Background: an optimization exercise with open tools, aiming at small area, a short achievable clock period and few clock cycles per item. Do not read the settings as production practice.
Where RTL was checked, it was by simulation tests only, not by an equivalence proof against the original.
Not every run is shown, and edits may drop behaviour that the tests do not exercise.
Only the layout flow was run in runs 1 to 4 and 7 to 9; the RTL was not checked for function there.

$ cat run.sh
#!/bin/bash
# synth_recipe.tcl (not shown) runs the flow's synth.tcl, then flattens the netlist and writes it again
# the make line also repeats each setting of config.mk as NAME=value (left out here)
make -C /OpenROAD-flow-scripts/flow DESIGN_CONFIG=/design/flow/config.mk WORK_HOME=/design/flow/orfs CLKGATE_MAP_FILE= SYNTH_SCRIPT=/design/flow/synth_recipe.tcl finish
$ cat config.mk
export PLATFORM = sky130hd
export DESIGN_NAME = verilog_multiplier
export DESIGN_NICKNAME = verilog_multiplier
export VERILOG_FILES = /design/flow/design.v
export SDC_FILE = /design/flow/constraint.sdc
export NUM_CORES = 4
export LEC_CHECK = 0
export CAP_MARGIN = 20
export CORE_MARGIN = 2
export CORE_UTILIZATION = 40
export SETUP_SLACK_MARGIN = 1.5
export SLEW_MARGIN = 20
$ cat constraint.sdc
create_clock -name core_clock -period 8.0 [get_ports {clk}]
set_input_delay 1.6000 -clock core_clock [delete_from_list [all_inputs] [get_ports {clk}]]
set_output_delay 1.6000 -clock core_clock [all_outputs]
set_load 0.01 [all_outputs]
$ cat design.v
`timescale 1ns / 1ps
module verilog_multiplier(clk, rst, ready, op1, op2, res, done);
    input wire clk, rst;
    input wire ready;
    input wire [31:0] op1, op2;
    output wire [31:0] res;
    output reg done;
    localparam IDLE = 2'd0, R0 = 2'd1, LSH = 2'd2, RSH = 2'd3;
    reg [1:0] st;
    reg [47:0] S, C;     
    reg [9:0]  E;        
    reg        sgn, fnan, fz, nornd;
    wire e1z = (op1[30:23] == 8'd0);
    wire e2z = (op2[30:23] == 8'd0);
    wire e1f = (op1[30:23] == 8'hff);
    wire e2f = (op2[30:23] == 8'hff);
    wire f1z = (op1[22:0] == 23'd0);
    wire f2z = (op2[22:0] == 23'd0);
    wire zero1 = e1z & f1z, zero2 = e2z & f2z;
    wire inf1 = e1f & f1z, inf2 = e2f & f2z;
    wire nan1 = e1f & ~f1z, nan2 = e2f & ~f2z;
    wire qnan = (zero1 & inf2) | (inf1 & zero2);
    wire nanx = ~qnan & (nan1 | nan2);           
    wire zerox = ~(e1f | e2f) & (zero1 | zero2);  
    wire infx = qnan | (~nan1 & ~nan2 & ~zero1 & ~zero2 & (inf1 | inf2));
    wire special = zero1 | zero2 | e1f | e2f;
    wire [8:0] esum = {1'b0, op1[30:24], op1[23] | e1z} + {1'b0, op2[30:24], op2[23] | e2z};
    wire [9:0] e_in = {1'b0, esum} - 10'd127;
    wire fast = special | (~e1z & ~e2z & (esum >= 9'd128));
    wire [23:0] a = {~e1z, op1[22:0]};
    wire [23:0] b = {~e2z, op2[22:0]};
    wire [47:0] tree_s, tree_c;
wire t_0, t_1, t_2, t_3, t_4, t_5, t_6, t_7, t_8, t_9, t_10, t_11, t_12, t_13, t_14, t_15, t_16, t_17, t_18, t_19, t_20, t_21, t_22, t_23, t_24, t_25, t_26, t_27, t_28, t_29, t_30, t_31, t_32, t_33, t_34, t_35, t_36, t_37, t_38, t_39, t_40, t_41, t_42, t_43, t_44, t_45, t_46, t_47, t_48, t_49, t_50, t_51, t_52, t_53, t_54, t_55, t_56, t_57, t_58, t_59, t_60, t_61, t_62, t_63, t_64, t_65, t_66, t_67, t_68, t_69, t_70, t_71, t_72, t_73, t_74, t_75, t_76, t_77, t_78, t_79, t_80, t_81, t_82, t_83, t_84, t_85, t_86, t_87, t_88, t_89, t_90, t_91, t_92, t_93, t_94, t_95, t_96, t_97, t_98, t_99, t_100, t_101, t_102, t_103, t_104, t_105, t_106, t_107, t_108, t_109, t_110, t_111, t_112, t_113, t_114, t_115, t_116, t_117, t_118, t_119, t_120, t_121, t_122, t_123, t_124, t_125, t_126, t_127, t_128, t_129, t_130, t_131, t_132, t_133, t_134, t_135, t_136, t_137, t_138, t_139, t_140, t_141, t_142, t_143, t_144, t_145, t_146, t_147, t_148, t_149, t_150, t_151, t_152, t_153, t_154, t_155, t_156, t_157, t_158, t_159, t_160, t_161, t_162, t_163, t_164, t_165, t_166, t_167, t_168, t_169, t_170, t_171, t_172, t_173, t_174, t_175, t_176, t_177, t_178, t_179, t_180, t_181, t_182, t_183, t_184, t_185, t_186, t_187, t_188, t_189, t_190, t_191, t_192, t_193, t_194, t_195, t_196, t_197, t_198, t_199, t_200, t_201, t_202, t_203, t_204, t_205, t_206, t_207, t_208, t_209, t_210, t_211, t_212, t_213, t_214, t_215, t_216, t_217, t_218, t_219, t_220, t_221, t_222, t_223, t_224, t_225, t_226, t_227, t_228, t_229, t_230, t_231, t_232, t_233, t_234, t_235, t_236, t_237, t_238, t_239, t_240, t_241, t_242, t_243, t_244, t_245, t_246, t_247, t_248, t_249, t_250, t_251, t_252, t_253, t_254, t_255, t_256, t_257, t_258, t_259, t_260, t_261, t_262, t_263, t_264, t_265, t_266, t_267, t_268, t_269, t_270, t_271, t_272, t_273, t_274, t_275, t_276, t_277, t_278, t_279, t_280, t_281, t_282, t_283, t_284, t_285, t_286, t_287, t_288, t_289, t_290, t_291, t_292, t_293, t_294, t_295, t_296, t_297, t_298, t_299, t_300, t_301, t_302, t_303, t_304, t_305, t_306, t_307, t_308, t_309, t_310, t_311, t_312, t_313, t_314, t_315, t_316, t_317, t_318, t_319, t_320, t_321, t_322, t_323, t_324, t_325, t_326, t_327, t_328, t_329, t_330, t_331, t_332, t_333, t_334, t_335, t_336, t_337, t_338, t_339, t_340, t_341, t_342, t_343, t_344, t_345, t_346, t_347, t_348, t_349, t_350, t_351, t_352, t_353, t_354, t_355, t_356, t_357, t_358, t_359, t_360, t_361, t_362, t_363, t_364, t_365, t_366, t_367, t_368, t_369, t_370, t_371, t_372, t_373, t_374, t_375, t_376, t_377, t_378, t_379, t_380, t_381, t_382, t_383, t_384, t_385, t_386, t_387, t_388, t_389, t_390, t_391, t_392, t_393, t_394, t_395, t_396, t_397, t_398, t_399, t_400, t_401, t_402, t_403, t_404, t_405, t_406, t_407, t_408, t_409, t_410, t_411, t_412, t_413, t_414, t_415, t_416, t_417, t_418, t_419, t_420, t_421, t_422, t_423, t_424, t_425, t_426, t_427, t_428, t_429, t_430, t_431, t_432, t_433, t_434, t_435, t_436, t_437, t_438, t_439, t_440, t_441, t_442, t_443, t_444, t_445, t_446, t_447, t_448, t_449, t_450, t_451, t_452, t_453, t_454, t_455, t_456, t_457, t_458, t_459, t_460, t_461, t_462, t_463, t_464, t_465, t_466, t_467, t_468, t_469, t_470, t_471, t_472, t_473, t_474, t_475, t_476, t_477, t_478, t_479, t_480, t_481, t_482, t_483, t_484, t_485, t_486, t_487, t_488, t_489, t_490, t_491, t_492, t_493, t_494, t_495, t_496, t_497, t_498, t_499, t_500, t_501, t_502, t_503, t_504, t_505, t_506, t_507, t_508, t_509, t_510, t_511, t_512, t_513, t_514, t_515, t_516, t_517, t_518, t_519, t_520, t_521, t_522, t_523, t_524, t_525, t_526, t_527, t_528, t_529, t_530, t_531, t_532, t_533, t_534, t_535, t_536, t_537, t_538, t_539, t_540, t_541, t_542, t_543, t_544, t_545, t_546, t_547, t_548, t_549, t_550, t_551, t_552, t_553, t_554, t_555, t_556, t_557, t_558, t_559, t_560, t_561, t_562, t_563, t_564, t_565, t_566, t_567, t_568, t_569, t_570, t_571, t_572, t_573, t_574, t_575, t_576, t_577, t_578, t_579, t_580, t_581, t_582, t_583, t_584, t_585, t_586, t_587, t_588, t_589, t_590, t_591, t_592, t_593, t_594, t_595, t_596, t_597, t_598, t_599, t_600, t_601, t_602, t_603, t_604, t_605, t_606, t_607, t_608, t_609, t_610, t_611, t_612, t_613, t_614, t_615, t_616, t_617, t_618, t_619, t_620, t_621, t_622, t_623, t_624, t_625, t_626, t_627, t_628, t_629, t_630, t_631, t_632, t_633, t_634, t_635, t_636, t_637, t_638, t_639, t_640, t_641, t_642, t_643, t_644, t_645, t_646, t_647, t_648, t_649, t_650, t_651, t_652, t_653, t_654, t_655, t_656, t_657, t_658, t_659, t_660, t_661, t_662, t_663, t_664, t_665, t_666, t_667, t_668, t_669, t_670, t_671, t_672, t_673, t_674, t_675, t_676, t_677, t_678, t_679, t_680, t_681, t_682, t_683, t_684, t_685, t_686, t_687, t_688, t_689, t_690, t_691, t_692, t_693, t_694, t_695, t_696, t_697, t_698, t_699, t_700, t_701, t_702, t_703, t_704, t_705, t_706, t_707, t_708, t_709, t_710, t_711, t_712, t_713, t_714, t_715, t_716, t_717, t_718, t_719, t_720, t_721, t_722, t_723, t_724, t_725, t_726, t_727, t_728, t_729, t_730, t_731, t_732, t_733, t_734, t_735, t_736, t_737, t_738, t_739, t_740, t_741, t_742, t_743, t_744, t_745, t_746, t_747, t_748, t_749, t_750, t_751, t_752, t_753, t_754, t_755, t_756, t_757, t_758, t_759, t_760, t_761, t_762, t_763, t_764, t_765, t_766, t_767, t_768, t_769, t_770, t_771, t_772, t_773, t_774, t_775, t_776, t_777, t_778, t_779, t_780, t_781, t_782, t_783, t_784, t_785, t_786, t_787, t_788, t_789, t_790, t_791, t_792, t_793, t_794, t_795, t_796, t_797, t_798, t_799, t_800, t_801, t_802, t_803, t_804, t_805, t_806, t_807, t_808, t_809, t_810, t_811, t_812, t_813, t_814, t_815, t_816, t_817, t_818, t_819, t_820, t_821, t_822, t_823, t_824, t_825, t_826, t_827, t_828, t_829, t_830, t_831, t_832, t_833, t_834, t_835, t_836, t_837, t_838, t_839, t_840, t_841, t_842, t_843, t_844, t_845, t_846, t_847, t_848, t_849, t_850, t_851, t_852, t_853, t_854, t_855, t_856, t_857, t_858, t_859, t_860, t_861, t_862, t_863, t_864, t_865, t_866, t_867, t_868, t_869, t_870, t_871, t_872, t_873, t_874, t_875, t_876, t_877, t_878, t_879, t_880, t_881, t_882, t_883, t_884, t_885, t_886, t_887, t_888, t_889, t_890, t_891, t_892, t_893, t_894, t_895, t_896, t_897, t_898, t_899, t_900, t_901, t_902, t_903, t_904, t_905, t_906, t_907, t_908, t_909, t_910, t_911, t_912, t_913, t_914, t_915, t_916, t_917, t_918, t_919, t_920, t_921, t_922, t_923, t_924, t_925, t_926, t_927, t_928, t_929, t_930, t_931, t_932, t_933, t_934, t_935, t_936, t_937, t_938, t_939, t_940, t_941, t_942, t_943, t_944, t_945, t_946, t_947, t_948, t_949, t_950, t_951, t_952, t_953, t_954, t_955, t_956, t_957, t_958, t_959, t_960, t_961, t_962, t_963, t_964, t_965, t_966, t_967, t_968, t_969, t_970, t_971, t_972, t_973, t_974, t_975, t_976, t_977, t_978, t_979, t_980, t_981, t_982, t_983, t_984, t_985, t_986, t_987, t_988, t_989, t_990, t_991, t_992, t_993, t_994, t_995, t_996, t_997, t_998, t_999, t_1000, t_1001, t_1002, t_1003, t_1004, t_1005, t_1006, t_1007, t_1008, t_1009, t_1010, t_1011;
assign t_0 = (a[19] & b[0]) ^ (a[18] & b[1]);
assign t_1 = (a[19] & b[0]) & (a[18] & b[1]);
assign t_2 = (a[20] & b[0]) ^ (a[19] & b[1]) ^ (a[18] & b[2]);
assign t_3 = ((a[20] & b[0]) & (a[19] & b[1])) | ((a[20] & b[0]) & (a[18] & b[2])) | ((a[19] & b[1]) & (a[18] & b[2]));
assign t_4 = (a[17] & b[3]) ^ (a[16] & b[4]);
assign t_5 = (a[17] & b[3]) & (a[16] & b[4]);
assign t_6 = (a[21] & b[0]) ^ (a[20] & b[1]) ^ (a[19] & b[2]);
assign t_7 = ((a[21] & b[0]) & (a[20] & b[1])) | ((a[21] & b[0]) & (a[19] & b[2])) | ((a[20] & b[1]) & (a[19] & b[2]));
assign t_8 = (a[18] & b[3]) ^ (a[17] & b[4]) ^ (a[16] & b[5]);
assign t_9 = ((a[18] & b[3]) & (a[17] & b[4])) | ((a[18] & b[3]) & (a[16] & b[5])) | ((a[17] & b[4]) & (a[16] & b[5]));
assign t_10 = (a[15] & b[6]) ^ (a[14] & b[7]);
assign t_11 = (a[15] & b[6]) & (a[14] & b[7]);
assign t_12 = (a[22] & b[0]) ^ (a[21] & b[1]) ^ (a[20] & b[2]);
assign t_13 = ((a[22] & b[0]) & (a[21] & b[1])) | ((a[22] & b[0]) & (a[20] & b[2])) | ((a[21] & b[1]) & (a[20] & b[2]));
assign t_14 = (a[19] & b[3]) ^ (a[18] & b[4]) ^ (a[17] & b[5]);
assign t_15 = ((a[19] & b[3]) & (a[18] & b[4])) | ((a[19] & b[3]) & (a[17] & b[5])) | ((a[18] & b[4]) & (a[17] & b[5]));
assign t_16 = (a[16] & b[6]) ^ (a[15] & b[7]) ^ (a[14] & b[8]);
assign t_17 = ((a[16] & b[6]) & (a[15] & b[7])) | ((a[16] & b[6]) & (a[14] & b[8])) | ((a[15] & b[7]) & (a[14] & b[8]));
assign t_18 = (a[13] & b[9]) ^ (a[12] & b[10]);
assign t_19 = (a[13] & b[9]) & (a[12] & b[10]);
assign t_20 = (a[22] & b[1]) ^ (a[21] & b[2]) ^ (a[20] & b[3]);
assign t_21 = ((a[22] & b[1]) & (a[21] & b[2])) | ((a[22] & b[1]) & (a[20] & b[3])) | ((a[21] & b[2]) & (a[20] & b[3]));
assign t_22 = (a[19] & b[4]) ^ (a[18] & b[5]) ^ (a[17] & b[6]);
assign t_23 = ((a[19] & b[4]) & (a[18] & b[5])) | ((a[19] & b[4]) & (a[17] & b[6])) | ((a[18] & b[5]) & (a[17] & b[6]));
assign t_24 = (a[16] & b[7]) ^ (a[15] & b[8]) ^ (a[14] & b[9]);
assign t_25 = ((a[16] & b[7]) & (a[15] & b[8])) | ((a[16] & b[7]) & (a[14] & b[9])) | ((a[15] & b[8]) & (a[14] & b[9]));
assign t_26 = (a[13] & b[10]) ^ (a[12] & b[11]) ^ (a[11] & b[12]);
assign t_27 = ((a[13] & b[10]) & (a[12] & b[11])) | ((a[13] & b[10]) & (a[11] & b[12])) | ((a[12] & b[11]) & (a[11] & b[12]));
assign t_28 = (a[10] & b[13]) ^ (a[9] & b[14]);
assign t_29 = (a[10] & b[13]) & (a[9] & b[14]);
assign t_30 = (a[22] & b[2]) ^ (a[21] & b[3]) ^ (a[20] & b[4]);
assign t_31 = ((a[22] & b[2]) & (a[21] & b[3])) | ((a[22] & b[2]) & (a[20] & b[4])) | ((a[21] & b[3]) & (a[20] & b[4]));
assign t_32 = (a[19] & b[5]) ^ (a[18] & b[6]) ^ (a[17] & b[7]);
assign t_33 = ((a[19] & b[5]) & (a[18] & b[6])) | ((a[19] & b[5]) & (a[17] & b[7])) | ((a[18] & b[6]) & (a[17] & b[7]));
assign t_34 = (a[16] & b[8]) ^ (a[15] & b[9]) ^ (a[14] & b[10]);
assign t_35 = ((a[16] & b[8]) & (a[15] & b[9])) | ((a[16] & b[8]) & (a[14] & b[10])) | ((a[15] & b[9]) & (a[14] & b[10]));
assign t_36 = (a[13] & b[11]) ^ (a[12] & b[12]) ^ (a[11] & b[13]);
assign t_37 = ((a[13] & b[11]) & (a[12] & b[12])) | ((a[13] & b[11]) & (a[11] & b[13])) | ((a[12] & b[12]) & (a[11] & b[13]));
assign t_38 = (a[10] & b[14]) ^ (a[9] & b[15]);
assign t_39 = (a[10] & b[14]) & (a[9] & b[15]);
assign t_40 = (a[22] & b[3]) ^ (a[21] & b[4]) ^ (a[20] & b[5]);
assign t_41 = ((a[22] & b[3]) & (a[21] & b[4])) | ((a[22] & b[3]) & (a[20] & b[5])) | ((a[21] & b[4]) & (a[20] & b[5]));
assign t_42 = (a[19] & b[6]) ^ (a[18] & b[7]) ^ (a[17] & b[8]);
assign t_43 = ((a[19] & b[6]) & (a[18] & b[7])) | ((a[19] & b[6]) & (a[17] & b[8])) | ((a[18] & b[7]) & (a[17] & b[8]));
assign t_44 = (a[16] & b[9]) ^ (a[15] & b[10]) ^ (a[14] & b[11]);
assign t_45 = ((a[16] & b[9]) & (a[15] & b[10])) | ((a[16] & b[9]) & (a[14] & b[11])) | ((a[15] & b[10]) & (a[14] & b[11]));
assign t_46 = (a[13] & b[12]) ^ (a[12] & b[13]) ^ (a[11] & b[14]);
assign t_47 = ((a[13] & b[12]) & (a[12] & b[13])) | ((a[13] & b[12]) & (a[11] & b[14])) | ((a[12] & b[13]) & (a[11] & b[14]));
assign t_48 = (a[22] & b[4]) ^ (a[21] & b[5]) ^ (a[20] & b[6]);
assign t_49 = ((a[22] & b[4]) & (a[21] & b[5])) | ((a[22] & b[4]) & (a[20] & b[6])) | ((a[21] & b[5]) & (a[20] & b[6]));
assign t_50 = (a[19] & b[7]) ^ (a[18] & b[8]) ^ (a[17] & b[9]);
assign t_51 = ((a[19] & b[7]) & (a[18] & b[8])) | ((a[19] & b[7]) & (a[17] & b[9])) | ((a[18] & b[8]) & (a[17] & b[9]));
assign t_52 = (a[16] & b[10]) ^ (a[15] & b[11]) ^ (a[14] & b[12]);
assign t_53 = ((a[16] & b[10]) & (a[15] & b[11])) | ((a[16] & b[10]) & (a[14] & b[12])) | ((a[15] & b[11]) & (a[14] & b[12]));
assign t_54 = (a[22] & b[5]) ^ (a[21] & b[6]) ^ (a[20] & b[7]);
assign t_55 = ((a[22] & b[5]) & (a[21] & b[6])) | ((a[22] & b[5]) & (a[20] & b[7])) | ((a[21] & b[6]) & (a[20] & b[7]));
assign t_56 = (a[19] & b[8]) ^ (a[18] & b[9]) ^ (a[17] & b[10]);
assign t_57 = ((a[19] & b[8]) & (a[18] & b[9])) | ((a[19] & b[8]) & (a[17] & b[10])) | ((a[18] & b[9]) & (a[17] & b[10]));
assign t_58 = (a[22] & b[6]) ^ (a[21] & b[7]) ^ (a[20] & b[8]);
assign t_59 = ((a[22] & b[6]) & (a[21] & b[7])) | ((a[22] & b[6]) & (a[20] & b[8])) | ((a[21] & b[7]) & (a[20] & b[8]));
assign t_60 = (a[13] & b[0]) ^ (a[12] & b[1]);
assign t_61 = (a[13] & b[0]) & (a[12] & b[1]);
assign t_62 = (a[14] & b[0]) ^ (a[13] & b[1]) ^ (a[12] & b[2]);
assign t_63 = ((a[14] & b[0]) & (a[13] & b[1])) | ((a[14] & b[0]) & (a[12] & b[2])) | ((a[13] & b[1]) & (a[12] & b[2]));
assign t_64 = (a[11] & b[3]) ^ (a[10] & b[4]);
assign t_65 = (a[11] & b[3]) & (a[10] & b[4]);
assign t_66 = (a[15] & b[0]) ^ (a[14] & b[1]) ^ (a[13] & b[2]);
assign t_67 = ((a[15] & b[0]) & (a[14] & b[1])) | ((a[15] & b[0]) & (a[13] & b[2])) | ((a[14] & b[1]) & (a[13] & b[2]));
assign t_68 = (a[12] & b[3]) ^ (a[11] & b[4]) ^ (a[10] & b[5]);
assign t_69 = ((a[12] & b[3]) & (a[11] & b[4])) | ((a[12] & b[3]) & (a[10] & b[5])) | ((a[11] & b[4]) & (a[10] & b[5]));
assign t_70 = (a[9] & b[6]) ^ (a[8] & b[7]);
assign t_71 = (a[9] & b[6]) & (a[8] & b[7]);
assign t_72 = (a[16] & b[0]) ^ (a[15] & b[1]) ^ (a[14] & b[2]);
assign t_73 = ((a[16] & b[0]) & (a[15] & b[1])) | ((a[16] & b[0]) & (a[14] & b[2])) | ((a[15] & b[1]) & (a[14] & b[2]));
assign t_74 = (a[13] & b[3]) ^ (a[12] & b[4]) ^ (a[11] & b[5]);
assign t_75 = ((a[13] & b[3]) & (a[12] & b[4])) | ((a[13] & b[3]) & (a[11] & b[5])) | ((a[12] & b[4]) & (a[11] & b[5]));
assign t_76 = (a[10] & b[6]) ^ (a[9] & b[7]) ^ (a[8] & b[8]);
assign t_77 = ((a[10] & b[6]) & (a[9] & b[7])) | ((a[10] & b[6]) & (a[8] & b[8])) | ((a[9] & b[7]) & (a[8] & b[8]));
assign t_78 = (a[7] & b[9]) ^ (a[6] & b[10]);
assign t_79 = (a[7] & b[9]) & (a[6] & b[10]);
assign t_80 = (a[17] & b[0]) ^ (a[16] & b[1]) ^ (a[15] & b[2]);
assign t_81 = ((a[17] & b[0]) & (a[16] & b[1])) | ((a[17] & b[0]) & (a[15] & b[2])) | ((a[16] & b[1]) & (a[15] & b[2]));
assign t_82 = (a[14] & b[3]) ^ (a[13] & b[4]) ^ (a[12] & b[5]);
assign t_83 = ((a[14] & b[3]) & (a[13] & b[4])) | ((a[14] & b[3]) & (a[12] & b[5])) | ((a[13] & b[4]) & (a[12] & b[5]));
assign t_84 = (a[11] & b[6]) ^ (a[10] & b[7]) ^ (a[9] & b[8]);
assign t_85 = ((a[11] & b[6]) & (a[10] & b[7])) | ((a[11] & b[6]) & (a[9] & b[8])) | ((a[10] & b[7]) & (a[9] & b[8]));
assign t_86 = (a[8] & b[9]) ^ (a[7] & b[10]) ^ (a[6] & b[11]);
assign t_87 = ((a[8] & b[9]) & (a[7] & b[10])) | ((a[8] & b[9]) & (a[6] & b[11])) | ((a[7] & b[10]) & (a[6] & b[11]));
assign t_88 = (a[5] & b[12]) ^ (a[4] & b[13]);
assign t_89 = (a[5] & b[12]) & (a[4] & b[13]);
assign t_90 = (a[18] & b[0]) ^ (a[17] & b[1]) ^ (a[16] & b[2]);
assign t_91 = ((a[18] & b[0]) & (a[17] & b[1])) | ((a[18] & b[0]) & (a[16] & b[2])) | ((a[17] & b[1]) & (a[16] & b[2]));
assign t_92 = (a[15] & b[3]) ^ (a[14] & b[4]) ^ (a[13] & b[5]);
assign t_93 = ((a[15] & b[3]) & (a[14] & b[4])) | ((a[15] & b[3]) & (a[13] & b[5])) | ((a[14] & b[4]) & (a[13] & b[5]));
assign t_94 = (a[12] & b[6]) ^ (a[11] & b[7]) ^ (a[10] & b[8]);
assign t_95 = ((a[12] & b[6]) & (a[11] & b[7])) | ((a[12] & b[6]) & (a[10] & b[8])) | ((a[11] & b[7]) & (a[10] & b[8]));
assign t_96 = (a[9] & b[9]) ^ (a[8] & b[10]) ^ (a[7] & b[11]);
assign t_97 = ((a[9] & b[9]) & (a[8] & b[10])) | ((a[9] & b[9]) & (a[7] & b[11])) | ((a[8] & b[10]) & (a[7] & b[11]));
assign t_98 = (a[6] & b[12]) ^ (a[5] & b[13]) ^ (a[4] & b[14]);
assign t_99 = ((a[6] & b[12]) & (a[5] & b[13])) | ((a[6] & b[12]) & (a[4] & b[14])) | ((a[5] & b[13]) & (a[4] & b[14]));
assign t_100 = (a[3] & b[15]) ^ (a[2] & b[16]);
assign t_101 = (a[3] & b[15]) & (a[2] & b[16]);
assign t_102 = (a[17] & b[2]) ^ (a[16] & b[3]) ^ (a[15] & b[4]);
assign t_103 = ((a[17] & b[2]) & (a[16] & b[3])) | ((a[17] & b[2]) & (a[15] & b[4])) | ((a[16] & b[3]) & (a[15] & b[4]));
assign t_104 = (a[14] & b[5]) ^ (a[13] & b[6]) ^ (a[12] & b[7]);
assign t_105 = ((a[14] & b[5]) & (a[13] & b[6])) | ((a[14] & b[5]) & (a[12] & b[7])) | ((a[13] & b[6]) & (a[12] & b[7]));
assign t_106 = (a[11] & b[8]) ^ (a[10] & b[9]) ^ (a[9] & b[10]);
assign t_107 = ((a[11] & b[8]) & (a[10] & b[9])) | ((a[11] & b[8]) & (a[9] & b[10])) | ((a[10] & b[9]) & (a[9] & b[10]));
assign t_108 = (a[8] & b[11]) ^ (a[7] & b[12]) ^ (a[6] & b[13]);
assign t_109 = ((a[8] & b[11]) & (a[7] & b[12])) | ((a[8] & b[11]) & (a[6] & b[13])) | ((a[7] & b[12]) & (a[6] & b[13]));
assign t_110 = (a[5] & b[14]) ^ (a[4] & b[15]) ^ (a[3] & b[16]);
assign t_111 = ((a[5] & b[14]) & (a[4] & b[15])) | ((a[5] & b[14]) & (a[3] & b[16])) | ((a[4] & b[15]) & (a[3] & b[16]));
assign t_112 = (a[2] & b[17]) ^ (a[1] & b[18]) ^ (a[0] & b[19]);
assign t_113 = ((a[2] & b[17]) & (a[1] & b[18])) | ((a[2] & b[17]) & (a[0] & b[19])) | ((a[1] & b[18]) & (a[0] & b[19]));
assign t_114 = (a[15] & b[5]) ^ (a[14] & b[6]) ^ (a[13] & b[7]);
assign t_115 = ((a[15] & b[5]) & (a[14] & b[6])) | ((a[15] & b[5]) & (a[13] & b[7])) | ((a[14] & b[6]) & (a[13] & b[7]));
assign t_116 = (a[12] & b[8]) ^ (a[11] & b[9]) ^ (a[10] & b[10]);
assign t_117 = ((a[12] & b[8]) & (a[11] & b[9])) | ((a[12] & b[8]) & (a[10] & b[10])) | ((a[11] & b[9]) & (a[10] & b[10]));
assign t_118 = (a[9] & b[11]) ^ (a[8] & b[12]) ^ (a[7] & b[13]);
assign t_119 = ((a[9] & b[11]) & (a[8] & b[12])) | ((a[9] & b[11]) & (a[7] & b[13])) | ((a[8] & b[12]) & (a[7] & b[13]));
assign t_120 = (a[6] & b[14]) ^ (a[5] & b[15]) ^ (a[4] & b[16]);
assign t_121 = ((a[6] & b[14]) & (a[5] & b[15])) | ((a[6] & b[14]) & (a[4] & b[16])) | ((a[5] & b[15]) & (a[4] & b[16]));
assign t_122 = (a[3] & b[17]) ^ (a[2] & b[18]) ^ (a[1] & b[19]);
assign t_123 = ((a[3] & b[17]) & (a[2] & b[18])) | ((a[3] & b[17]) & (a[1] & b[19])) | ((a[2] & b[18]) & (a[1] & b[19]));
assign t_124 = (a[0] & b[20]) ^ t_1 ^ t_4;
assign t_125 = ((a[0] & b[20]) & t_1) | ((a[0] & b[20]) & t_4) | (t_1 & t_4);
assign t_126 = (a[13] & b[8]) ^ (a[12] & b[9]) ^ (a[11] & b[10]);
assign t_127 = ((a[13] & b[8]) & (a[12] & b[9])) | ((a[13] & b[8]) & (a[11] & b[10])) | ((a[12] & b[9]) & (a[11] & b[10]));
assign t_128 = (a[10] & b[11]) ^ (a[9] & b[12]) ^ (a[8] & b[13]);
assign t_129 = ((a[10] & b[11]) & (a[9] & b[12])) | ((a[10] & b[11]) & (a[8] & b[13])) | ((a[9] & b[12]) & (a[8] & b[13]));
assign t_130 = (a[7] & b[14]) ^ (a[6] & b[15]) ^ (a[5] & b[16]);
assign t_131 = ((a[7] & b[14]) & (a[6] & b[15])) | ((a[7] & b[14]) & (a[5] & b[16])) | ((a[6] & b[15]) & (a[5] & b[16]));
assign t_132 = (a[4] & b[17]) ^ (a[3] & b[18]) ^ (a[2] & b[19]);
assign t_133 = ((a[4] & b[17]) & (a[3] & b[18])) | ((a[4] & b[17]) & (a[2] & b[19])) | ((a[3] & b[18]) & (a[2] & b[19]));
assign t_134 = (a[1] & b[20]) ^ (a[0] & b[21]) ^ t_5;
assign t_135 = ((a[1] & b[20]) & (a[0] & b[21])) | ((a[1] & b[20]) & t_5) | ((a[0] & b[21]) & t_5);
assign t_136 = t_10 ^ t_3 ^ t_6;
assign t_137 = (t_10 & t_3) | (t_10 & t_6) | (t_3 & t_6);
assign t_138 = (a[11] & b[11]) ^ (a[10] & b[12]) ^ (a[9] & b[13]);
assign t_139 = ((a[11] & b[11]) & (a[10] & b[12])) | ((a[11] & b[11]) & (a[9] & b[13])) | ((a[10] & b[12]) & (a[9] & b[13]));
assign t_140 = (a[8] & b[14]) ^ (a[7] & b[15]) ^ (a[6] & b[16]);
assign t_141 = ((a[8] & b[14]) & (a[7] & b[15])) | ((a[8] & b[14]) & (a[6] & b[16])) | ((a[7] & b[15]) & (a[6] & b[16]));
assign t_142 = (a[5] & b[17]) ^ (a[4] & b[18]) ^ (a[3] & b[19]);
assign t_143 = ((a[5] & b[17]) & (a[4] & b[18])) | ((a[5] & b[17]) & (a[3] & b[19])) | ((a[4] & b[18]) & (a[3] & b[19]));
assign t_144 = (a[2] & b[20]) ^ (a[1] & b[21]) ^ (a[0] & b[22]);
assign t_145 = ((a[2] & b[20]) & (a[1] & b[21])) | ((a[2] & b[20]) & (a[0] & b[22])) | ((a[1] & b[21]) & (a[0] & b[22]));
assign t_146 = t_11 ^ t_18 ^ t_7;
assign t_147 = (t_11 & t_18) | (t_11 & t_7) | (t_18 & t_7);
assign t_148 = t_9 ^ t_12 ^ t_14;
assign t_149 = (t_9 & t_12) | (t_9 & t_14) | (t_12 & t_14);
assign t_150 = (a[8] & b[15]) ^ (a[7] & b[16]) ^ (a[6] & b[17]);
assign t_151 = ((a[8] & b[15]) & (a[7] & b[16])) | ((a[8] & b[15]) & (a[6] & b[17])) | ((a[7] & b[16]) & (a[6] & b[17]));
assign t_152 = (a[5] & b[18]) ^ (a[4] & b[19]) ^ (a[3] & b[20]);
assign t_153 = ((a[5] & b[18]) & (a[4] & b[19])) | ((a[5] & b[18]) & (a[3] & b[20])) | ((a[4] & b[19]) & (a[3] & b[20]));
assign t_154 = (a[2] & b[21]) ^ (a[1] & b[22]) ^ t_19;
assign t_155 = ((a[2] & b[21]) & (a[1] & b[22])) | ((a[2] & b[21]) & t_19) | ((a[1] & b[22]) & t_19);
assign t_156 = t_28 ^ t_13 ^ t_15;
assign t_157 = (t_28 & t_13) | (t_28 & t_15) | (t_13 & t_15);
assign t_158 = t_17 ^ t_20 ^ t_22;
assign t_159 = (t_17 & t_20) | (t_17 & t_22) | (t_20 & t_22);
assign t_160 = t_24 ^ t_26 ^ (a[23] & b[0]);
assign t_161 = (t_24 & t_26) | (t_24 & (a[23] & b[0])) | (t_26 & (a[23] & b[0]));
assign t_162 = (a[8] & b[16]) ^ (a[7] & b[17]) ^ (a[6] & b[18]);
assign t_163 = ((a[8] & b[16]) & (a[7] & b[17])) | ((a[8] & b[16]) & (a[6] & b[18])) | ((a[7] & b[17]) & (a[6] & b[18]));
assign t_164 = (a[5] & b[19]) ^ (a[4] & b[20]) ^ (a[3] & b[21]);
assign t_165 = ((a[5] & b[19]) & (a[4] & b[20])) | ((a[5] & b[19]) & (a[3] & b[21])) | ((a[4] & b[20]) & (a[3] & b[21]));
assign t_166 = (a[2] & b[22]) ^ t_29 ^ t_38;
assign t_167 = ((a[2] & b[22]) & t_29) | ((a[2] & b[22]) & t_38) | (t_29 & t_38);
assign t_168 = t_21 ^ t_23 ^ t_25;
assign t_169 = (t_21 & t_23) | (t_21 & t_25) | (t_23 & t_25);
assign t_170 = t_27 ^ t_30 ^ t_32;
assign t_171 = (t_27 & t_30) | (t_27 & t_32) | (t_30 & t_32);
assign t_172 = t_34 ^ t_36 ^ (a[23] & b[1]);
assign t_173 = (t_34 & t_36) | (t_34 & (a[23] & b[1])) | (t_36 & (a[23] & b[1]));
assign t_174 = (a[10] & b[15]) ^ (a[9] & b[16]) ^ (a[8] & b[17]);
assign t_175 = ((a[10] & b[15]) & (a[9] & b[16])) | ((a[10] & b[15]) & (a[8] & b[17])) | ((a[9] & b[16]) & (a[8] & b[17]));
assign t_176 = (a[7] & b[18]) ^ (a[6] & b[19]) ^ (a[5] & b[20]);
assign t_177 = ((a[7] & b[18]) & (a[6] & b[19])) | ((a[7] & b[18]) & (a[5] & b[20])) | ((a[6] & b[19]) & (a[5] & b[20]));
assign t_178 = (a[4] & b[21]) ^ (a[3] & b[22]) ^ t_39;
assign t_179 = ((a[4] & b[21]) & (a[3] & b[22])) | ((a[4] & b[21]) & t_39) | ((a[3] & b[22]) & t_39);
assign t_180 = t_31 ^ t_33 ^ t_35;
assign t_181 = (t_31 & t_33) | (t_31 & t_35) | (t_33 & t_35);
assign t_182 = t_37 ^ t_40 ^ t_42;
assign t_183 = (t_37 & t_40) | (t_37 & t_42) | (t_40 & t_42);
assign t_184 = t_44 ^ t_46 ^ (a[23] & b[2]);
assign t_185 = (t_44 & t_46) | (t_44 & (a[23] & b[2])) | (t_46 & (a[23] & b[2]));
assign t_186 = (a[13] & b[13]) ^ (a[12] & b[14]) ^ (a[11] & b[15]);
assign t_187 = ((a[13] & b[13]) & (a[12] & b[14])) | ((a[13] & b[13]) & (a[11] & b[15])) | ((a[12] & b[14]) & (a[11] & b[15]));
assign t_188 = (a[10] & b[16]) ^ (a[9] & b[17]) ^ (a[8] & b[18]);
assign t_189 = ((a[10] & b[16]) & (a[9] & b[17])) | ((a[10] & b[16]) & (a[8] & b[18])) | ((a[9] & b[17]) & (a[8] & b[18]));
assign t_190 = (a[7] & b[19]) ^ (a[6] & b[20]) ^ (a[5] & b[21]);
assign t_191 = ((a[7] & b[19]) & (a[6] & b[20])) | ((a[7] & b[19]) & (a[5] & b[21])) | ((a[6] & b[20]) & (a[5] & b[21]));
assign t_192 = (a[4] & b[22]) ^ t_41 ^ t_43;
assign t_193 = ((a[4] & b[22]) & t_41) | ((a[4] & b[22]) & t_43) | (t_41 & t_43);
assign t_194 = t_45 ^ t_47 ^ t_48;
assign t_195 = (t_45 & t_47) | (t_45 & t_48) | (t_47 & t_48);
assign t_196 = t_50 ^ t_52 ^ (a[23] & b[3]);
assign t_197 = (t_50 & t_52) | (t_50 & (a[23] & b[3])) | (t_52 & (a[23] & b[3]));
assign t_198 = (a[16] & b[11]) ^ (a[15] & b[12]) ^ (a[14] & b[13]);
assign t_199 = ((a[16] & b[11]) & (a[15] & b[12])) | ((a[16] & b[11]) & (a[14] & b[13])) | ((a[15] & b[12]) & (a[14] & b[13]));
assign t_200 = (a[13] & b[14]) ^ (a[12] & b[15]) ^ (a[11] & b[16]);
assign t_201 = ((a[13] & b[14]) & (a[12] & b[15])) | ((a[13] & b[14]) & (a[11] & b[16])) | ((a[12] & b[15]) & (a[11] & b[16]));
assign t_202 = (a[10] & b[17]) ^ (a[9] & b[18]) ^ (a[8] & b[19]);
assign t_203 = ((a[10] & b[17]) & (a[9] & b[18])) | ((a[10] & b[17]) & (a[8] & b[19])) | ((a[9] & b[18]) & (a[8] & b[19]));
assign t_204 = (a[7] & b[20]) ^ (a[6] & b[21]) ^ (a[5] & b[22]);
assign t_205 = ((a[7] & b[20]) & (a[6] & b[21])) | ((a[7] & b[20]) & (a[5] & b[22])) | ((a[6] & b[21]) & (a[5] & b[22]));
assign t_206 = t_49 ^ t_51 ^ t_53;
assign t_207 = (t_49 & t_51) | (t_49 & t_53) | (t_51 & t_53);
assign t_208 = t_54 ^ t_56 ^ (a[23] & b[4]);
assign t_209 = (t_54 & t_56) | (t_54 & (a[23] & b[4])) | (t_56 & (a[23] & b[4]));
assign t_210 = (a[19] & b[9]) ^ (a[18] & b[10]) ^ (a[17] & b[11]);
assign t_211 = ((a[19] & b[9]) & (a[18] & b[10])) | ((a[19] & b[9]) & (a[17] & b[11])) | ((a[18] & b[10]) & (a[17] & b[11]));
assign t_212 = (a[16] & b[12]) ^ (a[15] & b[13]) ^ (a[14] & b[14]);
assign t_213 = ((a[16] & b[12]) & (a[15] & b[13])) | ((a[16] & b[12]) & (a[14] & b[14])) | ((a[15] & b[13]) & (a[14] & b[14]));
assign t_214 = (a[13] & b[15]) ^ (a[12] & b[16]) ^ (a[11] & b[17]);
assign t_215 = ((a[13] & b[15]) & (a[12] & b[16])) | ((a[13] & b[15]) & (a[11] & b[17])) | ((a[12] & b[16]) & (a[11] & b[17]));
assign t_216 = (a[10] & b[18]) ^ (a[9] & b[19]) ^ (a[8] & b[20]);
assign t_217 = ((a[10] & b[18]) & (a[9] & b[19])) | ((a[10] & b[18]) & (a[8] & b[20])) | ((a[9] & b[19]) & (a[8] & b[20]));
assign t_218 = (a[7] & b[21]) ^ (a[6] & b[22]) ^ t_55;
assign t_219 = ((a[7] & b[21]) & (a[6] & b[22])) | ((a[7] & b[21]) & t_55) | ((a[6] & b[22]) & t_55);
assign t_220 = t_57 ^ t_58 ^ (a[23] & b[5]);
assign t_221 = (t_57 & t_58) | (t_57 & (a[23] & b[5])) | (t_58 & (a[23] & b[5]));
assign t_222 = (a[22] & b[7]) ^ (a[21] & b[8]) ^ (a[20] & b[9]);
assign t_223 = ((a[22] & b[7]) & (a[21] & b[8])) | ((a[22] & b[7]) & (a[20] & b[9])) | ((a[21] & b[8]) & (a[20] & b[9]));
assign t_224 = (a[19] & b[10]) ^ (a[18] & b[11]) ^ (a[17] & b[12]);
assign t_225 = ((a[19] & b[10]) & (a[18] & b[11])) | ((a[19] & b[10]) & (a[17] & b[12])) | ((a[18] & b[11]) & (a[17] & b[12]));
assign t_226 = (a[16] & b[13]) ^ (a[15] & b[14]) ^ (a[14] & b[15]);
assign t_227 = ((a[16] & b[13]) & (a[15] & b[14])) | ((a[16] & b[13]) & (a[14] & b[15])) | ((a[15] & b[14]) & (a[14] & b[15]));
assign t_228 = (a[13] & b[16]) ^ (a[12] & b[17]) ^ (a[11] & b[18]);
assign t_229 = ((a[13] & b[16]) & (a[12] & b[17])) | ((a[13] & b[16]) & (a[11] & b[18])) | ((a[12] & b[17]) & (a[11] & b[18]));
assign t_230 = (a[10] & b[19]) ^ (a[9] & b[20]) ^ (a[8] & b[21]);
assign t_231 = ((a[10] & b[19]) & (a[9] & b[20])) | ((a[10] & b[19]) & (a[8] & b[21])) | ((a[9] & b[20]) & (a[8] & b[21]));
assign t_232 = (a[7] & b[22]) ^ t_59 ^ (a[23] & b[6]);
assign t_233 = ((a[7] & b[22]) & t_59) | ((a[7] & b[22]) & (a[23] & b[6])) | (t_59 & (a[23] & b[6]));
assign t_234 = (a[22] & b[8]) ^ (a[21] & b[9]) ^ (a[20] & b[10]);
assign t_235 = ((a[22] & b[8]) & (a[21] & b[9])) | ((a[22] & b[8]) & (a[20] & b[10])) | ((a[21] & b[9]) & (a[20] & b[10]));
assign t_236 = (a[19] & b[11]) ^ (a[18] & b[12]) ^ (a[17] & b[13]);
assign t_237 = ((a[19] & b[11]) & (a[18] & b[12])) | ((a[19] & b[11]) & (a[17] & b[13])) | ((a[18] & b[12]) & (a[17] & b[13]));
assign t_238 = (a[16] & b[14]) ^ (a[15] & b[15]) ^ (a[14] & b[16]);
assign t_239 = ((a[16] & b[14]) & (a[15] & b[15])) | ((a[16] & b[14]) & (a[14] & b[16])) | ((a[15] & b[15]) & (a[14] & b[16]));
assign t_240 = (a[13] & b[17]) ^ (a[12] & b[18]) ^ (a[11] & b[19]);
assign t_241 = ((a[13] & b[17]) & (a[12] & b[18])) | ((a[13] & b[17]) & (a[11] & b[19])) | ((a[12] & b[18]) & (a[11] & b[19]));
assign t_242 = (a[10] & b[20]) ^ (a[9] & b[21]) ^ (a[8] & b[22]);
assign t_243 = ((a[10] & b[20]) & (a[9] & b[21])) | ((a[10] & b[20]) & (a[8] & b[22])) | ((a[9] & b[21]) & (a[8] & b[22]));
assign t_244 = (a[22] & b[9]) ^ (a[21] & b[10]) ^ (a[20] & b[11]);
assign t_245 = ((a[22] & b[9]) & (a[21] & b[10])) | ((a[22] & b[9]) & (a[20] & b[11])) | ((a[21] & b[10]) & (a[20] & b[11]));
assign t_246 = (a[19] & b[12]) ^ (a[18] & b[13]) ^ (a[17] & b[14]);
assign t_247 = ((a[19] & b[12]) & (a[18] & b[13])) | ((a[19] & b[12]) & (a[17] & b[14])) | ((a[18] & b[13]) & (a[17] & b[14]));
assign t_248 = (a[16] & b[15]) ^ (a[15] & b[16]) ^ (a[14] & b[17]);
assign t_249 = ((a[16] & b[15]) & (a[15] & b[16])) | ((a[16] & b[15]) & (a[14] & b[17])) | ((a[15] & b[16]) & (a[14] & b[17]));
assign t_250 = (a[13] & b[18]) ^ (a[12] & b[19]) ^ (a[11] & b[20]);
assign t_251 = ((a[13] & b[18]) & (a[12] & b[19])) | ((a[13] & b[18]) & (a[11] & b[20])) | ((a[12] & b[19]) & (a[11] & b[20]));
assign t_252 = (a[22] & b[10]) ^ (a[21] & b[11]) ^ (a[20] & b[12]);
assign t_253 = ((a[22] & b[10]) & (a[21] & b[11])) | ((a[22] & b[10]) & (a[20] & b[12])) | ((a[21] & b[11]) & (a[20] & b[12]));
assign t_254 = (a[19] & b[13]) ^ (a[18] & b[14]) ^ (a[17] & b[15]);
assign t_255 = ((a[19] & b[13]) & (a[18] & b[14])) | ((a[19] & b[13]) & (a[17] & b[15])) | ((a[18] & b[14]) & (a[17] & b[15]));
assign t_256 = (a[16] & b[16]) ^ (a[15] & b[17]) ^ (a[14] & b[18]);
assign t_257 = ((a[16] & b[16]) & (a[15] & b[17])) | ((a[16] & b[16]) & (a[14] & b[18])) | ((a[15] & b[17]) & (a[14] & b[18]));
assign t_258 = (a[22] & b[11]) ^ (a[21] & b[12]) ^ (a[20] & b[13]);
assign t_259 = ((a[22] & b[11]) & (a[21] & b[12])) | ((a[22] & b[11]) & (a[20] & b[13])) | ((a[21] & b[12]) & (a[20] & b[13]));
assign t_260 = (a[19] & b[14]) ^ (a[18] & b[15]) ^ (a[17] & b[16]);
assign t_261 = ((a[19] & b[14]) & (a[18] & b[15])) | ((a[19] & b[14]) & (a[17] & b[16])) | ((a[18] & b[15]) & (a[17] & b[16]));
assign t_262 = (a[22] & b[12]) ^ (a[21] & b[13]) ^ (a[20] & b[14]);
assign t_263 = ((a[22] & b[12]) & (a[21] & b[13])) | ((a[22] & b[12]) & (a[20] & b[14])) | ((a[21] & b[13]) & (a[20] & b[14]));
assign t_264 = (a[9] & b[0]) ^ (a[8] & b[1]);
assign t_265 = (a[9] & b[0]) & (a[8] & b[1]);
assign t_266 = (a[10] & b[0]) ^ (a[9] & b[1]) ^ (a[8] & b[2]);
assign t_267 = ((a[10] & b[0]) & (a[9] & b[1])) | ((a[10] & b[0]) & (a[8] & b[2])) | ((a[9] & b[1]) & (a[8] & b[2]));
assign t_268 = (a[7] & b[3]) ^ (a[6] & b[4]);
assign t_269 = (a[7] & b[3]) & (a[6] & b[4]);
assign t_270 = (a[11] & b[0]) ^ (a[10] & b[1]) ^ (a[9] & b[2]);
assign t_271 = ((a[11] & b[0]) & (a[10] & b[1])) | ((a[11] & b[0]) & (a[9] & b[2])) | ((a[10] & b[1]) & (a[9] & b[2]));
assign t_272 = (a[8] & b[3]) ^ (a[7] & b[4]) ^ (a[6] & b[5]);
assign t_273 = ((a[8] & b[3]) & (a[7] & b[4])) | ((a[8] & b[3]) & (a[6] & b[5])) | ((a[7] & b[4]) & (a[6] & b[5]));
assign t_274 = (a[5] & b[6]) ^ (a[4] & b[7]);
assign t_275 = (a[5] & b[6]) & (a[4] & b[7]);
assign t_276 = (a[12] & b[0]) ^ (a[11] & b[1]) ^ (a[10] & b[2]);
assign t_277 = ((a[12] & b[0]) & (a[11] & b[1])) | ((a[12] & b[0]) & (a[10] & b[2])) | ((a[11] & b[1]) & (a[10] & b[2]));
assign t_278 = (a[9] & b[3]) ^ (a[8] & b[4]) ^ (a[7] & b[5]);
assign t_279 = ((a[9] & b[3]) & (a[8] & b[4])) | ((a[9] & b[3]) & (a[7] & b[5])) | ((a[8] & b[4]) & (a[7] & b[5]));
assign t_280 = (a[6] & b[6]) ^ (a[5] & b[7]) ^ (a[4] & b[8]);
assign t_281 = ((a[6] & b[6]) & (a[5] & b[7])) | ((a[6] & b[6]) & (a[4] & b[8])) | ((a[5] & b[7]) & (a[4] & b[8]));
assign t_282 = (a[3] & b[9]) ^ (a[2] & b[10]);
assign t_283 = (a[3] & b[9]) & (a[2] & b[10]);
assign t_284 = (a[11] & b[2]) ^ (a[10] & b[3]) ^ (a[9] & b[4]);
assign t_285 = ((a[11] & b[2]) & (a[10] & b[3])) | ((a[11] & b[2]) & (a[9] & b[4])) | ((a[10] & b[3]) & (a[9] & b[4]));
assign t_286 = (a[8] & b[5]) ^ (a[7] & b[6]) ^ (a[6] & b[7]);
assign t_287 = ((a[8] & b[5]) & (a[7] & b[6])) | ((a[8] & b[5]) & (a[6] & b[7])) | ((a[7] & b[6]) & (a[6] & b[7]));
assign t_288 = (a[5] & b[8]) ^ (a[4] & b[9]) ^ (a[3] & b[10]);
assign t_289 = ((a[5] & b[8]) & (a[4] & b[9])) | ((a[5] & b[8]) & (a[3] & b[10])) | ((a[4] & b[9]) & (a[3] & b[10]));
assign t_290 = (a[2] & b[11]) ^ (a[1] & b[12]) ^ (a[0] & b[13]);
assign t_291 = ((a[2] & b[11]) & (a[1] & b[12])) | ((a[2] & b[11]) & (a[0] & b[13])) | ((a[1] & b[12]) & (a[0] & b[13]));
assign t_292 = (a[9] & b[5]) ^ (a[8] & b[6]) ^ (a[7] & b[7]);
assign t_293 = ((a[9] & b[5]) & (a[8] & b[6])) | ((a[9] & b[5]) & (a[7] & b[7])) | ((a[8] & b[6]) & (a[7] & b[7]));
assign t_294 = (a[6] & b[8]) ^ (a[5] & b[9]) ^ (a[4] & b[10]);
assign t_295 = ((a[6] & b[8]) & (a[5] & b[9])) | ((a[6] & b[8]) & (a[4] & b[10])) | ((a[5] & b[9]) & (a[4] & b[10]));
assign t_296 = (a[3] & b[11]) ^ (a[2] & b[12]) ^ (a[1] & b[13]);
assign t_297 = ((a[3] & b[11]) & (a[2] & b[12])) | ((a[3] & b[11]) & (a[1] & b[13])) | ((a[2] & b[12]) & (a[1] & b[13]));
assign t_298 = (a[0] & b[14]) ^ t_61 ^ t_64;
assign t_299 = ((a[0] & b[14]) & t_61) | ((a[0] & b[14]) & t_64) | (t_61 & t_64);
assign t_300 = (a[7] & b[8]) ^ (a[6] & b[9]) ^ (a[5] & b[10]);
assign t_301 = ((a[7] & b[8]) & (a[6] & b[9])) | ((a[7] & b[8]) & (a[5] & b[10])) | ((a[6] & b[9]) & (a[5] & b[10]));
assign t_302 = (a[4] & b[11]) ^ (a[3] & b[12]) ^ (a[2] & b[13]);
assign t_303 = ((a[4] & b[11]) & (a[3] & b[12])) | ((a[4] & b[11]) & (a[2] & b[13])) | ((a[3] & b[12]) & (a[2] & b[13]));
assign t_304 = (a[1] & b[14]) ^ (a[0] & b[15]) ^ t_65;
assign t_305 = ((a[1] & b[14]) & (a[0] & b[15])) | ((a[1] & b[14]) & t_65) | ((a[0] & b[15]) & t_65);
assign t_306 = t_70 ^ t_63 ^ t_66;
assign t_307 = (t_70 & t_63) | (t_70 & t_66) | (t_63 & t_66);
assign t_308 = (a[5] & b[11]) ^ (a[4] & b[12]) ^ (a[3] & b[13]);
assign t_309 = ((a[5] & b[11]) & (a[4] & b[12])) | ((a[5] & b[11]) & (a[3] & b[13])) | ((a[4] & b[12]) & (a[3] & b[13]));
assign t_310 = (a[2] & b[14]) ^ (a[1] & b[15]) ^ (a[0] & b[16]);
assign t_311 = ((a[2] & b[14]) & (a[1] & b[15])) | ((a[2] & b[14]) & (a[0] & b[16])) | ((a[1] & b[15]) & (a[0] & b[16]));
assign t_312 = t_71 ^ t_78 ^ t_67;
assign t_313 = (t_71 & t_78) | (t_71 & t_67) | (t_78 & t_67);
assign t_314 = t_69 ^ t_72 ^ t_74;
assign t_315 = (t_69 & t_72) | (t_69 & t_74) | (t_72 & t_74);
assign t_316 = (a[3] & b[14]) ^ (a[2] & b[15]) ^ (a[1] & b[16]);
assign t_317 = ((a[3] & b[14]) & (a[2] & b[15])) | ((a[3] & b[14]) & (a[1] & b[16])) | ((a[2] & b[15]) & (a[1] & b[16]));
assign t_318 = (a[0] & b[17]) ^ t_79 ^ t_88;
assign t_319 = ((a[0] & b[17]) & t_79) | ((a[0] & b[17]) & t_88) | (t_79 & t_88);
assign t_320 = t_73 ^ t_75 ^ t_77;
assign t_321 = (t_73 & t_75) | (t_73 & t_77) | (t_75 & t_77);
assign t_322 = t_80 ^ t_82 ^ t_84;
assign t_323 = (t_80 & t_82) | (t_80 & t_84) | (t_82 & t_84);
assign t_324 = (a[1] & b[17]) ^ (a[0] & b[18]) ^ t_89;
assign t_325 = ((a[1] & b[17]) & (a[0] & b[18])) | ((a[1] & b[17]) & t_89) | ((a[0] & b[18]) & t_89);
assign t_326 = t_100 ^ t_81 ^ t_83;
assign t_327 = (t_100 & t_81) | (t_100 & t_83) | (t_81 & t_83);
assign t_328 = t_85 ^ t_87 ^ t_90;
assign t_329 = (t_85 & t_87) | (t_85 & t_90) | (t_87 & t_90);
assign t_330 = t_92 ^ t_94 ^ t_96;
assign t_331 = (t_92 & t_94) | (t_92 & t_96) | (t_94 & t_96);
assign t_332 = t_101 ^ t_0 ^ t_91;
assign t_333 = (t_101 & t_0) | (t_101 & t_91) | (t_0 & t_91);
assign t_334 = t_93 ^ t_95 ^ t_97;
assign t_335 = (t_93 & t_95) | (t_93 & t_97) | (t_95 & t_97);
assign t_336 = t_99 ^ t_102 ^ t_104;
assign t_337 = (t_99 & t_102) | (t_99 & t_104) | (t_102 & t_104);
assign t_338 = t_106 ^ t_108 ^ t_110;
assign t_339 = (t_106 & t_108) | (t_106 & t_110) | (t_108 & t_110);
assign t_340 = t_103 ^ t_105 ^ t_107;
assign t_341 = (t_103 & t_105) | (t_103 & t_107) | (t_105 & t_107);
assign t_342 = t_109 ^ t_111 ^ t_113;
assign t_343 = (t_109 & t_111) | (t_109 & t_113) | (t_111 & t_113);
assign t_344 = t_114 ^ t_116 ^ t_118;
assign t_345 = (t_114 & t_116) | (t_114 & t_118) | (t_116 & t_118);
assign t_346 = t_120 ^ t_122 ^ t_2;
assign t_347 = (t_120 & t_122) | (t_120 & t_2) | (t_122 & t_2);
assign t_348 = t_115 ^ t_117 ^ t_119;
assign t_349 = (t_115 & t_117) | (t_115 & t_119) | (t_117 & t_119);
assign t_350 = t_121 ^ t_123 ^ t_126;
assign t_351 = (t_121 & t_123) | (t_121 & t_126) | (t_123 & t_126);
assign t_352 = t_128 ^ t_130 ^ t_132;
assign t_353 = (t_128 & t_130) | (t_128 & t_132) | (t_130 & t_132);
assign t_354 = t_8 ^ t_125 ^ t_134;
assign t_355 = (t_8 & t_125) | (t_8 & t_134) | (t_125 & t_134);
assign t_356 = t_127 ^ t_129 ^ t_131;
assign t_357 = (t_127 & t_129) | (t_127 & t_131) | (t_129 & t_131);
assign t_358 = t_133 ^ t_138 ^ t_140;
assign t_359 = (t_133 & t_138) | (t_133 & t_140) | (t_138 & t_140);
assign t_360 = t_142 ^ t_144 ^ t_16;
assign t_361 = (t_142 & t_144) | (t_142 & t_16) | (t_144 & t_16);
assign t_362 = t_135 ^ t_137 ^ t_146;
assign t_363 = (t_135 & t_137) | (t_135 & t_146) | (t_137 & t_146);
assign t_364 = t_139 ^ t_141 ^ t_143;
assign t_365 = (t_139 & t_141) | (t_139 & t_143) | (t_141 & t_143);
assign t_366 = t_145 ^ t_150 ^ t_152;
assign t_367 = (t_145 & t_150) | (t_145 & t_152) | (t_150 & t_152);
assign t_368 = (a[0] & b[23]) ^ t_147 ^ t_154;
assign t_369 = ((a[0] & b[23]) & t_147) | ((a[0] & b[23]) & t_154) | (t_147 & t_154);
assign t_370 = t_149 ^ t_156 ^ t_158;
assign t_371 = (t_149 & t_156) | (t_149 & t_158) | (t_156 & t_158);
assign t_372 = t_151 ^ t_153 ^ t_162;
assign t_373 = (t_151 & t_153) | (t_151 & t_162) | (t_153 & t_162);
assign t_374 = t_164 ^ (a[1] & b[23]) ^ t_155;
assign t_375 = (t_164 & (a[1] & b[23])) | (t_164 & t_155) | ((a[1] & b[23]) & t_155);
assign t_376 = t_157 ^ t_166 ^ t_159;
assign t_377 = (t_157 & t_166) | (t_157 & t_159) | (t_166 & t_159);
assign t_378 = t_161 ^ t_168 ^ t_170;
assign t_379 = (t_161 & t_168) | (t_161 & t_170) | (t_168 & t_170);
assign t_380 = t_163 ^ t_165 ^ t_174;
assign t_381 = (t_163 & t_165) | (t_163 & t_174) | (t_165 & t_174);
assign t_382 = t_176 ^ (a[2] & b[23]) ^ t_167;
assign t_383 = (t_176 & (a[2] & b[23])) | (t_176 & t_167) | ((a[2] & b[23]) & t_167);
assign t_384 = t_169 ^ t_178 ^ t_171;
assign t_385 = (t_169 & t_178) | (t_169 & t_171) | (t_178 & t_171);
assign t_386 = t_173 ^ t_180 ^ t_182;
assign t_387 = (t_173 & t_180) | (t_173 & t_182) | (t_180 & t_182);
assign t_388 = t_175 ^ t_177 ^ t_186;
assign t_389 = (t_175 & t_177) | (t_175 & t_186) | (t_177 & t_186);
assign t_390 = t_188 ^ t_190 ^ (a[3] & b[23]);
assign t_391 = (t_188 & t_190) | (t_188 & (a[3] & b[23])) | (t_190 & (a[3] & b[23]));
assign t_392 = t_179 ^ t_181 ^ t_183;
assign t_393 = (t_179 & t_181) | (t_179 & t_183) | (t_181 & t_183);
assign t_394 = t_185 ^ t_192 ^ t_194;
assign t_395 = (t_185 & t_192) | (t_185 & t_194) | (t_192 & t_194);
assign t_396 = t_187 ^ t_189 ^ t_191;
assign t_397 = (t_187 & t_189) | (t_187 & t_191) | (t_189 & t_191);
assign t_398 = t_198 ^ t_200 ^ t_202;
assign t_399 = (t_198 & t_200) | (t_198 & t_202) | (t_200 & t_202);
assign t_400 = t_204 ^ (a[4] & b[23]) ^ t_193;
assign t_401 = (t_204 & (a[4] & b[23])) | (t_204 & t_193) | ((a[4] & b[23]) & t_193);
assign t_402 = t_195 ^ t_197 ^ t_206;
assign t_403 = (t_195 & t_197) | (t_195 & t_206) | (t_197 & t_206);
assign t_404 = t_199 ^ t_201 ^ t_203;
assign t_405 = (t_199 & t_201) | (t_199 & t_203) | (t_201 & t_203);
assign t_406 = t_205 ^ t_210 ^ t_212;
assign t_407 = (t_205 & t_210) | (t_205 & t_212) | (t_210 & t_212);
assign t_408 = t_214 ^ t_216 ^ (a[5] & b[23]);
assign t_409 = (t_214 & t_216) | (t_214 & (a[5] & b[23])) | (t_216 & (a[5] & b[23]));
assign t_410 = t_207 ^ t_209 ^ t_218;
assign t_411 = (t_207 & t_209) | (t_207 & t_218) | (t_209 & t_218);
assign t_412 = t_211 ^ t_213 ^ t_215;
assign t_413 = (t_211 & t_213) | (t_211 & t_215) | (t_213 & t_215);
assign t_414 = t_217 ^ t_222 ^ t_224;
assign t_415 = (t_217 & t_222) | (t_217 & t_224) | (t_222 & t_224);
assign t_416 = t_226 ^ t_228 ^ t_230;
assign t_417 = (t_226 & t_228) | (t_226 & t_230) | (t_228 & t_230);
assign t_418 = (a[6] & b[23]) ^ t_219 ^ t_221;
assign t_419 = ((a[6] & b[23]) & t_219) | ((a[6] & b[23]) & t_221) | (t_219 & t_221);
assign t_420 = t_223 ^ t_225 ^ t_227;
assign t_421 = (t_223 & t_225) | (t_223 & t_227) | (t_225 & t_227);
assign t_422 = t_229 ^ t_231 ^ t_234;
assign t_423 = (t_229 & t_231) | (t_229 & t_234) | (t_231 & t_234);
assign t_424 = t_236 ^ t_238 ^ t_240;
assign t_425 = (t_236 & t_238) | (t_236 & t_240) | (t_238 & t_240);
assign t_426 = t_242 ^ (a[23] & b[7]) ^ (a[7] & b[23]);
assign t_427 = (t_242 & (a[23] & b[7])) | (t_242 & (a[7] & b[23])) | ((a[23] & b[7]) & (a[7] & b[23]));
assign t_428 = (a[10] & b[21]) ^ (a[9] & b[22]) ^ t_235;
assign t_429 = ((a[10] & b[21]) & (a[9] & b[22])) | ((a[10] & b[21]) & t_235) | ((a[9] & b[22]) & t_235);
assign t_430 = t_237 ^ t_239 ^ t_241;
assign t_431 = (t_237 & t_239) | (t_237 & t_241) | (t_239 & t_241);
assign t_432 = t_243 ^ t_244 ^ t_246;
assign t_433 = (t_243 & t_244) | (t_243 & t_246) | (t_244 & t_246);
assign t_434 = t_248 ^ t_250 ^ (a[23] & b[8]);
assign t_435 = (t_248 & t_250) | (t_248 & (a[23] & b[8])) | (t_250 & (a[23] & b[8]));
assign t_436 = (a[13] & b[19]) ^ (a[12] & b[20]) ^ (a[11] & b[21]);
assign t_437 = ((a[13] & b[19]) & (a[12] & b[20])) | ((a[13] & b[19]) & (a[11] & b[21])) | ((a[12] & b[20]) & (a[11] & b[21]));
assign t_438 = (a[10] & b[22]) ^ t_245 ^ t_247;
assign t_439 = ((a[10] & b[22]) & t_245) | ((a[10] & b[22]) & t_247) | (t_245 & t_247);
assign t_440 = t_249 ^ t_251 ^ t_252;
assign t_441 = (t_249 & t_251) | (t_249 & t_252) | (t_251 & t_252);
assign t_442 = t_254 ^ t_256 ^ (a[23] & b[9]);
assign t_443 = (t_254 & t_256) | (t_254 & (a[23] & b[9])) | (t_256 & (a[23] & b[9]));
assign t_444 = (a[16] & b[17]) ^ (a[15] & b[18]) ^ (a[14] & b[19]);
assign t_445 = ((a[16] & b[17]) & (a[15] & b[18])) | ((a[16] & b[17]) & (a[14] & b[19])) | ((a[15] & b[18]) & (a[14] & b[19]));
assign t_446 = (a[13] & b[20]) ^ (a[12] & b[21]) ^ (a[11] & b[22]);
assign t_447 = ((a[13] & b[20]) & (a[12] & b[21])) | ((a[13] & b[20]) & (a[11] & b[22])) | ((a[12] & b[21]) & (a[11] & b[22]));
assign t_448 = t_253 ^ t_255 ^ t_257;
assign t_449 = (t_253 & t_255) | (t_253 & t_257) | (t_255 & t_257);
assign t_450 = t_258 ^ t_260 ^ (a[23] & b[10]);
assign t_451 = (t_258 & t_260) | (t_258 & (a[23] & b[10])) | (t_260 & (a[23] & b[10]));
assign t_452 = (a[19] & b[15]) ^ (a[18] & b[16]) ^ (a[17] & b[17]);
assign t_453 = ((a[19] & b[15]) & (a[18] & b[16])) | ((a[19] & b[15]) & (a[17] & b[17])) | ((a[18] & b[16]) & (a[17] & b[17]));
assign t_454 = (a[16] & b[18]) ^ (a[15] & b[19]) ^ (a[14] & b[20]);
assign t_455 = ((a[16] & b[18]) & (a[15] & b[19])) | ((a[16] & b[18]) & (a[14] & b[20])) | ((a[15] & b[19]) & (a[14] & b[20]));
assign t_456 = (a[13] & b[21]) ^ (a[12] & b[22]) ^ t_259;
assign t_457 = ((a[13] & b[21]) & (a[12] & b[22])) | ((a[13] & b[21]) & t_259) | ((a[12] & b[22]) & t_259);
assign t_458 = t_261 ^ t_262 ^ (a[23] & b[11]);
assign t_459 = (t_261 & t_262) | (t_261 & (a[23] & b[11])) | (t_262 & (a[23] & b[11]));
assign t_460 = (a[22] & b[13]) ^ (a[21] & b[14]) ^ (a[20] & b[15]);
assign t_461 = ((a[22] & b[13]) & (a[21] & b[14])) | ((a[22] & b[13]) & (a[20] & b[15])) | ((a[21] & b[14]) & (a[20] & b[15]));
assign t_462 = (a[19] & b[16]) ^ (a[18] & b[17]) ^ (a[17] & b[18]);
assign t_463 = ((a[19] & b[16]) & (a[18] & b[17])) | ((a[19] & b[16]) & (a[17] & b[18])) | ((a[18] & b[17]) & (a[17] & b[18]));
assign t_464 = (a[16] & b[19]) ^ (a[15] & b[20]) ^ (a[14] & b[21]);
assign t_465 = ((a[16] & b[19]) & (a[15] & b[20])) | ((a[16] & b[19]) & (a[14] & b[21])) | ((a[15] & b[20]) & (a[14] & b[21]));
assign t_466 = (a[13] & b[22]) ^ t_263 ^ (a[23] & b[12]);
assign t_467 = ((a[13] & b[22]) & t_263) | ((a[13] & b[22]) & (a[23] & b[12])) | (t_263 & (a[23] & b[12]));
assign t_468 = (a[22] & b[14]) ^ (a[21] & b[15]) ^ (a[20] & b[16]);
assign t_469 = ((a[22] & b[14]) & (a[21] & b[15])) | ((a[22] & b[14]) & (a[20] & b[16])) | ((a[21] & b[15]) & (a[20] & b[16]));
assign t_470 = (a[19] & b[17]) ^ (a[18] & b[18]) ^ (a[17] & b[19]);
assign t_471 = ((a[19] & b[17]) & (a[18] & b[18])) | ((a[19] & b[17]) & (a[17] & b[19])) | ((a[18] & b[18]) & (a[17] & b[19]));
assign t_472 = (a[16] & b[20]) ^ (a[15] & b[21]) ^ (a[14] & b[22]);
assign t_473 = ((a[16] & b[20]) & (a[15] & b[21])) | ((a[16] & b[20]) & (a[14] & b[22])) | ((a[15] & b[21]) & (a[14] & b[22]));
assign t_474 = (a[22] & b[15]) ^ (a[21] & b[16]) ^ (a[20] & b[17]);
assign t_475 = ((a[22] & b[15]) & (a[21] & b[16])) | ((a[22] & b[15]) & (a[20] & b[17])) | ((a[21] & b[16]) & (a[20] & b[17]));
assign t_476 = (a[19] & b[18]) ^ (a[18] & b[19]) ^ (a[17] & b[20]);
assign t_477 = ((a[19] & b[18]) & (a[18] & b[19])) | ((a[19] & b[18]) & (a[17] & b[20])) | ((a[18] & b[19]) & (a[17] & b[20]));
assign t_478 = (a[22] & b[16]) ^ (a[21] & b[17]) ^ (a[20] & b[18]);
assign t_479 = ((a[22] & b[16]) & (a[21] & b[17])) | ((a[22] & b[16]) & (a[20] & b[18])) | ((a[21] & b[17]) & (a[20] & b[18]));
assign t_480 = (a[6] & b[0]) ^ (a[5] & b[1]);
assign t_481 = (a[6] & b[0]) & (a[5] & b[1]);
assign t_482 = (a[7] & b[0]) ^ (a[6] & b[1]) ^ (a[5] & b[2]);
assign t_483 = ((a[7] & b[0]) & (a[6] & b[1])) | ((a[7] & b[0]) & (a[5] & b[2])) | ((a[6] & b[1]) & (a[5] & b[2]));
assign t_484 = (a[4] & b[3]) ^ (a[3] & b[4]);
assign t_485 = (a[4] & b[3]) & (a[3] & b[4]);
assign t_486 = (a[8] & b[0]) ^ (a[7] & b[1]) ^ (a[6] & b[2]);
assign t_487 = ((a[8] & b[0]) & (a[7] & b[1])) | ((a[8] & b[0]) & (a[6] & b[2])) | ((a[7] & b[1]) & (a[6] & b[2]));
assign t_488 = (a[5] & b[3]) ^ (a[4] & b[4]) ^ (a[3] & b[5]);
assign t_489 = ((a[5] & b[3]) & (a[4] & b[4])) | ((a[5] & b[3]) & (a[3] & b[5])) | ((a[4] & b[4]) & (a[3] & b[5]));
assign t_490 = (a[2] & b[6]) ^ (a[1] & b[7]);
assign t_491 = (a[2] & b[6]) & (a[1] & b[7]);
assign t_492 = (a[7] & b[2]) ^ (a[6] & b[3]) ^ (a[5] & b[4]);
assign t_493 = ((a[7] & b[2]) & (a[6] & b[3])) | ((a[7] & b[2]) & (a[5] & b[4])) | ((a[6] & b[3]) & (a[5] & b[4]));
assign t_494 = (a[4] & b[5]) ^ (a[3] & b[6]) ^ (a[2] & b[7]);
assign t_495 = ((a[4] & b[5]) & (a[3] & b[6])) | ((a[4] & b[5]) & (a[2] & b[7])) | ((a[3] & b[6]) & (a[2] & b[7]));
assign t_496 = (a[1] & b[8]) ^ (a[0] & b[9]) ^ t_264;
assign t_497 = ((a[1] & b[8]) & (a[0] & b[9])) | ((a[1] & b[8]) & t_264) | ((a[0] & b[9]) & t_264);
assign t_498 = (a[5] & b[5]) ^ (a[4] & b[6]) ^ (a[3] & b[7]);
assign t_499 = ((a[5] & b[5]) & (a[4] & b[6])) | ((a[5] & b[5]) & (a[3] & b[7])) | ((a[4] & b[6]) & (a[3] & b[7]));
assign t_500 = (a[2] & b[8]) ^ (a[1] & b[9]) ^ (a[0] & b[10]);
assign t_501 = ((a[2] & b[8]) & (a[1] & b[9])) | ((a[2] & b[8]) & (a[0] & b[10])) | ((a[1] & b[9]) & (a[0] & b[10]));
assign t_502 = t_265 ^ t_268 ^ t_266;
assign t_503 = (t_265 & t_268) | (t_265 & t_266) | (t_268 & t_266);
assign t_504 = (a[3] & b[8]) ^ (a[2] & b[9]) ^ (a[1] & b[10]);
assign t_505 = ((a[3] & b[8]) & (a[2] & b[9])) | ((a[3] & b[8]) & (a[1] & b[10])) | ((a[2] & b[9]) & (a[1] & b[10]));
assign t_506 = (a[0] & b[11]) ^ t_269 ^ t_274;
assign t_507 = ((a[0] & b[11]) & t_269) | ((a[0] & b[11]) & t_274) | (t_269 & t_274);
assign t_508 = t_267 ^ t_270 ^ t_272;
assign t_509 = (t_267 & t_270) | (t_267 & t_272) | (t_270 & t_272);
assign t_510 = (a[1] & b[11]) ^ (a[0] & b[12]) ^ t_275;
assign t_511 = ((a[1] & b[11]) & (a[0] & b[12])) | ((a[1] & b[11]) & t_275) | ((a[0] & b[12]) & t_275);
assign t_512 = t_282 ^ t_271 ^ t_273;
assign t_513 = (t_282 & t_271) | (t_282 & t_273) | (t_271 & t_273);
assign t_514 = t_276 ^ t_278 ^ t_280;
assign t_515 = (t_276 & t_278) | (t_276 & t_280) | (t_278 & t_280);
assign t_516 = t_283 ^ t_60 ^ t_277;
assign t_517 = (t_283 & t_60) | (t_283 & t_277) | (t_60 & t_277);
assign t_518 = t_279 ^ t_281 ^ t_284;
assign t_519 = (t_279 & t_281) | (t_279 & t_284) | (t_281 & t_284);
assign t_520 = t_286 ^ t_288 ^ t_290;
assign t_521 = (t_286 & t_288) | (t_286 & t_290) | (t_288 & t_290);
assign t_522 = t_285 ^ t_287 ^ t_289;
assign t_523 = (t_285 & t_287) | (t_285 & t_289) | (t_287 & t_289);
assign t_524 = t_291 ^ t_292 ^ t_294;
assign t_525 = (t_291 & t_292) | (t_291 & t_294) | (t_292 & t_294);
assign t_526 = t_296 ^ t_62 ^ t_298;
assign t_527 = (t_296 & t_62) | (t_296 & t_298) | (t_62 & t_298);
assign t_528 = t_293 ^ t_295 ^ t_297;
assign t_529 = (t_293 & t_295) | (t_293 & t_297) | (t_295 & t_297);
assign t_530 = t_300 ^ t_302 ^ t_68;
assign t_531 = (t_300 & t_302) | (t_300 & t_68) | (t_302 & t_68);
assign t_532 = t_299 ^ t_304 ^ t_306;
assign t_533 = (t_299 & t_304) | (t_299 & t_306) | (t_304 & t_306);
assign t_534 = t_301 ^ t_303 ^ t_308;
assign t_535 = (t_301 & t_303) | (t_301 & t_308) | (t_303 & t_308);
assign t_536 = t_310 ^ t_76 ^ t_305;
assign t_537 = (t_310 & t_76) | (t_310 & t_305) | (t_76 & t_305);
assign t_538 = t_307 ^ t_312 ^ t_314;
assign t_539 = (t_307 & t_312) | (t_307 & t_314) | (t_312 & t_314);
assign t_540 = t_309 ^ t_311 ^ t_316;
assign t_541 = (t_309 & t_311) | (t_309 & t_316) | (t_311 & t_316);
assign t_542 = t_86 ^ t_313 ^ t_318;
assign t_543 = (t_86 & t_313) | (t_86 & t_318) | (t_313 & t_318);
assign t_544 = t_315 ^ t_320 ^ t_322;
assign t_545 = (t_315 & t_320) | (t_315 & t_322) | (t_320 & t_322);
assign t_546 = t_317 ^ t_98 ^ t_319;
assign t_547 = (t_317 & t_98) | (t_317 & t_319) | (t_98 & t_319);
assign t_548 = t_321 ^ t_324 ^ t_323;
assign t_549 = (t_321 & t_324) | (t_321 & t_323) | (t_324 & t_323);
assign t_550 = t_326 ^ t_328 ^ t_330;
assign t_551 = (t_326 & t_328) | (t_326 & t_330) | (t_328 & t_330);
assign t_552 = t_112 ^ t_325 ^ t_327;
assign t_553 = (t_112 & t_325) | (t_112 & t_327) | (t_325 & t_327);
assign t_554 = t_329 ^ t_331 ^ t_332;
assign t_555 = (t_329 & t_331) | (t_329 & t_332) | (t_331 & t_332);
assign t_556 = t_334 ^ t_336 ^ t_338;
assign t_557 = (t_334 & t_336) | (t_334 & t_338) | (t_336 & t_338);
assign t_558 = t_333 ^ t_335 ^ t_124;
assign t_559 = (t_333 & t_335) | (t_333 & t_124) | (t_335 & t_124);
assign t_560 = t_337 ^ t_339 ^ t_340;
assign t_561 = (t_337 & t_339) | (t_337 & t_340) | (t_339 & t_340);
assign t_562 = t_342 ^ t_344 ^ t_346;
assign t_563 = (t_342 & t_344) | (t_342 & t_346) | (t_344 & t_346);
assign t_564 = t_341 ^ t_343 ^ t_345;
assign t_565 = (t_341 & t_343) | (t_341 & t_345) | (t_343 & t_345);
assign t_566 = t_347 ^ t_348 ^ t_350;
assign t_567 = (t_347 & t_348) | (t_347 & t_350) | (t_348 & t_350);
assign t_568 = t_352 ^ t_136 ^ t_354;
assign t_569 = (t_352 & t_136) | (t_352 & t_354) | (t_136 & t_354);
assign t_570 = t_349 ^ t_351 ^ t_353;
assign t_571 = (t_349 & t_351) | (t_349 & t_353) | (t_351 & t_353);
assign t_572 = t_356 ^ t_358 ^ t_360;
assign t_573 = (t_356 & t_358) | (t_356 & t_360) | (t_358 & t_360);
assign t_574 = t_148 ^ t_355 ^ t_362;
assign t_575 = (t_148 & t_355) | (t_148 & t_362) | (t_355 & t_362);
assign t_576 = t_357 ^ t_359 ^ t_361;
assign t_577 = (t_357 & t_359) | (t_357 & t_361) | (t_359 & t_361);
assign t_578 = t_364 ^ t_366 ^ t_160;
assign t_579 = (t_364 & t_366) | (t_364 & t_160) | (t_366 & t_160);
assign t_580 = t_363 ^ t_368 ^ t_370;
assign t_581 = (t_363 & t_368) | (t_363 & t_370) | (t_368 & t_370);
assign t_582 = t_365 ^ t_367 ^ t_372;
assign t_583 = (t_365 & t_367) | (t_365 & t_372) | (t_367 & t_372);
assign t_584 = t_172 ^ t_369 ^ t_374;
assign t_585 = (t_172 & t_369) | (t_172 & t_374) | (t_369 & t_374);
assign t_586 = t_371 ^ t_376 ^ t_378;
assign t_587 = (t_371 & t_376) | (t_371 & t_378) | (t_376 & t_378);
assign t_588 = t_373 ^ t_375 ^ t_380;
assign t_589 = (t_373 & t_375) | (t_373 & t_380) | (t_375 & t_380);
assign t_590 = t_184 ^ t_382 ^ t_377;
assign t_591 = (t_184 & t_382) | (t_184 & t_377) | (t_382 & t_377);
assign t_592 = t_379 ^ t_384 ^ t_386;
assign t_593 = (t_379 & t_384) | (t_379 & t_386) | (t_384 & t_386);
assign t_594 = t_381 ^ t_383 ^ t_388;
assign t_595 = (t_381 & t_383) | (t_381 & t_388) | (t_383 & t_388);
assign t_596 = t_390 ^ t_196 ^ t_385;
assign t_597 = (t_390 & t_196) | (t_390 & t_385) | (t_196 & t_385);
assign t_598 = t_387 ^ t_392 ^ t_394;
assign t_599 = (t_387 & t_392) | (t_387 & t_394) | (t_392 & t_394);
assign t_600 = t_389 ^ t_391 ^ t_396;
assign t_601 = (t_389 & t_391) | (t_389 & t_396) | (t_391 & t_396);
assign t_602 = t_398 ^ t_208 ^ t_393;
assign t_603 = (t_398 & t_208) | (t_398 & t_393) | (t_208 & t_393);
assign t_604 = t_400 ^ t_395 ^ t_402;
assign t_605 = (t_400 & t_395) | (t_400 & t_402) | (t_395 & t_402);
assign t_606 = t_397 ^ t_399 ^ t_404;
assign t_607 = (t_397 & t_399) | (t_397 & t_404) | (t_399 & t_404);
assign t_608 = t_406 ^ t_408 ^ t_220;
assign t_609 = (t_406 & t_408) | (t_406 & t_220) | (t_408 & t_220);
assign t_610 = t_401 ^ t_403 ^ t_410;
assign t_611 = (t_401 & t_403) | (t_401 & t_410) | (t_403 & t_410);
assign t_612 = t_405 ^ t_407 ^ t_409;
assign t_613 = (t_405 & t_407) | (t_405 & t_409) | (t_407 & t_409);
assign t_614 = t_412 ^ t_414 ^ t_416;
assign t_615 = (t_412 & t_414) | (t_412 & t_416) | (t_414 & t_416);
assign t_616 = t_232 ^ t_411 ^ t_418;
assign t_617 = (t_232 & t_411) | (t_232 & t_418) | (t_411 & t_418);
assign t_618 = t_413 ^ t_415 ^ t_417;
assign t_619 = (t_413 & t_415) | (t_413 & t_417) | (t_415 & t_417);
assign t_620 = t_420 ^ t_233 ^ t_422;
assign t_621 = (t_420 & t_233) | (t_420 & t_422) | (t_233 & t_422);
assign t_622 = t_424 ^ t_426 ^ t_419;
assign t_623 = (t_424 & t_426) | (t_424 & t_419) | (t_426 & t_419);
assign t_624 = (a[8] & b[23]) ^ t_421 ^ t_423;
assign t_625 = ((a[8] & b[23]) & t_421) | ((a[8] & b[23]) & t_423) | (t_421 & t_423);
assign t_626 = t_425 ^ t_427 ^ t_428;
assign t_627 = (t_425 & t_427) | (t_425 & t_428) | (t_427 & t_428);
assign t_628 = t_430 ^ t_432 ^ t_434;
assign t_629 = (t_430 & t_432) | (t_430 & t_434) | (t_432 & t_434);
assign t_630 = t_436 ^ (a[9] & b[23]) ^ t_429;
assign t_631 = (t_436 & (a[9] & b[23])) | (t_436 & t_429) | ((a[9] & b[23]) & t_429);
assign t_632 = t_431 ^ t_433 ^ t_435;
assign t_633 = (t_431 & t_433) | (t_431 & t_435) | (t_433 & t_435);
assign t_634 = t_438 ^ t_440 ^ t_442;
assign t_635 = (t_438 & t_440) | (t_438 & t_442) | (t_440 & t_442);
assign t_636 = t_437 ^ t_444 ^ t_446;
assign t_637 = (t_437 & t_444) | (t_437 & t_446) | (t_444 & t_446);
assign t_638 = (a[10] & b[23]) ^ t_439 ^ t_441;
assign t_639 = ((a[10] & b[23]) & t_439) | ((a[10] & b[23]) & t_441) | (t_439 & t_441);
assign t_640 = t_443 ^ t_448 ^ t_450;
assign t_641 = (t_443 & t_448) | (t_443 & t_450) | (t_448 & t_450);
assign t_642 = t_445 ^ t_447 ^ t_452;
assign t_643 = (t_445 & t_447) | (t_445 & t_452) | (t_447 & t_452);
assign t_644 = t_454 ^ (a[11] & b[23]) ^ t_449;
assign t_645 = (t_454 & (a[11] & b[23])) | (t_454 & t_449) | ((a[11] & b[23]) & t_449);
assign t_646 = t_451 ^ t_456 ^ t_458;
assign t_647 = (t_451 & t_456) | (t_451 & t_458) | (t_456 & t_458);
assign t_648 = t_453 ^ t_455 ^ t_460;
assign t_649 = (t_453 & t_455) | (t_453 & t_460) | (t_455 & t_460);
assign t_650 = t_462 ^ t_464 ^ (a[12] & b[23]);
assign t_651 = (t_462 & t_464) | (t_462 & (a[12] & b[23])) | (t_464 & (a[12] & b[23]));
assign t_652 = t_457 ^ t_459 ^ t_466;
assign t_653 = (t_457 & t_459) | (t_457 & t_466) | (t_459 & t_466);
assign t_654 = t_461 ^ t_463 ^ t_465;
assign t_655 = (t_461 & t_463) | (t_461 & t_465) | (t_463 & t_465);
assign t_656 = t_468 ^ t_470 ^ t_472;
assign t_657 = (t_468 & t_470) | (t_468 & t_472) | (t_470 & t_472);
assign t_658 = (a[23] & b[13]) ^ (a[13] & b[23]) ^ t_467;
assign t_659 = ((a[23] & b[13]) & (a[13] & b[23])) | ((a[23] & b[13]) & t_467) | ((a[13] & b[23]) & t_467);
assign t_660 = (a[16] & b[21]) ^ (a[15] & b[22]) ^ t_469;
assign t_661 = ((a[16] & b[21]) & (a[15] & b[22])) | ((a[16] & b[21]) & t_469) | ((a[15] & b[22]) & t_469);
assign t_662 = t_471 ^ t_473 ^ t_474;
assign t_663 = (t_471 & t_473) | (t_471 & t_474) | (t_473 & t_474);
assign t_664 = t_476 ^ (a[23] & b[14]) ^ (a[14] & b[23]);
assign t_665 = (t_476 & (a[23] & b[14])) | (t_476 & (a[14] & b[23])) | ((a[23] & b[14]) & (a[14] & b[23]));
assign t_666 = (a[19] & b[19]) ^ (a[18] & b[20]) ^ (a[17] & b[21]);
assign t_667 = ((a[19] & b[19]) & (a[18] & b[20])) | ((a[19] & b[19]) & (a[17] & b[21])) | ((a[18] & b[20]) & (a[17] & b[21]));
assign t_668 = (a[16] & b[22]) ^ t_475 ^ t_477;
assign t_669 = ((a[16] & b[22]) & t_475) | ((a[16] & b[22]) & t_477) | (t_475 & t_477);
assign t_670 = t_478 ^ (a[23] & b[15]) ^ (a[15] & b[23]);
assign t_671 = (t_478 & (a[23] & b[15])) | (t_478 & (a[15] & b[23])) | ((a[23] & b[15]) & (a[15] & b[23]));
assign t_672 = (a[22] & b[17]) ^ (a[21] & b[18]) ^ (a[20] & b[19]);
assign t_673 = ((a[22] & b[17]) & (a[21] & b[18])) | ((a[22] & b[17]) & (a[20] & b[19])) | ((a[21] & b[18]) & (a[20] & b[19]));
assign t_674 = (a[19] & b[20]) ^ (a[18] & b[21]) ^ (a[17] & b[22]);
assign t_675 = ((a[19] & b[20]) & (a[18] & b[21])) | ((a[19] & b[20]) & (a[17] & b[22])) | ((a[18] & b[21]) & (a[17] & b[22]));
assign t_676 = t_479 ^ (a[23] & b[16]) ^ (a[16] & b[23]);
assign t_677 = (t_479 & (a[23] & b[16])) | (t_479 & (a[16] & b[23])) | ((a[23] & b[16]) & (a[16] & b[23]));
assign t_678 = (a[22] & b[18]) ^ (a[21] & b[19]) ^ (a[20] & b[20]);
assign t_679 = ((a[22] & b[18]) & (a[21] & b[19])) | ((a[22] & b[18]) & (a[20] & b[20])) | ((a[21] & b[19]) & (a[20] & b[20]));
assign t_680 = (a[19] & b[21]) ^ (a[18] & b[22]) ^ (a[23] & b[17]);
assign t_681 = ((a[19] & b[21]) & (a[18] & b[22])) | ((a[19] & b[21]) & (a[23] & b[17])) | ((a[18] & b[22]) & (a[23] & b[17]));
assign t_682 = (a[22] & b[19]) ^ (a[21] & b[20]) ^ (a[20] & b[21]);
assign t_683 = ((a[22] & b[19]) & (a[21] & b[20])) | ((a[22] & b[19]) & (a[20] & b[21])) | ((a[21] & b[20]) & (a[20] & b[21]));
assign t_684 = (a[4] & b[0]) ^ (a[3] & b[1]);
assign t_685 = (a[4] & b[0]) & (a[3] & b[1]);
assign t_686 = (a[5] & b[0]) ^ (a[4] & b[1]) ^ (a[3] & b[2]);
assign t_687 = ((a[5] & b[0]) & (a[4] & b[1])) | ((a[5] & b[0]) & (a[3] & b[2])) | ((a[4] & b[1]) & (a[3] & b[2]));
assign t_688 = (a[2] & b[3]) ^ (a[1] & b[4]);
assign t_689 = (a[2] & b[3]) & (a[1] & b[4]);
assign t_690 = (a[4] & b[2]) ^ (a[3] & b[3]) ^ (a[2] & b[4]);
assign t_691 = ((a[4] & b[2]) & (a[3] & b[3])) | ((a[4] & b[2]) & (a[2] & b[4])) | ((a[3] & b[3]) & (a[2] & b[4]));
assign t_692 = (a[1] & b[5]) ^ (a[0] & b[6]) ^ t_480;
assign t_693 = ((a[1] & b[5]) & (a[0] & b[6])) | ((a[1] & b[5]) & t_480) | ((a[0] & b[6]) & t_480);
assign t_694 = (a[2] & b[5]) ^ (a[1] & b[6]) ^ (a[0] & b[7]);
assign t_695 = ((a[2] & b[5]) & (a[1] & b[6])) | ((a[2] & b[5]) & (a[0] & b[7])) | ((a[1] & b[6]) & (a[0] & b[7]));
assign t_696 = t_481 ^ t_484 ^ t_482;
assign t_697 = (t_481 & t_484) | (t_481 & t_482) | (t_484 & t_482);
assign t_698 = (a[0] & b[8]) ^ t_485 ^ t_490;
assign t_699 = ((a[0] & b[8]) & t_485) | ((a[0] & b[8]) & t_490) | (t_485 & t_490);
assign t_700 = t_483 ^ t_486 ^ t_488;
assign t_701 = (t_483 & t_486) | (t_483 & t_488) | (t_486 & t_488);
assign t_702 = t_491 ^ t_487 ^ t_489;
assign t_703 = (t_491 & t_487) | (t_491 & t_489) | (t_487 & t_489);
assign t_704 = t_492 ^ t_494 ^ t_496;
assign t_705 = (t_492 & t_494) | (t_492 & t_496) | (t_494 & t_496);
assign t_706 = t_493 ^ t_495 ^ t_498;
assign t_707 = (t_493 & t_495) | (t_493 & t_498) | (t_495 & t_498);
assign t_708 = t_500 ^ t_497 ^ t_502;
assign t_709 = (t_500 & t_497) | (t_500 & t_502) | (t_497 & t_502);
assign t_710 = t_499 ^ t_501 ^ t_504;
assign t_711 = (t_499 & t_501) | (t_499 & t_504) | (t_501 & t_504);
assign t_712 = t_506 ^ t_503 ^ t_508;
assign t_713 = (t_506 & t_503) | (t_506 & t_508) | (t_503 & t_508);
assign t_714 = t_505 ^ t_507 ^ t_510;
assign t_715 = (t_505 & t_507) | (t_505 & t_510) | (t_507 & t_510);
assign t_716 = t_509 ^ t_512 ^ t_514;
assign t_717 = (t_509 & t_512) | (t_509 & t_514) | (t_512 & t_514);
assign t_718 = t_511 ^ t_513 ^ t_515;
assign t_719 = (t_511 & t_513) | (t_511 & t_515) | (t_513 & t_515);
assign t_720 = t_516 ^ t_518 ^ t_520;
assign t_721 = (t_516 & t_518) | (t_516 & t_520) | (t_518 & t_520);
assign t_722 = t_517 ^ t_519 ^ t_521;
assign t_723 = (t_517 & t_519) | (t_517 & t_521) | (t_519 & t_521);
assign t_724 = t_522 ^ t_524 ^ t_526;
assign t_725 = (t_522 & t_524) | (t_522 & t_526) | (t_524 & t_526);
assign t_726 = t_523 ^ t_525 ^ t_528;
assign t_727 = (t_523 & t_525) | (t_523 & t_528) | (t_525 & t_528);
assign t_728 = t_530 ^ t_527 ^ t_532;
assign t_729 = (t_530 & t_527) | (t_530 & t_532) | (t_527 & t_532);
assign t_730 = t_529 ^ t_531 ^ t_534;
assign t_731 = (t_529 & t_531) | (t_529 & t_534) | (t_531 & t_534);
assign t_732 = t_536 ^ t_533 ^ t_538;
assign t_733 = (t_536 & t_533) | (t_536 & t_538) | (t_533 & t_538);
assign t_734 = t_535 ^ t_537 ^ t_540;
assign t_735 = (t_535 & t_537) | (t_535 & t_540) | (t_537 & t_540);
assign t_736 = t_542 ^ t_539 ^ t_544;
assign t_737 = (t_542 & t_539) | (t_542 & t_544) | (t_539 & t_544);
assign t_738 = t_541 ^ t_543 ^ t_546;
assign t_739 = (t_541 & t_543) | (t_541 & t_546) | (t_543 & t_546);
assign t_740 = t_545 ^ t_548 ^ t_550;
assign t_741 = (t_545 & t_548) | (t_545 & t_550) | (t_548 & t_550);
assign t_742 = t_547 ^ t_549 ^ t_552;
assign t_743 = (t_547 & t_549) | (t_547 & t_552) | (t_549 & t_552);
assign t_744 = t_551 ^ t_554 ^ t_556;
assign t_745 = (t_551 & t_554) | (t_551 & t_556) | (t_554 & t_556);
assign t_746 = t_553 ^ t_555 ^ t_558;
assign t_747 = (t_553 & t_555) | (t_553 & t_558) | (t_555 & t_558);
assign t_748 = t_557 ^ t_560 ^ t_562;
assign t_749 = (t_557 & t_560) | (t_557 & t_562) | (t_560 & t_562);
assign t_750 = t_559 ^ t_561 ^ t_563;
assign t_751 = (t_559 & t_561) | (t_559 & t_563) | (t_561 & t_563);
assign t_752 = t_564 ^ t_566 ^ t_568;
assign t_753 = (t_564 & t_566) | (t_564 & t_568) | (t_566 & t_568);
assign t_754 = t_565 ^ t_567 ^ t_570;
assign t_755 = (t_565 & t_567) | (t_565 & t_570) | (t_567 & t_570);
assign t_756 = t_572 ^ t_569 ^ t_574;
assign t_757 = (t_572 & t_569) | (t_572 & t_574) | (t_569 & t_574);
assign t_758 = t_571 ^ t_573 ^ t_576;
assign t_759 = (t_571 & t_573) | (t_571 & t_576) | (t_573 & t_576);
assign t_760 = t_578 ^ t_575 ^ t_580;
assign t_761 = (t_578 & t_575) | (t_578 & t_580) | (t_575 & t_580);
assign t_762 = t_577 ^ t_579 ^ t_582;
assign t_763 = (t_577 & t_579) | (t_577 & t_582) | (t_579 & t_582);
assign t_764 = t_584 ^ t_581 ^ t_586;
assign t_765 = (t_584 & t_581) | (t_584 & t_586) | (t_581 & t_586);
assign t_766 = t_583 ^ t_585 ^ t_588;
assign t_767 = (t_583 & t_585) | (t_583 & t_588) | (t_585 & t_588);
assign t_768 = t_590 ^ t_587 ^ t_592;
assign t_769 = (t_590 & t_587) | (t_590 & t_592) | (t_587 & t_592);
assign t_770 = t_589 ^ t_594 ^ t_591;
assign t_771 = (t_589 & t_594) | (t_589 & t_591) | (t_594 & t_591);
assign t_772 = t_596 ^ t_593 ^ t_598;
assign t_773 = (t_596 & t_593) | (t_596 & t_598) | (t_593 & t_598);
assign t_774 = t_595 ^ t_600 ^ t_597;
assign t_775 = (t_595 & t_600) | (t_595 & t_597) | (t_600 & t_597);
assign t_776 = t_602 ^ t_599 ^ t_604;
assign t_777 = (t_602 & t_599) | (t_602 & t_604) | (t_599 & t_604);
assign t_778 = t_601 ^ t_606 ^ t_608;
assign t_779 = (t_601 & t_606) | (t_601 & t_608) | (t_606 & t_608);
assign t_780 = t_603 ^ t_605 ^ t_610;
assign t_781 = (t_603 & t_605) | (t_603 & t_610) | (t_605 & t_610);
assign t_782 = t_607 ^ t_609 ^ t_612;
assign t_783 = (t_607 & t_609) | (t_607 & t_612) | (t_609 & t_612);
assign t_784 = t_614 ^ t_611 ^ t_616;
assign t_785 = (t_614 & t_611) | (t_614 & t_616) | (t_611 & t_616);
assign t_786 = t_613 ^ t_615 ^ t_618;
assign t_787 = (t_613 & t_615) | (t_613 & t_618) | (t_615 & t_618);
assign t_788 = t_620 ^ t_622 ^ t_617;
assign t_789 = (t_620 & t_622) | (t_620 & t_617) | (t_622 & t_617);
assign t_790 = t_619 ^ t_621 ^ t_624;
assign t_791 = (t_619 & t_621) | (t_619 & t_624) | (t_621 & t_624);
assign t_792 = t_626 ^ t_628 ^ t_623;
assign t_793 = (t_626 & t_628) | (t_626 & t_623) | (t_628 & t_623);
assign t_794 = t_625 ^ t_627 ^ t_630;
assign t_795 = (t_625 & t_627) | (t_625 & t_630) | (t_627 & t_630);
assign t_796 = t_629 ^ t_632 ^ t_634;
assign t_797 = (t_629 & t_632) | (t_629 & t_634) | (t_632 & t_634);
assign t_798 = t_636 ^ t_631 ^ t_633;
assign t_799 = (t_636 & t_631) | (t_636 & t_633) | (t_631 & t_633);
assign t_800 = t_635 ^ t_638 ^ t_640;
assign t_801 = (t_635 & t_638) | (t_635 & t_640) | (t_638 & t_640);
assign t_802 = t_637 ^ t_642 ^ t_639;
assign t_803 = (t_637 & t_642) | (t_637 & t_639) | (t_642 & t_639);
assign t_804 = t_644 ^ t_641 ^ t_646;
assign t_805 = (t_644 & t_641) | (t_644 & t_646) | (t_641 & t_646);
assign t_806 = t_643 ^ t_648 ^ t_650;
assign t_807 = (t_643 & t_648) | (t_643 & t_650) | (t_648 & t_650);
assign t_808 = t_645 ^ t_647 ^ t_652;
assign t_809 = (t_645 & t_647) | (t_645 & t_652) | (t_647 & t_652);
assign t_810 = t_649 ^ t_651 ^ t_654;
assign t_811 = (t_649 & t_651) | (t_649 & t_654) | (t_651 & t_654);
assign t_812 = t_656 ^ t_653 ^ t_658;
assign t_813 = (t_656 & t_653) | (t_656 & t_658) | (t_653 & t_658);
assign t_814 = t_655 ^ t_657 ^ t_660;
assign t_815 = (t_655 & t_657) | (t_655 & t_660) | (t_657 & t_660);
assign t_816 = t_662 ^ t_664 ^ t_659;
assign t_817 = (t_662 & t_664) | (t_662 & t_659) | (t_664 & t_659);
assign t_818 = t_666 ^ t_661 ^ t_663;
assign t_819 = (t_666 & t_661) | (t_666 & t_663) | (t_661 & t_663);
assign t_820 = t_665 ^ t_668 ^ t_670;
assign t_821 = (t_665 & t_668) | (t_665 & t_670) | (t_668 & t_670);
assign t_822 = t_667 ^ t_672 ^ t_674;
assign t_823 = (t_667 & t_672) | (t_667 & t_674) | (t_672 & t_674);
assign t_824 = t_669 ^ t_671 ^ t_676;
assign t_825 = (t_669 & t_671) | (t_669 & t_676) | (t_671 & t_676);
assign t_826 = t_673 ^ t_675 ^ t_678;
assign t_827 = (t_673 & t_675) | (t_673 & t_678) | (t_675 & t_678);
assign t_828 = (a[17] & b[23]) ^ t_677 ^ t_680;
assign t_829 = ((a[17] & b[23]) & t_677) | ((a[17] & b[23]) & t_680) | (t_677 & t_680);
assign t_830 = (a[19] & b[22]) ^ t_679 ^ t_682;
assign t_831 = ((a[19] & b[22]) & t_679) | ((a[19] & b[22]) & t_682) | (t_679 & t_682);
assign t_832 = (a[23] & b[18]) ^ (a[18] & b[23]) ^ t_681;
assign t_833 = ((a[23] & b[18]) & (a[18] & b[23])) | ((a[23] & b[18]) & t_681) | ((a[18] & b[23]) & t_681);
assign t_834 = (a[22] & b[20]) ^ (a[21] & b[21]) ^ (a[20] & b[22]);
assign t_835 = ((a[22] & b[20]) & (a[21] & b[21])) | ((a[22] & b[20]) & (a[20] & b[22])) | ((a[21] & b[21]) & (a[20] & b[22]));
assign t_836 = t_683 ^ (a[23] & b[19]) ^ (a[19] & b[23]);
assign t_837 = (t_683 & (a[23] & b[19])) | (t_683 & (a[19] & b[23])) | ((a[23] & b[19]) & (a[19] & b[23]));
assign t_838 = (a[22] & b[21]) ^ (a[21] & b[22]) ^ (a[23] & b[20]);
assign t_839 = ((a[22] & b[21]) & (a[21] & b[22])) | ((a[22] & b[21]) & (a[23] & b[20])) | ((a[21] & b[22]) & (a[23] & b[20]));
assign t_840 = (a[3] & b[0]) ^ (a[2] & b[1]);
assign t_841 = (a[3] & b[0]) & (a[2] & b[1]);
assign t_842 = (a[2] & b[2]) ^ (a[1] & b[3]) ^ (a[0] & b[4]);
assign t_843 = ((a[2] & b[2]) & (a[1] & b[3])) | ((a[2] & b[2]) & (a[0] & b[4])) | ((a[1] & b[3]) & (a[0] & b[4]));
assign t_844 = (a[0] & b[5]) ^ t_685 ^ t_688;
assign t_845 = ((a[0] & b[5]) & t_685) | ((a[0] & b[5]) & t_688) | (t_685 & t_688);
assign t_846 = t_689 ^ t_687 ^ t_690;
assign t_847 = (t_689 & t_687) | (t_689 & t_690) | (t_687 & t_690);
assign t_848 = t_691 ^ t_694 ^ t_693;
assign t_849 = (t_691 & t_694) | (t_691 & t_693) | (t_694 & t_693);
assign t_850 = t_695 ^ t_698 ^ t_697;
assign t_851 = (t_695 & t_698) | (t_695 & t_697) | (t_698 & t_697);
assign t_852 = t_699 ^ t_701 ^ t_702;
assign t_853 = (t_699 & t_701) | (t_699 & t_702) | (t_701 & t_702);
assign t_854 = t_703 ^ t_706 ^ t_705;
assign t_855 = (t_703 & t_706) | (t_703 & t_705) | (t_706 & t_705);
assign t_856 = t_707 ^ t_710 ^ t_709;
assign t_857 = (t_707 & t_710) | (t_707 & t_709) | (t_710 & t_709);
assign t_858 = t_711 ^ t_714 ^ t_713;
assign t_859 = (t_711 & t_714) | (t_711 & t_713) | (t_714 & t_713);
assign t_860 = t_715 ^ t_717 ^ t_718;
assign t_861 = (t_715 & t_717) | (t_715 & t_718) | (t_717 & t_718);
assign t_862 = t_719 ^ t_721 ^ t_722;
assign t_863 = (t_719 & t_721) | (t_719 & t_722) | (t_721 & t_722);
assign t_864 = t_723 ^ t_726 ^ t_725;
assign t_865 = (t_723 & t_726) | (t_723 & t_725) | (t_726 & t_725);
assign t_866 = t_727 ^ t_730 ^ t_729;
assign t_867 = (t_727 & t_730) | (t_727 & t_729) | (t_730 & t_729);
assign t_868 = t_731 ^ t_734 ^ t_733;
assign t_869 = (t_731 & t_734) | (t_731 & t_733) | (t_734 & t_733);
assign t_870 = t_735 ^ t_738 ^ t_737;
assign t_871 = (t_735 & t_738) | (t_735 & t_737) | (t_738 & t_737);
assign t_872 = t_739 ^ t_742 ^ t_741;
assign t_873 = (t_739 & t_742) | (t_739 & t_741) | (t_742 & t_741);
assign t_874 = t_743 ^ t_746 ^ t_745;
assign t_875 = (t_743 & t_746) | (t_743 & t_745) | (t_746 & t_745);
assign t_876 = t_747 ^ t_749 ^ t_750;
assign t_877 = (t_747 & t_749) | (t_747 & t_750) | (t_749 & t_750);
assign t_878 = t_751 ^ t_754 ^ t_753;
assign t_879 = (t_751 & t_754) | (t_751 & t_753) | (t_754 & t_753);
assign t_880 = t_755 ^ t_758 ^ t_757;
assign t_881 = (t_755 & t_758) | (t_755 & t_757) | (t_758 & t_757);
assign t_882 = t_759 ^ t_762 ^ t_761;
assign t_883 = (t_759 & t_762) | (t_759 & t_761) | (t_762 & t_761);
assign t_884 = t_763 ^ t_766 ^ t_765;
assign t_885 = (t_763 & t_766) | (t_763 & t_765) | (t_766 & t_765);
assign t_886 = t_767 ^ t_770 ^ t_769;
assign t_887 = (t_767 & t_770) | (t_767 & t_769) | (t_770 & t_769);
assign t_888 = t_771 ^ t_774 ^ t_773;
assign t_889 = (t_771 & t_774) | (t_771 & t_773) | (t_774 & t_773);
assign t_890 = t_775 ^ t_778 ^ t_777;
assign t_891 = (t_775 & t_778) | (t_775 & t_777) | (t_778 & t_777);
assign t_892 = t_779 ^ t_782 ^ t_781;
assign t_893 = (t_779 & t_782) | (t_779 & t_781) | (t_782 & t_781);
assign t_894 = t_783 ^ t_786 ^ t_785;
assign t_895 = (t_783 & t_786) | (t_783 & t_785) | (t_786 & t_785);
assign t_896 = t_787 ^ t_790 ^ t_792;
assign t_897 = (t_787 & t_790) | (t_787 & t_792) | (t_790 & t_792);
assign t_898 = t_794 ^ t_791 ^ t_793;
assign t_899 = (t_794 & t_791) | (t_794 & t_793) | (t_791 & t_793);
assign t_900 = t_795 ^ t_798 ^ t_797;
assign t_901 = (t_795 & t_798) | (t_795 & t_797) | (t_798 & t_797);
assign t_902 = t_799 ^ t_802 ^ t_801;
assign t_903 = (t_799 & t_802) | (t_799 & t_801) | (t_802 & t_801);
assign t_904 = t_806 ^ t_803 ^ t_805;
assign t_905 = (t_806 & t_803) | (t_806 & t_805) | (t_803 & t_805);
assign t_906 = t_807 ^ t_810 ^ t_809;
assign t_907 = (t_807 & t_810) | (t_807 & t_809) | (t_810 & t_809);
assign t_908 = t_811 ^ t_814 ^ t_816;
assign t_909 = (t_811 & t_814) | (t_811 & t_816) | (t_814 & t_816);
assign t_910 = t_815 ^ t_818 ^ t_820;
assign t_911 = (t_815 & t_818) | (t_815 & t_820) | (t_818 & t_820);
assign t_912 = t_822 ^ t_819 ^ t_821;
assign t_913 = (t_822 & t_819) | (t_822 & t_821) | (t_819 & t_821);
assign t_914 = t_823 ^ t_826 ^ t_825;
assign t_915 = (t_823 & t_826) | (t_823 & t_825) | (t_826 & t_825);
assign t_916 = t_827 ^ t_830 ^ t_829;
assign t_917 = (t_827 & t_830) | (t_827 & t_829) | (t_830 & t_829);
assign t_918 = t_834 ^ t_831 ^ t_836;
assign t_919 = (t_834 & t_831) | (t_834 & t_836) | (t_831 & t_836);
assign t_920 = t_835 ^ (a[20] & b[23]) ^ t_837;
assign t_921 = (t_835 & (a[20] & b[23])) | (t_835 & t_837) | ((a[20] & b[23]) & t_837);
assign t_922 = (a[22] & b[22]) ^ (a[23] & b[21]) ^ (a[21] & b[23]);
assign t_923 = ((a[22] & b[22]) & (a[23] & b[21])) | ((a[22] & b[22]) & (a[21] & b[23])) | ((a[23] & b[21]) & (a[21] & b[23]));
assign t_924 = (a[2] & b[0]) ^ (a[1] & b[1]);
assign t_925 = (a[2] & b[0]) & (a[1] & b[1]);
assign t_926 = (a[1] & b[2]) ^ (a[0] & b[3]) ^ t_840;
assign t_927 = ((a[1] & b[2]) & (a[0] & b[3])) | ((a[1] & b[2]) & t_840) | ((a[0] & b[3]) & t_840);
assign t_928 = t_841 ^ t_684 ^ t_842;
assign t_929 = (t_841 & t_684) | (t_841 & t_842) | (t_684 & t_842);
assign t_930 = t_843 ^ t_686 ^ t_844;
assign t_931 = (t_843 & t_686) | (t_843 & t_844) | (t_686 & t_844);
assign t_932 = t_845 ^ t_692 ^ t_846;
assign t_933 = (t_845 & t_692) | (t_845 & t_846) | (t_692 & t_846);
assign t_934 = t_847 ^ t_696 ^ t_848;
assign t_935 = (t_847 & t_696) | (t_847 & t_848) | (t_696 & t_848);
assign t_936 = t_849 ^ t_700 ^ t_850;
assign t_937 = (t_849 & t_700) | (t_849 & t_850) | (t_700 & t_850);
assign t_938 = t_851 ^ t_704 ^ t_852;
assign t_939 = (t_851 & t_704) | (t_851 & t_852) | (t_704 & t_852);
assign t_940 = t_853 ^ t_708 ^ t_854;
assign t_941 = (t_853 & t_708) | (t_853 & t_854) | (t_708 & t_854);
assign t_942 = t_855 ^ t_712 ^ t_856;
assign t_943 = (t_855 & t_712) | (t_855 & t_856) | (t_712 & t_856);
assign t_944 = t_716 ^ t_857 ^ t_858;
assign t_945 = (t_716 & t_857) | (t_716 & t_858) | (t_857 & t_858);
assign t_946 = t_720 ^ t_859 ^ t_860;
assign t_947 = (t_720 & t_859) | (t_720 & t_860) | (t_859 & t_860);
assign t_948 = t_861 ^ t_724 ^ t_862;
assign t_949 = (t_861 & t_724) | (t_861 & t_862) | (t_724 & t_862);
assign t_950 = t_863 ^ t_728 ^ t_864;
assign t_951 = (t_863 & t_728) | (t_863 & t_864) | (t_728 & t_864);
assign t_952 = t_865 ^ t_732 ^ t_866;
assign t_953 = (t_865 & t_732) | (t_865 & t_866) | (t_732 & t_866);
assign t_954 = t_736 ^ t_867 ^ t_868;
assign t_955 = (t_736 & t_867) | (t_736 & t_868) | (t_867 & t_868);
assign t_956 = t_740 ^ t_869 ^ t_870;
assign t_957 = (t_740 & t_869) | (t_740 & t_870) | (t_869 & t_870);
assign t_958 = t_744 ^ t_871 ^ t_872;
assign t_959 = (t_744 & t_871) | (t_744 & t_872) | (t_871 & t_872);
assign t_960 = t_748 ^ t_873 ^ t_874;
assign t_961 = (t_748 & t_873) | (t_748 & t_874) | (t_873 & t_874);
assign t_962 = t_875 ^ t_752 ^ t_876;
assign t_963 = (t_875 & t_752) | (t_875 & t_876) | (t_752 & t_876);
assign t_964 = t_877 ^ t_756 ^ t_878;
assign t_965 = (t_877 & t_756) | (t_877 & t_878) | (t_756 & t_878);
assign t_966 = t_879 ^ t_760 ^ t_880;
assign t_967 = (t_879 & t_760) | (t_879 & t_880) | (t_760 & t_880);
assign t_968 = t_764 ^ t_881 ^ t_882;
assign t_969 = (t_764 & t_881) | (t_764 & t_882) | (t_881 & t_882);
assign t_970 = t_768 ^ t_883 ^ t_884;
assign t_971 = (t_768 & t_883) | (t_768 & t_884) | (t_883 & t_884);
assign t_972 = t_772 ^ t_885 ^ t_886;
assign t_973 = (t_772 & t_885) | (t_772 & t_886) | (t_885 & t_886);
assign t_974 = t_776 ^ t_887 ^ t_888;
assign t_975 = (t_776 & t_887) | (t_776 & t_888) | (t_887 & t_888);
assign t_976 = t_780 ^ t_889 ^ t_890;
assign t_977 = (t_780 & t_889) | (t_780 & t_890) | (t_889 & t_890);
assign t_978 = t_784 ^ t_891 ^ t_892;
assign t_979 = (t_784 & t_891) | (t_784 & t_892) | (t_891 & t_892);
assign t_980 = t_788 ^ t_893 ^ t_894;
assign t_981 = (t_788 & t_893) | (t_788 & t_894) | (t_893 & t_894);
assign t_982 = t_789 ^ t_896 ^ t_895;
assign t_983 = (t_789 & t_896) | (t_789 & t_895) | (t_896 & t_895);
assign t_984 = t_796 ^ t_897 ^ t_898;
assign t_985 = (t_796 & t_897) | (t_796 & t_898) | (t_897 & t_898);
assign t_986 = t_800 ^ t_899 ^ t_900;
assign t_987 = (t_800 & t_899) | (t_800 & t_900) | (t_899 & t_900);
assign t_988 = t_804 ^ t_901 ^ t_902;
assign t_989 = (t_804 & t_901) | (t_804 & t_902) | (t_901 & t_902);
assign t_990 = t_808 ^ t_903 ^ t_904;
assign t_991 = (t_808 & t_903) | (t_808 & t_904) | (t_903 & t_904);
assign t_992 = t_812 ^ t_905 ^ t_906;
assign t_993 = (t_812 & t_905) | (t_812 & t_906) | (t_905 & t_906);
assign t_994 = t_813 ^ t_907 ^ t_908;
assign t_995 = (t_813 & t_907) | (t_813 & t_908) | (t_907 & t_908);
assign t_996 = t_817 ^ t_910 ^ t_909;
assign t_997 = (t_817 & t_910) | (t_817 & t_909) | (t_910 & t_909);
assign t_998 = t_824 ^ t_911 ^ t_912;
assign t_999 = (t_824 & t_911) | (t_824 & t_912) | (t_911 & t_912);
assign t_1000 = t_828 ^ t_913 ^ t_914;
assign t_1001 = (t_828 & t_913) | (t_828 & t_914) | (t_913 & t_914);
assign t_1002 = t_832 ^ t_915 ^ t_916;
assign t_1003 = (t_832 & t_915) | (t_832 & t_916) | (t_915 & t_916);
assign t_1004 = t_833 ^ t_918 ^ t_917;
assign t_1005 = (t_833 & t_918) | (t_833 & t_917) | (t_918 & t_917);
assign t_1006 = t_838 ^ t_919 ^ t_920;
assign t_1007 = (t_838 & t_919) | (t_838 & t_920) | (t_919 & t_920);
assign t_1008 = t_839 ^ t_922 ^ t_921;
assign t_1009 = (t_839 & t_922) | (t_839 & t_921) | (t_922 & t_921);
assign t_1010 = (a[23] & b[22]) ^ (a[22] & b[23]) ^ t_923;
assign t_1011 = ((a[23] & b[22]) & (a[22] & b[23])) | ((a[23] & b[22]) & t_923) | ((a[22] & b[23]) & t_923);
assign tree_s = {1'b0, t_1011, t_1009, t_1007, t_1005, t_1003, t_1001, t_999, t_997, t_995, t_993, t_991, t_989, t_987, t_985, t_983, t_981, t_979, t_977, t_975, t_973, t_971, t_969, t_967, t_965, t_963, t_961, t_959, t_957, t_955, t_953, t_951, t_949, t_947, t_945, t_943, t_941, t_939, t_937, t_935, t_933, t_931, t_929, t_927, t_925, t_924, (a[1] & b[0]), (a[0] & b[0])};
assign tree_c = {1'b0, (a[23] & b[23]), t_1010, t_1008, t_1006, t_1004, t_1002, t_1000, t_998, t_996, t_994, t_992, t_990, t_988, t_986, t_984, t_982, t_980, t_978, t_976, t_974, t_972, t_970, t_968, t_966, t_964, t_962, t_960, t_958, t_956, t_954, t_952, t_950, t_948, t_946, t_944, t_942, t_940, t_938, t_936, t_934, t_932, t_930, t_928, t_926, (a[0] & b[2]), (a[0] & b[1]), 1'b0};
    wire rnd = (st == IDLE) & ~nornd;
    wire [47:0] q0 = S + C + {25'd0, rnd, 22'd0};
    wire [47:0] q1 = S + C + {24'd0, 1'b1, 23'd0};
    wire [47:0] p = q0;
    wire top = p[47];
    wire p46 = p[46];
    wire hi = q0[47];
    wire [22:0] field = hi ? q1[46:24] : q0[45:23];
    wire [9:0] e1 = E + 10'd1;
    wire [7:0] ex = hi ? e1[7:0] : E[7:0];
    wire ovf = hi ? e1[8] : E[8];
    assign res[31] = sgn;
    assign res[30:23] = fz ? 8'd0 : ovf ? 8'hff : ex;
    assign res[22] = fnan | (~fz & ~ovf & field[22]);
    assign res[21:0] = (fz | ovf) ? 22'd0 : field[21:0];
    wire e_pos = ~E[9] & (E != 10'd0);      
    wire e_zero = (E == 10'd0);
    wire e_under = E[9] & (E < 10'h3eb);     
    always @(posedge clk or posedge rst) begin
        if (rst) begin
            st <= IDLE;
            done <= 1'b0;
        end else begin
            done <= 1'b0;
            case (st)
                IDLE: if (ready) begin
                    if (fast) done <= 1'b1;
                    else st <= R0;
                end
                R0: begin
                    if (top) begin
                        if (~E[9]) begin done <= 1'b1; st <= IDLE; end
                        else st <= RSH;
                    end else if (p46) begin
                        if (e_pos) begin done <= 1'b1; st <= IDLE; end
                        else st <= RSH;
                    end else
                        st <= LSH;
                end
                LSH: begin
                    if (~e_pos) st <= RSH;
                    else if (p46) begin done <= 1'b1; st <= IDLE; end
                end
                RSH: begin
                    if (e_under | e_zero) begin done <= 1'b1; st <= IDLE; end
                end
            endcase
        end
    end
    wire shl = (st == R0) ? (~top & ~p46) : (st == LSH) ? (e_pos & ~p46) : 1'b0;
    wire shr = (st == R0) ? (top & E[9]) : (st == RSH) ? ~e_under : 1'b0;
    wire [47:0] p_next = shl ? {p[46:0], 1'b0} : shr ? {1'b0, p[47:1]} : p;
    wire tree_sel = (st == IDLE) & ~nanx;
    wire [47:0] s_alt = (st == IDLE) ? {2'b0, 1'b1, op2[22] | nan1 & ~nan2 & op1[22], nan2 ? op2[21:0] : op1[21:0], 23'd0} : p_next;
    always @(posedge clk) begin
        S <= tree_sel ? tree_s : s_alt;
        C <= tree_sel ? tree_c : 48'd0;
        case (st)
            IDLE: begin
                E <= infx ? 10'd256 : nanx ? 10'd255 : e_in;
                sgn <= qnan | (nan2 ? op2[31] : nan1 ? op1[31] : op1[31] ^ op2[31]);
                fnan <= qnan | nanx;
                fz <= zerox;
                nornd <= 1'b0;
            end
            R0, LSH: begin
                if (shl) E <= E - 10'd1;
                else if (shr) E <= E + 10'd1;
            end
            RSH: begin
                if (e_under) fz <= 1'b1;
                else if (e_zero) nornd <= 1'b1;
                else E <= E + 10'd1;
            end
        endcase
    end
endmodule
Figure 1. Where the registers sit (run 1).
Other sequential cells in the stronger grey, the rest of the logic in the fainter grey.
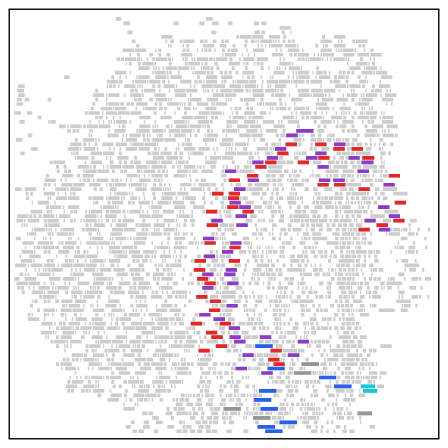
C: marked red, flops 46, where centre. st: marked cyan, flops 2. S: marked purple, flops 48. E: marked blue, flops 10, where south.
Another 5 sequential cells are not coloured.
Seq/total area: 0.08099
share of the core filled with cells: 0.4569
area taken by flip-flops and latches: 0.002390 mm2

Figure 2. Cell density map (run 1).
The die is cut into 26 by 26 equal tiles; dark purple is low, yellow is high, 0 to 100% covered.
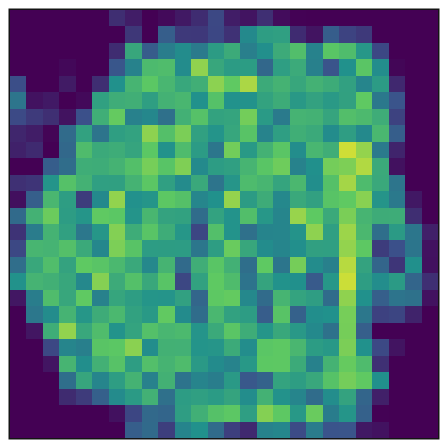
The fullest tile reaches 93%. 17% of the tiles are nearly empty. 7.7% of the tiles are over 75% full. The mean over all tiles is 42%.
initial standard-cell utilization of the core: 0.4050
core footprint: 0.06458 mm2

==> run summary, run 1 <==
- The flow ran to the end and the layout has no timing, DRC or antenna violations.
- Adder and majority cell fraction of the synthesized area: 0.4129
* Instance count on the critical path: 18
* Number of cells in the finished layout apart from fillers: 4,016
- By area, multi-input combinational cells come first.
- Number of gates resized after cts: 186
- Routed wire per std cell: 21.62 um
* Met1 track demand over resource in global routing: 0.3539
- CTS H-tree lvls: 3
* Final min period: 6.564 ns
- STA classifies the critical path endpoint as an output pin.
* Share of the final layout cell area in multi-input gates: 0.7426
- In the global route stage, met2 resource usage came out at 0.4144.
* CTS Hold Buffers Added: 0
- Layout sequential cell count: 111
* Launching element of the worst setup path: C[1]
* Detailed route wirelength on metal3: 6699 um
- Cells traversed along the worst timing path: ha_2 -> fa_2 -> a211oi_4 -> buf_4 -> o211a_1 -> nor3_4 -> o21a_4 -> nor3_1 -> nand4bb_4 -> or3_4 -> or4_4 -> or4_4 -> nand2_4 -> nor3_2 -> or3_4 -> buf_6 -> a211oi_4 -> buf_2
* Number of register bits inferred by synthesis: 111
- Across all layers, the routed design uses 22,350 vias.
- In the final routing, the length of wire on met1 measures 37,430 um.
- Setup Buffers After CTS: 24
- The initialized floorplan defines 93 standard-cell rows.
- Synthesized-area fraction occupied by ao, oa, aoi and oai cells: 0.1153
- Via count of the first global-routing pass: 22,910
* Max frequency: 152.3 MHz
* Length in cells of the worst reg-to-reg path: 17
- S holds more flip-flops than any other register.
- Setup violations remaining at the end of the flow were counted as 0.
- The worst hold path belongs to the class register to register.
- Endpoint of the most critical register-to-register path: S[6]
- For this run, the total global-route usage over all layers was measured as 0.2574.
* Final net count: 3,794
- I/O pins: 100
* Portion of netlist area occupied by mux cells: 0.02019
* Tap cell count: 855
* Quantity of I/O buffers inserted on ports: 99
* Startpoint type of the worst setup path: register
* Worst Hold Path Cells: 2
* Cell types with the largest area share after synthesis: sky130_fd_sc_hd__fa_1 (37%), sky130_fd_sc_hd__and2_1 (8.8%), sky130_fd_sc_hd__dfxtp_1 (7.1%), sky130_fd_sc_hd__inv_1 (7.0%), sky130_fd_sc_hd__nand2_1 (5.6%)
* Remaining global-route overflow: 0
- Largest fanout on the critical path: 7
* Worst relative slew slack: 0.3268
* Worst path buffer plus inverter count: 3
- The floorplan step defined a die boundary enclosing 0.06744 mm2.
- In the routed design, unresolved DRC markers number 0.
- Worst slack on hold paths: 0.4777 ns
* Library cell occupying the most area in the post-synthesis netlist: sky130_fd_sc_hd__fa_1
- Clk Tree Root Cell: sky130_fd_sc_hd__clkbuf_16
- The clock passes through at most 2 buffers.
- Final std cell area, no fill: 0.02951 mm2
* Number of DRC violations after detailed-routing iteration 0: 1,591
* Highest-utilization routing layer at the global route stage: met2
* Post-Syn Area: 0.02615 mm2
Figure 3. Wiring heat map (run 1).
Scale bar: 100 um. The die is cut into 26 by 26 equal tiles; dark purple is low, yellow is high, scaled to the fullest tile. Values are wire area over tile area, all layers added.
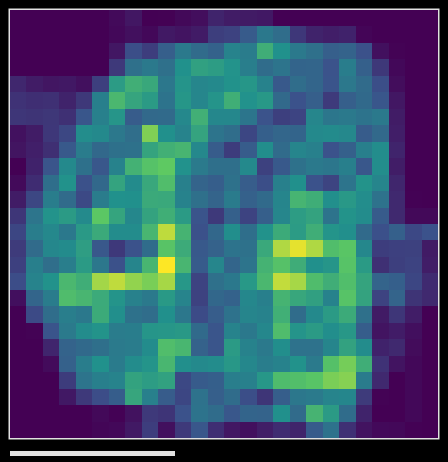
21% of the tiles are over half the peak. The fullest tile reaches 0.66. 15% of the tiles are nearly empty. The mean over all tiles is 0.21. The densest ninth of the die: centre.

run 1: cells in the final DEF, fill, tap and decap left out, drive strengths merged, types with 9 or more instances in the layout:
cell           Yosys  layout
nand2            393     393
mux2i             46      46
a221o             22      22
clkbuf           158      13
inv              485     487
ha                87      87
buf               34     157
xor2              29      29
o31ai             10      10
nor3              31      31
dfxtp             93      93
a21oi            131     131
dlygate4sd2        0      10
nor2b             10      10
o211ai            20      20
o21ai             75      75
o21bai            10      10
nor2             146     146
and4               9       9
or2               12      12
o21a              14      14
edfxtp            15      15
or3               17      17
o221ai            18      18
nand4             33      33
and2             367     367
a22oi             10      10
xnor2             67      67
fa               485     485
clkdlybuf4s50      0      41
a21o              16      16
nor4              21      21
a211oi            36      36
nand3             35      35
and3              56      56
dlymetal6s2s       0      19
run 1: worst register-to-register path, delay by kind of cell, from the launching register on:
family / cells / cell delay [ns]
buffers and inverters: 2 / 0.30
AO/OA/AOI/OAI: 7 / 2.05
AND/OR/NAND/NOR: 6 / 2.35
adder cells (fa/ha/maj): 2 / 0.57
flip-flops: 1 / 0.30
==> inputs of run 2 (changes only) <==
--- a/config.mk
+++ b/config.mk
@@ -10,3 +10,3 @@
 export CORE_UTILIZATION = 40
-export SETUP_SLACK_MARGIN = 1.5
+export SETUP_SLACK_MARGIN = 2.5
 export SLEW_MARGIN = 20
==> run summary, run 2 <==
- Status: no timing/DRC/antenna violations (unchanged)
* Most flops, register: S (unchanged)
- Adder and majority cell fraction of the synthesized area: 0.4129 (unchanged)
* Portion of netlist area occupied by mux cells: 0.02019 (unchanged)
* Met1 track demand over resource in global routing: 0.3771 (was 0.3539)
- Max-slew violation count: 0 (unchanged)
- The area of the placeable core is 0.06458 mm2 (unchanged).
* Worst slack on hold paths: 0.5060 ns (was 0.4777 ns)
- Number of register bits inferred by synthesis: 111 (unchanged)
- The final design instance area without fill came to 0.03067 mm2 (was 0.02951 mm2).
* Number of gates resized after cts: 501 (was 186)
- The hold-critical path depth was 2 (unchanged).
- The buffer levels on the longest clock path came to 2 (unchanged).
- Vias after detailed routing: 22,730 (was 22,350)
- The number of global-route vias before repair was 23,610 (was 22,910).
* Detailed route wirelength on metal3: 6834 um (was 6699 um)
* Most frequent cells in the layout: sky130_fd_sc_hd__inv_1 (463), sky130_fd_sc_hd__fa_1 (449), sky130_fd_sc_hd__nand2_1 (378) (was sky130_fd_sc_hd__inv_1 (485), sky130_fd_sc_hd__fa_1 (484), sky130_fd_sc_hd__nand2_1 (387))
* Routed wire per std cell: 22.73 um (was 21.62 um)
- The total routing resource utilization after global routing was 0.2731 (was 0.2574).
* CTS Hold Buffers Added: 0 (unchanged)
* Worst path buffer plus inverter count: 3 (unchanged)
- The number of I/O port buffers was 99 (unchanged).
- Final min period: 6.695 ns (was 6.564 ns)
- Number of cells in the finished layout apart from fillers: 4,063 (was 4,016)
- The library cell occupying the most area in the post-synthesis netlist is sky130_fd_sc_hd__fa_1 (unchanged).
* Worst relative slew slack: 0.3056 (was 0.3268)
- Length in cells of the worst reg-to-reg path: 17 (unchanged)
- CTS H-tree lvls: 3 (unchanged)
- Post-Synthesis Net Count: 3,744 (unchanged)
- The most congested layer reported by global routing is met2 (unchanged).
- The data arrival time at the worst-slack endpoint is 5.09 ns (was 4.96 ns).
- Floorplan row count: 93 (unchanged)
- Met2 track demand over resource: 0.4422 (was 0.4144)
- The endpoint of the worst hold path is S[1] (unchanged).
- I/O pins: 100 (unchanged)
- The clock-pin slew on the worst setup and hold paths came to 0.07 ns (about the same).
- The met1 wire length was 39,440 um (was 37,430 um).
* Clk Tree Root Cell: sky130_fd_sc_hd__clkbuf_16 (unchanged)
* Endpoint of the most critical register-to-register path: S[3] (was S[6])
* Remaining global-route overflow: 0 (unchanged)
- HP Class: register to register (unchanged)
- Most common library cell in the layout ignoring fill and taps: sky130_fd_sc_hd__inv_1 (unchanged)
- Max frequency: 149.4 MHz (was 152.3 MHz)
* Placer Congestion: 0.9940 (was 0.9649)
- The area fraction in compound gates after synthesis is 0.1153 (unchanged).
* Remaining DRCs: 0 (unchanged)
- The count of endpoints failing setup in the final report came to 0 (unchanged).
* Largest fanout on the critical path: 5 (was 7)
- The number of setup buffers added after CTS was 49 (was 24).
* Startpoint type of the worst setup path: register (unchanged)
- The logic depth of the worst path, buffers included came to 19 (was 18).
- Setup slack after placement: 0.3356 ns (was 0.2890 ns)
- Post-Syn Area: 0.02615 mm2 (unchanged)
* Critical Path Sink Type: output pin (unchanged)
* Cells traversed along the worst timing path: ha_4 -> fa_2 -> a211oi_4 -> o21ai_2 -> a41oi_2 -> a21o_1 -> xnor2_2 -> ha_2 -> nand2_2 -> or3_4 -> or4_4 -> or4_4 -> nand2_8 -> nor3_2 -> or3_4 -> buf_6 -> buf_12 -> a211oi_4 -> buf_2 (was ha_2 -> fa_2 -> a211oi_4 -> buf_4 -> o211a_1 -> nor3_4 -> o21a_4 -> nor3_1 -> nand4bb_4 -> or3_4 -> or4_4 -> or4_4 -> nand2_4 -> nor3_2 -> or3_4 -> buf_6 -> a211oi_4 -> buf_2)
- The initial standard-cell utilization of the core was 0.4050 (unchanged).
* Launching element of the worst setup path: S[1] (was C[1])
- Clock latency at the later pin of the worst-skew pair: 0.38 ns (was 0.37 ns)
* Area of the die: 0.06744 mm2 (unchanged)
* Synthesized area divided by synthesized cell count: 8.423 um2 (unchanged)
run 2: changes by cell type in the layout (fill, tap and decap cells not counted), moves of 19 or more:
cell                              before  now
sky130_fd_sc_hd__buf_12                3   26
sky130_fd_sc_hd__inv_1               485  463
sky130_fd_sc_hd__fa_1                484  449
sky130_fd_sc_hd__fa_2                  1   36
sky130_fd_sc_hd__clkdlybuf4s50_1      41    6
sky130_fd_sc_hd__buf_6                 5   40
sky130_fd_sc_hd__dlymetal6s2s_1       19    0
sky130_fd_sc_hd__inv_2                 0   22
run 2: cells by family (layout without fill, tap and decap cells):
group / count (synthesis) / in the layout
and+or+nand+nor: 1164 / 1165
buffers and inverters: 678 / 778
adders and majority gates: 572 / 572
AOI/OAI and AO/OA: 432 / 433
DFF: 111 / 111
xor gates and xnor gates: 96 / 96
muxes: 52 / 52
other: 0 / 1
run 2: area by class of cell:
class,count,area [um2]
antenna,1,2.502
clock inverter,3,43.79
clock buffer,13,250.2
tap,855,1070
multi-input combinational,2318,22140
timing repair buffer,276,2948
inverter,486,1824
sequential,111,2389
fill,6272,33910
Figure 4. Where the registers sit (run 2).
Other sequential cells in the stronger grey, the rest of the logic in the fainter grey.
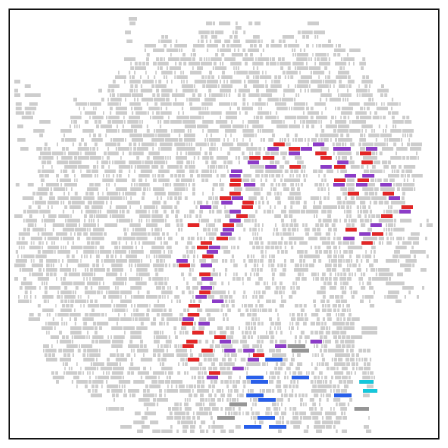
C: marked red, flops 46. S: marked purple, flops 48. E: marked blue, flops 10, where south. st: marked cyan, flops 2.
area taken by flip-flops and latches: 0.002389 mm2
Seq/total area: 0.07789
share of the core filled with cells: 0.4749

Figure 5. Clock wires, drivers and flops (run 2).
Scale bar: 100 um.
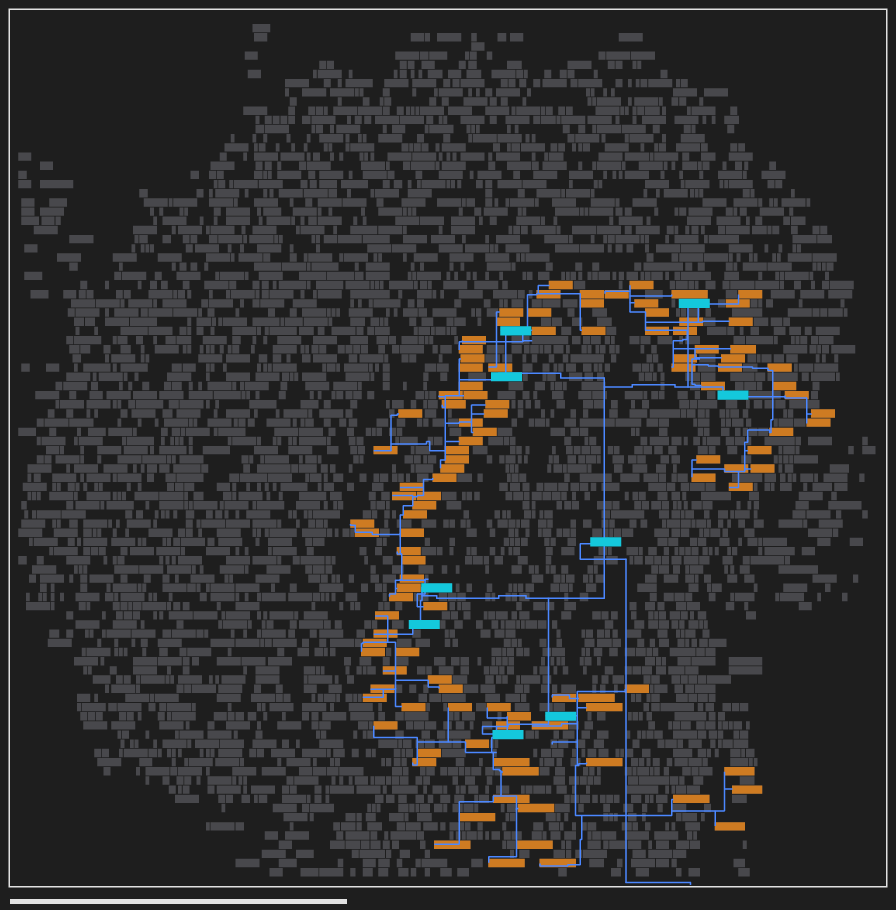
clock drivers: marked cyan, count 9. clock wires: marked blue, length 1,530 um. flip-flops: marked orange, count 111.
There are 10 routed clock nets.

Figure 6. Cell density map (run 2).
The die is cut into 26 by 26 equal tiles; dark purple is low, yellow is high, 0 to 100% covered.
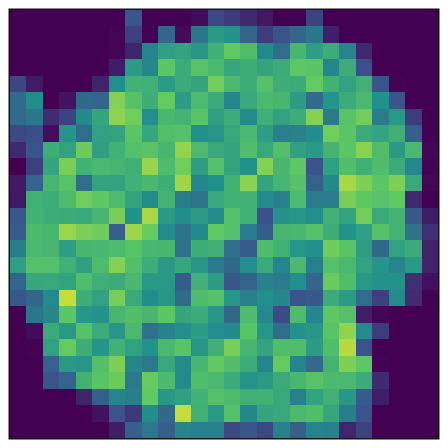

==> inputs of run 3 (changes only) <==
--- a/design.v
+++ b/design.v
@@ -32,2 +32,3 @@
     wire [47:0] tree_s, tree_c;
+    wire rnd;
 wire t_0, t_1, t_2, t_3, t_4, t_5, t_6, t_7, t_8, t_9, t_10, t_11, t_12, t_13, t_14, t_15, t_16, t_17, t_18, t_19, t_20, t_21, t_22, t_23, t_24, t_25, t_26, t_27, t_28, t_29, t_30, t_31, t_32, t_33, t_34, t_35, t_36, t_37, t_38, t_39, t_40, t_41, t_42, t_43, t_44, t_45, t_46, t_47, t_48, t_49, t_50, t_51, t_52, t_53, t_54, t_55, t_56, t_57, t_58, t_59, t_60, t_61, t_62, t_63, t_64, t_65, t_66, t_67, t_68, t_69, t_70, t_71, t_72, t_73, t_74, t_75, t_76, t_77, t_78, t_79, t_80, t_81, t_82, t_83, t_84, t_85, t_86, t_87, t_88, t_89, t_90, t_91, t_92, t_93, t_94, t_95, t_96, t_97, t_98, t_99, t_100, t_101, t_102, t_103, t_104, t_105, t_106, t_107, t_108, t_109, t_110, t_111, t_112, t_113, t_114, t_115, t_116, t_117, t_118, t_119, t_120, t_121, t_122, t_123, t_124, t_125, t_126, t_127, t_128, t_129, t_130, t_131, t_132, t_133, t_134, t_135, t_136, t_137, t_138, t_139, t_140, t_141, t_142, t_143, t_144, t_145, t_146, t_147, t_148, t_149, t_150, t_151, t_152, t_153, t_154, t_155, t_156, t_157, t_158, t_159, t_160, t_161, t_162, t_163, t_164, t_165, t_166, t_167, t_168, t_169, t_170, t_171, t_172, t_173, t_174, t_175, t_176, t_177, t_178, t_179, t_180, t_181, t_182, t_183, t_184, t_185, t_186, t_187, t_188, t_189, t_190, t_191, t_192, t_193, t_194, t_195, t_196, t_197, t_198, t_199, t_200, t_201, t_202, t_203, t_204, t_205, t_206, t_207, t_208, t_209, t_210, t_211, t_212, t_213, t_214, t_215, t_216, t_217, t_218, t_219, t_220, t_221, t_222, t_223, t_224, t_225, t_226, t_227, t_228, t_229, t_230, t_231, t_232, t_233, t_234, t_235, t_236, t_237, t_238, t_239, t_240, t_241, t_242, t_243, t_244, t_245, t_246, t_247, t_248, t_249, t_250, t_251, t_252, t_253, t_254, t_255, t_256, t_257, t_258, t_259, t_260, t_261, t_262, t_263, t_264, t_265, t_266, t_267, t_268, t_269, t_270, t_271, t_272, t_273, t_274, t_275, t_276, t_277, t_278, t_279, t_280, t_281, t_282, t_283, t_284, t_285, t_286, t_287, t_288, t_289, t_290, t_291, t_292, t_293, t_294, t_295, t_296, t_297, t_298, t_299, t_300, t_301, t_302, t_303, t_304, t_305, t_306, t_307, t_308, t_309, t_310, t_311, t_312, t_313, t_314, t_315, t_316, t_317, t_318, t_319, t_320, t_321, t_322, t_323, t_324, t_325, t_326, t_327, t_328, t_329, t_330, t_331, t_332, t_333, t_334, t_335, t_336, t_337, t_338, t_339, t_340, t_341, t_342, t_343, t_344, t_345, t_346, t_347, t_348, t_349, t_350, t_351, t_352, t_353, t_354, t_355, t_356, t_357, t_358, t_359, t_360, t_361, t_362, t_363, t_364, t_365, t_366, t_367, t_368, t_369, t_370, t_371, t_372, t_373, t_374, t_375, t_376, t_377, t_378, t_379, t_380, t_381, t_382, t_383, t_384, t_385, t_386, t_387, t_388, t_389, t_390, t_391, t_392, t_393, t_394, t_395, t_396, t_397, t_398, t_399, t_400, t_401, t_402, t_403, t_404, t_405, t_406, t_407, t_408, t_409, t_410, t_411, t_412, t_413, t_414, t_415, t_416, t_417, t_418, t_419, t_420, t_421, t_422, t_423, t_424, t_425, t_426, t_427, t_428, t_429, t_430, t_431, t_432, t_433, t_434, t_435, t_436, t_437, t_438, t_439, t_440, t_441, t_442, t_443, t_444, t_445, t_446, t_447, t_448, t_449, t_450, t_451, t_452, t_453, t_454, t_455, t_456, t_457, t_458, t_459, t_460, t_461, t_462, t_463, t_464, t_465, t_466, t_467, t_468, t_469, t_470, t_471, t_472, t_473, t_474, t_475, t_476, t_477, t_478, t_479, t_480, t_481, t_482, t_483, t_484, t_485, t_486, t_487, t_488, t_489, t_490, t_491, t_492, t_493, t_494, t_495, t_496, t_497, t_498, t_499, t_500, t_501, t_502, t_503, t_504, t_505, t_506, t_507, t_508, t_509, t_510, t_511, t_512, t_513, t_514, t_515, t_516, t_517, t_518, t_519, t_520, t_521, t_522, t_523, t_524, t_525, t_526, t_527, t_528, t_529, t_530, t_531, t_532, t_533, t_534, t_535, t_536, t_537, t_538, t_539, t_540, t_541, t_542, t_543, t_544, t_545, t_546, t_547, t_548, t_549, t_550, t_551, t_552, t_553, t_554, t_555, t_556, t_557, t_558, t_559, t_560, t_561, t_562, t_563, t_564, t_565, t_566, t_567, t_568, t_569, t_570, t_571, t_572, t_573, t_574, t_575, t_576, t_577, t_578, t_579, t_580, t_581, t_582, t_583, t_584, t_585, t_586, t_587, t_588, t_589, t_590, t_591, t_592, t_593, t_594, t_595, t_596, t_597, t_598, t_599, t_600, t_601, t_602, t_603, t_604, t_605, t_606, t_607, t_608, t_609, t_610, t_611, t_612, t_613, t_614, t_615, t_616, t_617, t_618, t_619, t_620, t_621, t_622, t_623, t_624, t_625, t_626, t_627, t_628, t_629, t_630, t_631, t_632, t_633, t_634, t_635, t_636, t_637, t_638, t_639, t_640, t_641, t_642, t_643, t_644, t_645, t_646, t_647, t_648, t_649, t_650, t_651, t_652, t_653, t_654, t_655, t_656, t_657, t_658, t_659, t_660, t_661, t_662, t_663, t_664, t_665, t_666, t_667, t_668, t_669, t_670, t_671, t_672, t_673, t_674, t_675, t_676, t_677, t_678, t_679, t_680, t_681, t_682, t_683, t_684, t_685, t_686, t_687, t_688, t_689, t_690, t_691, t_692, t_693, t_694, t_695, t_696, t_697, t_698, t_699, t_700, t_701, t_702, t_703, t_704, t_705, t_706, t_707, t_708, t_709, t_710, t_711, t_712, t_713, t_714, t_715, t_716, t_717, t_718, t_719, t_720, t_721, t_722, t_723, t_724, t_725, t_726, t_727, t_728, t_729, t_730, t_731, t_732, t_733, t_734, t_735, t_736, t_737, t_738, t_739, t_740, t_741, t_742, t_743, t_744, t_745, t_746, t_747, t_748, t_749, t_750, t_751, t_752, t_753, t_754, t_755, t_756, t_757, t_758, t_759, t_760, t_761, t_762, t_763, t_764, t_765, t_766, t_767, t_768, t_769, t_770, t_771, t_772, t_773, t_774, t_775, t_776, t_777, t_778, t_779, t_780, t_781, t_782, t_783, t_784, t_785, t_786, t_787, t_788, t_789, t_790, t_791, t_792, t_793, t_794, t_795, t_796, t_797, t_798, t_799, t_800, t_801, t_802, t_803, t_804, t_805, t_806, t_807, t_808, t_809, t_810, t_811, t_812, t_813, t_814, t_815, t_816, t_817, t_818, t_819, t_820, t_821, t_822, t_823, t_824, t_825, t_826, t_827, t_828, t_829, t_830, t_831, t_832, t_833, t_834, t_835, t_836, t_837, t_838, t_839, t_840, t_841, t_842, t_843, t_844, t_845, t_846, t_847, t_848, t_849, t_850, t_851, t_852, t_853, t_854, t_855, t_856, t_857, t_858, t_859, t_860, t_861, t_862, t_863, t_864, t_865, t_866, t_867, t_868, t_869, t_870, t_871, t_872, t_873, t_874, t_875, t_876, t_877, t_878, t_879, t_880, t_881, t_882, t_883, t_884, t_885, t_886, t_887, t_888, t_889, t_890, t_891, t_892, t_893, t_894, t_895, t_896, t_897, t_898, t_899, t_900, t_901, t_902, t_903, t_904, t_905, t_906, t_907, t_908, t_909, t_910, t_911, t_912, t_913, t_914, t_915, t_916, t_917, t_918, t_919, t_920, t_921, t_922, t_923, t_924, t_925, t_926, t_927, t_928, t_929, t_930, t_931, t_932, t_933, t_934, t_935, t_936, t_937, t_938, t_939, t_940, t_941, t_942, t_943, t_944, t_945, t_946, t_947, t_948, t_949, t_950, t_951, t_952, t_953, t_954, t_955, t_956, t_957, t_958, t_959, t_960, t_961, t_962, t_963, t_964, t_965, t_966, t_967, t_968, t_969, t_970, t_971, t_972, t_973, t_974, t_975, t_976, t_977, t_978, t_979, t_980, t_981, t_982, t_983, t_984, t_985, t_986, t_987, t_988, t_989, t_990, t_991, t_992, t_993, t_994, t_995, t_996, t_997, t_998, t_999, t_1000, t_1001, t_1002, t_1003, t_1004, t_1005, t_1006, t_1007, t_1008, t_1009, t_1010, t_1011;
@@ -1047,5 +1048,167 @@
 assign tree_c = {1'b0, (a[23] & b[23]), t_1010, t_1008, t_1006, t_1004, t_1002, t_1000, t_998, t_996, t_994, t_992, t_990, t_988, t_986, t_984, t_982, t_980, t_978, t_976, t_974, t_972, t_970, t_968, t_966, t_964, t_962, t_960, t_958, t_956, t_954, t_952, t_950, t_948, t_946, t_944, t_942, t_940, t_938, t_936, t_934, t_932, t_930, t_928, t_926, (a[0] & b[2]), (a[0] & b[1]), 1'b0};
-    wire rnd = (st == IDLE) & ~nornd;
-    wire [47:0] q0 = S + C + {25'd0, rnd, 22'd0};
-    wire [47:0] q1 = S + C + {24'd0, 1'b1, 23'd0};
+wire [22:0] lo = S[21:0] + C[21:0];
+wire c22 = lo[22];
+wire [47:22] ha = S[47:22] ^ C[47:22];
+wire [47:22] hb = S[47:22] & C[47:22];
+wire ut24 = ha[24] ^ hb[23];
+wire ug24 = ha[24] & hb[23];
+wire ut25 = ha[25] ^ hb[24];
+wire ug25 = ha[25] & hb[24];
+wire ut26 = ha[26] ^ hb[25];
+wire ug26 = ha[26] & hb[25];
+wire ut27 = ha[27] ^ hb[26];
+wire ug27 = ha[27] & hb[26];
+wire ut28 = ha[28] ^ hb[27];
+wire ug28 = ha[28] & hb[27];
+wire ut29 = ha[29] ^ hb[28];
+wire ug29 = ha[29] & hb[28];
+wire ut30 = ha[30] ^ hb[29];
+wire ug30 = ha[30] & hb[29];
+wire ut31 = ha[31] ^ hb[30];
+wire ug31 = ha[31] & hb[30];
+wire ut32 = ha[32] ^ hb[31];
+wire ug32 = ha[32] & hb[31];
+wire ut33 = ha[33] ^ hb[32];
+wire ug33 = ha[33] & hb[32];
+wire ut34 = ha[34] ^ hb[33];
+wire ug34 = ha[34] & hb[33];
+wire ut35 = ha[35] ^ hb[34];
+wire ug35 = ha[35] & hb[34];
+wire ut36 = ha[36] ^ hb[35];
+wire ug36 = ha[36] & hb[35];
+wire ut37 = ha[37] ^ hb[36];
+wire ug37 = ha[37] & hb[36];
+wire ut38 = ha[38] ^ hb[37];
+wire ug38 = ha[38] & hb[37];
+wire ut39 = ha[39] ^ hb[38];
+wire ug39 = ha[39] & hb[38];
+wire ut40 = ha[40] ^ hb[39];
+wire ug40 = ha[40] & hb[39];
+wire ut41 = ha[41] ^ hb[40];
+wire ug41 = ha[41] & hb[40];
+wire ut42 = ha[42] ^ hb[41];
+wire ug42 = ha[42] & hb[41];
+wire ut43 = ha[43] ^ hb[42];
+wire ug43 = ha[43] & hb[42];
+wire ut44 = ha[44] ^ hb[43];
+wire ug44 = ha[44] & hb[43];
+wire ut45 = ha[45] ^ hb[44];
+wire ug45 = ha[45] & hb[44];
+wire ut46 = ha[46] ^ hb[45];
+wire ug46 = ha[46] & hb[45];
+wire ut47 = ha[47] ^ hb[46];
+wire ug47 = ha[47] & hb[46];
+wire sk_g0_1 = ug25 | (ut25 & ug24);
+wire sk_p0_1 = ut25 & ut24;
+wire sk_g0_3 = ug27 | (ut27 & ug26);
+wire sk_p0_3 = ut27 & ut26;
+wire sk_g0_5 = ug29 | (ut29 & ug28);
+wire sk_p0_5 = ut29 & ut28;
+wire sk_g0_7 = ug31 | (ut31 & ug30);
+wire sk_p0_7 = ut31 & ut30;
+wire sk_g0_9 = ug33 | (ut33 & ug32);
+wire sk_p0_9 = ut33 & ut32;
+wire sk_g0_11 = ug35 | (ut35 & ug34);
+wire sk_p0_11 = ut35 & ut34;
+wire sk_g0_13 = ug37 | (ut37 & ug36);
+wire sk_p0_13 = ut37 & ut36;
+wire sk_g0_15 = ug39 | (ut39 & ug38);
+wire sk_p0_15 = ut39 & ut38;
+wire sk_g0_17 = ug41 | (ut41 & ug40);
+wire sk_p0_17 = ut41 & ut40;
+wire sk_g0_19 = ug43 | (ut43 & ug42);
+wire sk_p0_19 = ut43 & ut42;
+wire sk_g0_21 = ug45 | (ut45 & ug44);
+wire sk_p0_21 = ut45 & ut44;
+wire sk_g0_23 = ug47 | (ut47 & ug46);
+wire sk_p0_23 = ut47 & ut46;
+wire sk_g1_2 = ug26 | (ut26 & sk_g0_1);
+wire sk_p1_2 = ut26 & sk_p0_1;
+wire sk_g1_3 = sk_g0_3 | (sk_p0_3 & sk_g0_1);
+wire sk_p1_3 = sk_p0_3 & sk_p0_1;
+wire sk_g1_6 = ug30 | (ut30 & sk_g0_5);
+wire sk_p1_6 = ut30 & sk_p0_5;
+wire sk_g1_7 = sk_g0_7 | (sk_p0_7 & sk_g0_5);
+wire sk_p1_7 = sk_p0_7 & sk_p0_5;
+wire sk_g1_10 = ug34 | (ut34 & sk_g0_9);
+wire sk_p1_10 = ut34 & sk_p0_9;
+wire sk_g1_11 = sk_g0_11 | (sk_p0_11 & sk_g0_9);
+wire sk_p1_11 = sk_p0_11 & sk_p0_9;
+wire sk_g1_14 = ug38 | (ut38 & sk_g0_13);
+wire sk_p1_14 = ut38 & sk_p0_13;
+wire sk_g1_15 = sk_g0_15 | (sk_p0_15 & sk_g0_13);
+wire sk_p1_15 = sk_p0_15 & sk_p0_13;
+wire sk_g1_18 = ug42 | (ut42 & sk_g0_17);
+wire sk_p1_18 = ut42 & sk_p0_17;
+wire sk_g1_19 = sk_g0_19 | (sk_p0_19 & sk_g0_17);
+wire sk_p1_19 = sk_p0_19 & sk_p0_17;
+wire sk_g1_22 = ug46 | (ut46 & sk_g0_21);
+wire sk_p1_22 = ut46 & sk_p0_21;
+wire sk_g1_23 = sk_g0_23 | (sk_p0_23 & sk_g0_21);
+wire sk_p1_23 = sk_p0_23 & sk_p0_21;
+wire sk_g2_4 = ug28 | (ut28 & sk_g1_3);
+wire sk_p2_4 = ut28 & sk_p1_3;
+wire sk_g2_5 = sk_g0_5 | (sk_p0_5 & sk_g1_3);
+wire sk_p2_5 = sk_p0_5 & sk_p1_3;
+wire sk_g2_6 = sk_g1_6 | (sk_p1_6 & sk_g1_3);
+wire sk_p2_6 = sk_p1_6 & sk_p1_3;
+wire sk_g2_7 = sk_g1_7 | (sk_p1_7 & sk_g1_3);
+wire sk_p2_7 = sk_p1_7 & sk_p1_3;
+wire sk_g2_12 = ug36 | (ut36 & sk_g1_11);
+wire sk_p2_12 = ut36 & sk_p1_11;
+wire sk_g2_13 = sk_g0_13 | (sk_p0_13 & sk_g1_11);
+wire sk_p2_13 = sk_p0_13 & sk_p1_11;
+wire sk_g2_14 = sk_g1_14 | (sk_p1_14 & sk_g1_11);
+wire sk_p2_14 = sk_p1_14 & sk_p1_11;
+wire sk_g2_15 = sk_g1_15 | (sk_p1_15 & sk_g1_11);
+wire sk_p2_15 = sk_p1_15 & sk_p1_11;
+wire sk_g2_20 = ug44 | (ut44 & sk_g1_19);
+wire sk_p2_20 = ut44 & sk_p1_19;
+wire sk_g2_21 = sk_g0_21 | (sk_p0_21 & sk_g1_19);
+wire sk_p2_21 = sk_p0_21 & sk_p1_19;
+wire sk_g2_22 = sk_g1_22 | (sk_p1_22 & sk_g1_19);
+wire sk_p2_22 = sk_p1_22 & sk_p1_19;
+wire sk_g2_23 = sk_g1_23 | (sk_p1_23 & sk_g1_19);
+wire sk_p2_23 = sk_p1_23 & sk_p1_19;
+wire sk_g3_8 = ug32 | (ut32 & sk_g2_7);
+wire sk_p3_8 = ut32 & sk_p2_7;
+wire sk_g3_9 = sk_g0_9 | (sk_p0_9 & sk_g2_7);
+wire sk_p3_9 = sk_p0_9 & sk_p2_7;
+wire sk_g3_10 = sk_g1_10 | (sk_p1_10 & sk_g2_7);
+wire sk_p3_10 = sk_p1_10 & sk_p2_7;
+wire sk_g3_11 = sk_g1_11 | (sk_p1_11 & sk_g2_7);
+wire sk_p3_11 = sk_p1_11 & sk_p2_7;
+wire sk_g3_12 = sk_g2_12 | (sk_p2_12 & sk_g2_7);
+wire sk_p3_12 = sk_p2_12 & sk_p2_7;
+wire sk_g3_13 = sk_g2_13 | (sk_p2_13 & sk_g2_7);
+wire sk_p3_13 = sk_p2_13 & sk_p2_7;
+wire sk_g3_14 = sk_g2_14 | (sk_p2_14 & sk_g2_7);
+wire sk_p3_14 = sk_p2_14 & sk_p2_7;
+wire sk_g3_15 = sk_g2_15 | (sk_p2_15 & sk_g2_7);
+wire sk_p3_15 = sk_p2_15 & sk_p2_7;
+wire sk_g4_16 = ug40 | (ut40 & sk_g3_15);
+wire sk_p4_16 = ut40 & sk_p3_15;
+wire sk_g4_17 = sk_g0_17 | (sk_p0_17 & sk_g3_15);
+wire sk_p4_17 = sk_p0_17 & sk_p3_15;
+wire sk_g4_18 = sk_g1_18 | (sk_p1_18 & sk_g3_15);
+wire sk_p4_18 = sk_p1_18 & sk_p3_15;
+wire sk_g4_19 = sk_g1_19 | (sk_p1_19 & sk_g3_15);
+wire sk_p4_19 = sk_p1_19 & sk_p3_15;
+wire sk_g4_20 = sk_g2_20 | (sk_p2_20 & sk_g3_15);
+wire sk_p4_20 = sk_p2_20 & sk_p3_15;
+wire sk_g4_21 = sk_g2_21 | (sk_p2_21 & sk_g3_15);
+wire sk_p4_21 = sk_p2_21 & sk_p3_15;
+wire sk_g4_22 = sk_g2_22 | (sk_p2_22 & sk_g3_15);
+wire sk_p4_22 = sk_p2_22 & sk_p3_15;
+wire sk_g4_23 = sk_g2_23 | (sk_p2_23 & sk_g3_15);
+wire sk_p4_23 = sk_p2_23 & sk_p3_15;
+wire [1:0] l0a = {1'b0, c22} + {1'b0, ha[22]} + {1'b0, rnd};
+wire [2:0] l0v = {1'b0, l0a} + {ha[23] & hb[22], ha[23] ^ hb[22], 1'b0};
+wire k0 = l0v[2];
+wire [1:0] l1a = {1'b0, c22} + {1'b0, S[22]} + {1'b0, C[22]};
+wire [2:0] l1v = {1'b0, l1a} + {ha[23], ~ha[23], 1'b0};
+wire k1 = l1v[2];
+wire [47:0] q0 = {(ut47 ^ (sk_g4_22 | (sk_p4_22 & k0))), (ut46 ^ (sk_g4_21 | (sk_p4_21 & k0))), (ut45 ^ (sk_g4_20 | (sk_p4_20 & k0))), (ut44 ^ (sk_g4_19 | (sk_p4_19 & k0))), (ut43 ^ (sk_g4_18 | (sk_p4_18 & k0))), (ut42 ^ (sk_g4_17 | (sk_p4_17 & k0))), (ut41 ^ (sk_g4_16 | (sk_p4_16 & k0))), (ut40 ^ (sk_g3_15 | (sk_p3_15 & k0))), (ut39 ^ (sk_g3_14 | (sk_p3_14 & k0))), (ut38 ^ (sk_g3_13 | (sk_p3_13 & k0))), (ut37 ^ (sk_g3_12 | (sk_p3_12 & k0))), (ut36 ^ (sk_g3_11 | (sk_p3_11 & k0))), (ut35 ^ (sk_g3_10 | (sk_p3_10 & k0))), (ut34 ^ (sk_g3_9 | (sk_p3_9 & k0))), (ut33 ^ (sk_g3_8 | (sk_p3_8 & k0))), (ut32 ^ (sk_g2_7 | (sk_p2_7 & k0))), (ut31 ^ (sk_g2_6 | (sk_p2_6 & k0))), (ut30 ^ (sk_g2_5 | (sk_p2_5 & k0))), (ut29 ^ (sk_g2_4 | (sk_p2_4 & k0))), (ut28 ^ (sk_g1_3 | (sk_p1_3 & k0))), (ut27 ^ (sk_g1_2 | (sk_p1_2 & k0))), (ut26 ^ (sk_g0_1 | (sk_p0_1 & k0))), (ut25 ^ (ug24 | (ut24 & k0))), (ut24 ^ k0), l0v[1:0], lo[21:0]};
+wire [47:24] q1 = {(ut47 ^ (sk_g4_22 | (sk_p4_22 & k1))), (ut46 ^ (sk_g4_21 | (sk_p4_21 & k1))), (ut45 ^ (sk_g4_20 | (sk_p4_20 & k1))), (ut44 ^ (sk_g4_19 | (sk_p4_19 & k1))), (ut43 ^ (sk_g4_18 | (sk_p4_18 & k1))), (ut42 ^ (sk_g4_17 | (sk_p4_17 & k1))), (ut41 ^ (sk_g4_16 | (sk_p4_16 & k1))), (ut40 ^ (sk_g3_15 | (sk_p3_15 & k1))), (ut39 ^ (sk_g3_14 | (sk_p3_14 & k1))), (ut38 ^ (sk_g3_13 | (sk_p3_13 & k1))), (ut37 ^ (sk_g3_12 | (sk_p3_12 & k1))), (ut36 ^ (sk_g3_11 | (sk_p3_11 & k1))), (ut35 ^ (sk_g3_10 | (sk_p3_10 & k1))), (ut34 ^ (sk_g3_9 | (sk_p3_9 & k1))), (ut33 ^ (sk_g3_8 | (sk_p3_8 & k1))), (ut32 ^ (sk_g2_7 | (sk_p2_7 & k1))), (ut31 ^ (sk_g2_6 | (sk_p2_6 & k1))), (ut30 ^ (sk_g2_5 | (sk_p2_5 & k1))), (ut29 ^ (sk_g2_4 | (sk_p2_4 & k1))), (ut28 ^ (sk_g1_3 | (sk_p1_3 & k1))), (ut27 ^ (sk_g1_2 | (sk_p1_2 & k1))), (ut26 ^ (sk_g0_1 | (sk_p0_1 & k1))), (ut25 ^ (ug24 | (ut24 & k1))), (ut24 ^ k1)};
+    assign rnd = (st == IDLE) & ~nornd;
     wire [47:0] p = q0;
--- a/config.mk
+++ b/config.mk
@@ -10,3 +10,3 @@
 export CORE_UTILIZATION = 40
-export SETUP_SLACK_MARGIN = 2.5
+export SETUP_SLACK_MARGIN = 1.5
 export SLEW_MARGIN = 20
==> run summary, run 3 <==
- The fraction of area in registers was 0.08635 (was 0.07789).
* CTS Hold Buffers Added: 0 (unchanged)
- Share of the final layout cell area in multi-input gates: 0.7343 (was 0.7220)
- Remaining DRCs: 0 (unchanged)
- The number of nets produced by synthesis was 3,511 (was 3,744).
* Cell kind with the greatest summed area: multi-input combinational cells (unchanged)
* Area of the multi-input gates: 0.02033 mm2 (was 0.02214 mm2)
- Detailed route wirelength on metal3: 6583 um (was 6834 um)
- Status: no timing/DRC/antenna violations (unchanged).
* Worst relative slew slack: 0.2534 (was 0.3056)
- The count of inserted antenna diode cells is 0 (was 1).
* Final net count: 3,547 (was 3,841)
- The global-route met1 utilization is 0.3669 (was 0.3771).
* Non-clock buffer count in the final layout: 205 (was 276)
- The number of combinational gates with multiple inputs is 2,072 (was 2,318).
* Number of register bits inferred by synthesis: 111 (unchanged)
* Number of cells in the finished layout apart from fillers: 3,679 (was 4,063)
* Length in cells of the worst reg-to-reg path: 19 (was 17)
- The final max-slew violation count was 0 (unchanged).
- The library cell occupying the most area in the post-synthesis netlist was sky130_fd_sc_hd__fa_1 (unchanged).
- Instance count on the critical path: 20 (was 19)
- The capture point of the worst reg-to-reg path was S[44] (was S[3]).
- Critical Path Sink Type: output pin (unchanged)
- WL met1: 35,760 um (was 39,440 um)
- The share of final layout cell area taken by clock buffers and inverters came to 0.01098 (was 0.009588).
- Max frequency: 154.4 MHz (was 149.4 MHz)
- Worst path buffer plus inverter count: 3 (unchanged)
* Tap cell count: 790 (was 855)
- Most frequent cells in the layout: sky130_fd_sc_hd__fa_1 (487), sky130_fd_sc_hd__inv_1 (483), sky130_fd_sc_hd__and2_1 (365) (was sky130_fd_sc_hd__inv_1 (463), sky130_fd_sc_hd__fa_1 (449), sky130_fd_sc_hd__nand2_1 (378))
- The placer's final routability congestion estimate was 0.9209 (was 0.9940).
- Arrival time of data at the critical path endpoint: 4.88 ns (was 5.09 ns)
- Floorplan row count: 91 (was 93)
* Clock transition at the register clock pins on the worst setup and hold paths after CTS: 0.08 ns (was 0.07 ns)
- Most flops, register: S (unchanged)
- I/O pins: 100 (unchanged)
- Clock tree buffer count of the final layout: 10 (was 13)
* Buffer levels on the longest clock path: 2 (unchanged)
- The aggregate global routing overflow was 0 (unchanged).
-- run 3: changes by cell type in the layout (fill, tap and decap cells not counted), moves of 25 or more --
cell,delta
sky130_fd_sc_hd__buf_12,-25
sky130_fd_sc_hd__fa_1,+38
sky130_fd_sc_hd__a21oi_1,-40
sky130_fd_sc_hd__buf_2,-25
sky130_fd_sc_hd__clkdlybuf4s50_1,+54
sky130_fd_sc_hd__nor2_1,-43
sky130_fd_sc_hd__mux2i_1,-34
sky130_fd_sc_hd__fa_2,-34
sky130_fd_sc_hd__buf_6,-38
sky130_fd_sc_hd__nand2_1,-57
-- run 3: logic make-up (layout without fill, tap and decap cells) --
| group | count (synthesis) | after routing | share of synthesized area |
|---|---|---|---|
| AOI/OAI and AO/OA | 399 | 399 | 0.1139 |
| xor gates and xnor gates | 72 | 72 | 0.02544 |
| adders and majority gates | 596 | 596 | 0.4490 |
| buffers and inverters | 665 | 706 | 0.1035 |
| DFF | 111 | 111 | 0.09632 |
| muxes | 13 | 13 | 0.005351 |
| and+or+nand+nor | 992 | 992 | 0.2065 |
Figure 7. Cell density map (run 3).
The die is cut into 25 by 25 equal tiles; dark purple is low, yellow is high, 0 to 100% covered.
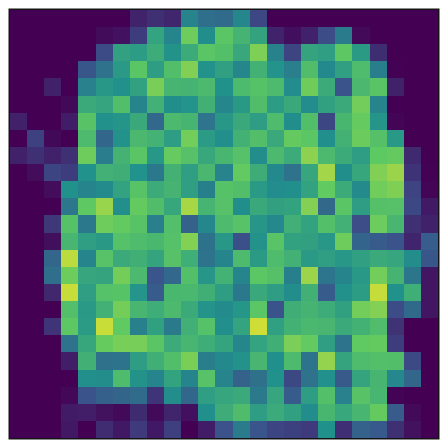
8.5% of the tiles are over 75% full. The emptiest ninth of the die: north-west. The fullest tile reaches 93%. 19% of the tiles are nearly empty. The mean over all tiles is 42%.
initial standard-cell utilization of the core: 0.4031
share of the core filled with cells: 0.4504
core footprint: 0.06148 mm2

Figure 8. Wiring heat map (run 3).
Scale bar: 100 um. The die is cut into 25 by 25 equal tiles; dark purple is low, yellow is high, scaled to the fullest tile. Values are wire area over tile area, all layers added.
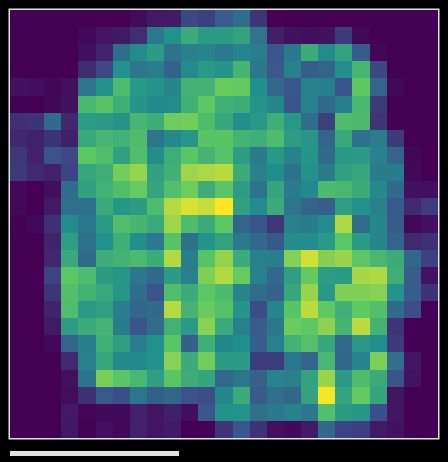
38% of the tiles are over half the peak. The fullest tile reaches 0.56. 17% of the tiles are nearly empty. The densest ninth of the die: centre. The mean over all tiles is 0.21.
All-Layer GR Usage: 0.2609
vias after detailed routing: 20,720
Routed Wire Length: 82,550 um

Figure 9. Clock wires, drivers and flops (run 3).
Scale bar: 100 um.
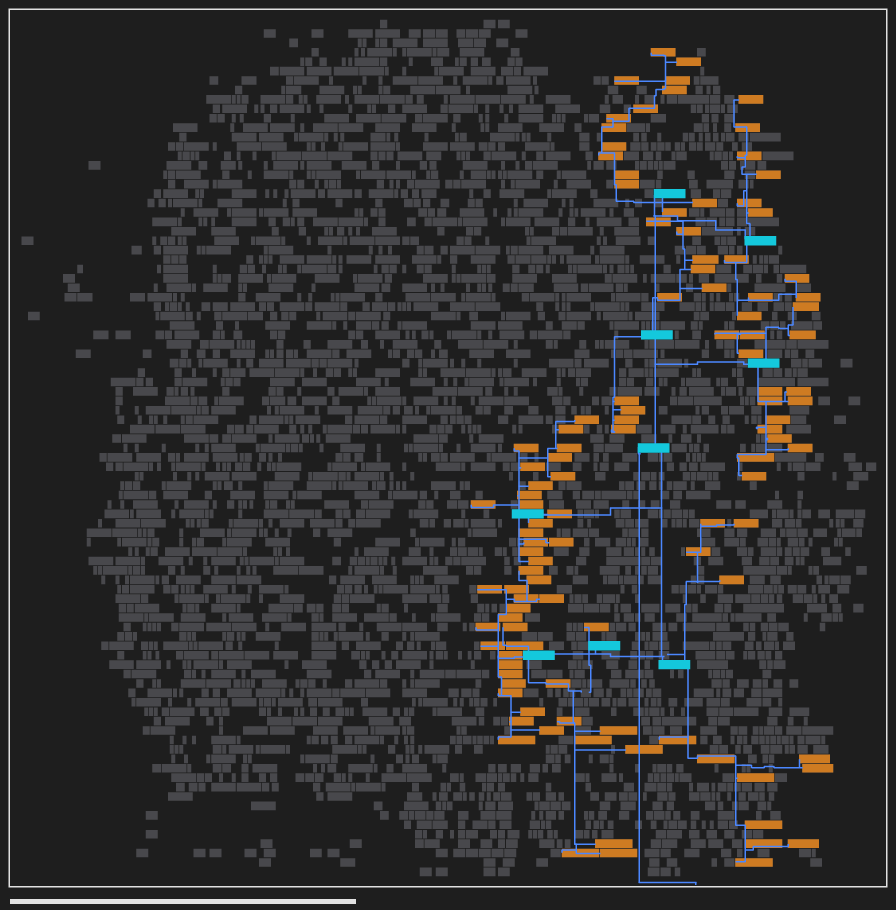
clock latency at the later pin of the worst-skew pair: 0.37 ns
Post-Route Skew: 0.01204 ns

==> inputs of run 4 (changes only) <==
==> flow/run.sh (new file) <==
#!/bin/bash
# Own flow: the standard layout, except that synthesis runs Yosys's fine
# stage without its early "abc -fast", so that extract_fa finds the design's
# full adders as written (no inverter between adders). The standard synthesis
# runs first; its register names are given to the own netlist's registers,
# and the standard netlist is used as it is if the registers do not match.
set -uo pipefail
W=$(pwd)
R=$W/orfs/results/$FLOW_PLATFORM/verilog_multiplier/base
bash standard.sh synth > log_standard_synth.txt 2>&1 || exit 1
cp "$R/1_2_yosys.v" "$W/ref_1_2_yosys.v"
sed '1s/.*/proc synth {args} { if {[lsearch -glob $args "fine:*"] >= 0} { yosys synth -nofsm -noshare -noabc {*}$args } else { yosys synth -nofsm -noshare {*}$args } }/' synth_recipe.tcl > own_synth.tcl
sed "s|SYNTH_SCRIPT=[^ ]*|SYNTH_SCRIPT=$W/own_synth.tcl|" standard.sh > own_standard.sh
if bash own_standard.sh do-yosys > log_own_synth.txt 2>&1 \
   && python3 flow/rename.py "$W/ref_1_2_yosys.v" "$R/1_2_yosys.v" "$W/own_1_2_yosys.v" > log_rename.txt 2>&1; then
  cp "$W/own_1_2_yosys.v" "$R/1_2_yosys.v"
  echo "own synthesis used" >> log_rename.txt
else
  cp "$W/ref_1_2_yosys.v" "$R/1_2_yosys.v"
  echo "standard synthesis used" >> log_rename.txt
fi
rm -f "$R/1_synth.odb" "$R/1_synth.sdc"
bash standard.sh > log_standard_finish.txt 2>&1
==> flow/rename.py (new file) <==
#!/usr/bin/env python3
# rename.py REF OWN OUT: give OWN's flip-flops the instance names that the
# standard synthesis (REF) gave the same registers. Registers are matched by
# their name without Yosys's "$_<cell>_" suffix. Exits 1 if the registers
# (count, names or cell types, drive strength aside) do not correspond.
import re, sys

pat = re.compile(r'^(\s*)(sky130_fd_sc_hd__(\w+?)_(\d+))\s+(\\\S+|\w+)\s*\(', re.M)

def flops(text):
    out = {}
    for m in pat.finditer(text):
        typ = m.group(3)
        if not (typ.startswith("df") or typ.startswith("edf") or typ.startswith("sdf") or typ.startswith("dl")):
            continue
        name = m.group(5)
        key = re.sub(r'\$_[A-Z0-9_]+_$', '', name.rstrip())
        if key in out:
            sys.exit("duplicate key %s" % key)
        out[key] = (typ, name)
    return out

ref = open(sys.argv[1]).read()
own = open(sys.argv[2]).read()
fr, fo = flops(ref), flops(own)
if set(fr) != set(fo):
    sys.exit("register sets differ: %s" % sorted(set(fr) ^ set(fo))[:10])
for k in fr:
    if fr[k][0] != fo[k][0]:
        sys.exit("cell type differs for %s: %s %s" % (k, fr[k][0], fo[k][0]))
ren = {fo[k][1]: fr[k][1] for k in fr if fo[k][1] != fr[k][1]}
def sub(m):
    name = m.group(5)
    if name in ren:
        return "%s%s %s (" % (m.group(1), m.group(2), ren[name] if ren[name].startswith("\\") is False else ren[name] + " ")
    return m.group(0)
new = pat.sub(sub, own)
# no instance name may clash after renaming
names = [m.group(5).rstrip() for m in pat.finditer(new)]
if len(names) != len(set(names)):
    sys.exit("name clash after renaming")
open(sys.argv[3], "w").write(new)
print("renamed %d of %d registers" % (len(ren), len(fr)))
==> standard.sh (new file) <==
#!/bin/bash
# synth_recipe.tcl (not shown) runs the flow's synth.tcl, then flattens the netlist and writes it again
# the make line also repeats each setting of config.mk as NAME=value (left out here)
make -C /OpenROAD-flow-scripts/flow DESIGN_CONFIG=/design/flow/config.mk WORK_HOME=/design/flow/orfs CLKGATE_MAP_FILE= SYNTH_SCRIPT=/design/flow/synth_recipe.tcl "${@:-finish}"
removed: run.sh
==> run summary, run 4 <==
* Status: no timing/DRC/antenna violations (unchanged)
* CP max-delay cell: sky130_fd_sc_hd__clkdlybuf4s50_1 (was sky130_fd_sc_hd__fa_2)
- Most frequent cells in the layout: sky130_fd_sc_hd__and2_1 (620), sky130_fd_sc_hd__fa_1 (487), sky130_fd_sc_hd__nand2_1 (132) (was sky130_fd_sc_hd__fa_1 (487), sky130_fd_sc_hd__inv_1 (483), sky130_fd_sc_hd__and2_1 (365)).
- Remaining global-route overflow: 0 (unchanged)
- CTS H-tree lvls: 3 (unchanged)
- The met2 global-route usage was 0.4169 (was 0.4190).
- GR met3 Demand/Resource: 0.04135 (was 0.03639)
- Startpoint of the tightest hold check path: st[0] (unchanged)
- The largest fanout on the critical path was 12 (was 6).
- The area of combinational cells with multiple inputs came to 0.02075 mm2 (was 0.02033 mm2).
- Die X: 247.2 um (was 252.9 um)
- The yosys synthesis warning count came to 1 (unchanged).
- The count of inserted antenna diode cells came to 4 (was 0).
- Worst slew pin tran: 1.148 ns (was 1.116 ns)
- WL met1: 33,740 um (was 35,760 um)
* Post-Route Skew: 0.01488 ns (was 0.01204 ns)
* DR WL met2: 35,230 um (was 37,680 um)
- Cell kind with the greatest summed area: multi-input combinational cells (unchanged)
- The DRC violation total after the first TritonRoute iteration is 1,396 (was 1,591).
- Clock transition at the register clock pins on the worst setup and hold paths after CTS: 0.08 ns (about the same)
- The post-route worst hold slack is 0.5850 ns (was 0.5778 ns).
- The dominant register cell in the synthesized netlist is sky130_fd_sc_hd__dfxtp_1 (unchanged).
- I/O pins: 100 (unchanged)
- The number of flip-flops under the largest register name is 48 (unchanged).
* Worst relative slew slack: 0.2332 (was 0.2534)
- Setup slack after placement: 0.8190 ns (was 0.5477 ns)
- Fraction of the cycle the final worst path needs: 0.7927 (was 0.8096)
- The required time of the critical path was 8.27 ns (was 6.40 ns).
* Cell type with the highest occurrence count on the critical path: sky130_fd_sc_hd__fa_1
- The area of the mapped netlist is 0.02366 mm2 (was 0.02479 mm2).
* Launching element of the worst setup path: op2[5] (was S[5])
- The clock latency of the later-clocked register in the worst-skew pair is 0.38 ns (was 0.37 ns).
- Final Hold Violating Endpoints: 0 (unchanged)
* Share of the final layout cell area in multi-input gates: 0.7887 (was 0.7343)
- Arrival time of data at the critical path endpoint: 6.61 ns (was 4.88 ns)
- Number of cells after detailed placement: 3,157 (was 3,641)
- Area of the die: 0.06111 mm2 (was 0.06397 mm2)
* Met1 track demand over resource in global routing: 0.3568 (was 0.3669)
* CTS Hold Buffers Added: 0 (unchanged)
- The number of global-route vias before repair came to 20,000 (was 21,440).
- Vias after detailed routing: 18,370 (was 20,720)
- Worst path buffer plus inverter count: 1 (was 3)
- Routed wire per std cell: 24.10 um (was 22.44 um)
- Final min period: 6.342 ns (was 6.477 ns)
- The number of I/O port buffers is 99 (unchanged).
- The clock tree from TritonCTS is built (unchanged).
- The register ranked first by flip-flop count is S (unchanged).
- Cell types with the largest area share after synthesis: sky130_fd_sc_hd__fa_1 (41%), sky130_fd_sc_hd__and2_1 (16%), sky130_fd_sc_hd__dfxtp_1 (7.9%), sky130_fd_sc_hd__ha_1 (5.8%), sky130_fd_sc_hd__clkbuf_1 (2.2%) (was sky130_fd_sc_hd__fa_1 (39%), sky130_fd_sc_hd__and2_1 (9.2%), sky130_fd_sc_hd__dfxtp_1 (7.5%), sky130_fd_sc_hd__inv_1 (7.3%), sky130_fd_sc_hd__ha_1 (5.4%))
- The count of endpoints failing setup in the final report came to 0 (unchanged).
- Remaining DRCs: 0 (unchanged)
* Startpoint type of the worst setup path: primary input (was register)
* Detailed route wirelength on metal3: 5653 um (was 6583 um)
* Clock-cell share: 0.01308 (was 0.01098)
- Register area share after synthesis: 0.1009 (was 0.09631)
* Routed Wire Length: 77,110 um (was 82,550 um)
* Buffer levels on the longest clock path: 2 (unchanged)
- The number of standard cells in the layout, taps in and fillers out came to 3,199 (was 3,679).
- The total routing resource utilization after global routing was 0.2587 (was 0.2609).
- Filler cell count: 5,621 (was 5,947)
* Max-slew violation count: 0 (unchanged)
- The inverter count of the layout excluding clock inverters was 23 (was 485).
* Highest-utilization routing layer at the global route stage: met2 (unchanged)
- The final design instance area without fill is 0.02631 mm2 (was 0.02769 mm2).
- Layout sequential cell count: 111 (unchanged)
- The number of clock buffers in the layout is 12 (was 10).
* Library cell occupying the most area in the post-synthesis netlist: sky130_fd_sc_hd__fa_1 (unchanged)
* Post-DP HPWL: 57,840 um (was 63,400 um)
- The class of the tightest hold or removal check is register to register (unchanged).
* Synthesized area divided by synthesized cell count: 9.924 um2 (was 8.703 um2)
- The number of storage elements in the synthesis netlist came to 111 (unchanged).
- The upper clock frequency limit came to 157.7 MHz (was 154.4 MHz).
* Number of antenna violations at the first check in global routing: 4 (was 3)
* Most repeated cell in the gate-level netlist after synthesis: sky130_fd_sc_hd__and2_1 (was sky130_fd_sc_hd__fa_1)
* Top Layer Used: met5 (unchanged)
- The launch instance of the worst register-to-register path was S[2] (was S[5]).
- The placer's final routability congestion estimate was 0.9166 (was 0.9209).
* Drt via density: 5.743 (was 5.631)
- The count of plain and timing-repair buffers in the layout was 190 (was 205).
- Number of multi-input combinational cells in the layout: 2,082 (was 2,072)
- The final net count was 3,082 (was 3,547).
* Cells traversed along the worst timing path: clkdlybuf4s50_1 -> and2_1 -> fa_1 -> fa_1 -> fa_1 -> fa_1 -> fa_1 -> fa_1 -> fa_1 -> mux2i_1 -> a21oi_1 -> a22o_1 (was ha_4 -> a21o_1 -> a31o_4 -> o31ai_4 -> a2111oi_4 -> nor2_2 -> fa_2 -> inv_1 -> fa_2 -> a21oi_4 -> nor2_4 -> o311ai_4 -> buf_4 -> nand2_2 -> a311oi_4 -> o21bai_1 -> xor2_1 -> a21oi_1 -> o31ai_4 -> clkbuf_2)
- Clk Tree Root Cell: sky130_fd_sc_hd__clkbuf_16 (unchanged)
- Biggest regs: S (48), C (46), E (10) (unchanged).
* Critical Path Sink Type: register (was output pin)
* Floorplan row count: 89 (was 91)
- The number of tap cells added at floorplan is 773 (was 790).
- The number of nets produced by synthesis was 3,049 (was 3,511).
- The share of final layout cell area taken by non-clock buffers is 0.06676 (was 0.06696).
- The most frequent standard cell in the layout excluding fill and tap cells was sky130_fd_sc_hd__and2_1 (was sky130_fd_sc_hd__fa_1).
==> run 4: cell types whose count changed after synthesis, sizes merged, moves of 13 or more <==
cell and delta:
inv -461, and2 +256, nand2 -190, and3 -48, o221ai -31, mux2i +26, nor3 -15, a21oi +14
a221oi -13
==> run 4: cells by family after synthesis <==
logic type / Yosys count / synth area share
buf+inv: 191 / 0.03363
xor+xnor: 87 / 0.03364
fa+ha+maj: 598 / 0.4714
compound gates: 361 / 0.1049
mux: 43 / 0.01867
flops: 111 / 0.1009
simple gates: 993 / 0.2368
==> run 4: final timing paths <==
kind                            depth (start not counted)  endpoint
worst max-delay path                                   12     S[32]
worst min-delay path                                    1     st[0]
worst max register to register                         18     S[39]
worst min register to register                          1     st[0]
max in group asynchronous                               2     st[0]
min in group asynchronous                               2      done
==> run 4: what timing repair did <==
action | in CTS | in global routing
pin swaps | 11 | 19
gates cloned | 2 | 2
buffers inserted | 12 | 6
endpoints found under the setup margin | 36 | 41
gates resized for setup | 77 | 66
Figure 10. Where the registers sit (run 4).
Other sequential cells in the stronger grey, the rest of the logic in the fainter grey.
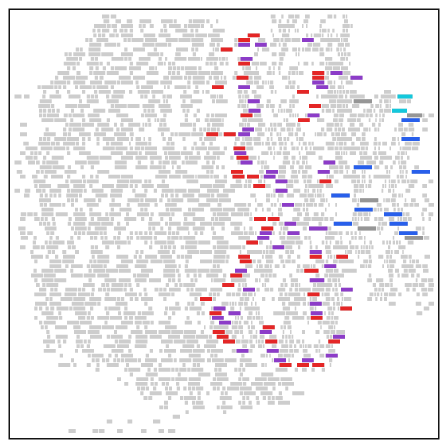
share of the core filled with cells: 0.4475
Seq/total area: 0.09102
area taken by flip-flops and latches: 0.002395 mm2

Figure 11. Wiring heat map (run 4).
Scale bar: 50 um. The die is cut into 25 by 25 equal tiles; dark purple is low, yellow is high, scaled to the fullest tile. Values are wire area over tile area, all layers added.
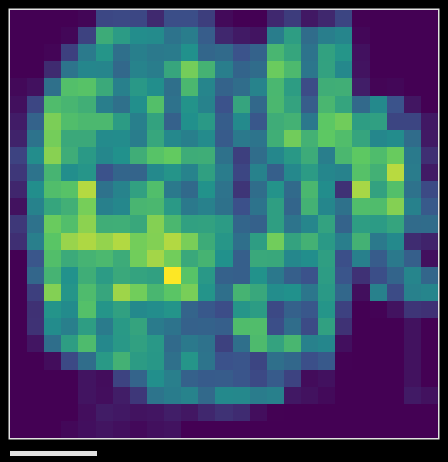
18% of the tiles are nearly empty. The fullest tile reaches 0.58. The emptiest ninth of the die: south-east. The mean over all tiles is 0.21. 32% of the tiles are over half the peak.

Figure 12. Cell density map (run 4).
The die is cut into 25 by 25 equal tiles; dark purple is low, yellow is high, 0 to 100% covered.
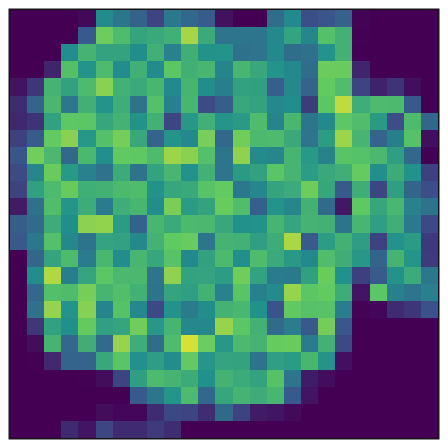
core footprint: 0.05880 mm2
initial standard-cell utilization of the core: 0.4024

==> inputs of run 5 (changes only) <==
--- a/design.v
+++ b/design.v
@@ -1048,4 +1048,94 @@
 assign tree_c = {1'b0, (a[23] & b[23]), t_1010, t_1008, t_1006, t_1004, t_1002, t_1000, t_998, t_996, t_994, t_992, t_990, t_988, t_986, t_984, t_982, t_980, t_978, t_976, t_974, t_972, t_970, t_968, t_966, t_964, t_962, t_960, t_958, t_956, t_954, t_952, t_950, t_948, t_946, t_944, t_942, t_940, t_938, t_936, t_934, t_932, t_930, t_928, t_926, (a[0] & b[2]), (a[0] & b[1]), 1'b0};
-wire [22:0] lo = S[21:0] + C[21:0];
-wire c22 = lo[22];
+wire lk_g0_1 = (S[1] & C[1]) | ((S[1] ^ C[1]) & (S[0] & C[0]));
+wire lk_p0_1 = (S[1] ^ C[1]) & (S[0] ^ C[0]);
+wire lk_g0_3 = (S[3] & C[3]) | ((S[3] ^ C[3]) & (S[2] & C[2]));
+wire lk_p0_3 = (S[3] ^ C[3]) & (S[2] ^ C[2]);
+wire lk_g0_5 = (S[5] & C[5]) | ((S[5] ^ C[5]) & (S[4] & C[4]));
+wire lk_p0_5 = (S[5] ^ C[5]) & (S[4] ^ C[4]);
+wire lk_g0_7 = (S[7] & C[7]) | ((S[7] ^ C[7]) & (S[6] & C[6]));
+wire lk_p0_7 = (S[7] ^ C[7]) & (S[6] ^ C[6]);
+wire lk_g0_9 = (S[9] & C[9]) | ((S[9] ^ C[9]) & (S[8] & C[8]));
+wire lk_p0_9 = (S[9] ^ C[9]) & (S[8] ^ C[8]);
+wire lk_g0_11 = (S[11] & C[11]) | ((S[11] ^ C[11]) & (S[10] & C[10]));
+wire lk_p0_11 = (S[11] ^ C[11]) & (S[10] ^ C[10]);
+wire lk_g0_13 = (S[13] & C[13]) | ((S[13] ^ C[13]) & (S[12] & C[12]));
+wire lk_p0_13 = (S[13] ^ C[13]) & (S[12] ^ C[12]);
+wire lk_g0_15 = (S[15] & C[15]) | ((S[15] ^ C[15]) & (S[14] & C[14]));
+wire lk_p0_15 = (S[15] ^ C[15]) & (S[14] ^ C[14]);
+wire lk_g0_17 = (S[17] & C[17]) | ((S[17] ^ C[17]) & (S[16] & C[16]));
+wire lk_p0_17 = (S[17] ^ C[17]) & (S[16] ^ C[16]);
+wire lk_g0_19 = (S[19] & C[19]) | ((S[19] ^ C[19]) & (S[18] & C[18]));
+wire lk_p0_19 = (S[19] ^ C[19]) & (S[18] ^ C[18]);
+wire lk_g0_21 = (S[21] & C[21]) | ((S[21] ^ C[21]) & (S[20] & C[20]));
+wire lk_p0_21 = (S[21] ^ C[21]) & (S[20] ^ C[20]);
+wire lk_g1_2 = (S[2] & C[2]) | ((S[2] ^ C[2]) & lk_g0_1);
+wire lk_p1_2 = (S[2] ^ C[2]) & lk_p0_1;
+wire lk_g1_3 = lk_g0_3 | (lk_p0_3 & lk_g0_1);
+wire lk_p1_3 = lk_p0_3 & lk_p0_1;
+wire lk_g1_6 = (S[6] & C[6]) | ((S[6] ^ C[6]) & lk_g0_5);
+wire lk_p1_6 = (S[6] ^ C[6]) & lk_p0_5;
+wire lk_g1_7 = lk_g0_7 | (lk_p0_7 & lk_g0_5);
+wire lk_p1_7 = lk_p0_7 & lk_p0_5;
+wire lk_g1_10 = (S[10] & C[10]) | ((S[10] ^ C[10]) & lk_g0_9);
+wire lk_p1_10 = (S[10] ^ C[10]) & lk_p0_9;
+wire lk_g1_11 = lk_g0_11 | (lk_p0_11 & lk_g0_9);
+wire lk_p1_11 = lk_p0_11 & lk_p0_9;
+wire lk_g1_14 = (S[14] & C[14]) | ((S[14] ^ C[14]) & lk_g0_13);
+wire lk_p1_14 = (S[14] ^ C[14]) & lk_p0_13;
+wire lk_g1_15 = lk_g0_15 | (lk_p0_15 & lk_g0_13);
+wire lk_p1_15 = lk_p0_15 & lk_p0_13;
+wire lk_g1_18 = (S[18] & C[18]) | ((S[18] ^ C[18]) & lk_g0_17);
+wire lk_p1_18 = (S[18] ^ C[18]) & lk_p0_17;
+wire lk_g1_19 = lk_g0_19 | (lk_p0_19 & lk_g0_17);
+wire lk_p1_19 = lk_p0_19 & lk_p0_17;
+wire lk_g2_4 = (S[4] & C[4]) | ((S[4] ^ C[4]) & lk_g1_3);
+wire lk_p2_4 = (S[4] ^ C[4]) & lk_p1_3;
+wire lk_g2_5 = lk_g0_5 | (lk_p0_5 & lk_g1_3);
+wire lk_p2_5 = lk_p0_5 & lk_p1_3;
+wire lk_g2_6 = lk_g1_6 | (lk_p1_6 & lk_g1_3);
+wire lk_p2_6 = lk_p1_6 & lk_p1_3;
+wire lk_g2_7 = lk_g1_7 | (lk_p1_7 & lk_g1_3);
+wire lk_p2_7 = lk_p1_7 & lk_p1_3;
+wire lk_g2_12 = (S[12] & C[12]) | ((S[12] ^ C[12]) & lk_g1_11);
+wire lk_p2_12 = (S[12] ^ C[12]) & lk_p1_11;
+wire lk_g2_13 = lk_g0_13 | (lk_p0_13 & lk_g1_11);
+wire lk_p2_13 = lk_p0_13 & lk_p1_11;
+wire lk_g2_14 = lk_g1_14 | (lk_p1_14 & lk_g1_11);
+wire lk_p2_14 = lk_p1_14 & lk_p1_11;
+wire lk_g2_15 = lk_g1_15 | (lk_p1_15 & lk_g1_11);
+wire lk_p2_15 = lk_p1_15 & lk_p1_11;
+wire lk_g2_20 = (S[20] & C[20]) | ((S[20] ^ C[20]) & lk_g1_19);
+wire lk_p2_20 = (S[20] ^ C[20]) & lk_p1_19;
+wire lk_g2_21 = lk_g0_21 | (lk_p0_21 & lk_g1_19);
+wire lk_p2_21 = lk_p0_21 & lk_p1_19;
+wire lk_g3_8 = (S[8] & C[8]) | ((S[8] ^ C[8]) & lk_g2_7);
+wire lk_p3_8 = (S[8] ^ C[8]) & lk_p2_7;
+wire lk_g3_9 = lk_g0_9 | (lk_p0_9 & lk_g2_7);
+wire lk_p3_9 = lk_p0_9 & lk_p2_7;
+wire lk_g3_10 = lk_g1_10 | (lk_p1_10 & lk_g2_7);
+wire lk_p3_10 = lk_p1_10 & lk_p2_7;
+wire lk_g3_11 = lk_g1_11 | (lk_p1_11 & lk_g2_7);
+wire lk_p3_11 = lk_p1_11 & lk_p2_7;
+wire lk_g3_12 = lk_g2_12 | (lk_p2_12 & lk_g2_7);
+wire lk_p3_12 = lk_p2_12 & lk_p2_7;
+wire lk_g3_13 = lk_g2_13 | (lk_p2_13 & lk_g2_7);
+wire lk_p3_13 = lk_p2_13 & lk_p2_7;
+wire lk_g3_14 = lk_g2_14 | (lk_p2_14 & lk_g2_7);
+wire lk_p3_14 = lk_p2_14 & lk_p2_7;
+wire lk_g3_15 = lk_g2_15 | (lk_p2_15 & lk_g2_7);
+wire lk_p3_15 = lk_p2_15 & lk_p2_7;
+wire lk_g4_16 = (S[16] & C[16]) | ((S[16] ^ C[16]) & lk_g3_15);
+wire lk_p4_16 = (S[16] ^ C[16]) & lk_p3_15;
+wire lk_g4_17 = lk_g0_17 | (lk_p0_17 & lk_g3_15);
+wire lk_p4_17 = lk_p0_17 & lk_p3_15;
+wire lk_g4_18 = lk_g1_18 | (lk_p1_18 & lk_g3_15);
+wire lk_p4_18 = lk_p1_18 & lk_p3_15;
+wire lk_g4_19 = lk_g1_19 | (lk_p1_19 & lk_g3_15);
+wire lk_p4_19 = lk_p1_19 & lk_p3_15;
+wire lk_g4_20 = lk_g2_20 | (lk_p2_20 & lk_g3_15);
+wire lk_p4_20 = lk_p2_20 & lk_p3_15;
+wire lk_g4_21 = lk_g2_21 | (lk_p2_21 & lk_g3_15);
+wire lk_p4_21 = lk_p2_21 & lk_p3_15;
+wire c22 = lk_g4_21;
+wire [21:0] lo = {((S[21] ^ C[21]) ^ lk_g4_20), ((S[20] ^ C[20]) ^ lk_g4_19), ((S[19] ^ C[19]) ^ lk_g4_18), ((S[18] ^ C[18]) ^ lk_g4_17), ((S[17] ^ C[17]) ^ lk_g4_16), ((S[16] ^ C[16]) ^ lk_g3_15), ((S[15] ^ C[15]) ^ lk_g3_14), ((S[14] ^ C[14]) ^ lk_g3_13), ((S[13] ^ C[13]) ^ lk_g3_12), ((S[12] ^ C[12]) ^ lk_g3_11), ((S[11] ^ C[11]) ^ lk_g3_10), ((S[10] ^ C[10]) ^ lk_g3_9), ((S[9] ^ C[9]) ^ lk_g3_8), ((S[8] ^ C[8]) ^ lk_g2_7), ((S[7] ^ C[7]) ^ lk_g2_6), ((S[6] ^ C[6]) ^ lk_g2_5), ((S[5] ^ C[5]) ^ lk_g2_4), ((S[4] ^ C[4]) ^ lk_g1_3), ((S[3] ^ C[3]) ^ lk_g1_2), ((S[2] ^ C[2]) ^ lk_g0_1), ((S[1] ^ C[1]) ^ (S[0] & C[0])), (S[0] ^ C[0])};
 wire [47:22] ha = S[47:22] ^ C[47:22];
@@ -1217,10 +1307,13 @@
     wire hi = q0[47];
-    wire [22:0] field = hi ? q1[46:24] : q0[45:23];
     wire [9:0] e1 = E + 10'd1;
-    wire [7:0] ex = hi ? e1[7:0] : E[7:0];
-    wire ovf = hi ? e1[8] : E[8];
+    wire kz1 = fz | e1[8];
+    wire kz0 = fz | E[8];
+    wire [7:0] x1 = fz ? 8'd0 : e1[8] ? 8'hff : e1[7:0];
+    wire [7:0] x0 = fz ? 8'd0 : E[8] ? 8'hff : E[7:0];
+    wire [22:0] d1 = q1[46:24] & {23{~kz1}};
+    wire [22:0] d0 = q0[45:23] & {23{~kz0}};
     assign res[31] = sgn;
-    assign res[30:23] = fz ? 8'd0 : ovf ? 8'hff : ex;
-    assign res[22] = fnan | (~fz & ~ovf & field[22]);
-    assign res[21:0] = (fz | ovf) ? 22'd0 : field[21:0];
+    assign res[30:23] = hi ? x1 : x0;
+    assign res[22] = fnan | (hi ? d1[22] : d0[22]);
+    assign res[21:0] = hi ? d1[21:0] : d0[21:0];
     wire e_pos = ~E[9] & (E != 10'd0);      
--- a/flow/run.sh
+++ b/flow/run.sh
@@ -22,2 +22,2 @@
 rm -f "$R/1_synth.odb" "$R/1_synth.sdc"
-bash standard.sh > log_standard_finish.txt 2>&1
+bash standard.sh "BUFFER_PORTS_ARGS=-buffer_cell sky130_fd_sc_hd__buf_4" finish > log_standard_finish.txt 2>&1
--- a/config.mk
+++ b/config.mk
@@ -10,3 +10,3 @@
 export CORE_UTILIZATION = 40
-export SETUP_SLACK_MARGIN = 1.5
+export SETUP_SLACK_MARGIN = 2.5
 export SLEW_MARGIN = 20
==> run summary, run 5 <==
- The count of buffer and inverter cells on the critical path was 2 (was 1).
* Fraction of the cycle the final worst path needs: 0.7659 (was 0.7927)
- Highest-utilization routing layer at the global route stage: met2 (unchanged)
- The shortest clock period the worst path allows after layout was 6.127 ns (was 6.342 ns).
- The fraction of met3 tracks used by global routing was 0.03582 (was 0.04135).
- Number of register bits inferred by synthesis: 111 (unchanged)
* Drt via density: 5.872 (was 5.743)
- Final-layout non-clock buffer area share: 0.05752 (was 0.06676)
* Clock-cell share: 0.01150 (was 0.01308)
* # setup viols final: 0 (unchanged)
- The buffer levels on the longest clock path is 2 (unchanged).
- The area of the placeable core is 0.05869 mm2 (was 0.05880 mm2).
- The timing startpoint of the critical path is C[4] (was op2[5]).
* CTS Hold Buffers Added: 0 (unchanged)
- The hold-critical path depth came to 2 (was 1).
- Status: no timing/DRC/antenna violations (unchanged)
- The total routing resource utilization after global routing is 0.2542 (was 0.2587).
- The inverter count of the layout excluding clock inverters came to 29 (was 23).
- The area of combinational cells with multiple inputs was 0.02083 mm2 (was 0.02075 mm2).
- The deepest level of the CTS H-tree came to 3 (unchanged).
- The number of standard cells in the layout, taps in and fillers out was 3,109 (was 3,199).
- Number of multi-input combinational cells in the layout: 2,022 (was 2,082)
- Worst slew pin tran: 1.106 ns (was 1.148 ns)
- Share of the final layout cell area in multi-input gates: 0.7981 (was 0.7887)
- Floorplan row count: 89 (unchanged)
* Quantity of I/O buffers inserted on ports: 99 (unchanged)
- The startpoint type of the worst setup path is a register (was primary input).
- The endpoint of the worst hold path is S[1] (was st[0]).
- Initial standard-cell utilization of the core: 0.4024 (about the same)
- Detailed route wirelength on metal3: 5287 um (was 5653 um)
* Length in cells of the worst reg-to-reg path: 17 (was 18)
- Final std cell area, no fill: 0.02610 mm2 (was 0.02631 mm2)
* Vias after detailed routing: 18,260 (was 18,370)
- The number of clock buffers in the layout came to 9 (was 12).
- The met1 wire length was 33,140 um (was 33,740 um).
* Biggest regs: S (48), C (46), E (10) (unchanged)
* Most common library cell in the layout ignoring fill and taps: sky130_fd_sc_hd__and2_1 (unchanged)
* Arrival time of data at the critical path endpoint: 4.53 ns (was 6.61 ns)
- Worst relative slew slack: 0.2578 (was 0.2332)
- The kind of capture point of the worst setup path is an output pin (was register).
- The start point of the worst min-delay path was S[0] (was st[0]).
- Synthesized area divided by synthesized cell count: 10.13 um2 (was 9.924 um2)
- The cell with the most instances on the worst path was sky130_fd_sc_hd__fa_2 (was sky130_fd_sc_hd__fa_1).
* Number of DRC violations after detailed-routing iteration 0: 1,507 (was 1,396)
* CTS tree: built (unchanged)
* Cell kind with the greatest summed area: multi-input combinational cells (unchanged)
- The register ranked first by flip-flop count is S (unchanged).
- Met1 track demand over resource in global routing: 0.3496 (was 0.3568)
- Library cell occupying the most area in the post-synthesis netlist: sky130_fd_sc_hd__fa_1 (unchanged)
- The cell count after placement was 3,048 (was 3,157).
- The library cell with the highest instance count after synthesis is sky130_fd_sc_hd__and2_1 (unchanged).
* Endpoint of the most critical register-to-register path: S[0] (was S[39])
- Setup slack after placement: 1.363 ns (was 0.8190 ns)
* Top Layer Used: met4 (was met5)
- The fill cell total of the finished layout was 5,499 (was 5,621).
- The largest fanout on the critical path was 6 (was 12).
* Post-DP HPWL: 53,140 um (was 57,840 um)
* Clock latency at the later pin of the worst-skew pair: 0.38 ns (about the same)
- The yosys synthesis warning count came to 1 (unchanged).
- CP max-delay cell: sky130_fd_sc_hd__mux2i_4 (was sky130_fd_sc_hd__clkdlybuf4s50_1)
- Via count of the first global-routing pass: 19,860 (was 20,000)
Testbench counts for the RTL of run 5, summed over its fixed seeds: cycles 6,400, items 3,200.
-- run 5: cell count changes after synthesis, moves of 11 or more --
cell / before / now
sky130_fd_sc_hd__nor2_1: 108 / 95
sky130_fd_sc_hd__and3_1: 11 / 60
sky130_fd_sc_hd__nor3_1: 17 / 32
sky130_fd_sc_hd__and2_1: 620 / 578
sky130_fd_sc_hd__o211ai_1: 20 / 9
sky130_fd_sc_hd__a21oi_1: 99 / 85
sky130_fd_sc_hd__a221o_1: 6 / 17
sky130_fd_sc_hd__o22ai_1: 4 / 18
sky130_fd_sc_hd__nand2_1: 133 / 89
-- run 5: cells by family after synthesis --
kind of cell,synth area share
muxes,0.02151
buffers and inverters,0.03958
and+or+nand+nor,0.2319
DFF,0.1011
xor gates and xnor gates,0.03004
adders and majority gates,0.4749
AOI/OAI and AO/OA,0.1009
Figure 13. Wiring heat map (run 5).
Scale bar: 50 um. The die is cut into 25 by 25 equal tiles; dark purple is low, yellow is high, scaled to the fullest tile. Values are wire area over tile area, all layers added.
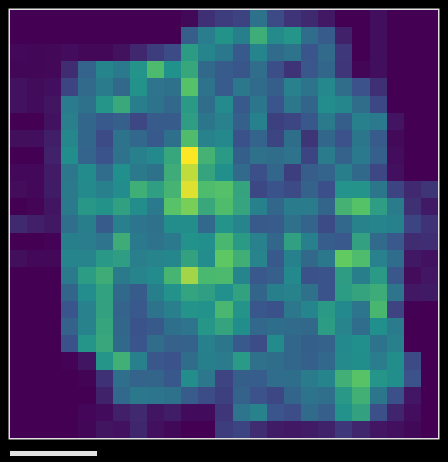
The mean over all tiles is 0.20. 15% of the tiles are over half the peak. 18% of the tiles are nearly empty. The densest ninth of the die: centre.

Figure 14. Clock wires, drivers and flops (run 5).
Scale bar: 50 um.
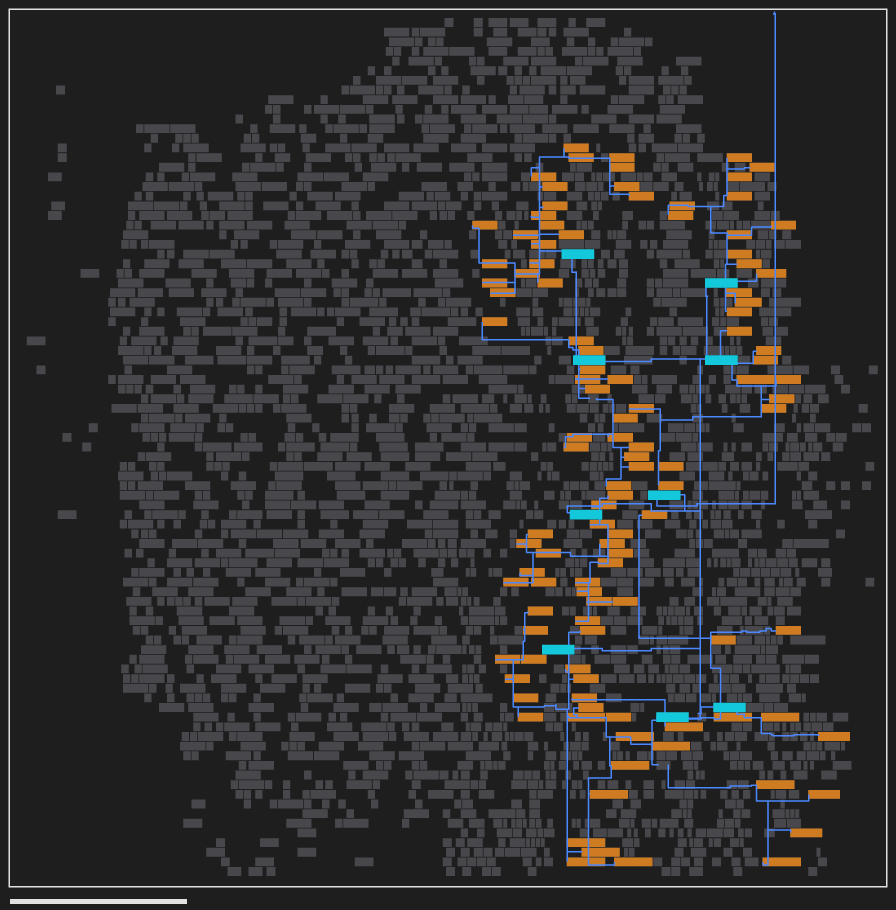
clock drivers: marked cyan, count 9. flip-flops: marked orange, count 111. clock wires: marked blue, length 1,650 um.
There are 10 routed clock nets.

Figure 15. Where the registers sit (run 5).
Other sequential cells in the stronger grey, the rest of the logic in the fainter grey.
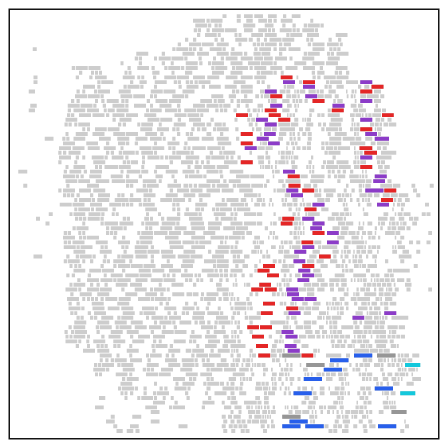
E: marked blue, flops 10, where south-east. st: marked cyan, flops 2. S: marked purple, flops 48. C: marked red, flops 46.
Another 5 sequential cells are not coloured.
Seq/total area: 0.09170
share of the core filled with cells: 0.4448
area taken by flip-flops and latches: 0.002394 mm2

==> inputs of run 6 (changes only) <==
--- a/config.mk
+++ b/config.mk
@@ -10,3 +10,3 @@
 export CORE_UTILIZATION = 40
-export SETUP_SLACK_MARGIN = 2.5
+export SETUP_SLACK_MARGIN = 1.5
 export SLEW_MARGIN = 20
==> run summary, run 6 <==
- The count of inserted antenna diode cells was 1 (was 0).
- The clock latency of the later-clocked register in the worst-skew pair is 0.37 ns (was 0.38 ns).
- Largest family of logic cells by synthesized area: adder cells (unchanged)
- The largest contributor to cell area by class was multi-input combinational cells (unchanged).
- Final std cell area, no fill: 0.02519 mm2 (was 0.02610 mm2)
- The library cell occupying the most area in the post-synthesis netlist is sky130_fd_sc_hd__fa_1 (unchanged).
- The DRC violation count after routing was 0 (unchanged).
- Post-Synth XOR/XNOR Area: 0.03004 (unchanged)
- Simple-gate area share of the yosys netlist: 0.2319 (unchanged)
- The sequential element share of the synthesized area was 0.1011 (unchanged).
- The horizontal extent of the die came to 247.0 um (unchanged).
* CTS tree: built (unchanged)
- The worst slew margin relative to its limit came to 0.4052 (was 0.2578).
* Filler cell count: 5,605 (was 5,499)
- The die area is 0.06099 mm2 (unchanged).
- The aggregate global routing overflow was 0 (unchanged).
- Initial standard-cell utilization of the core: 0.4024 (unchanged)
- The number of cell instances on the worst register-to-register path is 17 (unchanged).
* Post-Syn Area: 0.02361 mm2 (unchanged)
* Most flops, register: S (unchanged)
- The number of setup buffers added after CTS was 3 (was 35).
- The number of combinational gates with multiple inputs came to 2,021 (was 2,022).
* Worst slack on hold paths: 0.4773 ns (was 0.5081 ns)
- Final net count: 2,968 (was 2,999)
* Top_reg_cell synth: sky130_fd_sc_hd__dfxtp_1 (unchanged)
- The total number of placement rows is 89 (unchanged).
- Hold-critical path endpoint: S[1] (unchanged)
- The upper clock frequency limit is 157.8 MHz (was 163.2 MHz).
- Status: no timing/DRC/antenna violations (unchanged).
* Tap cell count: 773 (unchanged)
- Arrival time of data at the critical path endpoint: 4.74 ns (was 4.53 ns)
- Post-Route Skew: 0.01393 ns (was 0.01377 ns)
- Adder and majority cell fraction of the synthesized area: 0.4749 (unchanged)
- Non-clock inverter count: 29 (unchanged)
- The wire length per cell came to 24.31 um (was 24.46 um).
- Number of cells after detailed placement: 3,050 (was 3,048)
- Number of cells in the finished layout apart from fillers: 3,079 (was 3,109)
- Area of the multi-input gates: 0.02043 mm2 (was 0.02083 mm2)
* Cell types with the largest area share after synthesis: sky130_fd_sc_hd__fa_1 (42%), sky130_fd_sc_hd__and2_1 (15%), sky130_fd_sc_hd__dfxtp_1 (7.9%), sky130_fd_sc_hd__ha_1 (5.8%), sky130_fd_sc_hd__clkbuf_1 (2.1%) (unchanged)
- The class of the tightest hold or removal check is register to register (unchanged).
* All-Layer GR Usage: 0.2519 (was 0.2542)
- The post-cts repair resize count was 16 (was 67).
- Critical Path Sink Type: output pin (unchanged)
* Clock transition at the register clock pins on the worst setup and hold paths after CTS: 0.08 ns (about the same)
* Layout sequential cell count: 111 (unchanged)
- Biggest regs: S (48), C (46), E (10) (unchanged)
- The number of global-route vias before repair is 19,530 (was 19,860).
- The clock root buffer was sky130_fd_sc_hd__clkbuf_16 (unchanged).
* Synthesized area divided by synthesized cell count: 10.13 um2 (unchanged)
* Clock tree buffer count of the final layout: 11 (was 9)
- Post-DP HPWL: 52,300 um (was 53,140 um)
- The ratio of routed vias to standard cells was 5.855 (was 5.872).
- Number of DRC violations after detailed-routing iteration 0: 1,432 (was 1,507)
- The total I/O pin count is 100 (unchanged).
* Startpoint of the tightest hold check path: S[0] (unchanged)
* # setup viols final: 0 (unchanged)
- Required time reported for the critical path endpoint: 6.40 ns (about the same)
- Post-Synthesis Net Count: 2,998 (unchanged)
- Final min period: 6.339 ns (was 6.127 ns)
- The buffer levels on the longest clock path came to 2 (unchanged).
- Clock-cell share: 0.01207 (was 0.01150)
- The count of plain and timing-repair buffers in the layout was 128 (was 158).
* Fraction of the cycle the final worst path needs: 0.7923 (was 0.7659)
* Most common library cell in the layout ignoring fill and taps: sky130_fd_sc_hd__and2_1 (unchanged)
run 6: cell counts after synthesis:
Identical to the previous run, type by type.
run 6: worst max-delay path, stage by stage (launching register included):
cell and delay, ns:
sky130_fd_sc_hd__dfxtp_2 0.34, sky130_fd_sc_hd__ha_1 0.27, sky130_fd_sc_hd__and2_1 0.17, sky130_fd_sc_hd__a221o_1 0.33
sky130_fd_sc_hd__o2111a_2 0.29, sky130_fd_sc_hd__o21ai_2 0.14, sky130_fd_sc_hd__a21o_1 0.13, sky130_fd_sc_hd__nand2_1 0.07
sky130_fd_sc_hd__fa_2 0.37, sky130_fd_sc_hd__fa_2 0.41, sky130_fd_sc_hd__nand3_2 0.11, sky130_fd_sc_hd__o211ai_4 0.13
sky130_fd_sc_hd__a31oi_4 0.26, sky130_fd_sc_hd__mux2_4 0.35, sky130_fd_sc_hd__a21o_4 0.25, sky130_fd_sc_hd__nor2_4 0.17
sky130_fd_sc_hd__buf_6 0.17, sky130_fd_sc_hd__a21oi_1 0.08, sky130_fd_sc_hd__o21ai_1 0.17, sky130_fd_sc_hd__buf_4 0.17
run 6: layer usage:
layer,track usage,wire [um]
met5,0,0
met4,0.06662,1633
met3,0.03158,4918
met2,0.4108,35320
met1,0.3538,32970
Figure 16. Wiring heat map (run 6).
Scale bar: 50 um. The die is cut into 25 by 25 equal tiles; dark purple is low, yellow is high, scaled to the fullest tile. Values are wire area over tile area, all layers added.
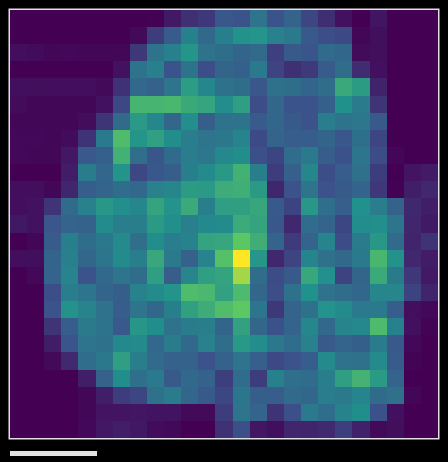
19% of the tiles are nearly empty. The mean over all tiles is 0.20. The densest ninth of the die: centre. 12% of the tiles are over half the peak. The emptiest ninth of the die: north-west. The fullest tile reaches 0.73.

Figure 17. Cell density map (run 6).
The die is cut into 25 by 25 equal tiles; dark purple is low, yellow is high, 0 to 100% covered.
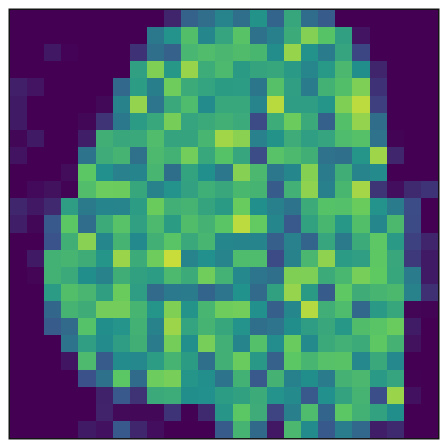
23% of the tiles are nearly empty. 8.8% of the tiles are over 75% full. The emptiest ninth of the die: north-west. The mean over all tiles is 40%. The fullest tile reaches 92%.

Figure 18. Where the registers sit (run 6).
Other sequential cells in the stronger grey, the rest of the logic in the fainter grey.
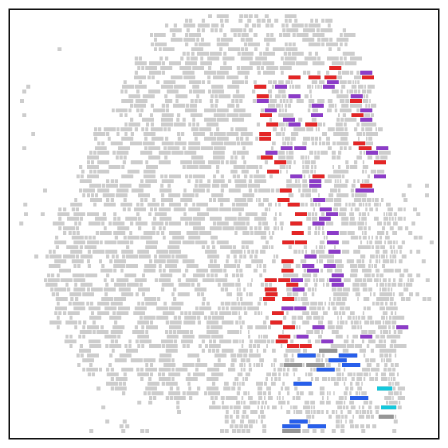
E: marked blue, flops 10, where south-east. S: marked purple, flops 48. C: marked red, flops 46. st: marked cyan, flops 2.
Another 5 sequential cells are not coloured.
share of the core filled with cells: 0.4292
area taken by flip-flops and latches: 0.002389 mm2
Seq/total area: 0.09482

--- run 7: outline of the changes from run 6 ---
design.v: 1380 -> 1382 lines; modules unchanged: 0
  verilog_multiplier: edited, 1379 -> 1381 lines
==> run summary, run 7 <==
* Register area share after synthesis: 0.1194 (was 0.1011)
- Setup repair after global routing missed its margin: true (was false).
* Length in cells of the worst reg-to-reg path: 13 (was 17)
- The aggregate global routing overflow came to 0 (unchanged).
- Number of DRC violations after detailed-routing iteration 0: 1,912 (was 1,432)
* CP peak stage delay: 0.71 ns (was 0.41 ns)
- The total I/O pin count is 100 (unchanged).
- Most frequent cells in the layout: sky130_fd_sc_hd__and3_1 (560), sky130_fd_sc_hd__fa_1 (491), sky130_fd_sc_hd__dfxtp_1 (116) (was sky130_fd_sc_hd__and2_1 (578), sky130_fd_sc_hd__fa_1 (490), sky130_fd_sc_hd__buf_4 (124)).
- The number of clock buffers in the layout came to 22 (was 11).
* Worst slew pin tran: 1.167 ns (was 0.8848 ns)
- Final min period: 6.375 ns (was 6.339 ns)
* Clk Tree Root Cell: sky130_fd_sc_hd__clkbuf_16 (unchanged)
- Number of flip-flops under the largest register name: 48 (unchanged)
* Initial standard-cell utilization of the core: 0.4041 (was 0.4024)
* Layout sequential cell count: 134 (was 111)
- Synthesized area divided by synthesized cell count: 10.14 um2 (was 10.13 um2)
- Cells traversed along the worst timing path: ha_1 -> ha_1 -> a211oi_2 -> o21bai_2 -> o31ai_4 -> o221ai_2 -> a21oi_4 -> o21ai_2 -> nand4_2 -> or3_2 -> o21ai_0 -> buf_4 (was ha_1 -> and2_1 -> a221o_1 -> o2111a_2 -> o21ai_2 -> a21o_1 -> nand2_1 -> fa_2 -> fa_2 -> nand3_2 -> o211ai_4 -> a31oi_4 -> mux2_4 -> a21o_4 -> nor2_4 -> buf_6 -> a21oi_1 -> o21ai_1 -> buf_4)
- The startpoint type of the worst setup path is a register (unchanged).
- Die X: 248.2 um (was 247.0 um)
* Clock transition at the register clock pins on the worst setup and hold paths after CTS: 0.07 ns (was 0.08 ns)
- Most flops, register: S (unchanged)
- Antenna fix cells: 0 (was 1)
* CTS H-tree lvls: 4 (was 3)
* Final Hold Violating Endpoints: 0 (unchanged)
- Number of cells after detailed placement: 3,023 (was 3,050)
- Cell types with the largest area share after synthesis: sky130_fd_sc_hd__fa_1 (41%), sky130_fd_sc_hd__and3_1 (15%), sky130_fd_sc_hd__dfxtp_1 (9.7%), sky130_fd_sc_hd__ha_1 (5.9%), sky130_fd_sc_hd__clkbuf_1 (2.9%) (was sky130_fd_sc_hd__fa_1 (42%), sky130_fd_sc_hd__and2_1 (15%), sky130_fd_sc_hd__dfxtp_1 (7.9%), sky130_fd_sc_hd__ha_1 (5.8%), sky130_fd_sc_hd__clkbuf_1 (2.1%)).
* Worst relative slew slack: 0.2221 (was 0.4052)
* Library cell occupying the most area in the post-synthesis netlist: sky130_fd_sc_hd__fa_1 (unchanged)
- Routed wire per std cell: 26.61 um (was 24.31 um)
- CTS tree: built (unchanged)
- The via count is 19,280 (was 18,030).
- The inverter count of the layout excluding clock inverters was 49 (was 29).
- The number of antenna violations at the first check in global routing came to 5 (was 1).
- Area of the multi-input gates: 0.02001 mm2 (was 0.02043 mm2)
- The fill cell total of the finished layout is 5,652 (was 5,605).
* Launch instance of the worst register-to-register path: st[1] (was C[4])
- Share of the final layout cell area in multi-input gates: 0.7843 (was 0.8112)
* Remaining DRCs: 0 (unchanged)
* Number of register bits inferred by synthesis: 134 (was 111)
- The number of nets produced by synthesis is 3,023 (was 2,998).
- Status: no timing/DRC/antenna violations (unchanged)
* Drt via density: 6.305 (was 5.855)
* Via count of the first global-routing pass: 20,370 (was 19,530)
* Cell type with the highest occurrence count on the critical path: sky130_fd_sc_hd__ha_1 (was sky130_fd_sc_hd__fa_2)
- Endpoint of the most critical register-to-register path: S[19] (was S[0])
- Startpoint of the tightest hold check path: S[0] (unchanged)
- The buffer levels on the longest clock path is 2 (unchanged).
- The share of final layout cell area taken by non-clock buffers came to 0.03453 (was 0.03909).
- Arrival time of data at the critical path endpoint: 4.78 ns (was 4.74 ns)
* Tap cell count: 773 (unchanged)
- Largest fanout on the critical path: 20 (was 8)
- The upper clock frequency limit is 156.9 MHz (was 157.8 MHz).
* Placer Congestion: 0.8912 (was 0.8848)
- Max-slew violation count: 0 (unchanged)
- The final net count was 2,942 (was 2,968).
* Hold-critical path endpoint: S[1] (unchanged)
- The post-cts hold buffer count was 0 (unchanged).
- The die area was 0.06159 mm2 (was 0.06099 mm2).
* Number of multi-input combinational cells in the layout: 1,956 (was 2,021)
- CP max-delay cell: sky130_fd_sc_hd__or3_2 (was sky130_fd_sc_hd__fa_2)
* Number of cells in the finished layout apart from fillers: 3,058 (was 3,079)
* Worst Hold Path Cells: 2 (unchanged)
- The area of the mapped netlist was 0.02385 mm2 (was 0.02361 mm2).
- Top_reg_cell synth: sky130_fd_sc_hd__dfxtp_1 (unchanged)
- The required time of the critical path is 6.40 ns (about the same).
- The fraction of area in registers was 0.1116 (was 0.09482).
- The total half-perimeter wirelength after legalization and detailed placement came to 54,420 um (was 52,300 um).
- Worst path buffer plus inverter count: 1 (was 2)
- The async set-reset flop share out of synthesis was 0.02239 (was 0.02703).
* Yosys warnings: 1 (unchanged)
- The most frequent standard cell in the layout excluding fill and tap cells is sky130_fd_sc_hd__and3_1 (was sky130_fd_sc_hd__and2_1).
- # setup viols final: 0 (unchanged)
- Biggest regs: S (48), C (46), pay (22) (was S (48), C (46), E (10)).
- Cell kind with the greatest summed area: multi-input combinational cells (unchanged)
- The final design instance area without fill is 0.02551 mm2 (was 0.02519 mm2).
* Worst slack on hold paths: 0.4891 ns (was 0.4773 ns)
* Non-clock buffer count in the final layout: 114 (was 128)
- HP Class: register to register (unchanged)
* Setup slack after placement: 1.783 ns (was 1.436 ns)
- The library cell with the highest instance count after synthesis is sky130_fd_sc_hd__and3_1 (was sky130_fd_sc_hd__and2_1).
- The area of the placeable core was 0.05902 mm2 (was 0.05869 mm2).
- Floorplan row count: 89 (unchanged)
- Top cell family by delay on the critical path: compound AO/OA/AOI/OAI gates (unchanged)
- Quantity of I/O buffers inserted on ports: 99 (unchanged)
* Clock-cell share: 0.02442 (was 0.01207)
run 7: kinds of logic (layout without fill, tap and decap cells):
logic type / count (synthesis) / in the layout / synth area share
mux: 63 / 63 / 0.02765
xor+xnor: 83 / 83 / 0.03048
fa+ha+maj: 603 / 603 / 0.4709
simple gates: 860 / 860 / 0.2095
buf+inv: 263 / 195 / 0.04412
flops: 134 / 134 / 0.1194
compound gates: 347 / 347 / 0.09790
run 7: worst max path at each step:
stage | startpoint | to | slack (ns) | cells past startpoint
floorplan | op1[25] | S[29] | 2.25 | 12
global placement | st[0] | res[8] | 1.64 | 13
detailed placement | st[0] | res[5] | 1.78 | 12
CTS | C[33] | res[7] | 1.51 | 14
global route | st[1] | res[7] | 1.47 | 12
finish | C[33] | res[7] | 1.62 | 12
run 7: routing by layer:
layer | GRT usage | wire length, um
met5 | 0 | 9
met4 | 0.08141 | 2073
met3 | 0.05839 | 8293
met2 | 0.4164 | 36220
met1 | 0.3757 | 34790
run 7: repair_timing:
item,CTS,global route
buffers inserted,1,2
resized for setup,3,5
endpoints found under the hold margin,0,0
pin swaps,1,1
endpoints found under the setup margin,13,18
Figure 19. Wiring heat map (run 7).
Scale bar: 50 um. The die is cut into 25 by 25 equal tiles; dark purple is low, yellow is high, scaled to the fullest tile. Values are wire area over tile area, all layers added.
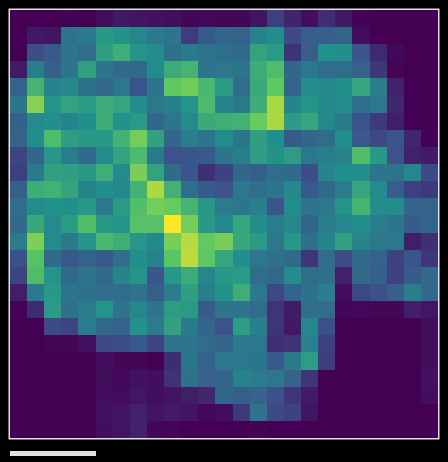
The mean over all tiles is 0.22. The fullest tile reaches 0.70. The emptiest ninth of the die: south-east.

Figure 20. Where the registers sit (run 7).
Other sequential cells in the stronger grey, the rest of the logic in the fainter grey.
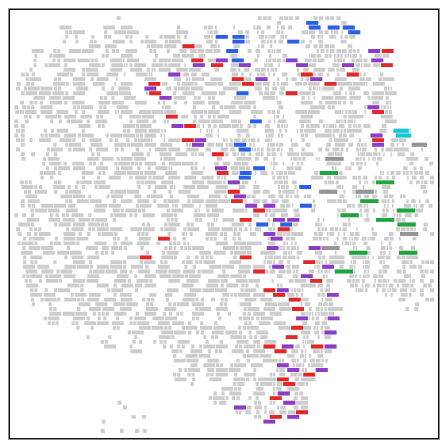
C: marked red, flops 46. st: marked cyan, flops 2. S: marked purple, flops 48. E: marked green, flops 10, where east. pay: marked blue, flops 22, where north.
Another 6 sequential cells are not coloured.
share of the core filled with cells: 0.4322
area taken by flip-flops and latches: 0.002848 mm2

Figure 21. Clock wires, drivers and flops (run 7).
Scale bar: 50 um.
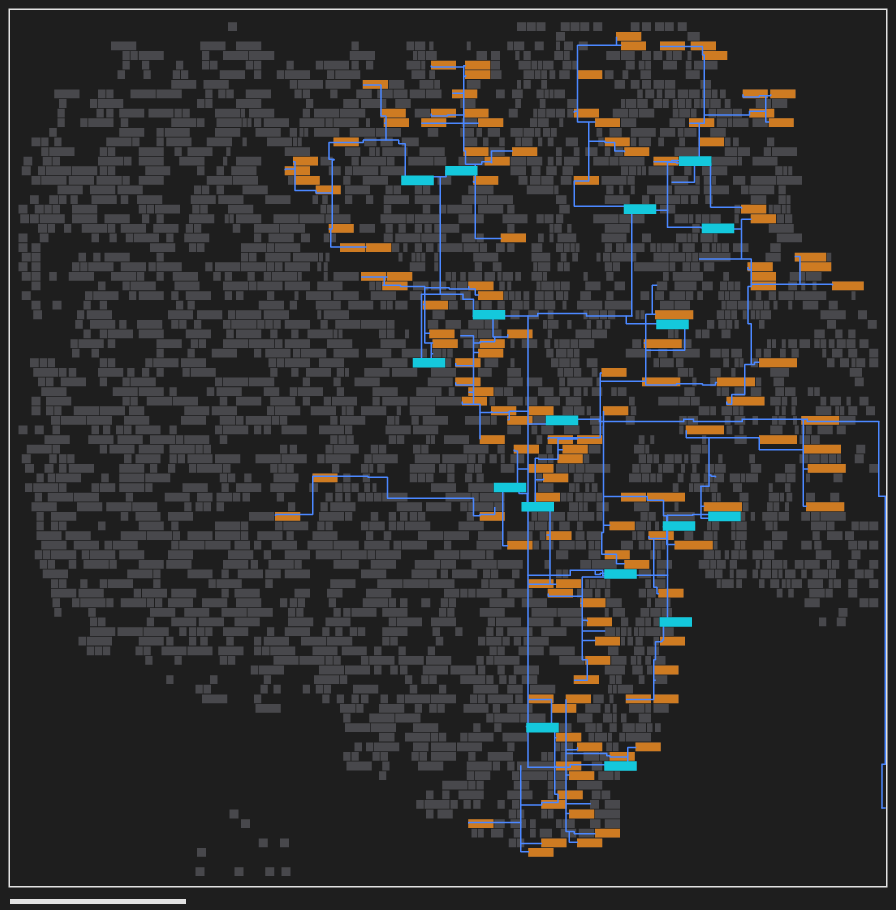
clock drivers: marked cyan, count 17. flip-flops: marked orange, count 134. clock wires: marked blue, length 2,300 um.
There are 18 routed clock nets.
clock latency at the later pin of the worst-skew pair: 0.45 ns
Post-Route Skew: 0.01349 ns

==> inputs of run 8 (changes only) <==
--- a/design.v
+++ b/design.v
@@ -9,3 +9,5 @@
     reg [1:0] st;
-    reg [47:0] S, C;     
+    reg [47:0] S;
+    reg [47:22] C;
+    reg        cc22;
     reg [9:0]  E;        
@@ -33,2 +35,6 @@
     wire [47:0] tree_s, tree_c;
+    wire [21:0] t_lo;
+    wire t_c22;
+    wire [47:23] t_ha;
+    wire [46:23] t_hb;
     wire idle = (st == IDLE);    
@@ -1050,46 +1056,46 @@
 assign tree_c = {1'b0, (a[23] & b[23] & idle), t_1010, t_1008, t_1006, t_1004, t_1002, t_1000, t_998, t_996, t_994, t_992, t_990, t_988, t_986, t_984, t_982, t_980, t_978, t_976, t_974, t_972, t_970, t_968, t_966, t_964, t_962, t_960, t_958, t_956, t_954, t_952, t_950, t_948, t_946, t_944, t_942, t_940, t_938, t_936, t_934, t_932, t_930, t_928, t_926, (a[0] & b[2] & idle), (a[0] & b[1] & idle), 1'b0};
-wire lk_g0_1 = (S[1] & C[1]) | ((S[1] ^ C[1]) & (S[0] & C[0]));
-wire lk_p0_1 = (S[1] ^ C[1]) & (S[0] ^ C[0]);
-wire lk_g0_3 = (S[3] & C[3]) | ((S[3] ^ C[3]) & (S[2] & C[2]));
-wire lk_p0_3 = (S[3] ^ C[3]) & (S[2] ^ C[2]);
-wire lk_g0_5 = (S[5] & C[5]) | ((S[5] ^ C[5]) & (S[4] & C[4]));
-wire lk_p0_5 = (S[5] ^ C[5]) & (S[4] ^ C[4]);
-wire lk_g0_7 = (S[7] & C[7]) | ((S[7] ^ C[7]) & (S[6] & C[6]));
-wire lk_p0_7 = (S[7] ^ C[7]) & (S[6] ^ C[6]);
-wire lk_g0_9 = (S[9] & C[9]) | ((S[9] ^ C[9]) & (S[8] & C[8]));
-wire lk_p0_9 = (S[9] ^ C[9]) & (S[8] ^ C[8]);
-wire lk_g0_11 = (S[11] & C[11]) | ((S[11] ^ C[11]) & (S[10] & C[10]));
-wire lk_p0_11 = (S[11] ^ C[11]) & (S[10] ^ C[10]);
-wire lk_g0_13 = (S[13] & C[13]) | ((S[13] ^ C[13]) & (S[12] & C[12]));
-wire lk_p0_13 = (S[13] ^ C[13]) & (S[12] ^ C[12]);
-wire lk_g0_15 = (S[15] & C[15]) | ((S[15] ^ C[15]) & (S[14] & C[14]));
-wire lk_p0_15 = (S[15] ^ C[15]) & (S[14] ^ C[14]);
-wire lk_g0_17 = (S[17] & C[17]) | ((S[17] ^ C[17]) & (S[16] & C[16]));
-wire lk_p0_17 = (S[17] ^ C[17]) & (S[16] ^ C[16]);
-wire lk_g0_19 = (S[19] & C[19]) | ((S[19] ^ C[19]) & (S[18] & C[18]));
-wire lk_p0_19 = (S[19] ^ C[19]) & (S[18] ^ C[18]);
-wire lk_g0_21 = (S[21] & C[21]) | ((S[21] ^ C[21]) & (S[20] & C[20]));
-wire lk_p0_21 = (S[21] ^ C[21]) & (S[20] ^ C[20]);
-wire lk_g1_2 = (S[2] & C[2]) | ((S[2] ^ C[2]) & lk_g0_1);
-wire lk_p1_2 = (S[2] ^ C[2]) & lk_p0_1;
+wire lk_g0_1 = (tree_s[1] & tree_c[1]) | ((tree_s[1] ^ tree_c[1]) & (tree_s[0] & tree_c[0]));
+wire lk_p0_1 = (tree_s[1] ^ tree_c[1]) & (tree_s[0] ^ tree_c[0]);
+wire lk_g0_3 = (tree_s[3] & tree_c[3]) | ((tree_s[3] ^ tree_c[3]) & (tree_s[2] & tree_c[2]));
+wire lk_p0_3 = (tree_s[3] ^ tree_c[3]) & (tree_s[2] ^ tree_c[2]);
+wire lk_g0_5 = (tree_s[5] & tree_c[5]) | ((tree_s[5] ^ tree_c[5]) & (tree_s[4] & tree_c[4]));
+wire lk_p0_5 = (tree_s[5] ^ tree_c[5]) & (tree_s[4] ^ tree_c[4]);
+wire lk_g0_7 = (tree_s[7] & tree_c[7]) | ((tree_s[7] ^ tree_c[7]) & (tree_s[6] & tree_c[6]));
+wire lk_p0_7 = (tree_s[7] ^ tree_c[7]) & (tree_s[6] ^ tree_c[6]);
+wire lk_g0_9 = (tree_s[9] & tree_c[9]) | ((tree_s[9] ^ tree_c[9]) & (tree_s[8] & tree_c[8]));
+wire lk_p0_9 = (tree_s[9] ^ tree_c[9]) & (tree_s[8] ^ tree_c[8]);
+wire lk_g0_11 = (tree_s[11] & tree_c[11]) | ((tree_s[11] ^ tree_c[11]) & (tree_s[10] & tree_c[10]));
+wire lk_p0_11 = (tree_s[11] ^ tree_c[11]) & (tree_s[10] ^ tree_c[10]);
+wire lk_g0_13 = (tree_s[13] & tree_c[13]) | ((tree_s[13] ^ tree_c[13]) & (tree_s[12] & tree_c[12]));
+wire lk_p0_13 = (tree_s[13] ^ tree_c[13]) & (tree_s[12] ^ tree_c[12]);
+wire lk_g0_15 = (tree_s[15] & tree_c[15]) | ((tree_s[15] ^ tree_c[15]) & (tree_s[14] & tree_c[14]));
+wire lk_p0_15 = (tree_s[15] ^ tree_c[15]) & (tree_s[14] ^ tree_c[14]);
+wire lk_g0_17 = (tree_s[17] & tree_c[17]) | ((tree_s[17] ^ tree_c[17]) & (tree_s[16] & tree_c[16]));
+wire lk_p0_17 = (tree_s[17] ^ tree_c[17]) & (tree_s[16] ^ tree_c[16]);
+wire lk_g0_19 = (tree_s[19] & tree_c[19]) | ((tree_s[19] ^ tree_c[19]) & (tree_s[18] & tree_c[18]));
+wire lk_p0_19 = (tree_s[19] ^ tree_c[19]) & (tree_s[18] ^ tree_c[18]);
+wire lk_g0_21 = (tree_s[21] & tree_c[21]) | ((tree_s[21] ^ tree_c[21]) & (tree_s[20] & tree_c[20]));
+wire lk_p0_21 = (tree_s[21] ^ tree_c[21]) & (tree_s[20] ^ tree_c[20]);
+wire lk_g1_2 = (tree_s[2] & tree_c[2]) | ((tree_s[2] ^ tree_c[2]) & lk_g0_1);
+wire lk_p1_2 = (tree_s[2] ^ tree_c[2]) & lk_p0_1;
 wire lk_g1_3 = lk_g0_3 | (lk_p0_3 & lk_g0_1);
 wire lk_p1_3 = lk_p0_3 & lk_p0_1;
-wire lk_g1_6 = (S[6] & C[6]) | ((S[6] ^ C[6]) & lk_g0_5);
-wire lk_p1_6 = (S[6] ^ C[6]) & lk_p0_5;
+wire lk_g1_6 = (tree_s[6] & tree_c[6]) | ((tree_s[6] ^ tree_c[6]) & lk_g0_5);
+wire lk_p1_6 = (tree_s[6] ^ tree_c[6]) & lk_p0_5;
 wire lk_g1_7 = lk_g0_7 | (lk_p0_7 & lk_g0_5);
 wire lk_p1_7 = lk_p0_7 & lk_p0_5;
-wire lk_g1_10 = (S[10] & C[10]) | ((S[10] ^ C[10]) & lk_g0_9);
-wire lk_p1_10 = (S[10] ^ C[10]) & lk_p0_9;
+wire lk_g1_10 = (tree_s[10] & tree_c[10]) | ((tree_s[10] ^ tree_c[10]) & lk_g0_9);
+wire lk_p1_10 = (tree_s[10] ^ tree_c[10]) & lk_p0_9;
 wire lk_g1_11 = lk_g0_11 | (lk_p0_11 & lk_g0_9);
 wire lk_p1_11 = lk_p0_11 & lk_p0_9;
-wire lk_g1_14 = (S[14] & C[14]) | ((S[14] ^ C[14]) & lk_g0_13);
-wire lk_p1_14 = (S[14] ^ C[14]) & lk_p0_13;
+wire lk_g1_14 = (tree_s[14] & tree_c[14]) | ((tree_s[14] ^ tree_c[14]) & lk_g0_13);
+wire lk_p1_14 = (tree_s[14] ^ tree_c[14]) & lk_p0_13;
 wire lk_g1_15 = lk_g0_15 | (lk_p0_15 & lk_g0_13);
 wire lk_p1_15 = lk_p0_15 & lk_p0_13;
-wire lk_g1_18 = (S[18] & C[18]) | ((S[18] ^ C[18]) & lk_g0_17);
-wire lk_p1_18 = (S[18] ^ C[18]) & lk_p0_17;
+wire lk_g1_18 = (tree_s[18] & tree_c[18]) | ((tree_s[18] ^ tree_c[18]) & lk_g0_17);
+wire lk_p1_18 = (tree_s[18] ^ tree_c[18]) & lk_p0_17;
 wire lk_g1_19 = lk_g0_19 | (lk_p0_19 & lk_g0_17);
 wire lk_p1_19 = lk_p0_19 & lk_p0_17;
-wire lk_g2_4 = (S[4] & C[4]) | ((S[4] ^ C[4]) & lk_g1_3);
-wire lk_p2_4 = (S[4] ^ C[4]) & lk_p1_3;
+wire lk_g2_4 = (tree_s[4] & tree_c[4]) | ((tree_s[4] ^ tree_c[4]) & lk_g1_3);
+wire lk_p2_4 = (tree_s[4] ^ tree_c[4]) & lk_p1_3;
 wire lk_g2_5 = lk_g0_5 | (lk_p0_5 & lk_g1_3);
@@ -1100,4 +1106,4 @@
 wire lk_p2_7 = lk_p1_7 & lk_p1_3;
-wire lk_g2_12 = (S[12] & C[12]) | ((S[12] ^ C[12]) & lk_g1_11);
-wire lk_p2_12 = (S[12] ^ C[12]) & lk_p1_11;
+wire lk_g2_12 = (tree_s[12] & tree_c[12]) | ((tree_s[12] ^ tree_c[12]) & lk_g1_11);
+wire lk_p2_12 = (tree_s[12] ^ tree_c[12]) & lk_p1_11;
 wire lk_g2_13 = lk_g0_13 | (lk_p0_13 & lk_g1_11);
@@ -1108,8 +1114,8 @@
 wire lk_p2_15 = lk_p1_15 & lk_p1_11;
-wire lk_g2_20 = (S[20] & C[20]) | ((S[20] ^ C[20]) & lk_g1_19);
-wire lk_p2_20 = (S[20] ^ C[20]) & lk_p1_19;
+wire lk_g2_20 = (tree_s[20] & tree_c[20]) | ((tree_s[20] ^ tree_c[20]) & lk_g1_19);
+wire lk_p2_20 = (tree_s[20] ^ tree_c[20]) & lk_p1_19;
 wire lk_g2_21 = lk_g0_21 | (lk_p0_21 & lk_g1_19);
 wire lk_p2_21 = lk_p0_21 & lk_p1_19;
-wire lk_g3_8 = (S[8] & C[8]) | ((S[8] ^ C[8]) & lk_g2_7);
-wire lk_p3_8 = (S[8] ^ C[8]) & lk_p2_7;
+wire lk_g3_8 = (tree_s[8] & tree_c[8]) | ((tree_s[8] ^ tree_c[8]) & lk_g2_7);
+wire lk_p3_8 = (tree_s[8] ^ tree_c[8]) & lk_p2_7;
 wire lk_g3_9 = lk_g0_9 | (lk_p0_9 & lk_g2_7);
@@ -1128,4 +1134,4 @@
 wire lk_p3_15 = lk_p2_15 & lk_p2_7;
-wire lk_g4_16 = (S[16] & C[16]) | ((S[16] ^ C[16]) & lk_g3_15);
-wire lk_p4_16 = (S[16] ^ C[16]) & lk_p3_15;
+wire lk_g4_16 = (tree_s[16] & tree_c[16]) | ((tree_s[16] ^ tree_c[16]) & lk_g3_15);
+wire lk_p4_16 = (tree_s[16] ^ tree_c[16]) & lk_p3_15;
 wire lk_g4_17 = lk_g0_17 | (lk_p0_17 & lk_g3_15);
@@ -1140,6 +1146,10 @@
 wire lk_p4_21 = lk_p2_21 & lk_p3_15;
-wire c22 = lk_g4_21;
-wire [21:0] lo = {((S[21] ^ C[21]) ^ lk_g4_20), ((S[20] ^ C[20]) ^ lk_g4_19), ((S[19] ^ C[19]) ^ lk_g4_18), ((S[18] ^ C[18]) ^ lk_g4_17), ((S[17] ^ C[17]) ^ lk_g4_16), ((S[16] ^ C[16]) ^ lk_g3_15), ((S[15] ^ C[15]) ^ lk_g3_14), ((S[14] ^ C[14]) ^ lk_g3_13), ((S[13] ^ C[13]) ^ lk_g3_12), ((S[12] ^ C[12]) ^ lk_g3_11), ((S[11] ^ C[11]) ^ lk_g3_10), ((S[10] ^ C[10]) ^ lk_g3_9), ((S[9] ^ C[9]) ^ lk_g3_8), ((S[8] ^ C[8]) ^ lk_g2_7), ((S[7] ^ C[7]) ^ lk_g2_6), ((S[6] ^ C[6]) ^ lk_g2_5), ((S[5] ^ C[5]) ^ lk_g2_4), ((S[4] ^ C[4]) ^ lk_g1_3), ((S[3] ^ C[3]) ^ lk_g1_2), ((S[2] ^ C[2]) ^ lk_g0_1), ((S[1] ^ C[1]) ^ (S[0] & C[0])), (S[0] ^ C[0])};
-wire [47:22] ha = S[47:22] ^ C[47:22];
-wire [47:22] hb = S[47:22] & C[47:22];
+assign t_c22 = lk_g4_21;
+assign t_lo = {((tree_s[21] ^ tree_c[21]) ^ lk_g4_20), ((tree_s[20] ^ tree_c[20]) ^ lk_g4_19), ((tree_s[19] ^ tree_c[19]) ^ lk_g4_18), ((tree_s[18] ^ tree_c[18]) ^ lk_g4_17), ((tree_s[17] ^ tree_c[17]) ^ lk_g4_16), ((tree_s[16] ^ tree_c[16]) ^ lk_g3_15), ((tree_s[15] ^ tree_c[15]) ^ lk_g3_14), ((tree_s[14] ^ tree_c[14]) ^ lk_g3_13), ((tree_s[13] ^ tree_c[13]) ^ lk_g3_12), ((tree_s[12] ^ tree_c[12]) ^ lk_g3_11), ((tree_s[11] ^ tree_c[11]) ^ lk_g3_10), ((tree_s[10] ^ tree_c[10]) ^ lk_g3_9), ((tree_s[9] ^ tree_c[9]) ^ lk_g3_8), ((tree_s[8] ^ tree_c[8]) ^ lk_g2_7), ((tree_s[7] ^ tree_c[7]) ^ lk_g2_6), ((tree_s[6] ^ tree_c[6]) ^ lk_g2_5), ((tree_s[5] ^ tree_c[5]) ^ lk_g2_4), ((tree_s[4] ^ tree_c[4]) ^ lk_g1_3), ((tree_s[3] ^ tree_c[3]) ^ lk_g1_2), ((tree_s[2] ^ tree_c[2]) ^ lk_g0_1), ((tree_s[1] ^ tree_c[1]) ^ (tree_s[0] & tree_c[0])), (tree_s[0] ^ tree_c[0])};
+assign t_ha = tree_s[47:23] ^ tree_c[47:23];
+assign t_hb = tree_s[46:23] & tree_c[46:23];
+wire c22 = cc22;
+wire [21:0] lo = S[21:0];
+wire [47:22] ha = {S[47:23], S[22] ^ C[22]};
+wire [46:22] hb = {C[47:24], S[22] & C[22]};
 wire ut24 = ha[24] ^ hb[23];
@@ -1358,4 +1368,5 @@
     always @(posedge clk) begin
-        S <= tree_s | (p_next & {48{~idle}});
-        C <= tree_c;
+        S <= {t_ha, tree_s[22], t_lo} | (p_next & {48{~idle}});
+        C <= {t_hb, 1'b0, tree_c[22]};
+        cc22 <= t_c22;
         pay <= nan2 ? op2[21:0] : op1[21:0];
==> run summary, run 8 <==
- The upper clock frequency limit is 160.3 MHz (was 156.9 MHz).
* Max-slew violation count: 0 (unchanged)
- Largest fanout on the critical path: 33 (was 20)
- The total routing resource utilization after global routing is 0.2529 (was 0.2682).
- Top cell family by delay on the critical path: buffers and inverters (was compound AO/OA/AOI/OAI gates)
* Drt via density: 6.242 (was 6.305)
* Register area share after synthesis: 0.1067 (was 0.1194)
* Routed Wire Length: 74,350 um (was 81,380 um)
* Startpoint of the tightest hold check path: S[0] (unchanged)
* Most flops, register: S (unchanged)
- Routed wire per std cell: 25.13 um (was 26.61 um)
- Instance count on the critical path: 15 (was 12)
* Vias after detailed routing: 18,470 (was 19,280)
- The die area is 0.05926 mm2 (was 0.06159 mm2).
* CP peak stage delay: 0.48 ns (was 0.71 ns)
- The number of hold violations in the final report was 0 (unchanged).
- The number of storage elements in the synthesis netlist was 114 (was 134).
- The area fraction in compound gates after synthesis was 0.08839 (was 0.09790).
- The data arrival time at the worst-slack endpoint is 4.64 ns (was 4.78 ns).
* Worst relative slew slack: 0.2923 (was 0.2221)
- The number of flip-flops under the largest register name came to 48 (unchanged).
- The end point of the critical path is res[6] (was res[7]).
- Cell types with the largest area share after synthesis: sky130_fd_sc_hd__fa_1 (43%), sky130_fd_sc_hd__and3_1 (15%), sky130_fd_sc_hd__dfxtp_1 (8.4%), sky130_fd_sc_hd__ha_1 (6.1%), sky130_fd_sc_hd__clkbuf_1 (3.0%) (was sky130_fd_sc_hd__fa_1 (41%), sky130_fd_sc_hd__and3_1 (15%), sky130_fd_sc_hd__dfxtp_1 (9.7%), sky130_fd_sc_hd__ha_1 (5.9%), sky130_fd_sc_hd__clkbuf_1 (2.9%)).
* Status: no timing/DRC/antenna violations (unchanged)
- The multiplexer share of the synthesized area was 0.03126 (was 0.02765).
* Post-Synthesis Net Count: 2,929 (was 3,023)
- The number of I/O port buffers came to 99 (unchanged).
- The DRC violation count after routing is 0 (unchanged).
- Startpoint type of the worst setup path: register (unchanged)
- The met2 global-route usage is 0.4074 (was 0.4164).
- The count of endpoints failing setup in the final report came to 0 (unchanged).
- DR WL met2: 34,480 um (was 36,220 um)
* Buffer levels on the longest clock path: 2 (unchanged)
* Clk Tree Root Cell: sky130_fd_sc_hd__clkbuf_16 (unchanged)
- Worst path buffer plus inverter count: 6 (was 1)
- The combinational family with the most area after synthesis is adder cells (unchanged).
- Clock latency at the later pin of the worst-skew pair: 0.44 ns (was 0.45 ns)
- The required time of the critical path is 6.40 ns (about the same).
- The number of antenna violations at the first check in global routing was 1 (was 5).
- Most frequent cells in the layout: sky130_fd_sc_hd__and3_1 (561), sky130_fd_sc_hd__fa_1 (491), sky130_fd_sc_hd__buf_4 (113) (was sky130_fd_sc_hd__and3_1 (560), sky130_fd_sc_hd__fa_1 (491), sky130_fd_sc_hd__dfxtp_1 (116)).
- The async set-reset flop share out of synthesis came to 0.02632 (was 0.02239).
* I/O pins: 100 (unchanged)
- The simple-gate portion of the synthesized area is 0.2104 (was 0.2095).
- Adder and majority cell fraction of the synthesized area: 0.4897 (was 0.4709)
- Biggest regs: S (48), C (25), pay (22) (was S (48), C (46), pay (22)).
- Top_reg_cell synth: sky130_fd_sc_hd__dfxtp_1 (unchanged)
* Detailed route wirelength on metal3: 6967 um (was 8293 um)
- The parity-gate share of the synthesized area counting xor and xnor cells is 0.03088 (was 0.03048).
* Highest-utilization routing layer at the global route stage: met2 (unchanged)
- The capture point of the worst reg-to-reg path is cc22 (was S[19]).
* Top Layer Used: met4 (was met5)
* HP Class: register to register (unchanged)
* Number of DRC violations after detailed-routing iteration 0: 1,678 (was 1,912)
-- run 8: timing repair --
| item | CTS | global route |
|---|---|---|
| buffers inserted | 1 | 2 |
| setup endpoints to repair | 1 | 7 |
| pin swaps | 1 | 1 |
| resized for setup | 0 | 6 |
-- run 8: cell type report --
cell class / instances / area [um2]
Multi-Input combinational cell: 1895 / 19560
Tap cell: 756 / 945.9
Antenna cell: 1 / 2.502
Inverter: 42 / 157.7
Clock buffer: 17 / 425.4
Sequential cell: 114 / 2447
Fill cell: 5346 / 31880
Timing Repair Buffer: 119 / 933.4
Clock inverter: 15 / 147.6
-- run 8: cell families after synthesis --
logic type | Yosys count
DFF | 114
AOI/OAI and AO/OA | 310
buffers and inverters | 250
muxes | 68
and+or+nand+nor | 834
adders and majority gates | 603
xor gates and xnor gates | 80
-- run 8: worst reg2reg max path: cells and delay by family (launching register included) --
family          cells  cell delay [ns]
fa+ha+maj           7             3.26
buf+inv             2             0.85
compound gates      4             0.80
simple gates        3             0.68
flops               1             0.42
Figure 22. Where the registers sit (run 8).
Other sequential cells in the stronger grey, the rest of the logic in the fainter grey.
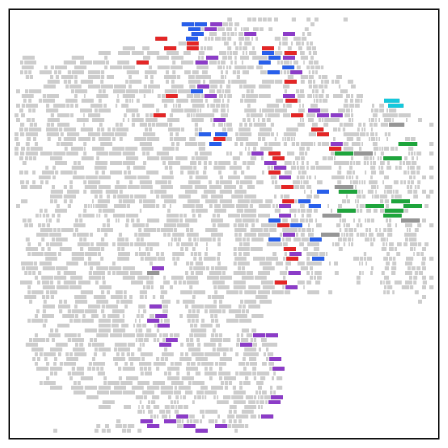
share of the core filled with cells: 0.4357
area taken by flip-flops and latches: 0.002447 mm2

Figure 23. Wiring heat map (run 8).
Scale bar: 50 um. The die is cut into 24 by 24 equal tiles; dark purple is low, yellow is high, scaled to the fullest tile. Values are wire area over tile area, all layers added.
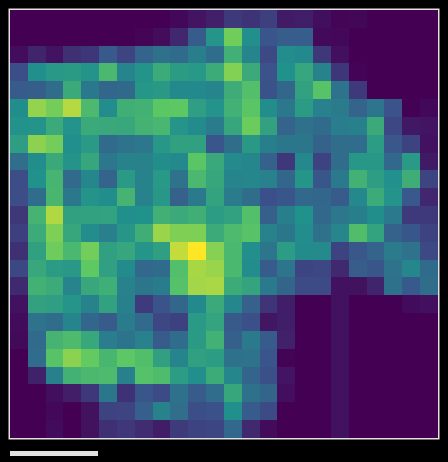
30% of the tiles are over half the peak. The mean over all tiles is 0.21. The emptiest ninth of the die: south-east.

Figure 24. Cell density map (run 8).
The die is cut into 24 by 24 equal tiles; dark purple is low, yellow is high, 0 to 100% covered.
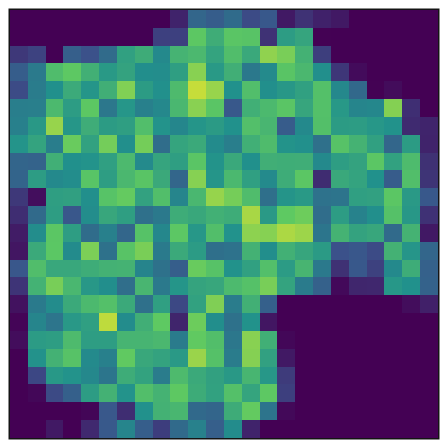
The densest ninth of the die: centre. The mean over all tiles is 40%. The emptiest ninth of the die: south-east. 22% of the tiles are nearly empty. 6.4% of the tiles are over 75% full. The fullest tile reaches 91%.
initial standard-cell utilization of the core: 0.4059
core footprint: 0.05650 mm2

==> inputs of run 9 (changes only) <==
--- a/config.mk
+++ b/config.mk
@@ -10,3 +10,3 @@
 export CORE_UTILIZATION = 40
-export SETUP_SLACK_MARGIN = 1.5
+export SETUP_SLACK_MARGIN = 2.5
 export SLEW_MARGIN = 20
==> run summary, run 9 <==
- The end point of the critical path is cc22 (was res[6]).
* Area of the die: 0.05926 mm2 (unchanged)
- The total number of placement rows was 87 (unchanged).
- The register ranked first by flip-flop count is S (unchanged).
- Number of register bits inferred by synthesis: 114 (unchanged)
- Instance count on the critical path: 19 (was 15)
- Clk Tree Root Cell: sky130_fd_sc_hd__clkbuf_16 (unchanged)
- The number of antenna violations at the first check in global routing came to 1 (unchanged).
- The timing startpoint of the critical path is op2[0] (was st[1]).
- The most congested layer reported by global routing was met2 (unchanged).
* Library cell occupying the most area in the post-synthesis netlist: sky130_fd_sc_hd__fa_1 (unchanged)
* Vias after detailed routing: 18,780 (was 18,470)
* All-Layer GR Usage: 0.2574 (was 0.2529)
* Largest fanout on the critical path: 6 (was 33)
- The dominant register cell in the synthesized netlist is sky130_fd_sc_hd__dfxtp_1 (unchanged).
* CTS tree: built (unchanged)
- Post-Route Skew: 0.01127 ns (was 0.02145 ns)
- The area of the mapped netlist was 0.02293 mm2 (unchanged).
- The number of I/O port buffers is 99 (unchanged).
* Top cell family by delay on the critical path: adder cells (was buffers and inverters)
- The library cell with the highest instance count after synthesis is sky130_fd_sc_hd__and3_1 (unchanged).
- Worst relative slew slack: 0.4379 (was 0.2923)
- The shortest clock period the worst path allows after layout was 5.928 ns (was 6.240 ns).
- I/O pins: 100 (unchanged)
- The global-route met1 utilization is 0.3537 (was 0.3435).
- CP peak stage delay: 0.56 ns (was 0.48 ns)
- The total met2 wirelength after detailed routing came to 36,350 um (was 34,480 um).
* Buffer levels on the longest clock path: 2 (unchanged)
- The count of endpoints failing setup in the final report came to 0 (unchanged).
* Post-DP HPWL: 50,250 um (was 50,060 um)
- HP Class: register to register (unchanged)
* Register area share after synthesis: 0.1067 (unchanged)
- Critical Path Sink Type: register (was output pin)
- Max frequency: 168.7 MHz (was 160.3 MHz)
- CTS Hold Buffers Added: 0 (unchanged)
- Startpoint type of the worst setup path: primary input (was register)
- Arrival time of data at the critical path endpoint: 6.25 ns (was 4.64 ns)
* Routed wire per std cell: 25.84 um (was 25.13 um)
* Final net count: 2,933 (was 2,859)
- Cell types with the largest area share after synthesis: sky130_fd_sc_hd__fa_1 (43%), sky130_fd_sc_hd__and3_1 (15%), sky130_fd_sc_hd__dfxtp_1 (8.4%), sky130_fd_sc_hd__ha_1 (6.1%), sky130_fd_sc_hd__clkbuf_1 (3.0%) (unchanged)
- The hold-critical path depth came to 2 (unchanged).
- The routed wire length on met3 is 7242 um (was 6967 um).
* Remaining global-route overflow: 0 (unchanged)
- Most common library cell in the layout ignoring fill and taps: sky130_fd_sc_hd__and3_1 (unchanged)
- The top metal layer carrying routed signals is met4 (unchanged).
* GR met3 Demand/Resource: 0.04946 (was 0.05254)
- Initial standard-cell utilization of the core: 0.4059 (unchanged)
- The number of nets produced by synthesis is 2,929 (unchanged).
- Setup repair after global routing missed its margin: true (was false)
* CP max-delay cell: sky130_fd_sc_hd__fa_1 (was sky130_fd_sc_hd__ha_4)
- Endpoint of the most critical register-to-register path: S[16] (was cc22)
* Launch instance of the worst register-to-register path: st[0] (was st[1])
- The count of buffer and inverter cells on the critical path is 4 (was 6).
* Cells traversed along the worst timing path: bufbuf_16 -> buf_4 -> and3_1 -> fa_1 -> fa_1 -> fa_1 -> fa_1 -> ha_4 -> a21oi_1 -> o21ai_2 -> nand2_1 -> o211ai_1 -> buf_4 -> buf_6 -> o211ai_1 -> a31oi_2 -> o21a_1 -> o21a_1 -> or2_4 (was inv_1 -> ha_4 -> buf_4 -> buf_4 -> nand4b_1 -> nand3_1 -> nand2_1 -> a21boi_2 -> o21a_2 -> xor2_2 -> nor4_4 -> buf_4 -> a222oi_1 -> inv_1 -> buf_4)
* Required time reported for the critical path endpoint: 8.32 ns (was 6.40 ns)
- Yosys warnings: 1 (unchanged)
- The cell count after placement was 2,927 (was 2,923).
- The met2 global-route usage was 0.4124 (was 0.4074).
* Remaining DRCs: 0 (unchanged)
- Core footprint: 0.05650 mm2 (unchanged)
- The DRC violation total after the first TritonRoute iteration came to 1,595 (was 1,678).
* Startpoint of the tightest hold check path: S[0] (unchanged)
- Status: no timing/DRC/antenna violations (unchanged)
- The wire length after detailed routing came to 78,360 um (was 74,350 um).
[run 9: cell counts after synthesis]
No cell type changed its count.
[run 9: area by class of cell]
cell class	instances	area (um2)
Inverter	42	157.7
Timing Repair Buffer	193	2494
Fill cell	5058	29660
Clock buffer	18	450.4
Tap cell	756	945.9
Sequential cell	114	2447
Multi-Input combinational cell	1895	20220
Clock inverter	14	125.1
[run 9: per-stage QoR]
stage | setup slack (ns) | area [um2] | hold slack, ns
final | 2.072 | 26840 | 0.4905
after global routing | 1.914 | 26840 | 0.5336
after CTS | 2.184 | 25850 | 0.4890
after detailed placement | 1.331 | 24340 | 0.4857
after global placement | 1.423 | 24340 | 0.4476
after floorplan | 1.883 | 23390 | 0.4332
[run 9: cell families after synthesis]
kind of cell	count (synthesis)	synth area share
mux	68	0.03126
compound gates	310	0.08839
simple gates	834	0.2104
flops	114	0.1067
buf+inv	250	0.04256
fa+ha+maj	603	0.4897
xor+xnor	80	0.03088
[run 9: what timing repair did]
item / CTS / global route
gates cloned: 6 / 12
pin swaps: 49 / 83
setup endpoints to repair: 69 / 48
endpoints found under the hold margin: 0 / 0
buffers inserted: 31 / 24
gates resized for setup: 109 / 116
Figure 25. Wiring heat map (run 9).
Scale bar: 50 um. The die is cut into 24 by 24 equal tiles; dark purple is low, yellow is high, scaled to the fullest tile. Values are wire area over tile area, all layers added.
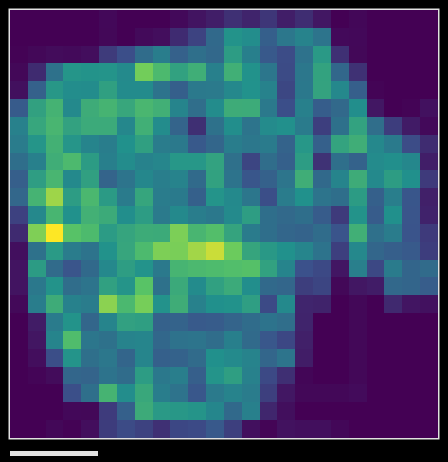
The emptiest ninth of the die: south-east. The mean over all tiles is 0.22. 17% of the tiles are nearly empty. The fullest tile reaches 0.69. 23% of the tiles are over half the peak.

Figure 26. Where the registers sit (run 9).
Other sequential cells in the stronger grey, the rest of the logic in the fainter grey.
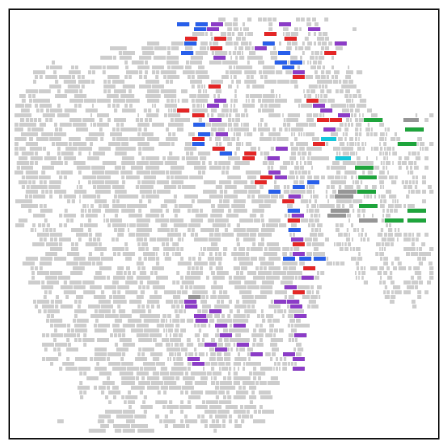
pay: marked blue, flops 22. C: marked red, flops 25. S: marked purple, flops 48. st: marked cyan, flops 2. E: marked green, flops 10, where east.

Figure 27. Cell density map (run 9).
The die is cut into 24 by 24 equal tiles; dark purple is low, yellow is high, 0 to 100% covered.
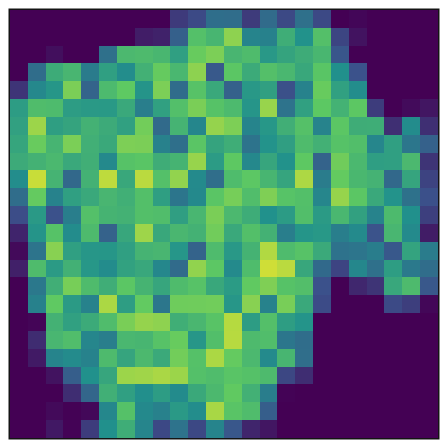
share of the core filled with cells: 0.4751

==> inputs of run 10 (changes only) <==
--- a/design.v
+++ b/design.v
@@ -10,6 +10,7 @@
     reg [47:0] S;
-    reg [47:22] C;
-    reg        cc22;
+    reg [47:16] C;
+    reg        ccl;
     reg [9:0]  E;        
-    reg        sgn, fnan, fz, nornd, fpay;
+    reg        sgn, fnan, fz, fpay;
+    reg        rndr;     
     reg [21:0] pay;      
@@ -35,4 +36,4 @@
     wire [47:0] tree_s, tree_c;
-    wire [21:0] t_lo;
-    wire t_c22;
+    wire [15:0] t_lo;
+    wire t_cl;
     wire [47:23] t_ha;
@@ -1072,8 +1073,2 @@
 wire lk_p0_15 = (tree_s[15] ^ tree_c[15]) & (tree_s[14] ^ tree_c[14]);
-wire lk_g0_17 = (tree_s[17] & tree_c[17]) | ((tree_s[17] ^ tree_c[17]) & (tree_s[16] & tree_c[16]));
-wire lk_p0_17 = (tree_s[17] ^ tree_c[17]) & (tree_s[16] ^ tree_c[16]);
-wire lk_g0_19 = (tree_s[19] & tree_c[19]) | ((tree_s[19] ^ tree_c[19]) & (tree_s[18] & tree_c[18]));
-wire lk_p0_19 = (tree_s[19] ^ tree_c[19]) & (tree_s[18] ^ tree_c[18]);
-wire lk_g0_21 = (tree_s[21] & tree_c[21]) | ((tree_s[21] ^ tree_c[21]) & (tree_s[20] & tree_c[20]));
-wire lk_p0_21 = (tree_s[21] ^ tree_c[21]) & (tree_s[20] ^ tree_c[20]);
 wire lk_g1_2 = (tree_s[2] & tree_c[2]) | ((tree_s[2] ^ tree_c[2]) & lk_g0_1);
@@ -1094,6 +1089,2 @@
 wire lk_p1_15 = lk_p0_15 & lk_p0_13;
-wire lk_g1_18 = (tree_s[18] & tree_c[18]) | ((tree_s[18] ^ tree_c[18]) & lk_g0_17);
-wire lk_p1_18 = (tree_s[18] ^ tree_c[18]) & lk_p0_17;
-wire lk_g1_19 = lk_g0_19 | (lk_p0_19 & lk_g0_17);
-wire lk_p1_19 = lk_p0_19 & lk_p0_17;
 wire lk_g2_4 = (tree_s[4] & tree_c[4]) | ((tree_s[4] ^ tree_c[4]) & lk_g1_3);
@@ -1114,6 +1105,2 @@
 wire lk_p2_15 = lk_p1_15 & lk_p1_11;
-wire lk_g2_20 = (tree_s[20] & tree_c[20]) | ((tree_s[20] ^ tree_c[20]) & lk_g1_19);
-wire lk_p2_20 = (tree_s[20] ^ tree_c[20]) & lk_p1_19;
-wire lk_g2_21 = lk_g0_21 | (lk_p0_21 & lk_g1_19);
-wire lk_p2_21 = lk_p0_21 & lk_p1_19;
 wire lk_g3_8 = (tree_s[8] & tree_c[8]) | ((tree_s[8] ^ tree_c[8]) & lk_g2_7);
@@ -1134,20 +1121,26 @@
 wire lk_p3_15 = lk_p2_15 & lk_p2_7;
-wire lk_g4_16 = (tree_s[16] & tree_c[16]) | ((tree_s[16] ^ tree_c[16]) & lk_g3_15);
-wire lk_p4_16 = (tree_s[16] ^ tree_c[16]) & lk_p3_15;
-wire lk_g4_17 = lk_g0_17 | (lk_p0_17 & lk_g3_15);
-wire lk_p4_17 = lk_p0_17 & lk_p3_15;
-wire lk_g4_18 = lk_g1_18 | (lk_p1_18 & lk_g3_15);
-wire lk_p4_18 = lk_p1_18 & lk_p3_15;
-wire lk_g4_19 = lk_g1_19 | (lk_p1_19 & lk_g3_15);
-wire lk_p4_19 = lk_p1_19 & lk_p3_15;
-wire lk_g4_20 = lk_g2_20 | (lk_p2_20 & lk_g3_15);
-wire lk_p4_20 = lk_p2_20 & lk_p3_15;
-wire lk_g4_21 = lk_g2_21 | (lk_p2_21 & lk_g3_15);
-wire lk_p4_21 = lk_p2_21 & lk_p3_15;
-assign t_c22 = lk_g4_21;
-assign t_lo = {((tree_s[21] ^ tree_c[21]) ^ lk_g4_20), ((tree_s[20] ^ tree_c[20]) ^ lk_g4_19), ((tree_s[19] ^ tree_c[19]) ^ lk_g4_18), ((tree_s[18] ^ tree_c[18]) ^ lk_g4_17), ((tree_s[17] ^ tree_c[17]) ^ lk_g4_16), ((tree_s[16] ^ tree_c[16]) ^ lk_g3_15), ((tree_s[15] ^ tree_c[15]) ^ lk_g3_14), ((tree_s[14] ^ tree_c[14]) ^ lk_g3_13), ((tree_s[13] ^ tree_c[13]) ^ lk_g3_12), ((tree_s[12] ^ tree_c[12]) ^ lk_g3_11), ((tree_s[11] ^ tree_c[11]) ^ lk_g3_10), ((tree_s[10] ^ tree_c[10]) ^ lk_g3_9), ((tree_s[9] ^ tree_c[9]) ^ lk_g3_8), ((tree_s[8] ^ tree_c[8]) ^ lk_g2_7), ((tree_s[7] ^ tree_c[7]) ^ lk_g2_6), ((tree_s[6] ^ tree_c[6]) ^ lk_g2_5), ((tree_s[5] ^ tree_c[5]) ^ lk_g2_4), ((tree_s[4] ^ tree_c[4]) ^ lk_g1_3), ((tree_s[3] ^ tree_c[3]) ^ lk_g1_2), ((tree_s[2] ^ tree_c[2]) ^ lk_g0_1), ((tree_s[1] ^ tree_c[1]) ^ (tree_s[0] & tree_c[0])), (tree_s[0] ^ tree_c[0])};
+assign t_cl = lk_g3_15;
+assign t_lo = {((tree_s[15] ^ tree_c[15]) ^ lk_g3_14), ((tree_s[14] ^ tree_c[14]) ^ lk_g3_13), ((tree_s[13] ^ tree_c[13]) ^ lk_g3_12), ((tree_s[12] ^ tree_c[12]) ^ lk_g3_11), ((tree_s[11] ^ tree_c[11]) ^ lk_g3_10), ((tree_s[10] ^ tree_c[10]) ^ lk_g3_9), ((tree_s[9] ^ tree_c[9]) ^ lk_g3_8), ((tree_s[8] ^ tree_c[8]) ^ lk_g2_7), ((tree_s[7] ^ tree_c[7]) ^ lk_g2_6), ((tree_s[6] ^ tree_c[6]) ^ lk_g2_5), ((tree_s[5] ^ tree_c[5]) ^ lk_g2_4), ((tree_s[4] ^ tree_c[4]) ^ lk_g1_3), ((tree_s[3] ^ tree_c[3]) ^ lk_g1_2), ((tree_s[2] ^ tree_c[2]) ^ lk_g0_1), ((tree_s[1] ^ tree_c[1]) ^ (tree_s[0] & tree_c[0])), (tree_s[0] ^ tree_c[0])};
 assign t_ha = tree_s[47:23] ^ tree_c[47:23];
 assign t_hb = tree_s[46:23] & tree_c[46:23];
-wire c22 = cc22;
-wire [21:0] lo = S[21:0];
+wire mk_g0_1 = (S[16] & C[16]) | ((S[16] ^ C[16]) & ccl);
+wire mk_p0_1 = (S[16] ^ C[16]) & 1'b0;
+wire mk_g0_3 = (S[18] & C[18]) | ((S[18] ^ C[18]) & (S[17] & C[17]));
+wire mk_p0_3 = (S[18] ^ C[18]) & (S[17] ^ C[17]);
+wire mk_g0_5 = (S[20] & C[20]) | ((S[20] ^ C[20]) & (S[19] & C[19]));
+wire mk_p0_5 = (S[20] ^ C[20]) & (S[19] ^ C[19]);
+wire mk_g1_2 = (S[17] & C[17]) | ((S[17] ^ C[17]) & mk_g0_1);
+wire mk_p1_2 = (S[17] ^ C[17]) & mk_p0_1;
+wire mk_g1_3 = mk_g0_3 | (mk_p0_3 & mk_g0_1);
+wire mk_p1_3 = mk_p0_3 & mk_p0_1;
+wire mk_g1_6 = (S[21] & C[21]) | ((S[21] ^ C[21]) & mk_g0_5);
+wire mk_p1_6 = (S[21] ^ C[21]) & mk_p0_5;
+wire mk_g2_4 = (S[19] & C[19]) | ((S[19] ^ C[19]) & mk_g1_3);
+wire mk_p2_4 = (S[19] ^ C[19]) & mk_p1_3;
+wire mk_g2_5 = mk_g0_5 | (mk_p0_5 & mk_g1_3);
+wire mk_p2_5 = mk_p0_5 & mk_p1_3;
+wire mk_g2_6 = mk_g1_6 | (mk_p1_6 & mk_g1_3);
+wire mk_p2_6 = mk_p1_6 & mk_p1_3;
+wire c22 = mk_g2_6;
+wire [21:0] lo = {((S[21] ^ C[21]) ^ mk_g2_5), ((S[20] ^ C[20]) ^ mk_g2_4), ((S[19] ^ C[19]) ^ mk_g1_3), ((S[18] ^ C[18]) ^ mk_g1_2), ((S[17] ^ C[17]) ^ mk_g0_1), ((S[16] ^ C[16]) ^ ccl), S[15:0]};
 wire [47:22] ha = {S[47:23], S[22] ^ C[22]};
@@ -1314,3 +1307,3 @@
 wire [47:24] q1 = {(ut47 ^ (sk_g4_22 | (sk_p4_22 & k1))), (ut46 ^ (sk_g4_21 | (sk_p4_21 & k1))), (ut45 ^ (sk_g4_20 | (sk_p4_20 & k1))), (ut44 ^ (sk_g4_19 | (sk_p4_19 & k1))), (ut43 ^ (sk_g4_18 | (sk_p4_18 & k1))), (ut42 ^ (sk_g4_17 | (sk_p4_17 & k1))), (ut41 ^ (sk_g4_16 | (sk_p4_16 & k1))), (ut40 ^ (sk_g3_15 | (sk_p3_15 & k1))), (ut39 ^ (sk_g3_14 | (sk_p3_14 & k1))), (ut38 ^ (sk_g3_13 | (sk_p3_13 & k1))), (ut37 ^ (sk_g3_12 | (sk_p3_12 & k1))), (ut36 ^ (sk_g3_11 | (sk_p3_11 & k1))), (ut35 ^ (sk_g3_10 | (sk_p3_10 & k1))), (ut34 ^ (sk_g3_9 | (sk_p3_9 & k1))), (ut33 ^ (sk_g3_8 | (sk_p3_8 & k1))), (ut32 ^ (sk_g2_7 | (sk_p2_7 & k1))), (ut31 ^ (sk_g2_6 | (sk_p2_6 & k1))), (ut30 ^ (sk_g2_5 | (sk_p2_5 & k1))), (ut29 ^ (sk_g2_4 | (sk_p2_4 & k1))), (ut28 ^ (sk_g1_3 | (sk_p1_3 & k1))), (ut27 ^ (sk_g1_2 | (sk_p1_2 & k1))), (ut26 ^ (sk_g0_1 | (sk_p0_1 & k1))), (ut25 ^ (ug24 | (ut24 & k1))), (ut24 ^ k1)};
-    assign rnd = (st == IDLE) & ~nornd;
+    assign rnd = rndr;
     wire [47:0] p = q0;
@@ -1337,15 +1330,18 @@
             done <= 1'b0;
+            rndr <= 1'b1;
         end else begin
             done <= 1'b0;
+            rndr <= 1'b0;
             case (st)
-                IDLE: if (ready) begin
-                    if (fast) done <= 1'b1;
-                    else st <= R0;
-                end
+                IDLE: if (ready & ~fast) st <= R0;
+                      else begin
+                          if (ready) done <= 1'b1;
+                          rndr <= 1'b1;
+                      end
                 R0: begin
                     if (top) begin
-                        if (~E[9]) begin done <= 1'b1; st <= IDLE; end
+                        if (~E[9]) begin done <= 1'b1; st <= IDLE; rndr <= 1'b1; end
                         else st <= RSH;
                     end else if (p46) begin
-                        if (e_pos) begin done <= 1'b1; st <= IDLE; end
+                        if (e_pos) begin done <= 1'b1; st <= IDLE; rndr <= 1'b1; end
                         else st <= RSH;
@@ -1356,3 +1352,3 @@
                     if (~e_pos) st <= RSH;
-                    else if (p46) begin done <= 1'b1; st <= IDLE; end
+                    else if (p46) begin done <= 1'b1; st <= IDLE; rndr <= 1'b1; end
                 end
@@ -1368,5 +1364,5 @@
     always @(posedge clk) begin
-        S <= {t_ha, tree_s[22], t_lo} | (p_next & {48{~idle}});
-        C <= {t_hb, 1'b0, tree_c[22]};
-        cc22 <= t_c22;
+        S <= {t_ha, tree_s[22:16], t_lo} | (p_next & {48{~idle}});
+        C <= {t_hb, 1'b0, tree_c[22:16]};
+        ccl <= t_cl;
         pay <= nan2 ? op2[21:0] : op1[21:0];
@@ -1379,3 +1375,2 @@
                 fz <= zerox;
-                nornd <= 1'b0;
             end
@@ -1387,4 +1382,3 @@
                 if (e_under) fz <= 1'b1;
-                else if (e_zero) nornd <= 1'b1;
-                else E <= E + 10'd1;
+                else if (~e_zero) E <= E + 10'd1;
             end
--- a/config.mk
+++ b/config.mk
@@ -10,3 +10,3 @@
 export CORE_UTILIZATION = 40
-export SETUP_SLACK_MARGIN = 2.5
+export SETUP_SLACK_MARGIN = 1.5
 export SLEW_MARGIN = 20
==> run summary, run 10 <==
- The wire length after detailed routing came to 75,640 um (was 78,360 um).
- The number of global-route vias before repair came to 19,770 (was 20,050).
* Clock transition at the register clock pins on the worst setup and hold paths after CTS: 0.06 ns (about the same)
* Clock-cell share: 0.02507 (was 0.02144)
- The library cell occupying the most area in the post-synthesis netlist is sky130_fd_sc_hd__fa_1 (unchanged).
- The fraction of met3 tracks used by global routing was 0.05849 (was 0.04946).
- Required time reported for the critical path endpoint: 8.31 ns (was 8.32 ns)
* Clk Tree Root Cell: sky130_fd_sc_hd__clkbuf_16 (unchanged)
- Post-DP HPWL: 50,990 um (was 50,250 um)
- Most common library cell in the layout ignoring fill and taps: sky130_fd_sc_hd__and3_1 (unchanged)
- The number of antenna violations at the first check in global routing came to 1 (unchanged).
* Final net count: 2,867 (was 2,933)
- Largest family of logic cells by synthesized area: adder cells (unchanged)
- WL met1: 33,280 um (was 32,780 um)
- CP max-delay cell: sky130_fd_sc_hd__buf_4 (was sky130_fd_sc_hd__fa_1)
* Non-clock inverter count: 49 (was 42)
- The number of clock buffers in the layout was 21 (was 18).
- The total I/O pin count is 100 (unchanged).
- The upper clock frequency limit is 161.3 MHz (was 168.7 MHz).
- Top_reg_cell synth: sky130_fd_sc_hd__dfxtp_1 (unchanged)
- The clock tree from TritonCTS was built (unchanged).
* Cell types with the largest area share after synthesis: sky130_fd_sc_hd__fa_1 (43%), sky130_fd_sc_hd__and3_1 (15%), sky130_fd_sc_hd__dfxtp_1 (8.9%), sky130_fd_sc_hd__ha_1 (6.0%), sky130_fd_sc_hd__clkbuf_1 (3.1%) (was sky130_fd_sc_hd__fa_1 (43%), sky130_fd_sc_hd__and3_1 (15%), sky130_fd_sc_hd__dfxtp_1 (8.4%), sky130_fd_sc_hd__ha_1 (6.1%), sky130_fd_sc_hd__clkbuf_1 (3.0%))
- Setup Buffers After CTS: 0 (was 31)
- Post-Synth XOR/XNOR Area: 0.03202 (was 0.03088)
- The post-cts hold buffer count was 0 (unchanged).
* Worst slew pin tran: 0.8561 ns (was 0.8315 ns)
- Most frequent cells in the layout: sky130_fd_sc_hd__and3_1 (560), sky130_fd_sc_hd__fa_1 (493), sky130_fd_sc_hd__nand2_1 (148) (was sky130_fd_sc_hd__and3_1 (527), sky130_fd_sc_hd__fa_1 (400), sky130_fd_sc_hd__buf_4 (106))
- Placer Congestion: 0.9360 (was 0.8876)
- Biggest regs: S (48), C (31), pay (22) (was S (48), C (25), pay (22)).
* Met1 track demand over resource in global routing: 0.3641 (was 0.3537)
- The die area came to 0.05937 mm2 (was 0.05926 mm2).
- Status: no timing/DRC/antenna violations (unchanged).
- The number of combinational gates with multiple inputs was 1,894 (was 1,895).
* Post-route setup slack: 1.800 ns (was 2.072 ns)
- The DRC violation count after routing came to 0 (unchanged).
- The final max-slew violation count was 0 (unchanged).
- The buffer levels on the longest clock path was 2 (unchanged).
- Antenna fix cells: 1 (was 0)
- The delay contributed by the slowest stage of the critical path came to 0.61 ns (was 0.56 ns).
* Worst slack on hold paths: 0.4685 ns (was 0.4905 ns)
* Critical Path Sink Type: register (unchanged)
- Die X: 243.7 um (was 243.4 um)
* Synthesized area divided by synthesized cell count: 10.13 um2 (was 10.15 um2)
- The deepest level of the CTS H-tree was 4 (unchanged).
- Vias after detailed routing: 18,480 (was 18,780)
* Area taken by flip-flops and latches: 0.002564 mm2 (was 0.002447 mm2)
- Number of DRC violations after detailed-routing iteration 0: 1,856 (was 1,595)
* Most repeated cell in the gate-level netlist after synthesis: sky130_fd_sc_hd__and3_1 (unchanged)
- The number of storage elements in the synthesis netlist came to 120 (was 114).
* Seq/total area: 0.1042 (was 0.09118)
- Most flops, register: S (unchanged)
- The final design instance area without fill was 0.02460 mm2 (was 0.02684 mm2).
* Met2 track demand over resource: 0.3941 (was 0.4124)
- Post-Route Skew: 0.01460 ns (was 0.01127 ns)
- Number of gates resized after cts: 0 (was 109)
Testbench counts for the RTL of run 10, summed over its fixed seeds: cycles 6,400, items 3,200.
## run 10: cell types whose count changed after synthesis, moves of 6 or more
cell	before	now
sky130_fd_sc_hd__xnor2_1	43	56
sky130_fd_sc_hd__a21oi_1	91	57
sky130_fd_sc_hd__a221o_1	18	4
sky130_fd_sc_hd__xor2_1	36	28
sky130_fd_sc_hd__mux2i_1	42	5
sky130_fd_sc_hd__a221oi_1	6	37
sky130_fd_sc_hd__dfxtp_1	96	102
sky130_fd_sc_hd__nand2_1	78	148
sky130_fd_sc_hd__nor3_1	21	30
sky130_fd_sc_hd__o21ai_0	69	39
sky130_fd_sc_hd__a311oi_1	9	2
sky130_fd_sc_hd__inv_1	42	49
sky130_fd_sc_hd__buf_2	17	8
## run 10: worst paths after layout
path                       start  endpoint  slack [ns]  cells after the start
setup reg to reg           st[0]     S[23]        1.80                     13
hold / removal             S[11]     S[11]        0.47                      2
min in group asynchronous    rst      done        1.07                      2
hold reg to reg            S[11]     S[11]        0.47                      2
setup / recovery           st[0]     S[23]        1.80                     13
max in group asynchronous    rst      rndr        6.69                      2
Figure 28. Cell density map (run 10).
The die is cut into 24 by 24 equal tiles; dark purple is low, yellow is high, 0 to 100% covered.
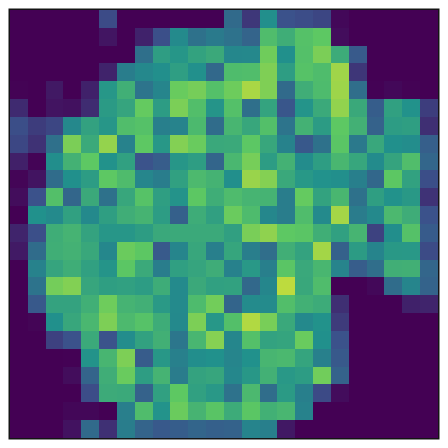
7.3% of the tiles are over 75% full. 22% of the tiles are nearly empty. The emptiest ninth of the die: south-east. The fullest tile reaches 90%. The mean over all tiles is 40%.
core footprint: 0.05660 mm2
share of the core filled with cells: 0.4346
initial standard-cell utilization of the core: 0.4059

Figure 29. Clock wires, drivers and flops (run 10).
Scale bar: 50 um.
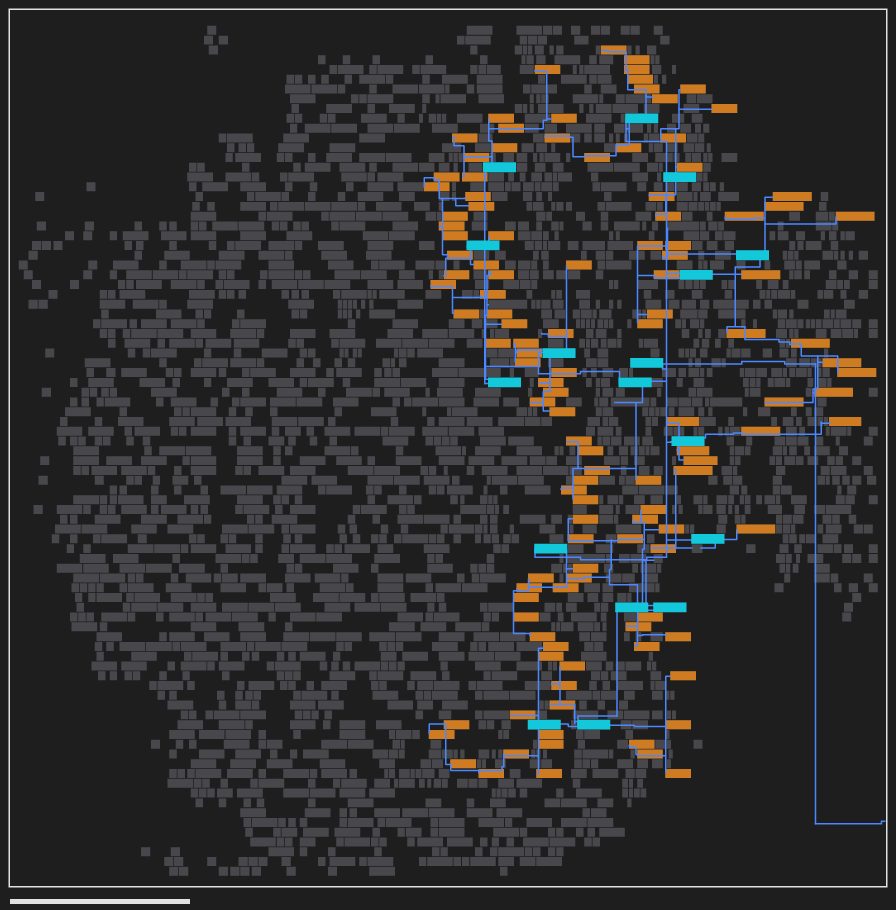
clock drivers: marked cyan, count 17. flip-flops: marked orange, count 120. clock wires: marked blue, length 1,860 um.
There are 18 routed clock nets.

Figure 30. Wiring heat map (run 10).
Scale bar: 50 um. The die is cut into 24 by 24 equal tiles; dark purple is low, yellow is high, scaled to the fullest tile. Values are wire area over tile area, all layers added.
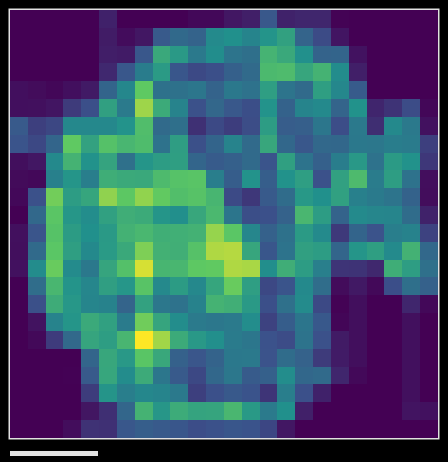
All-Layer GR Usage: 0.2576
Routed wire per std cell: 25.51 um

## what the ideal ports hide
The results above use ideal ports. As a check the final layouts listed here were re-extracted and re-timed, cells and wires unchanged.
Step 1: set_driving_cell puts a clkbuf_16 on clk and a buf_2 on each other input, an assumption about the parent block.
Step 2, shift: input delay + t, output delay - t, t = (earliest + latest rising clock arrival at the registers) / 2. This alone moves slack from input paths to output paths.
a / b / c = no drivers / after step 1 / after step 2; a / b = the first two.
run	t, ns	slack for setup (ns)	hold slack, ns	clock arrival spread, ns
run 1	0.406	1.436 / 1.392 / 1.286	0.478 / 0.478 / 0.478	0.016 / 0.016
run 2	0.417	1.305 / 1.257 / 1.675	0.506 / 0.506 / 0.506	0.017 / 0.017
run 3	0.418	1.523 / 1.474 / 1.211	0.578 / 0.578 / 0.578	0.012 / 0.012
run 4	0.425	1.658 / 1.634 / 1.263	0.585 / 0.585 / 0.585	0.015 / 0.015
run 5	0.427	1.873 / 1.820 / 2.118	0.508 / 0.508 / 0.508	0.014 / 0.014
run 6	0.413	1.661 / 1.608 / 1.655	0.477 / 0.477 / 0.477	0.013 / 0.014
run 7	0.498	1.625 / 1.572 / 1.784	0.489 / 0.489 / 0.489	0.014 / 0.014
run 8	0.479	1.760 / 1.715 / 1.311	0.477 / 0.477 / 0.477	0.022 / 0.021
run 9	0.477	2.072 / 1.981 / 1.504	0.490 / 0.490 / 0.490	0.012 / 0.012
run 10	0.483	1.800 / 1.770 / 1.387	0.469 / 0.469 / 0.469	0.016 / 0.016
After both steps every run listed still meets setup and hold. The setup slack of run 9, which loses most, moves by -0.091 ns with the drivers and by -0.568 ns with both steps.
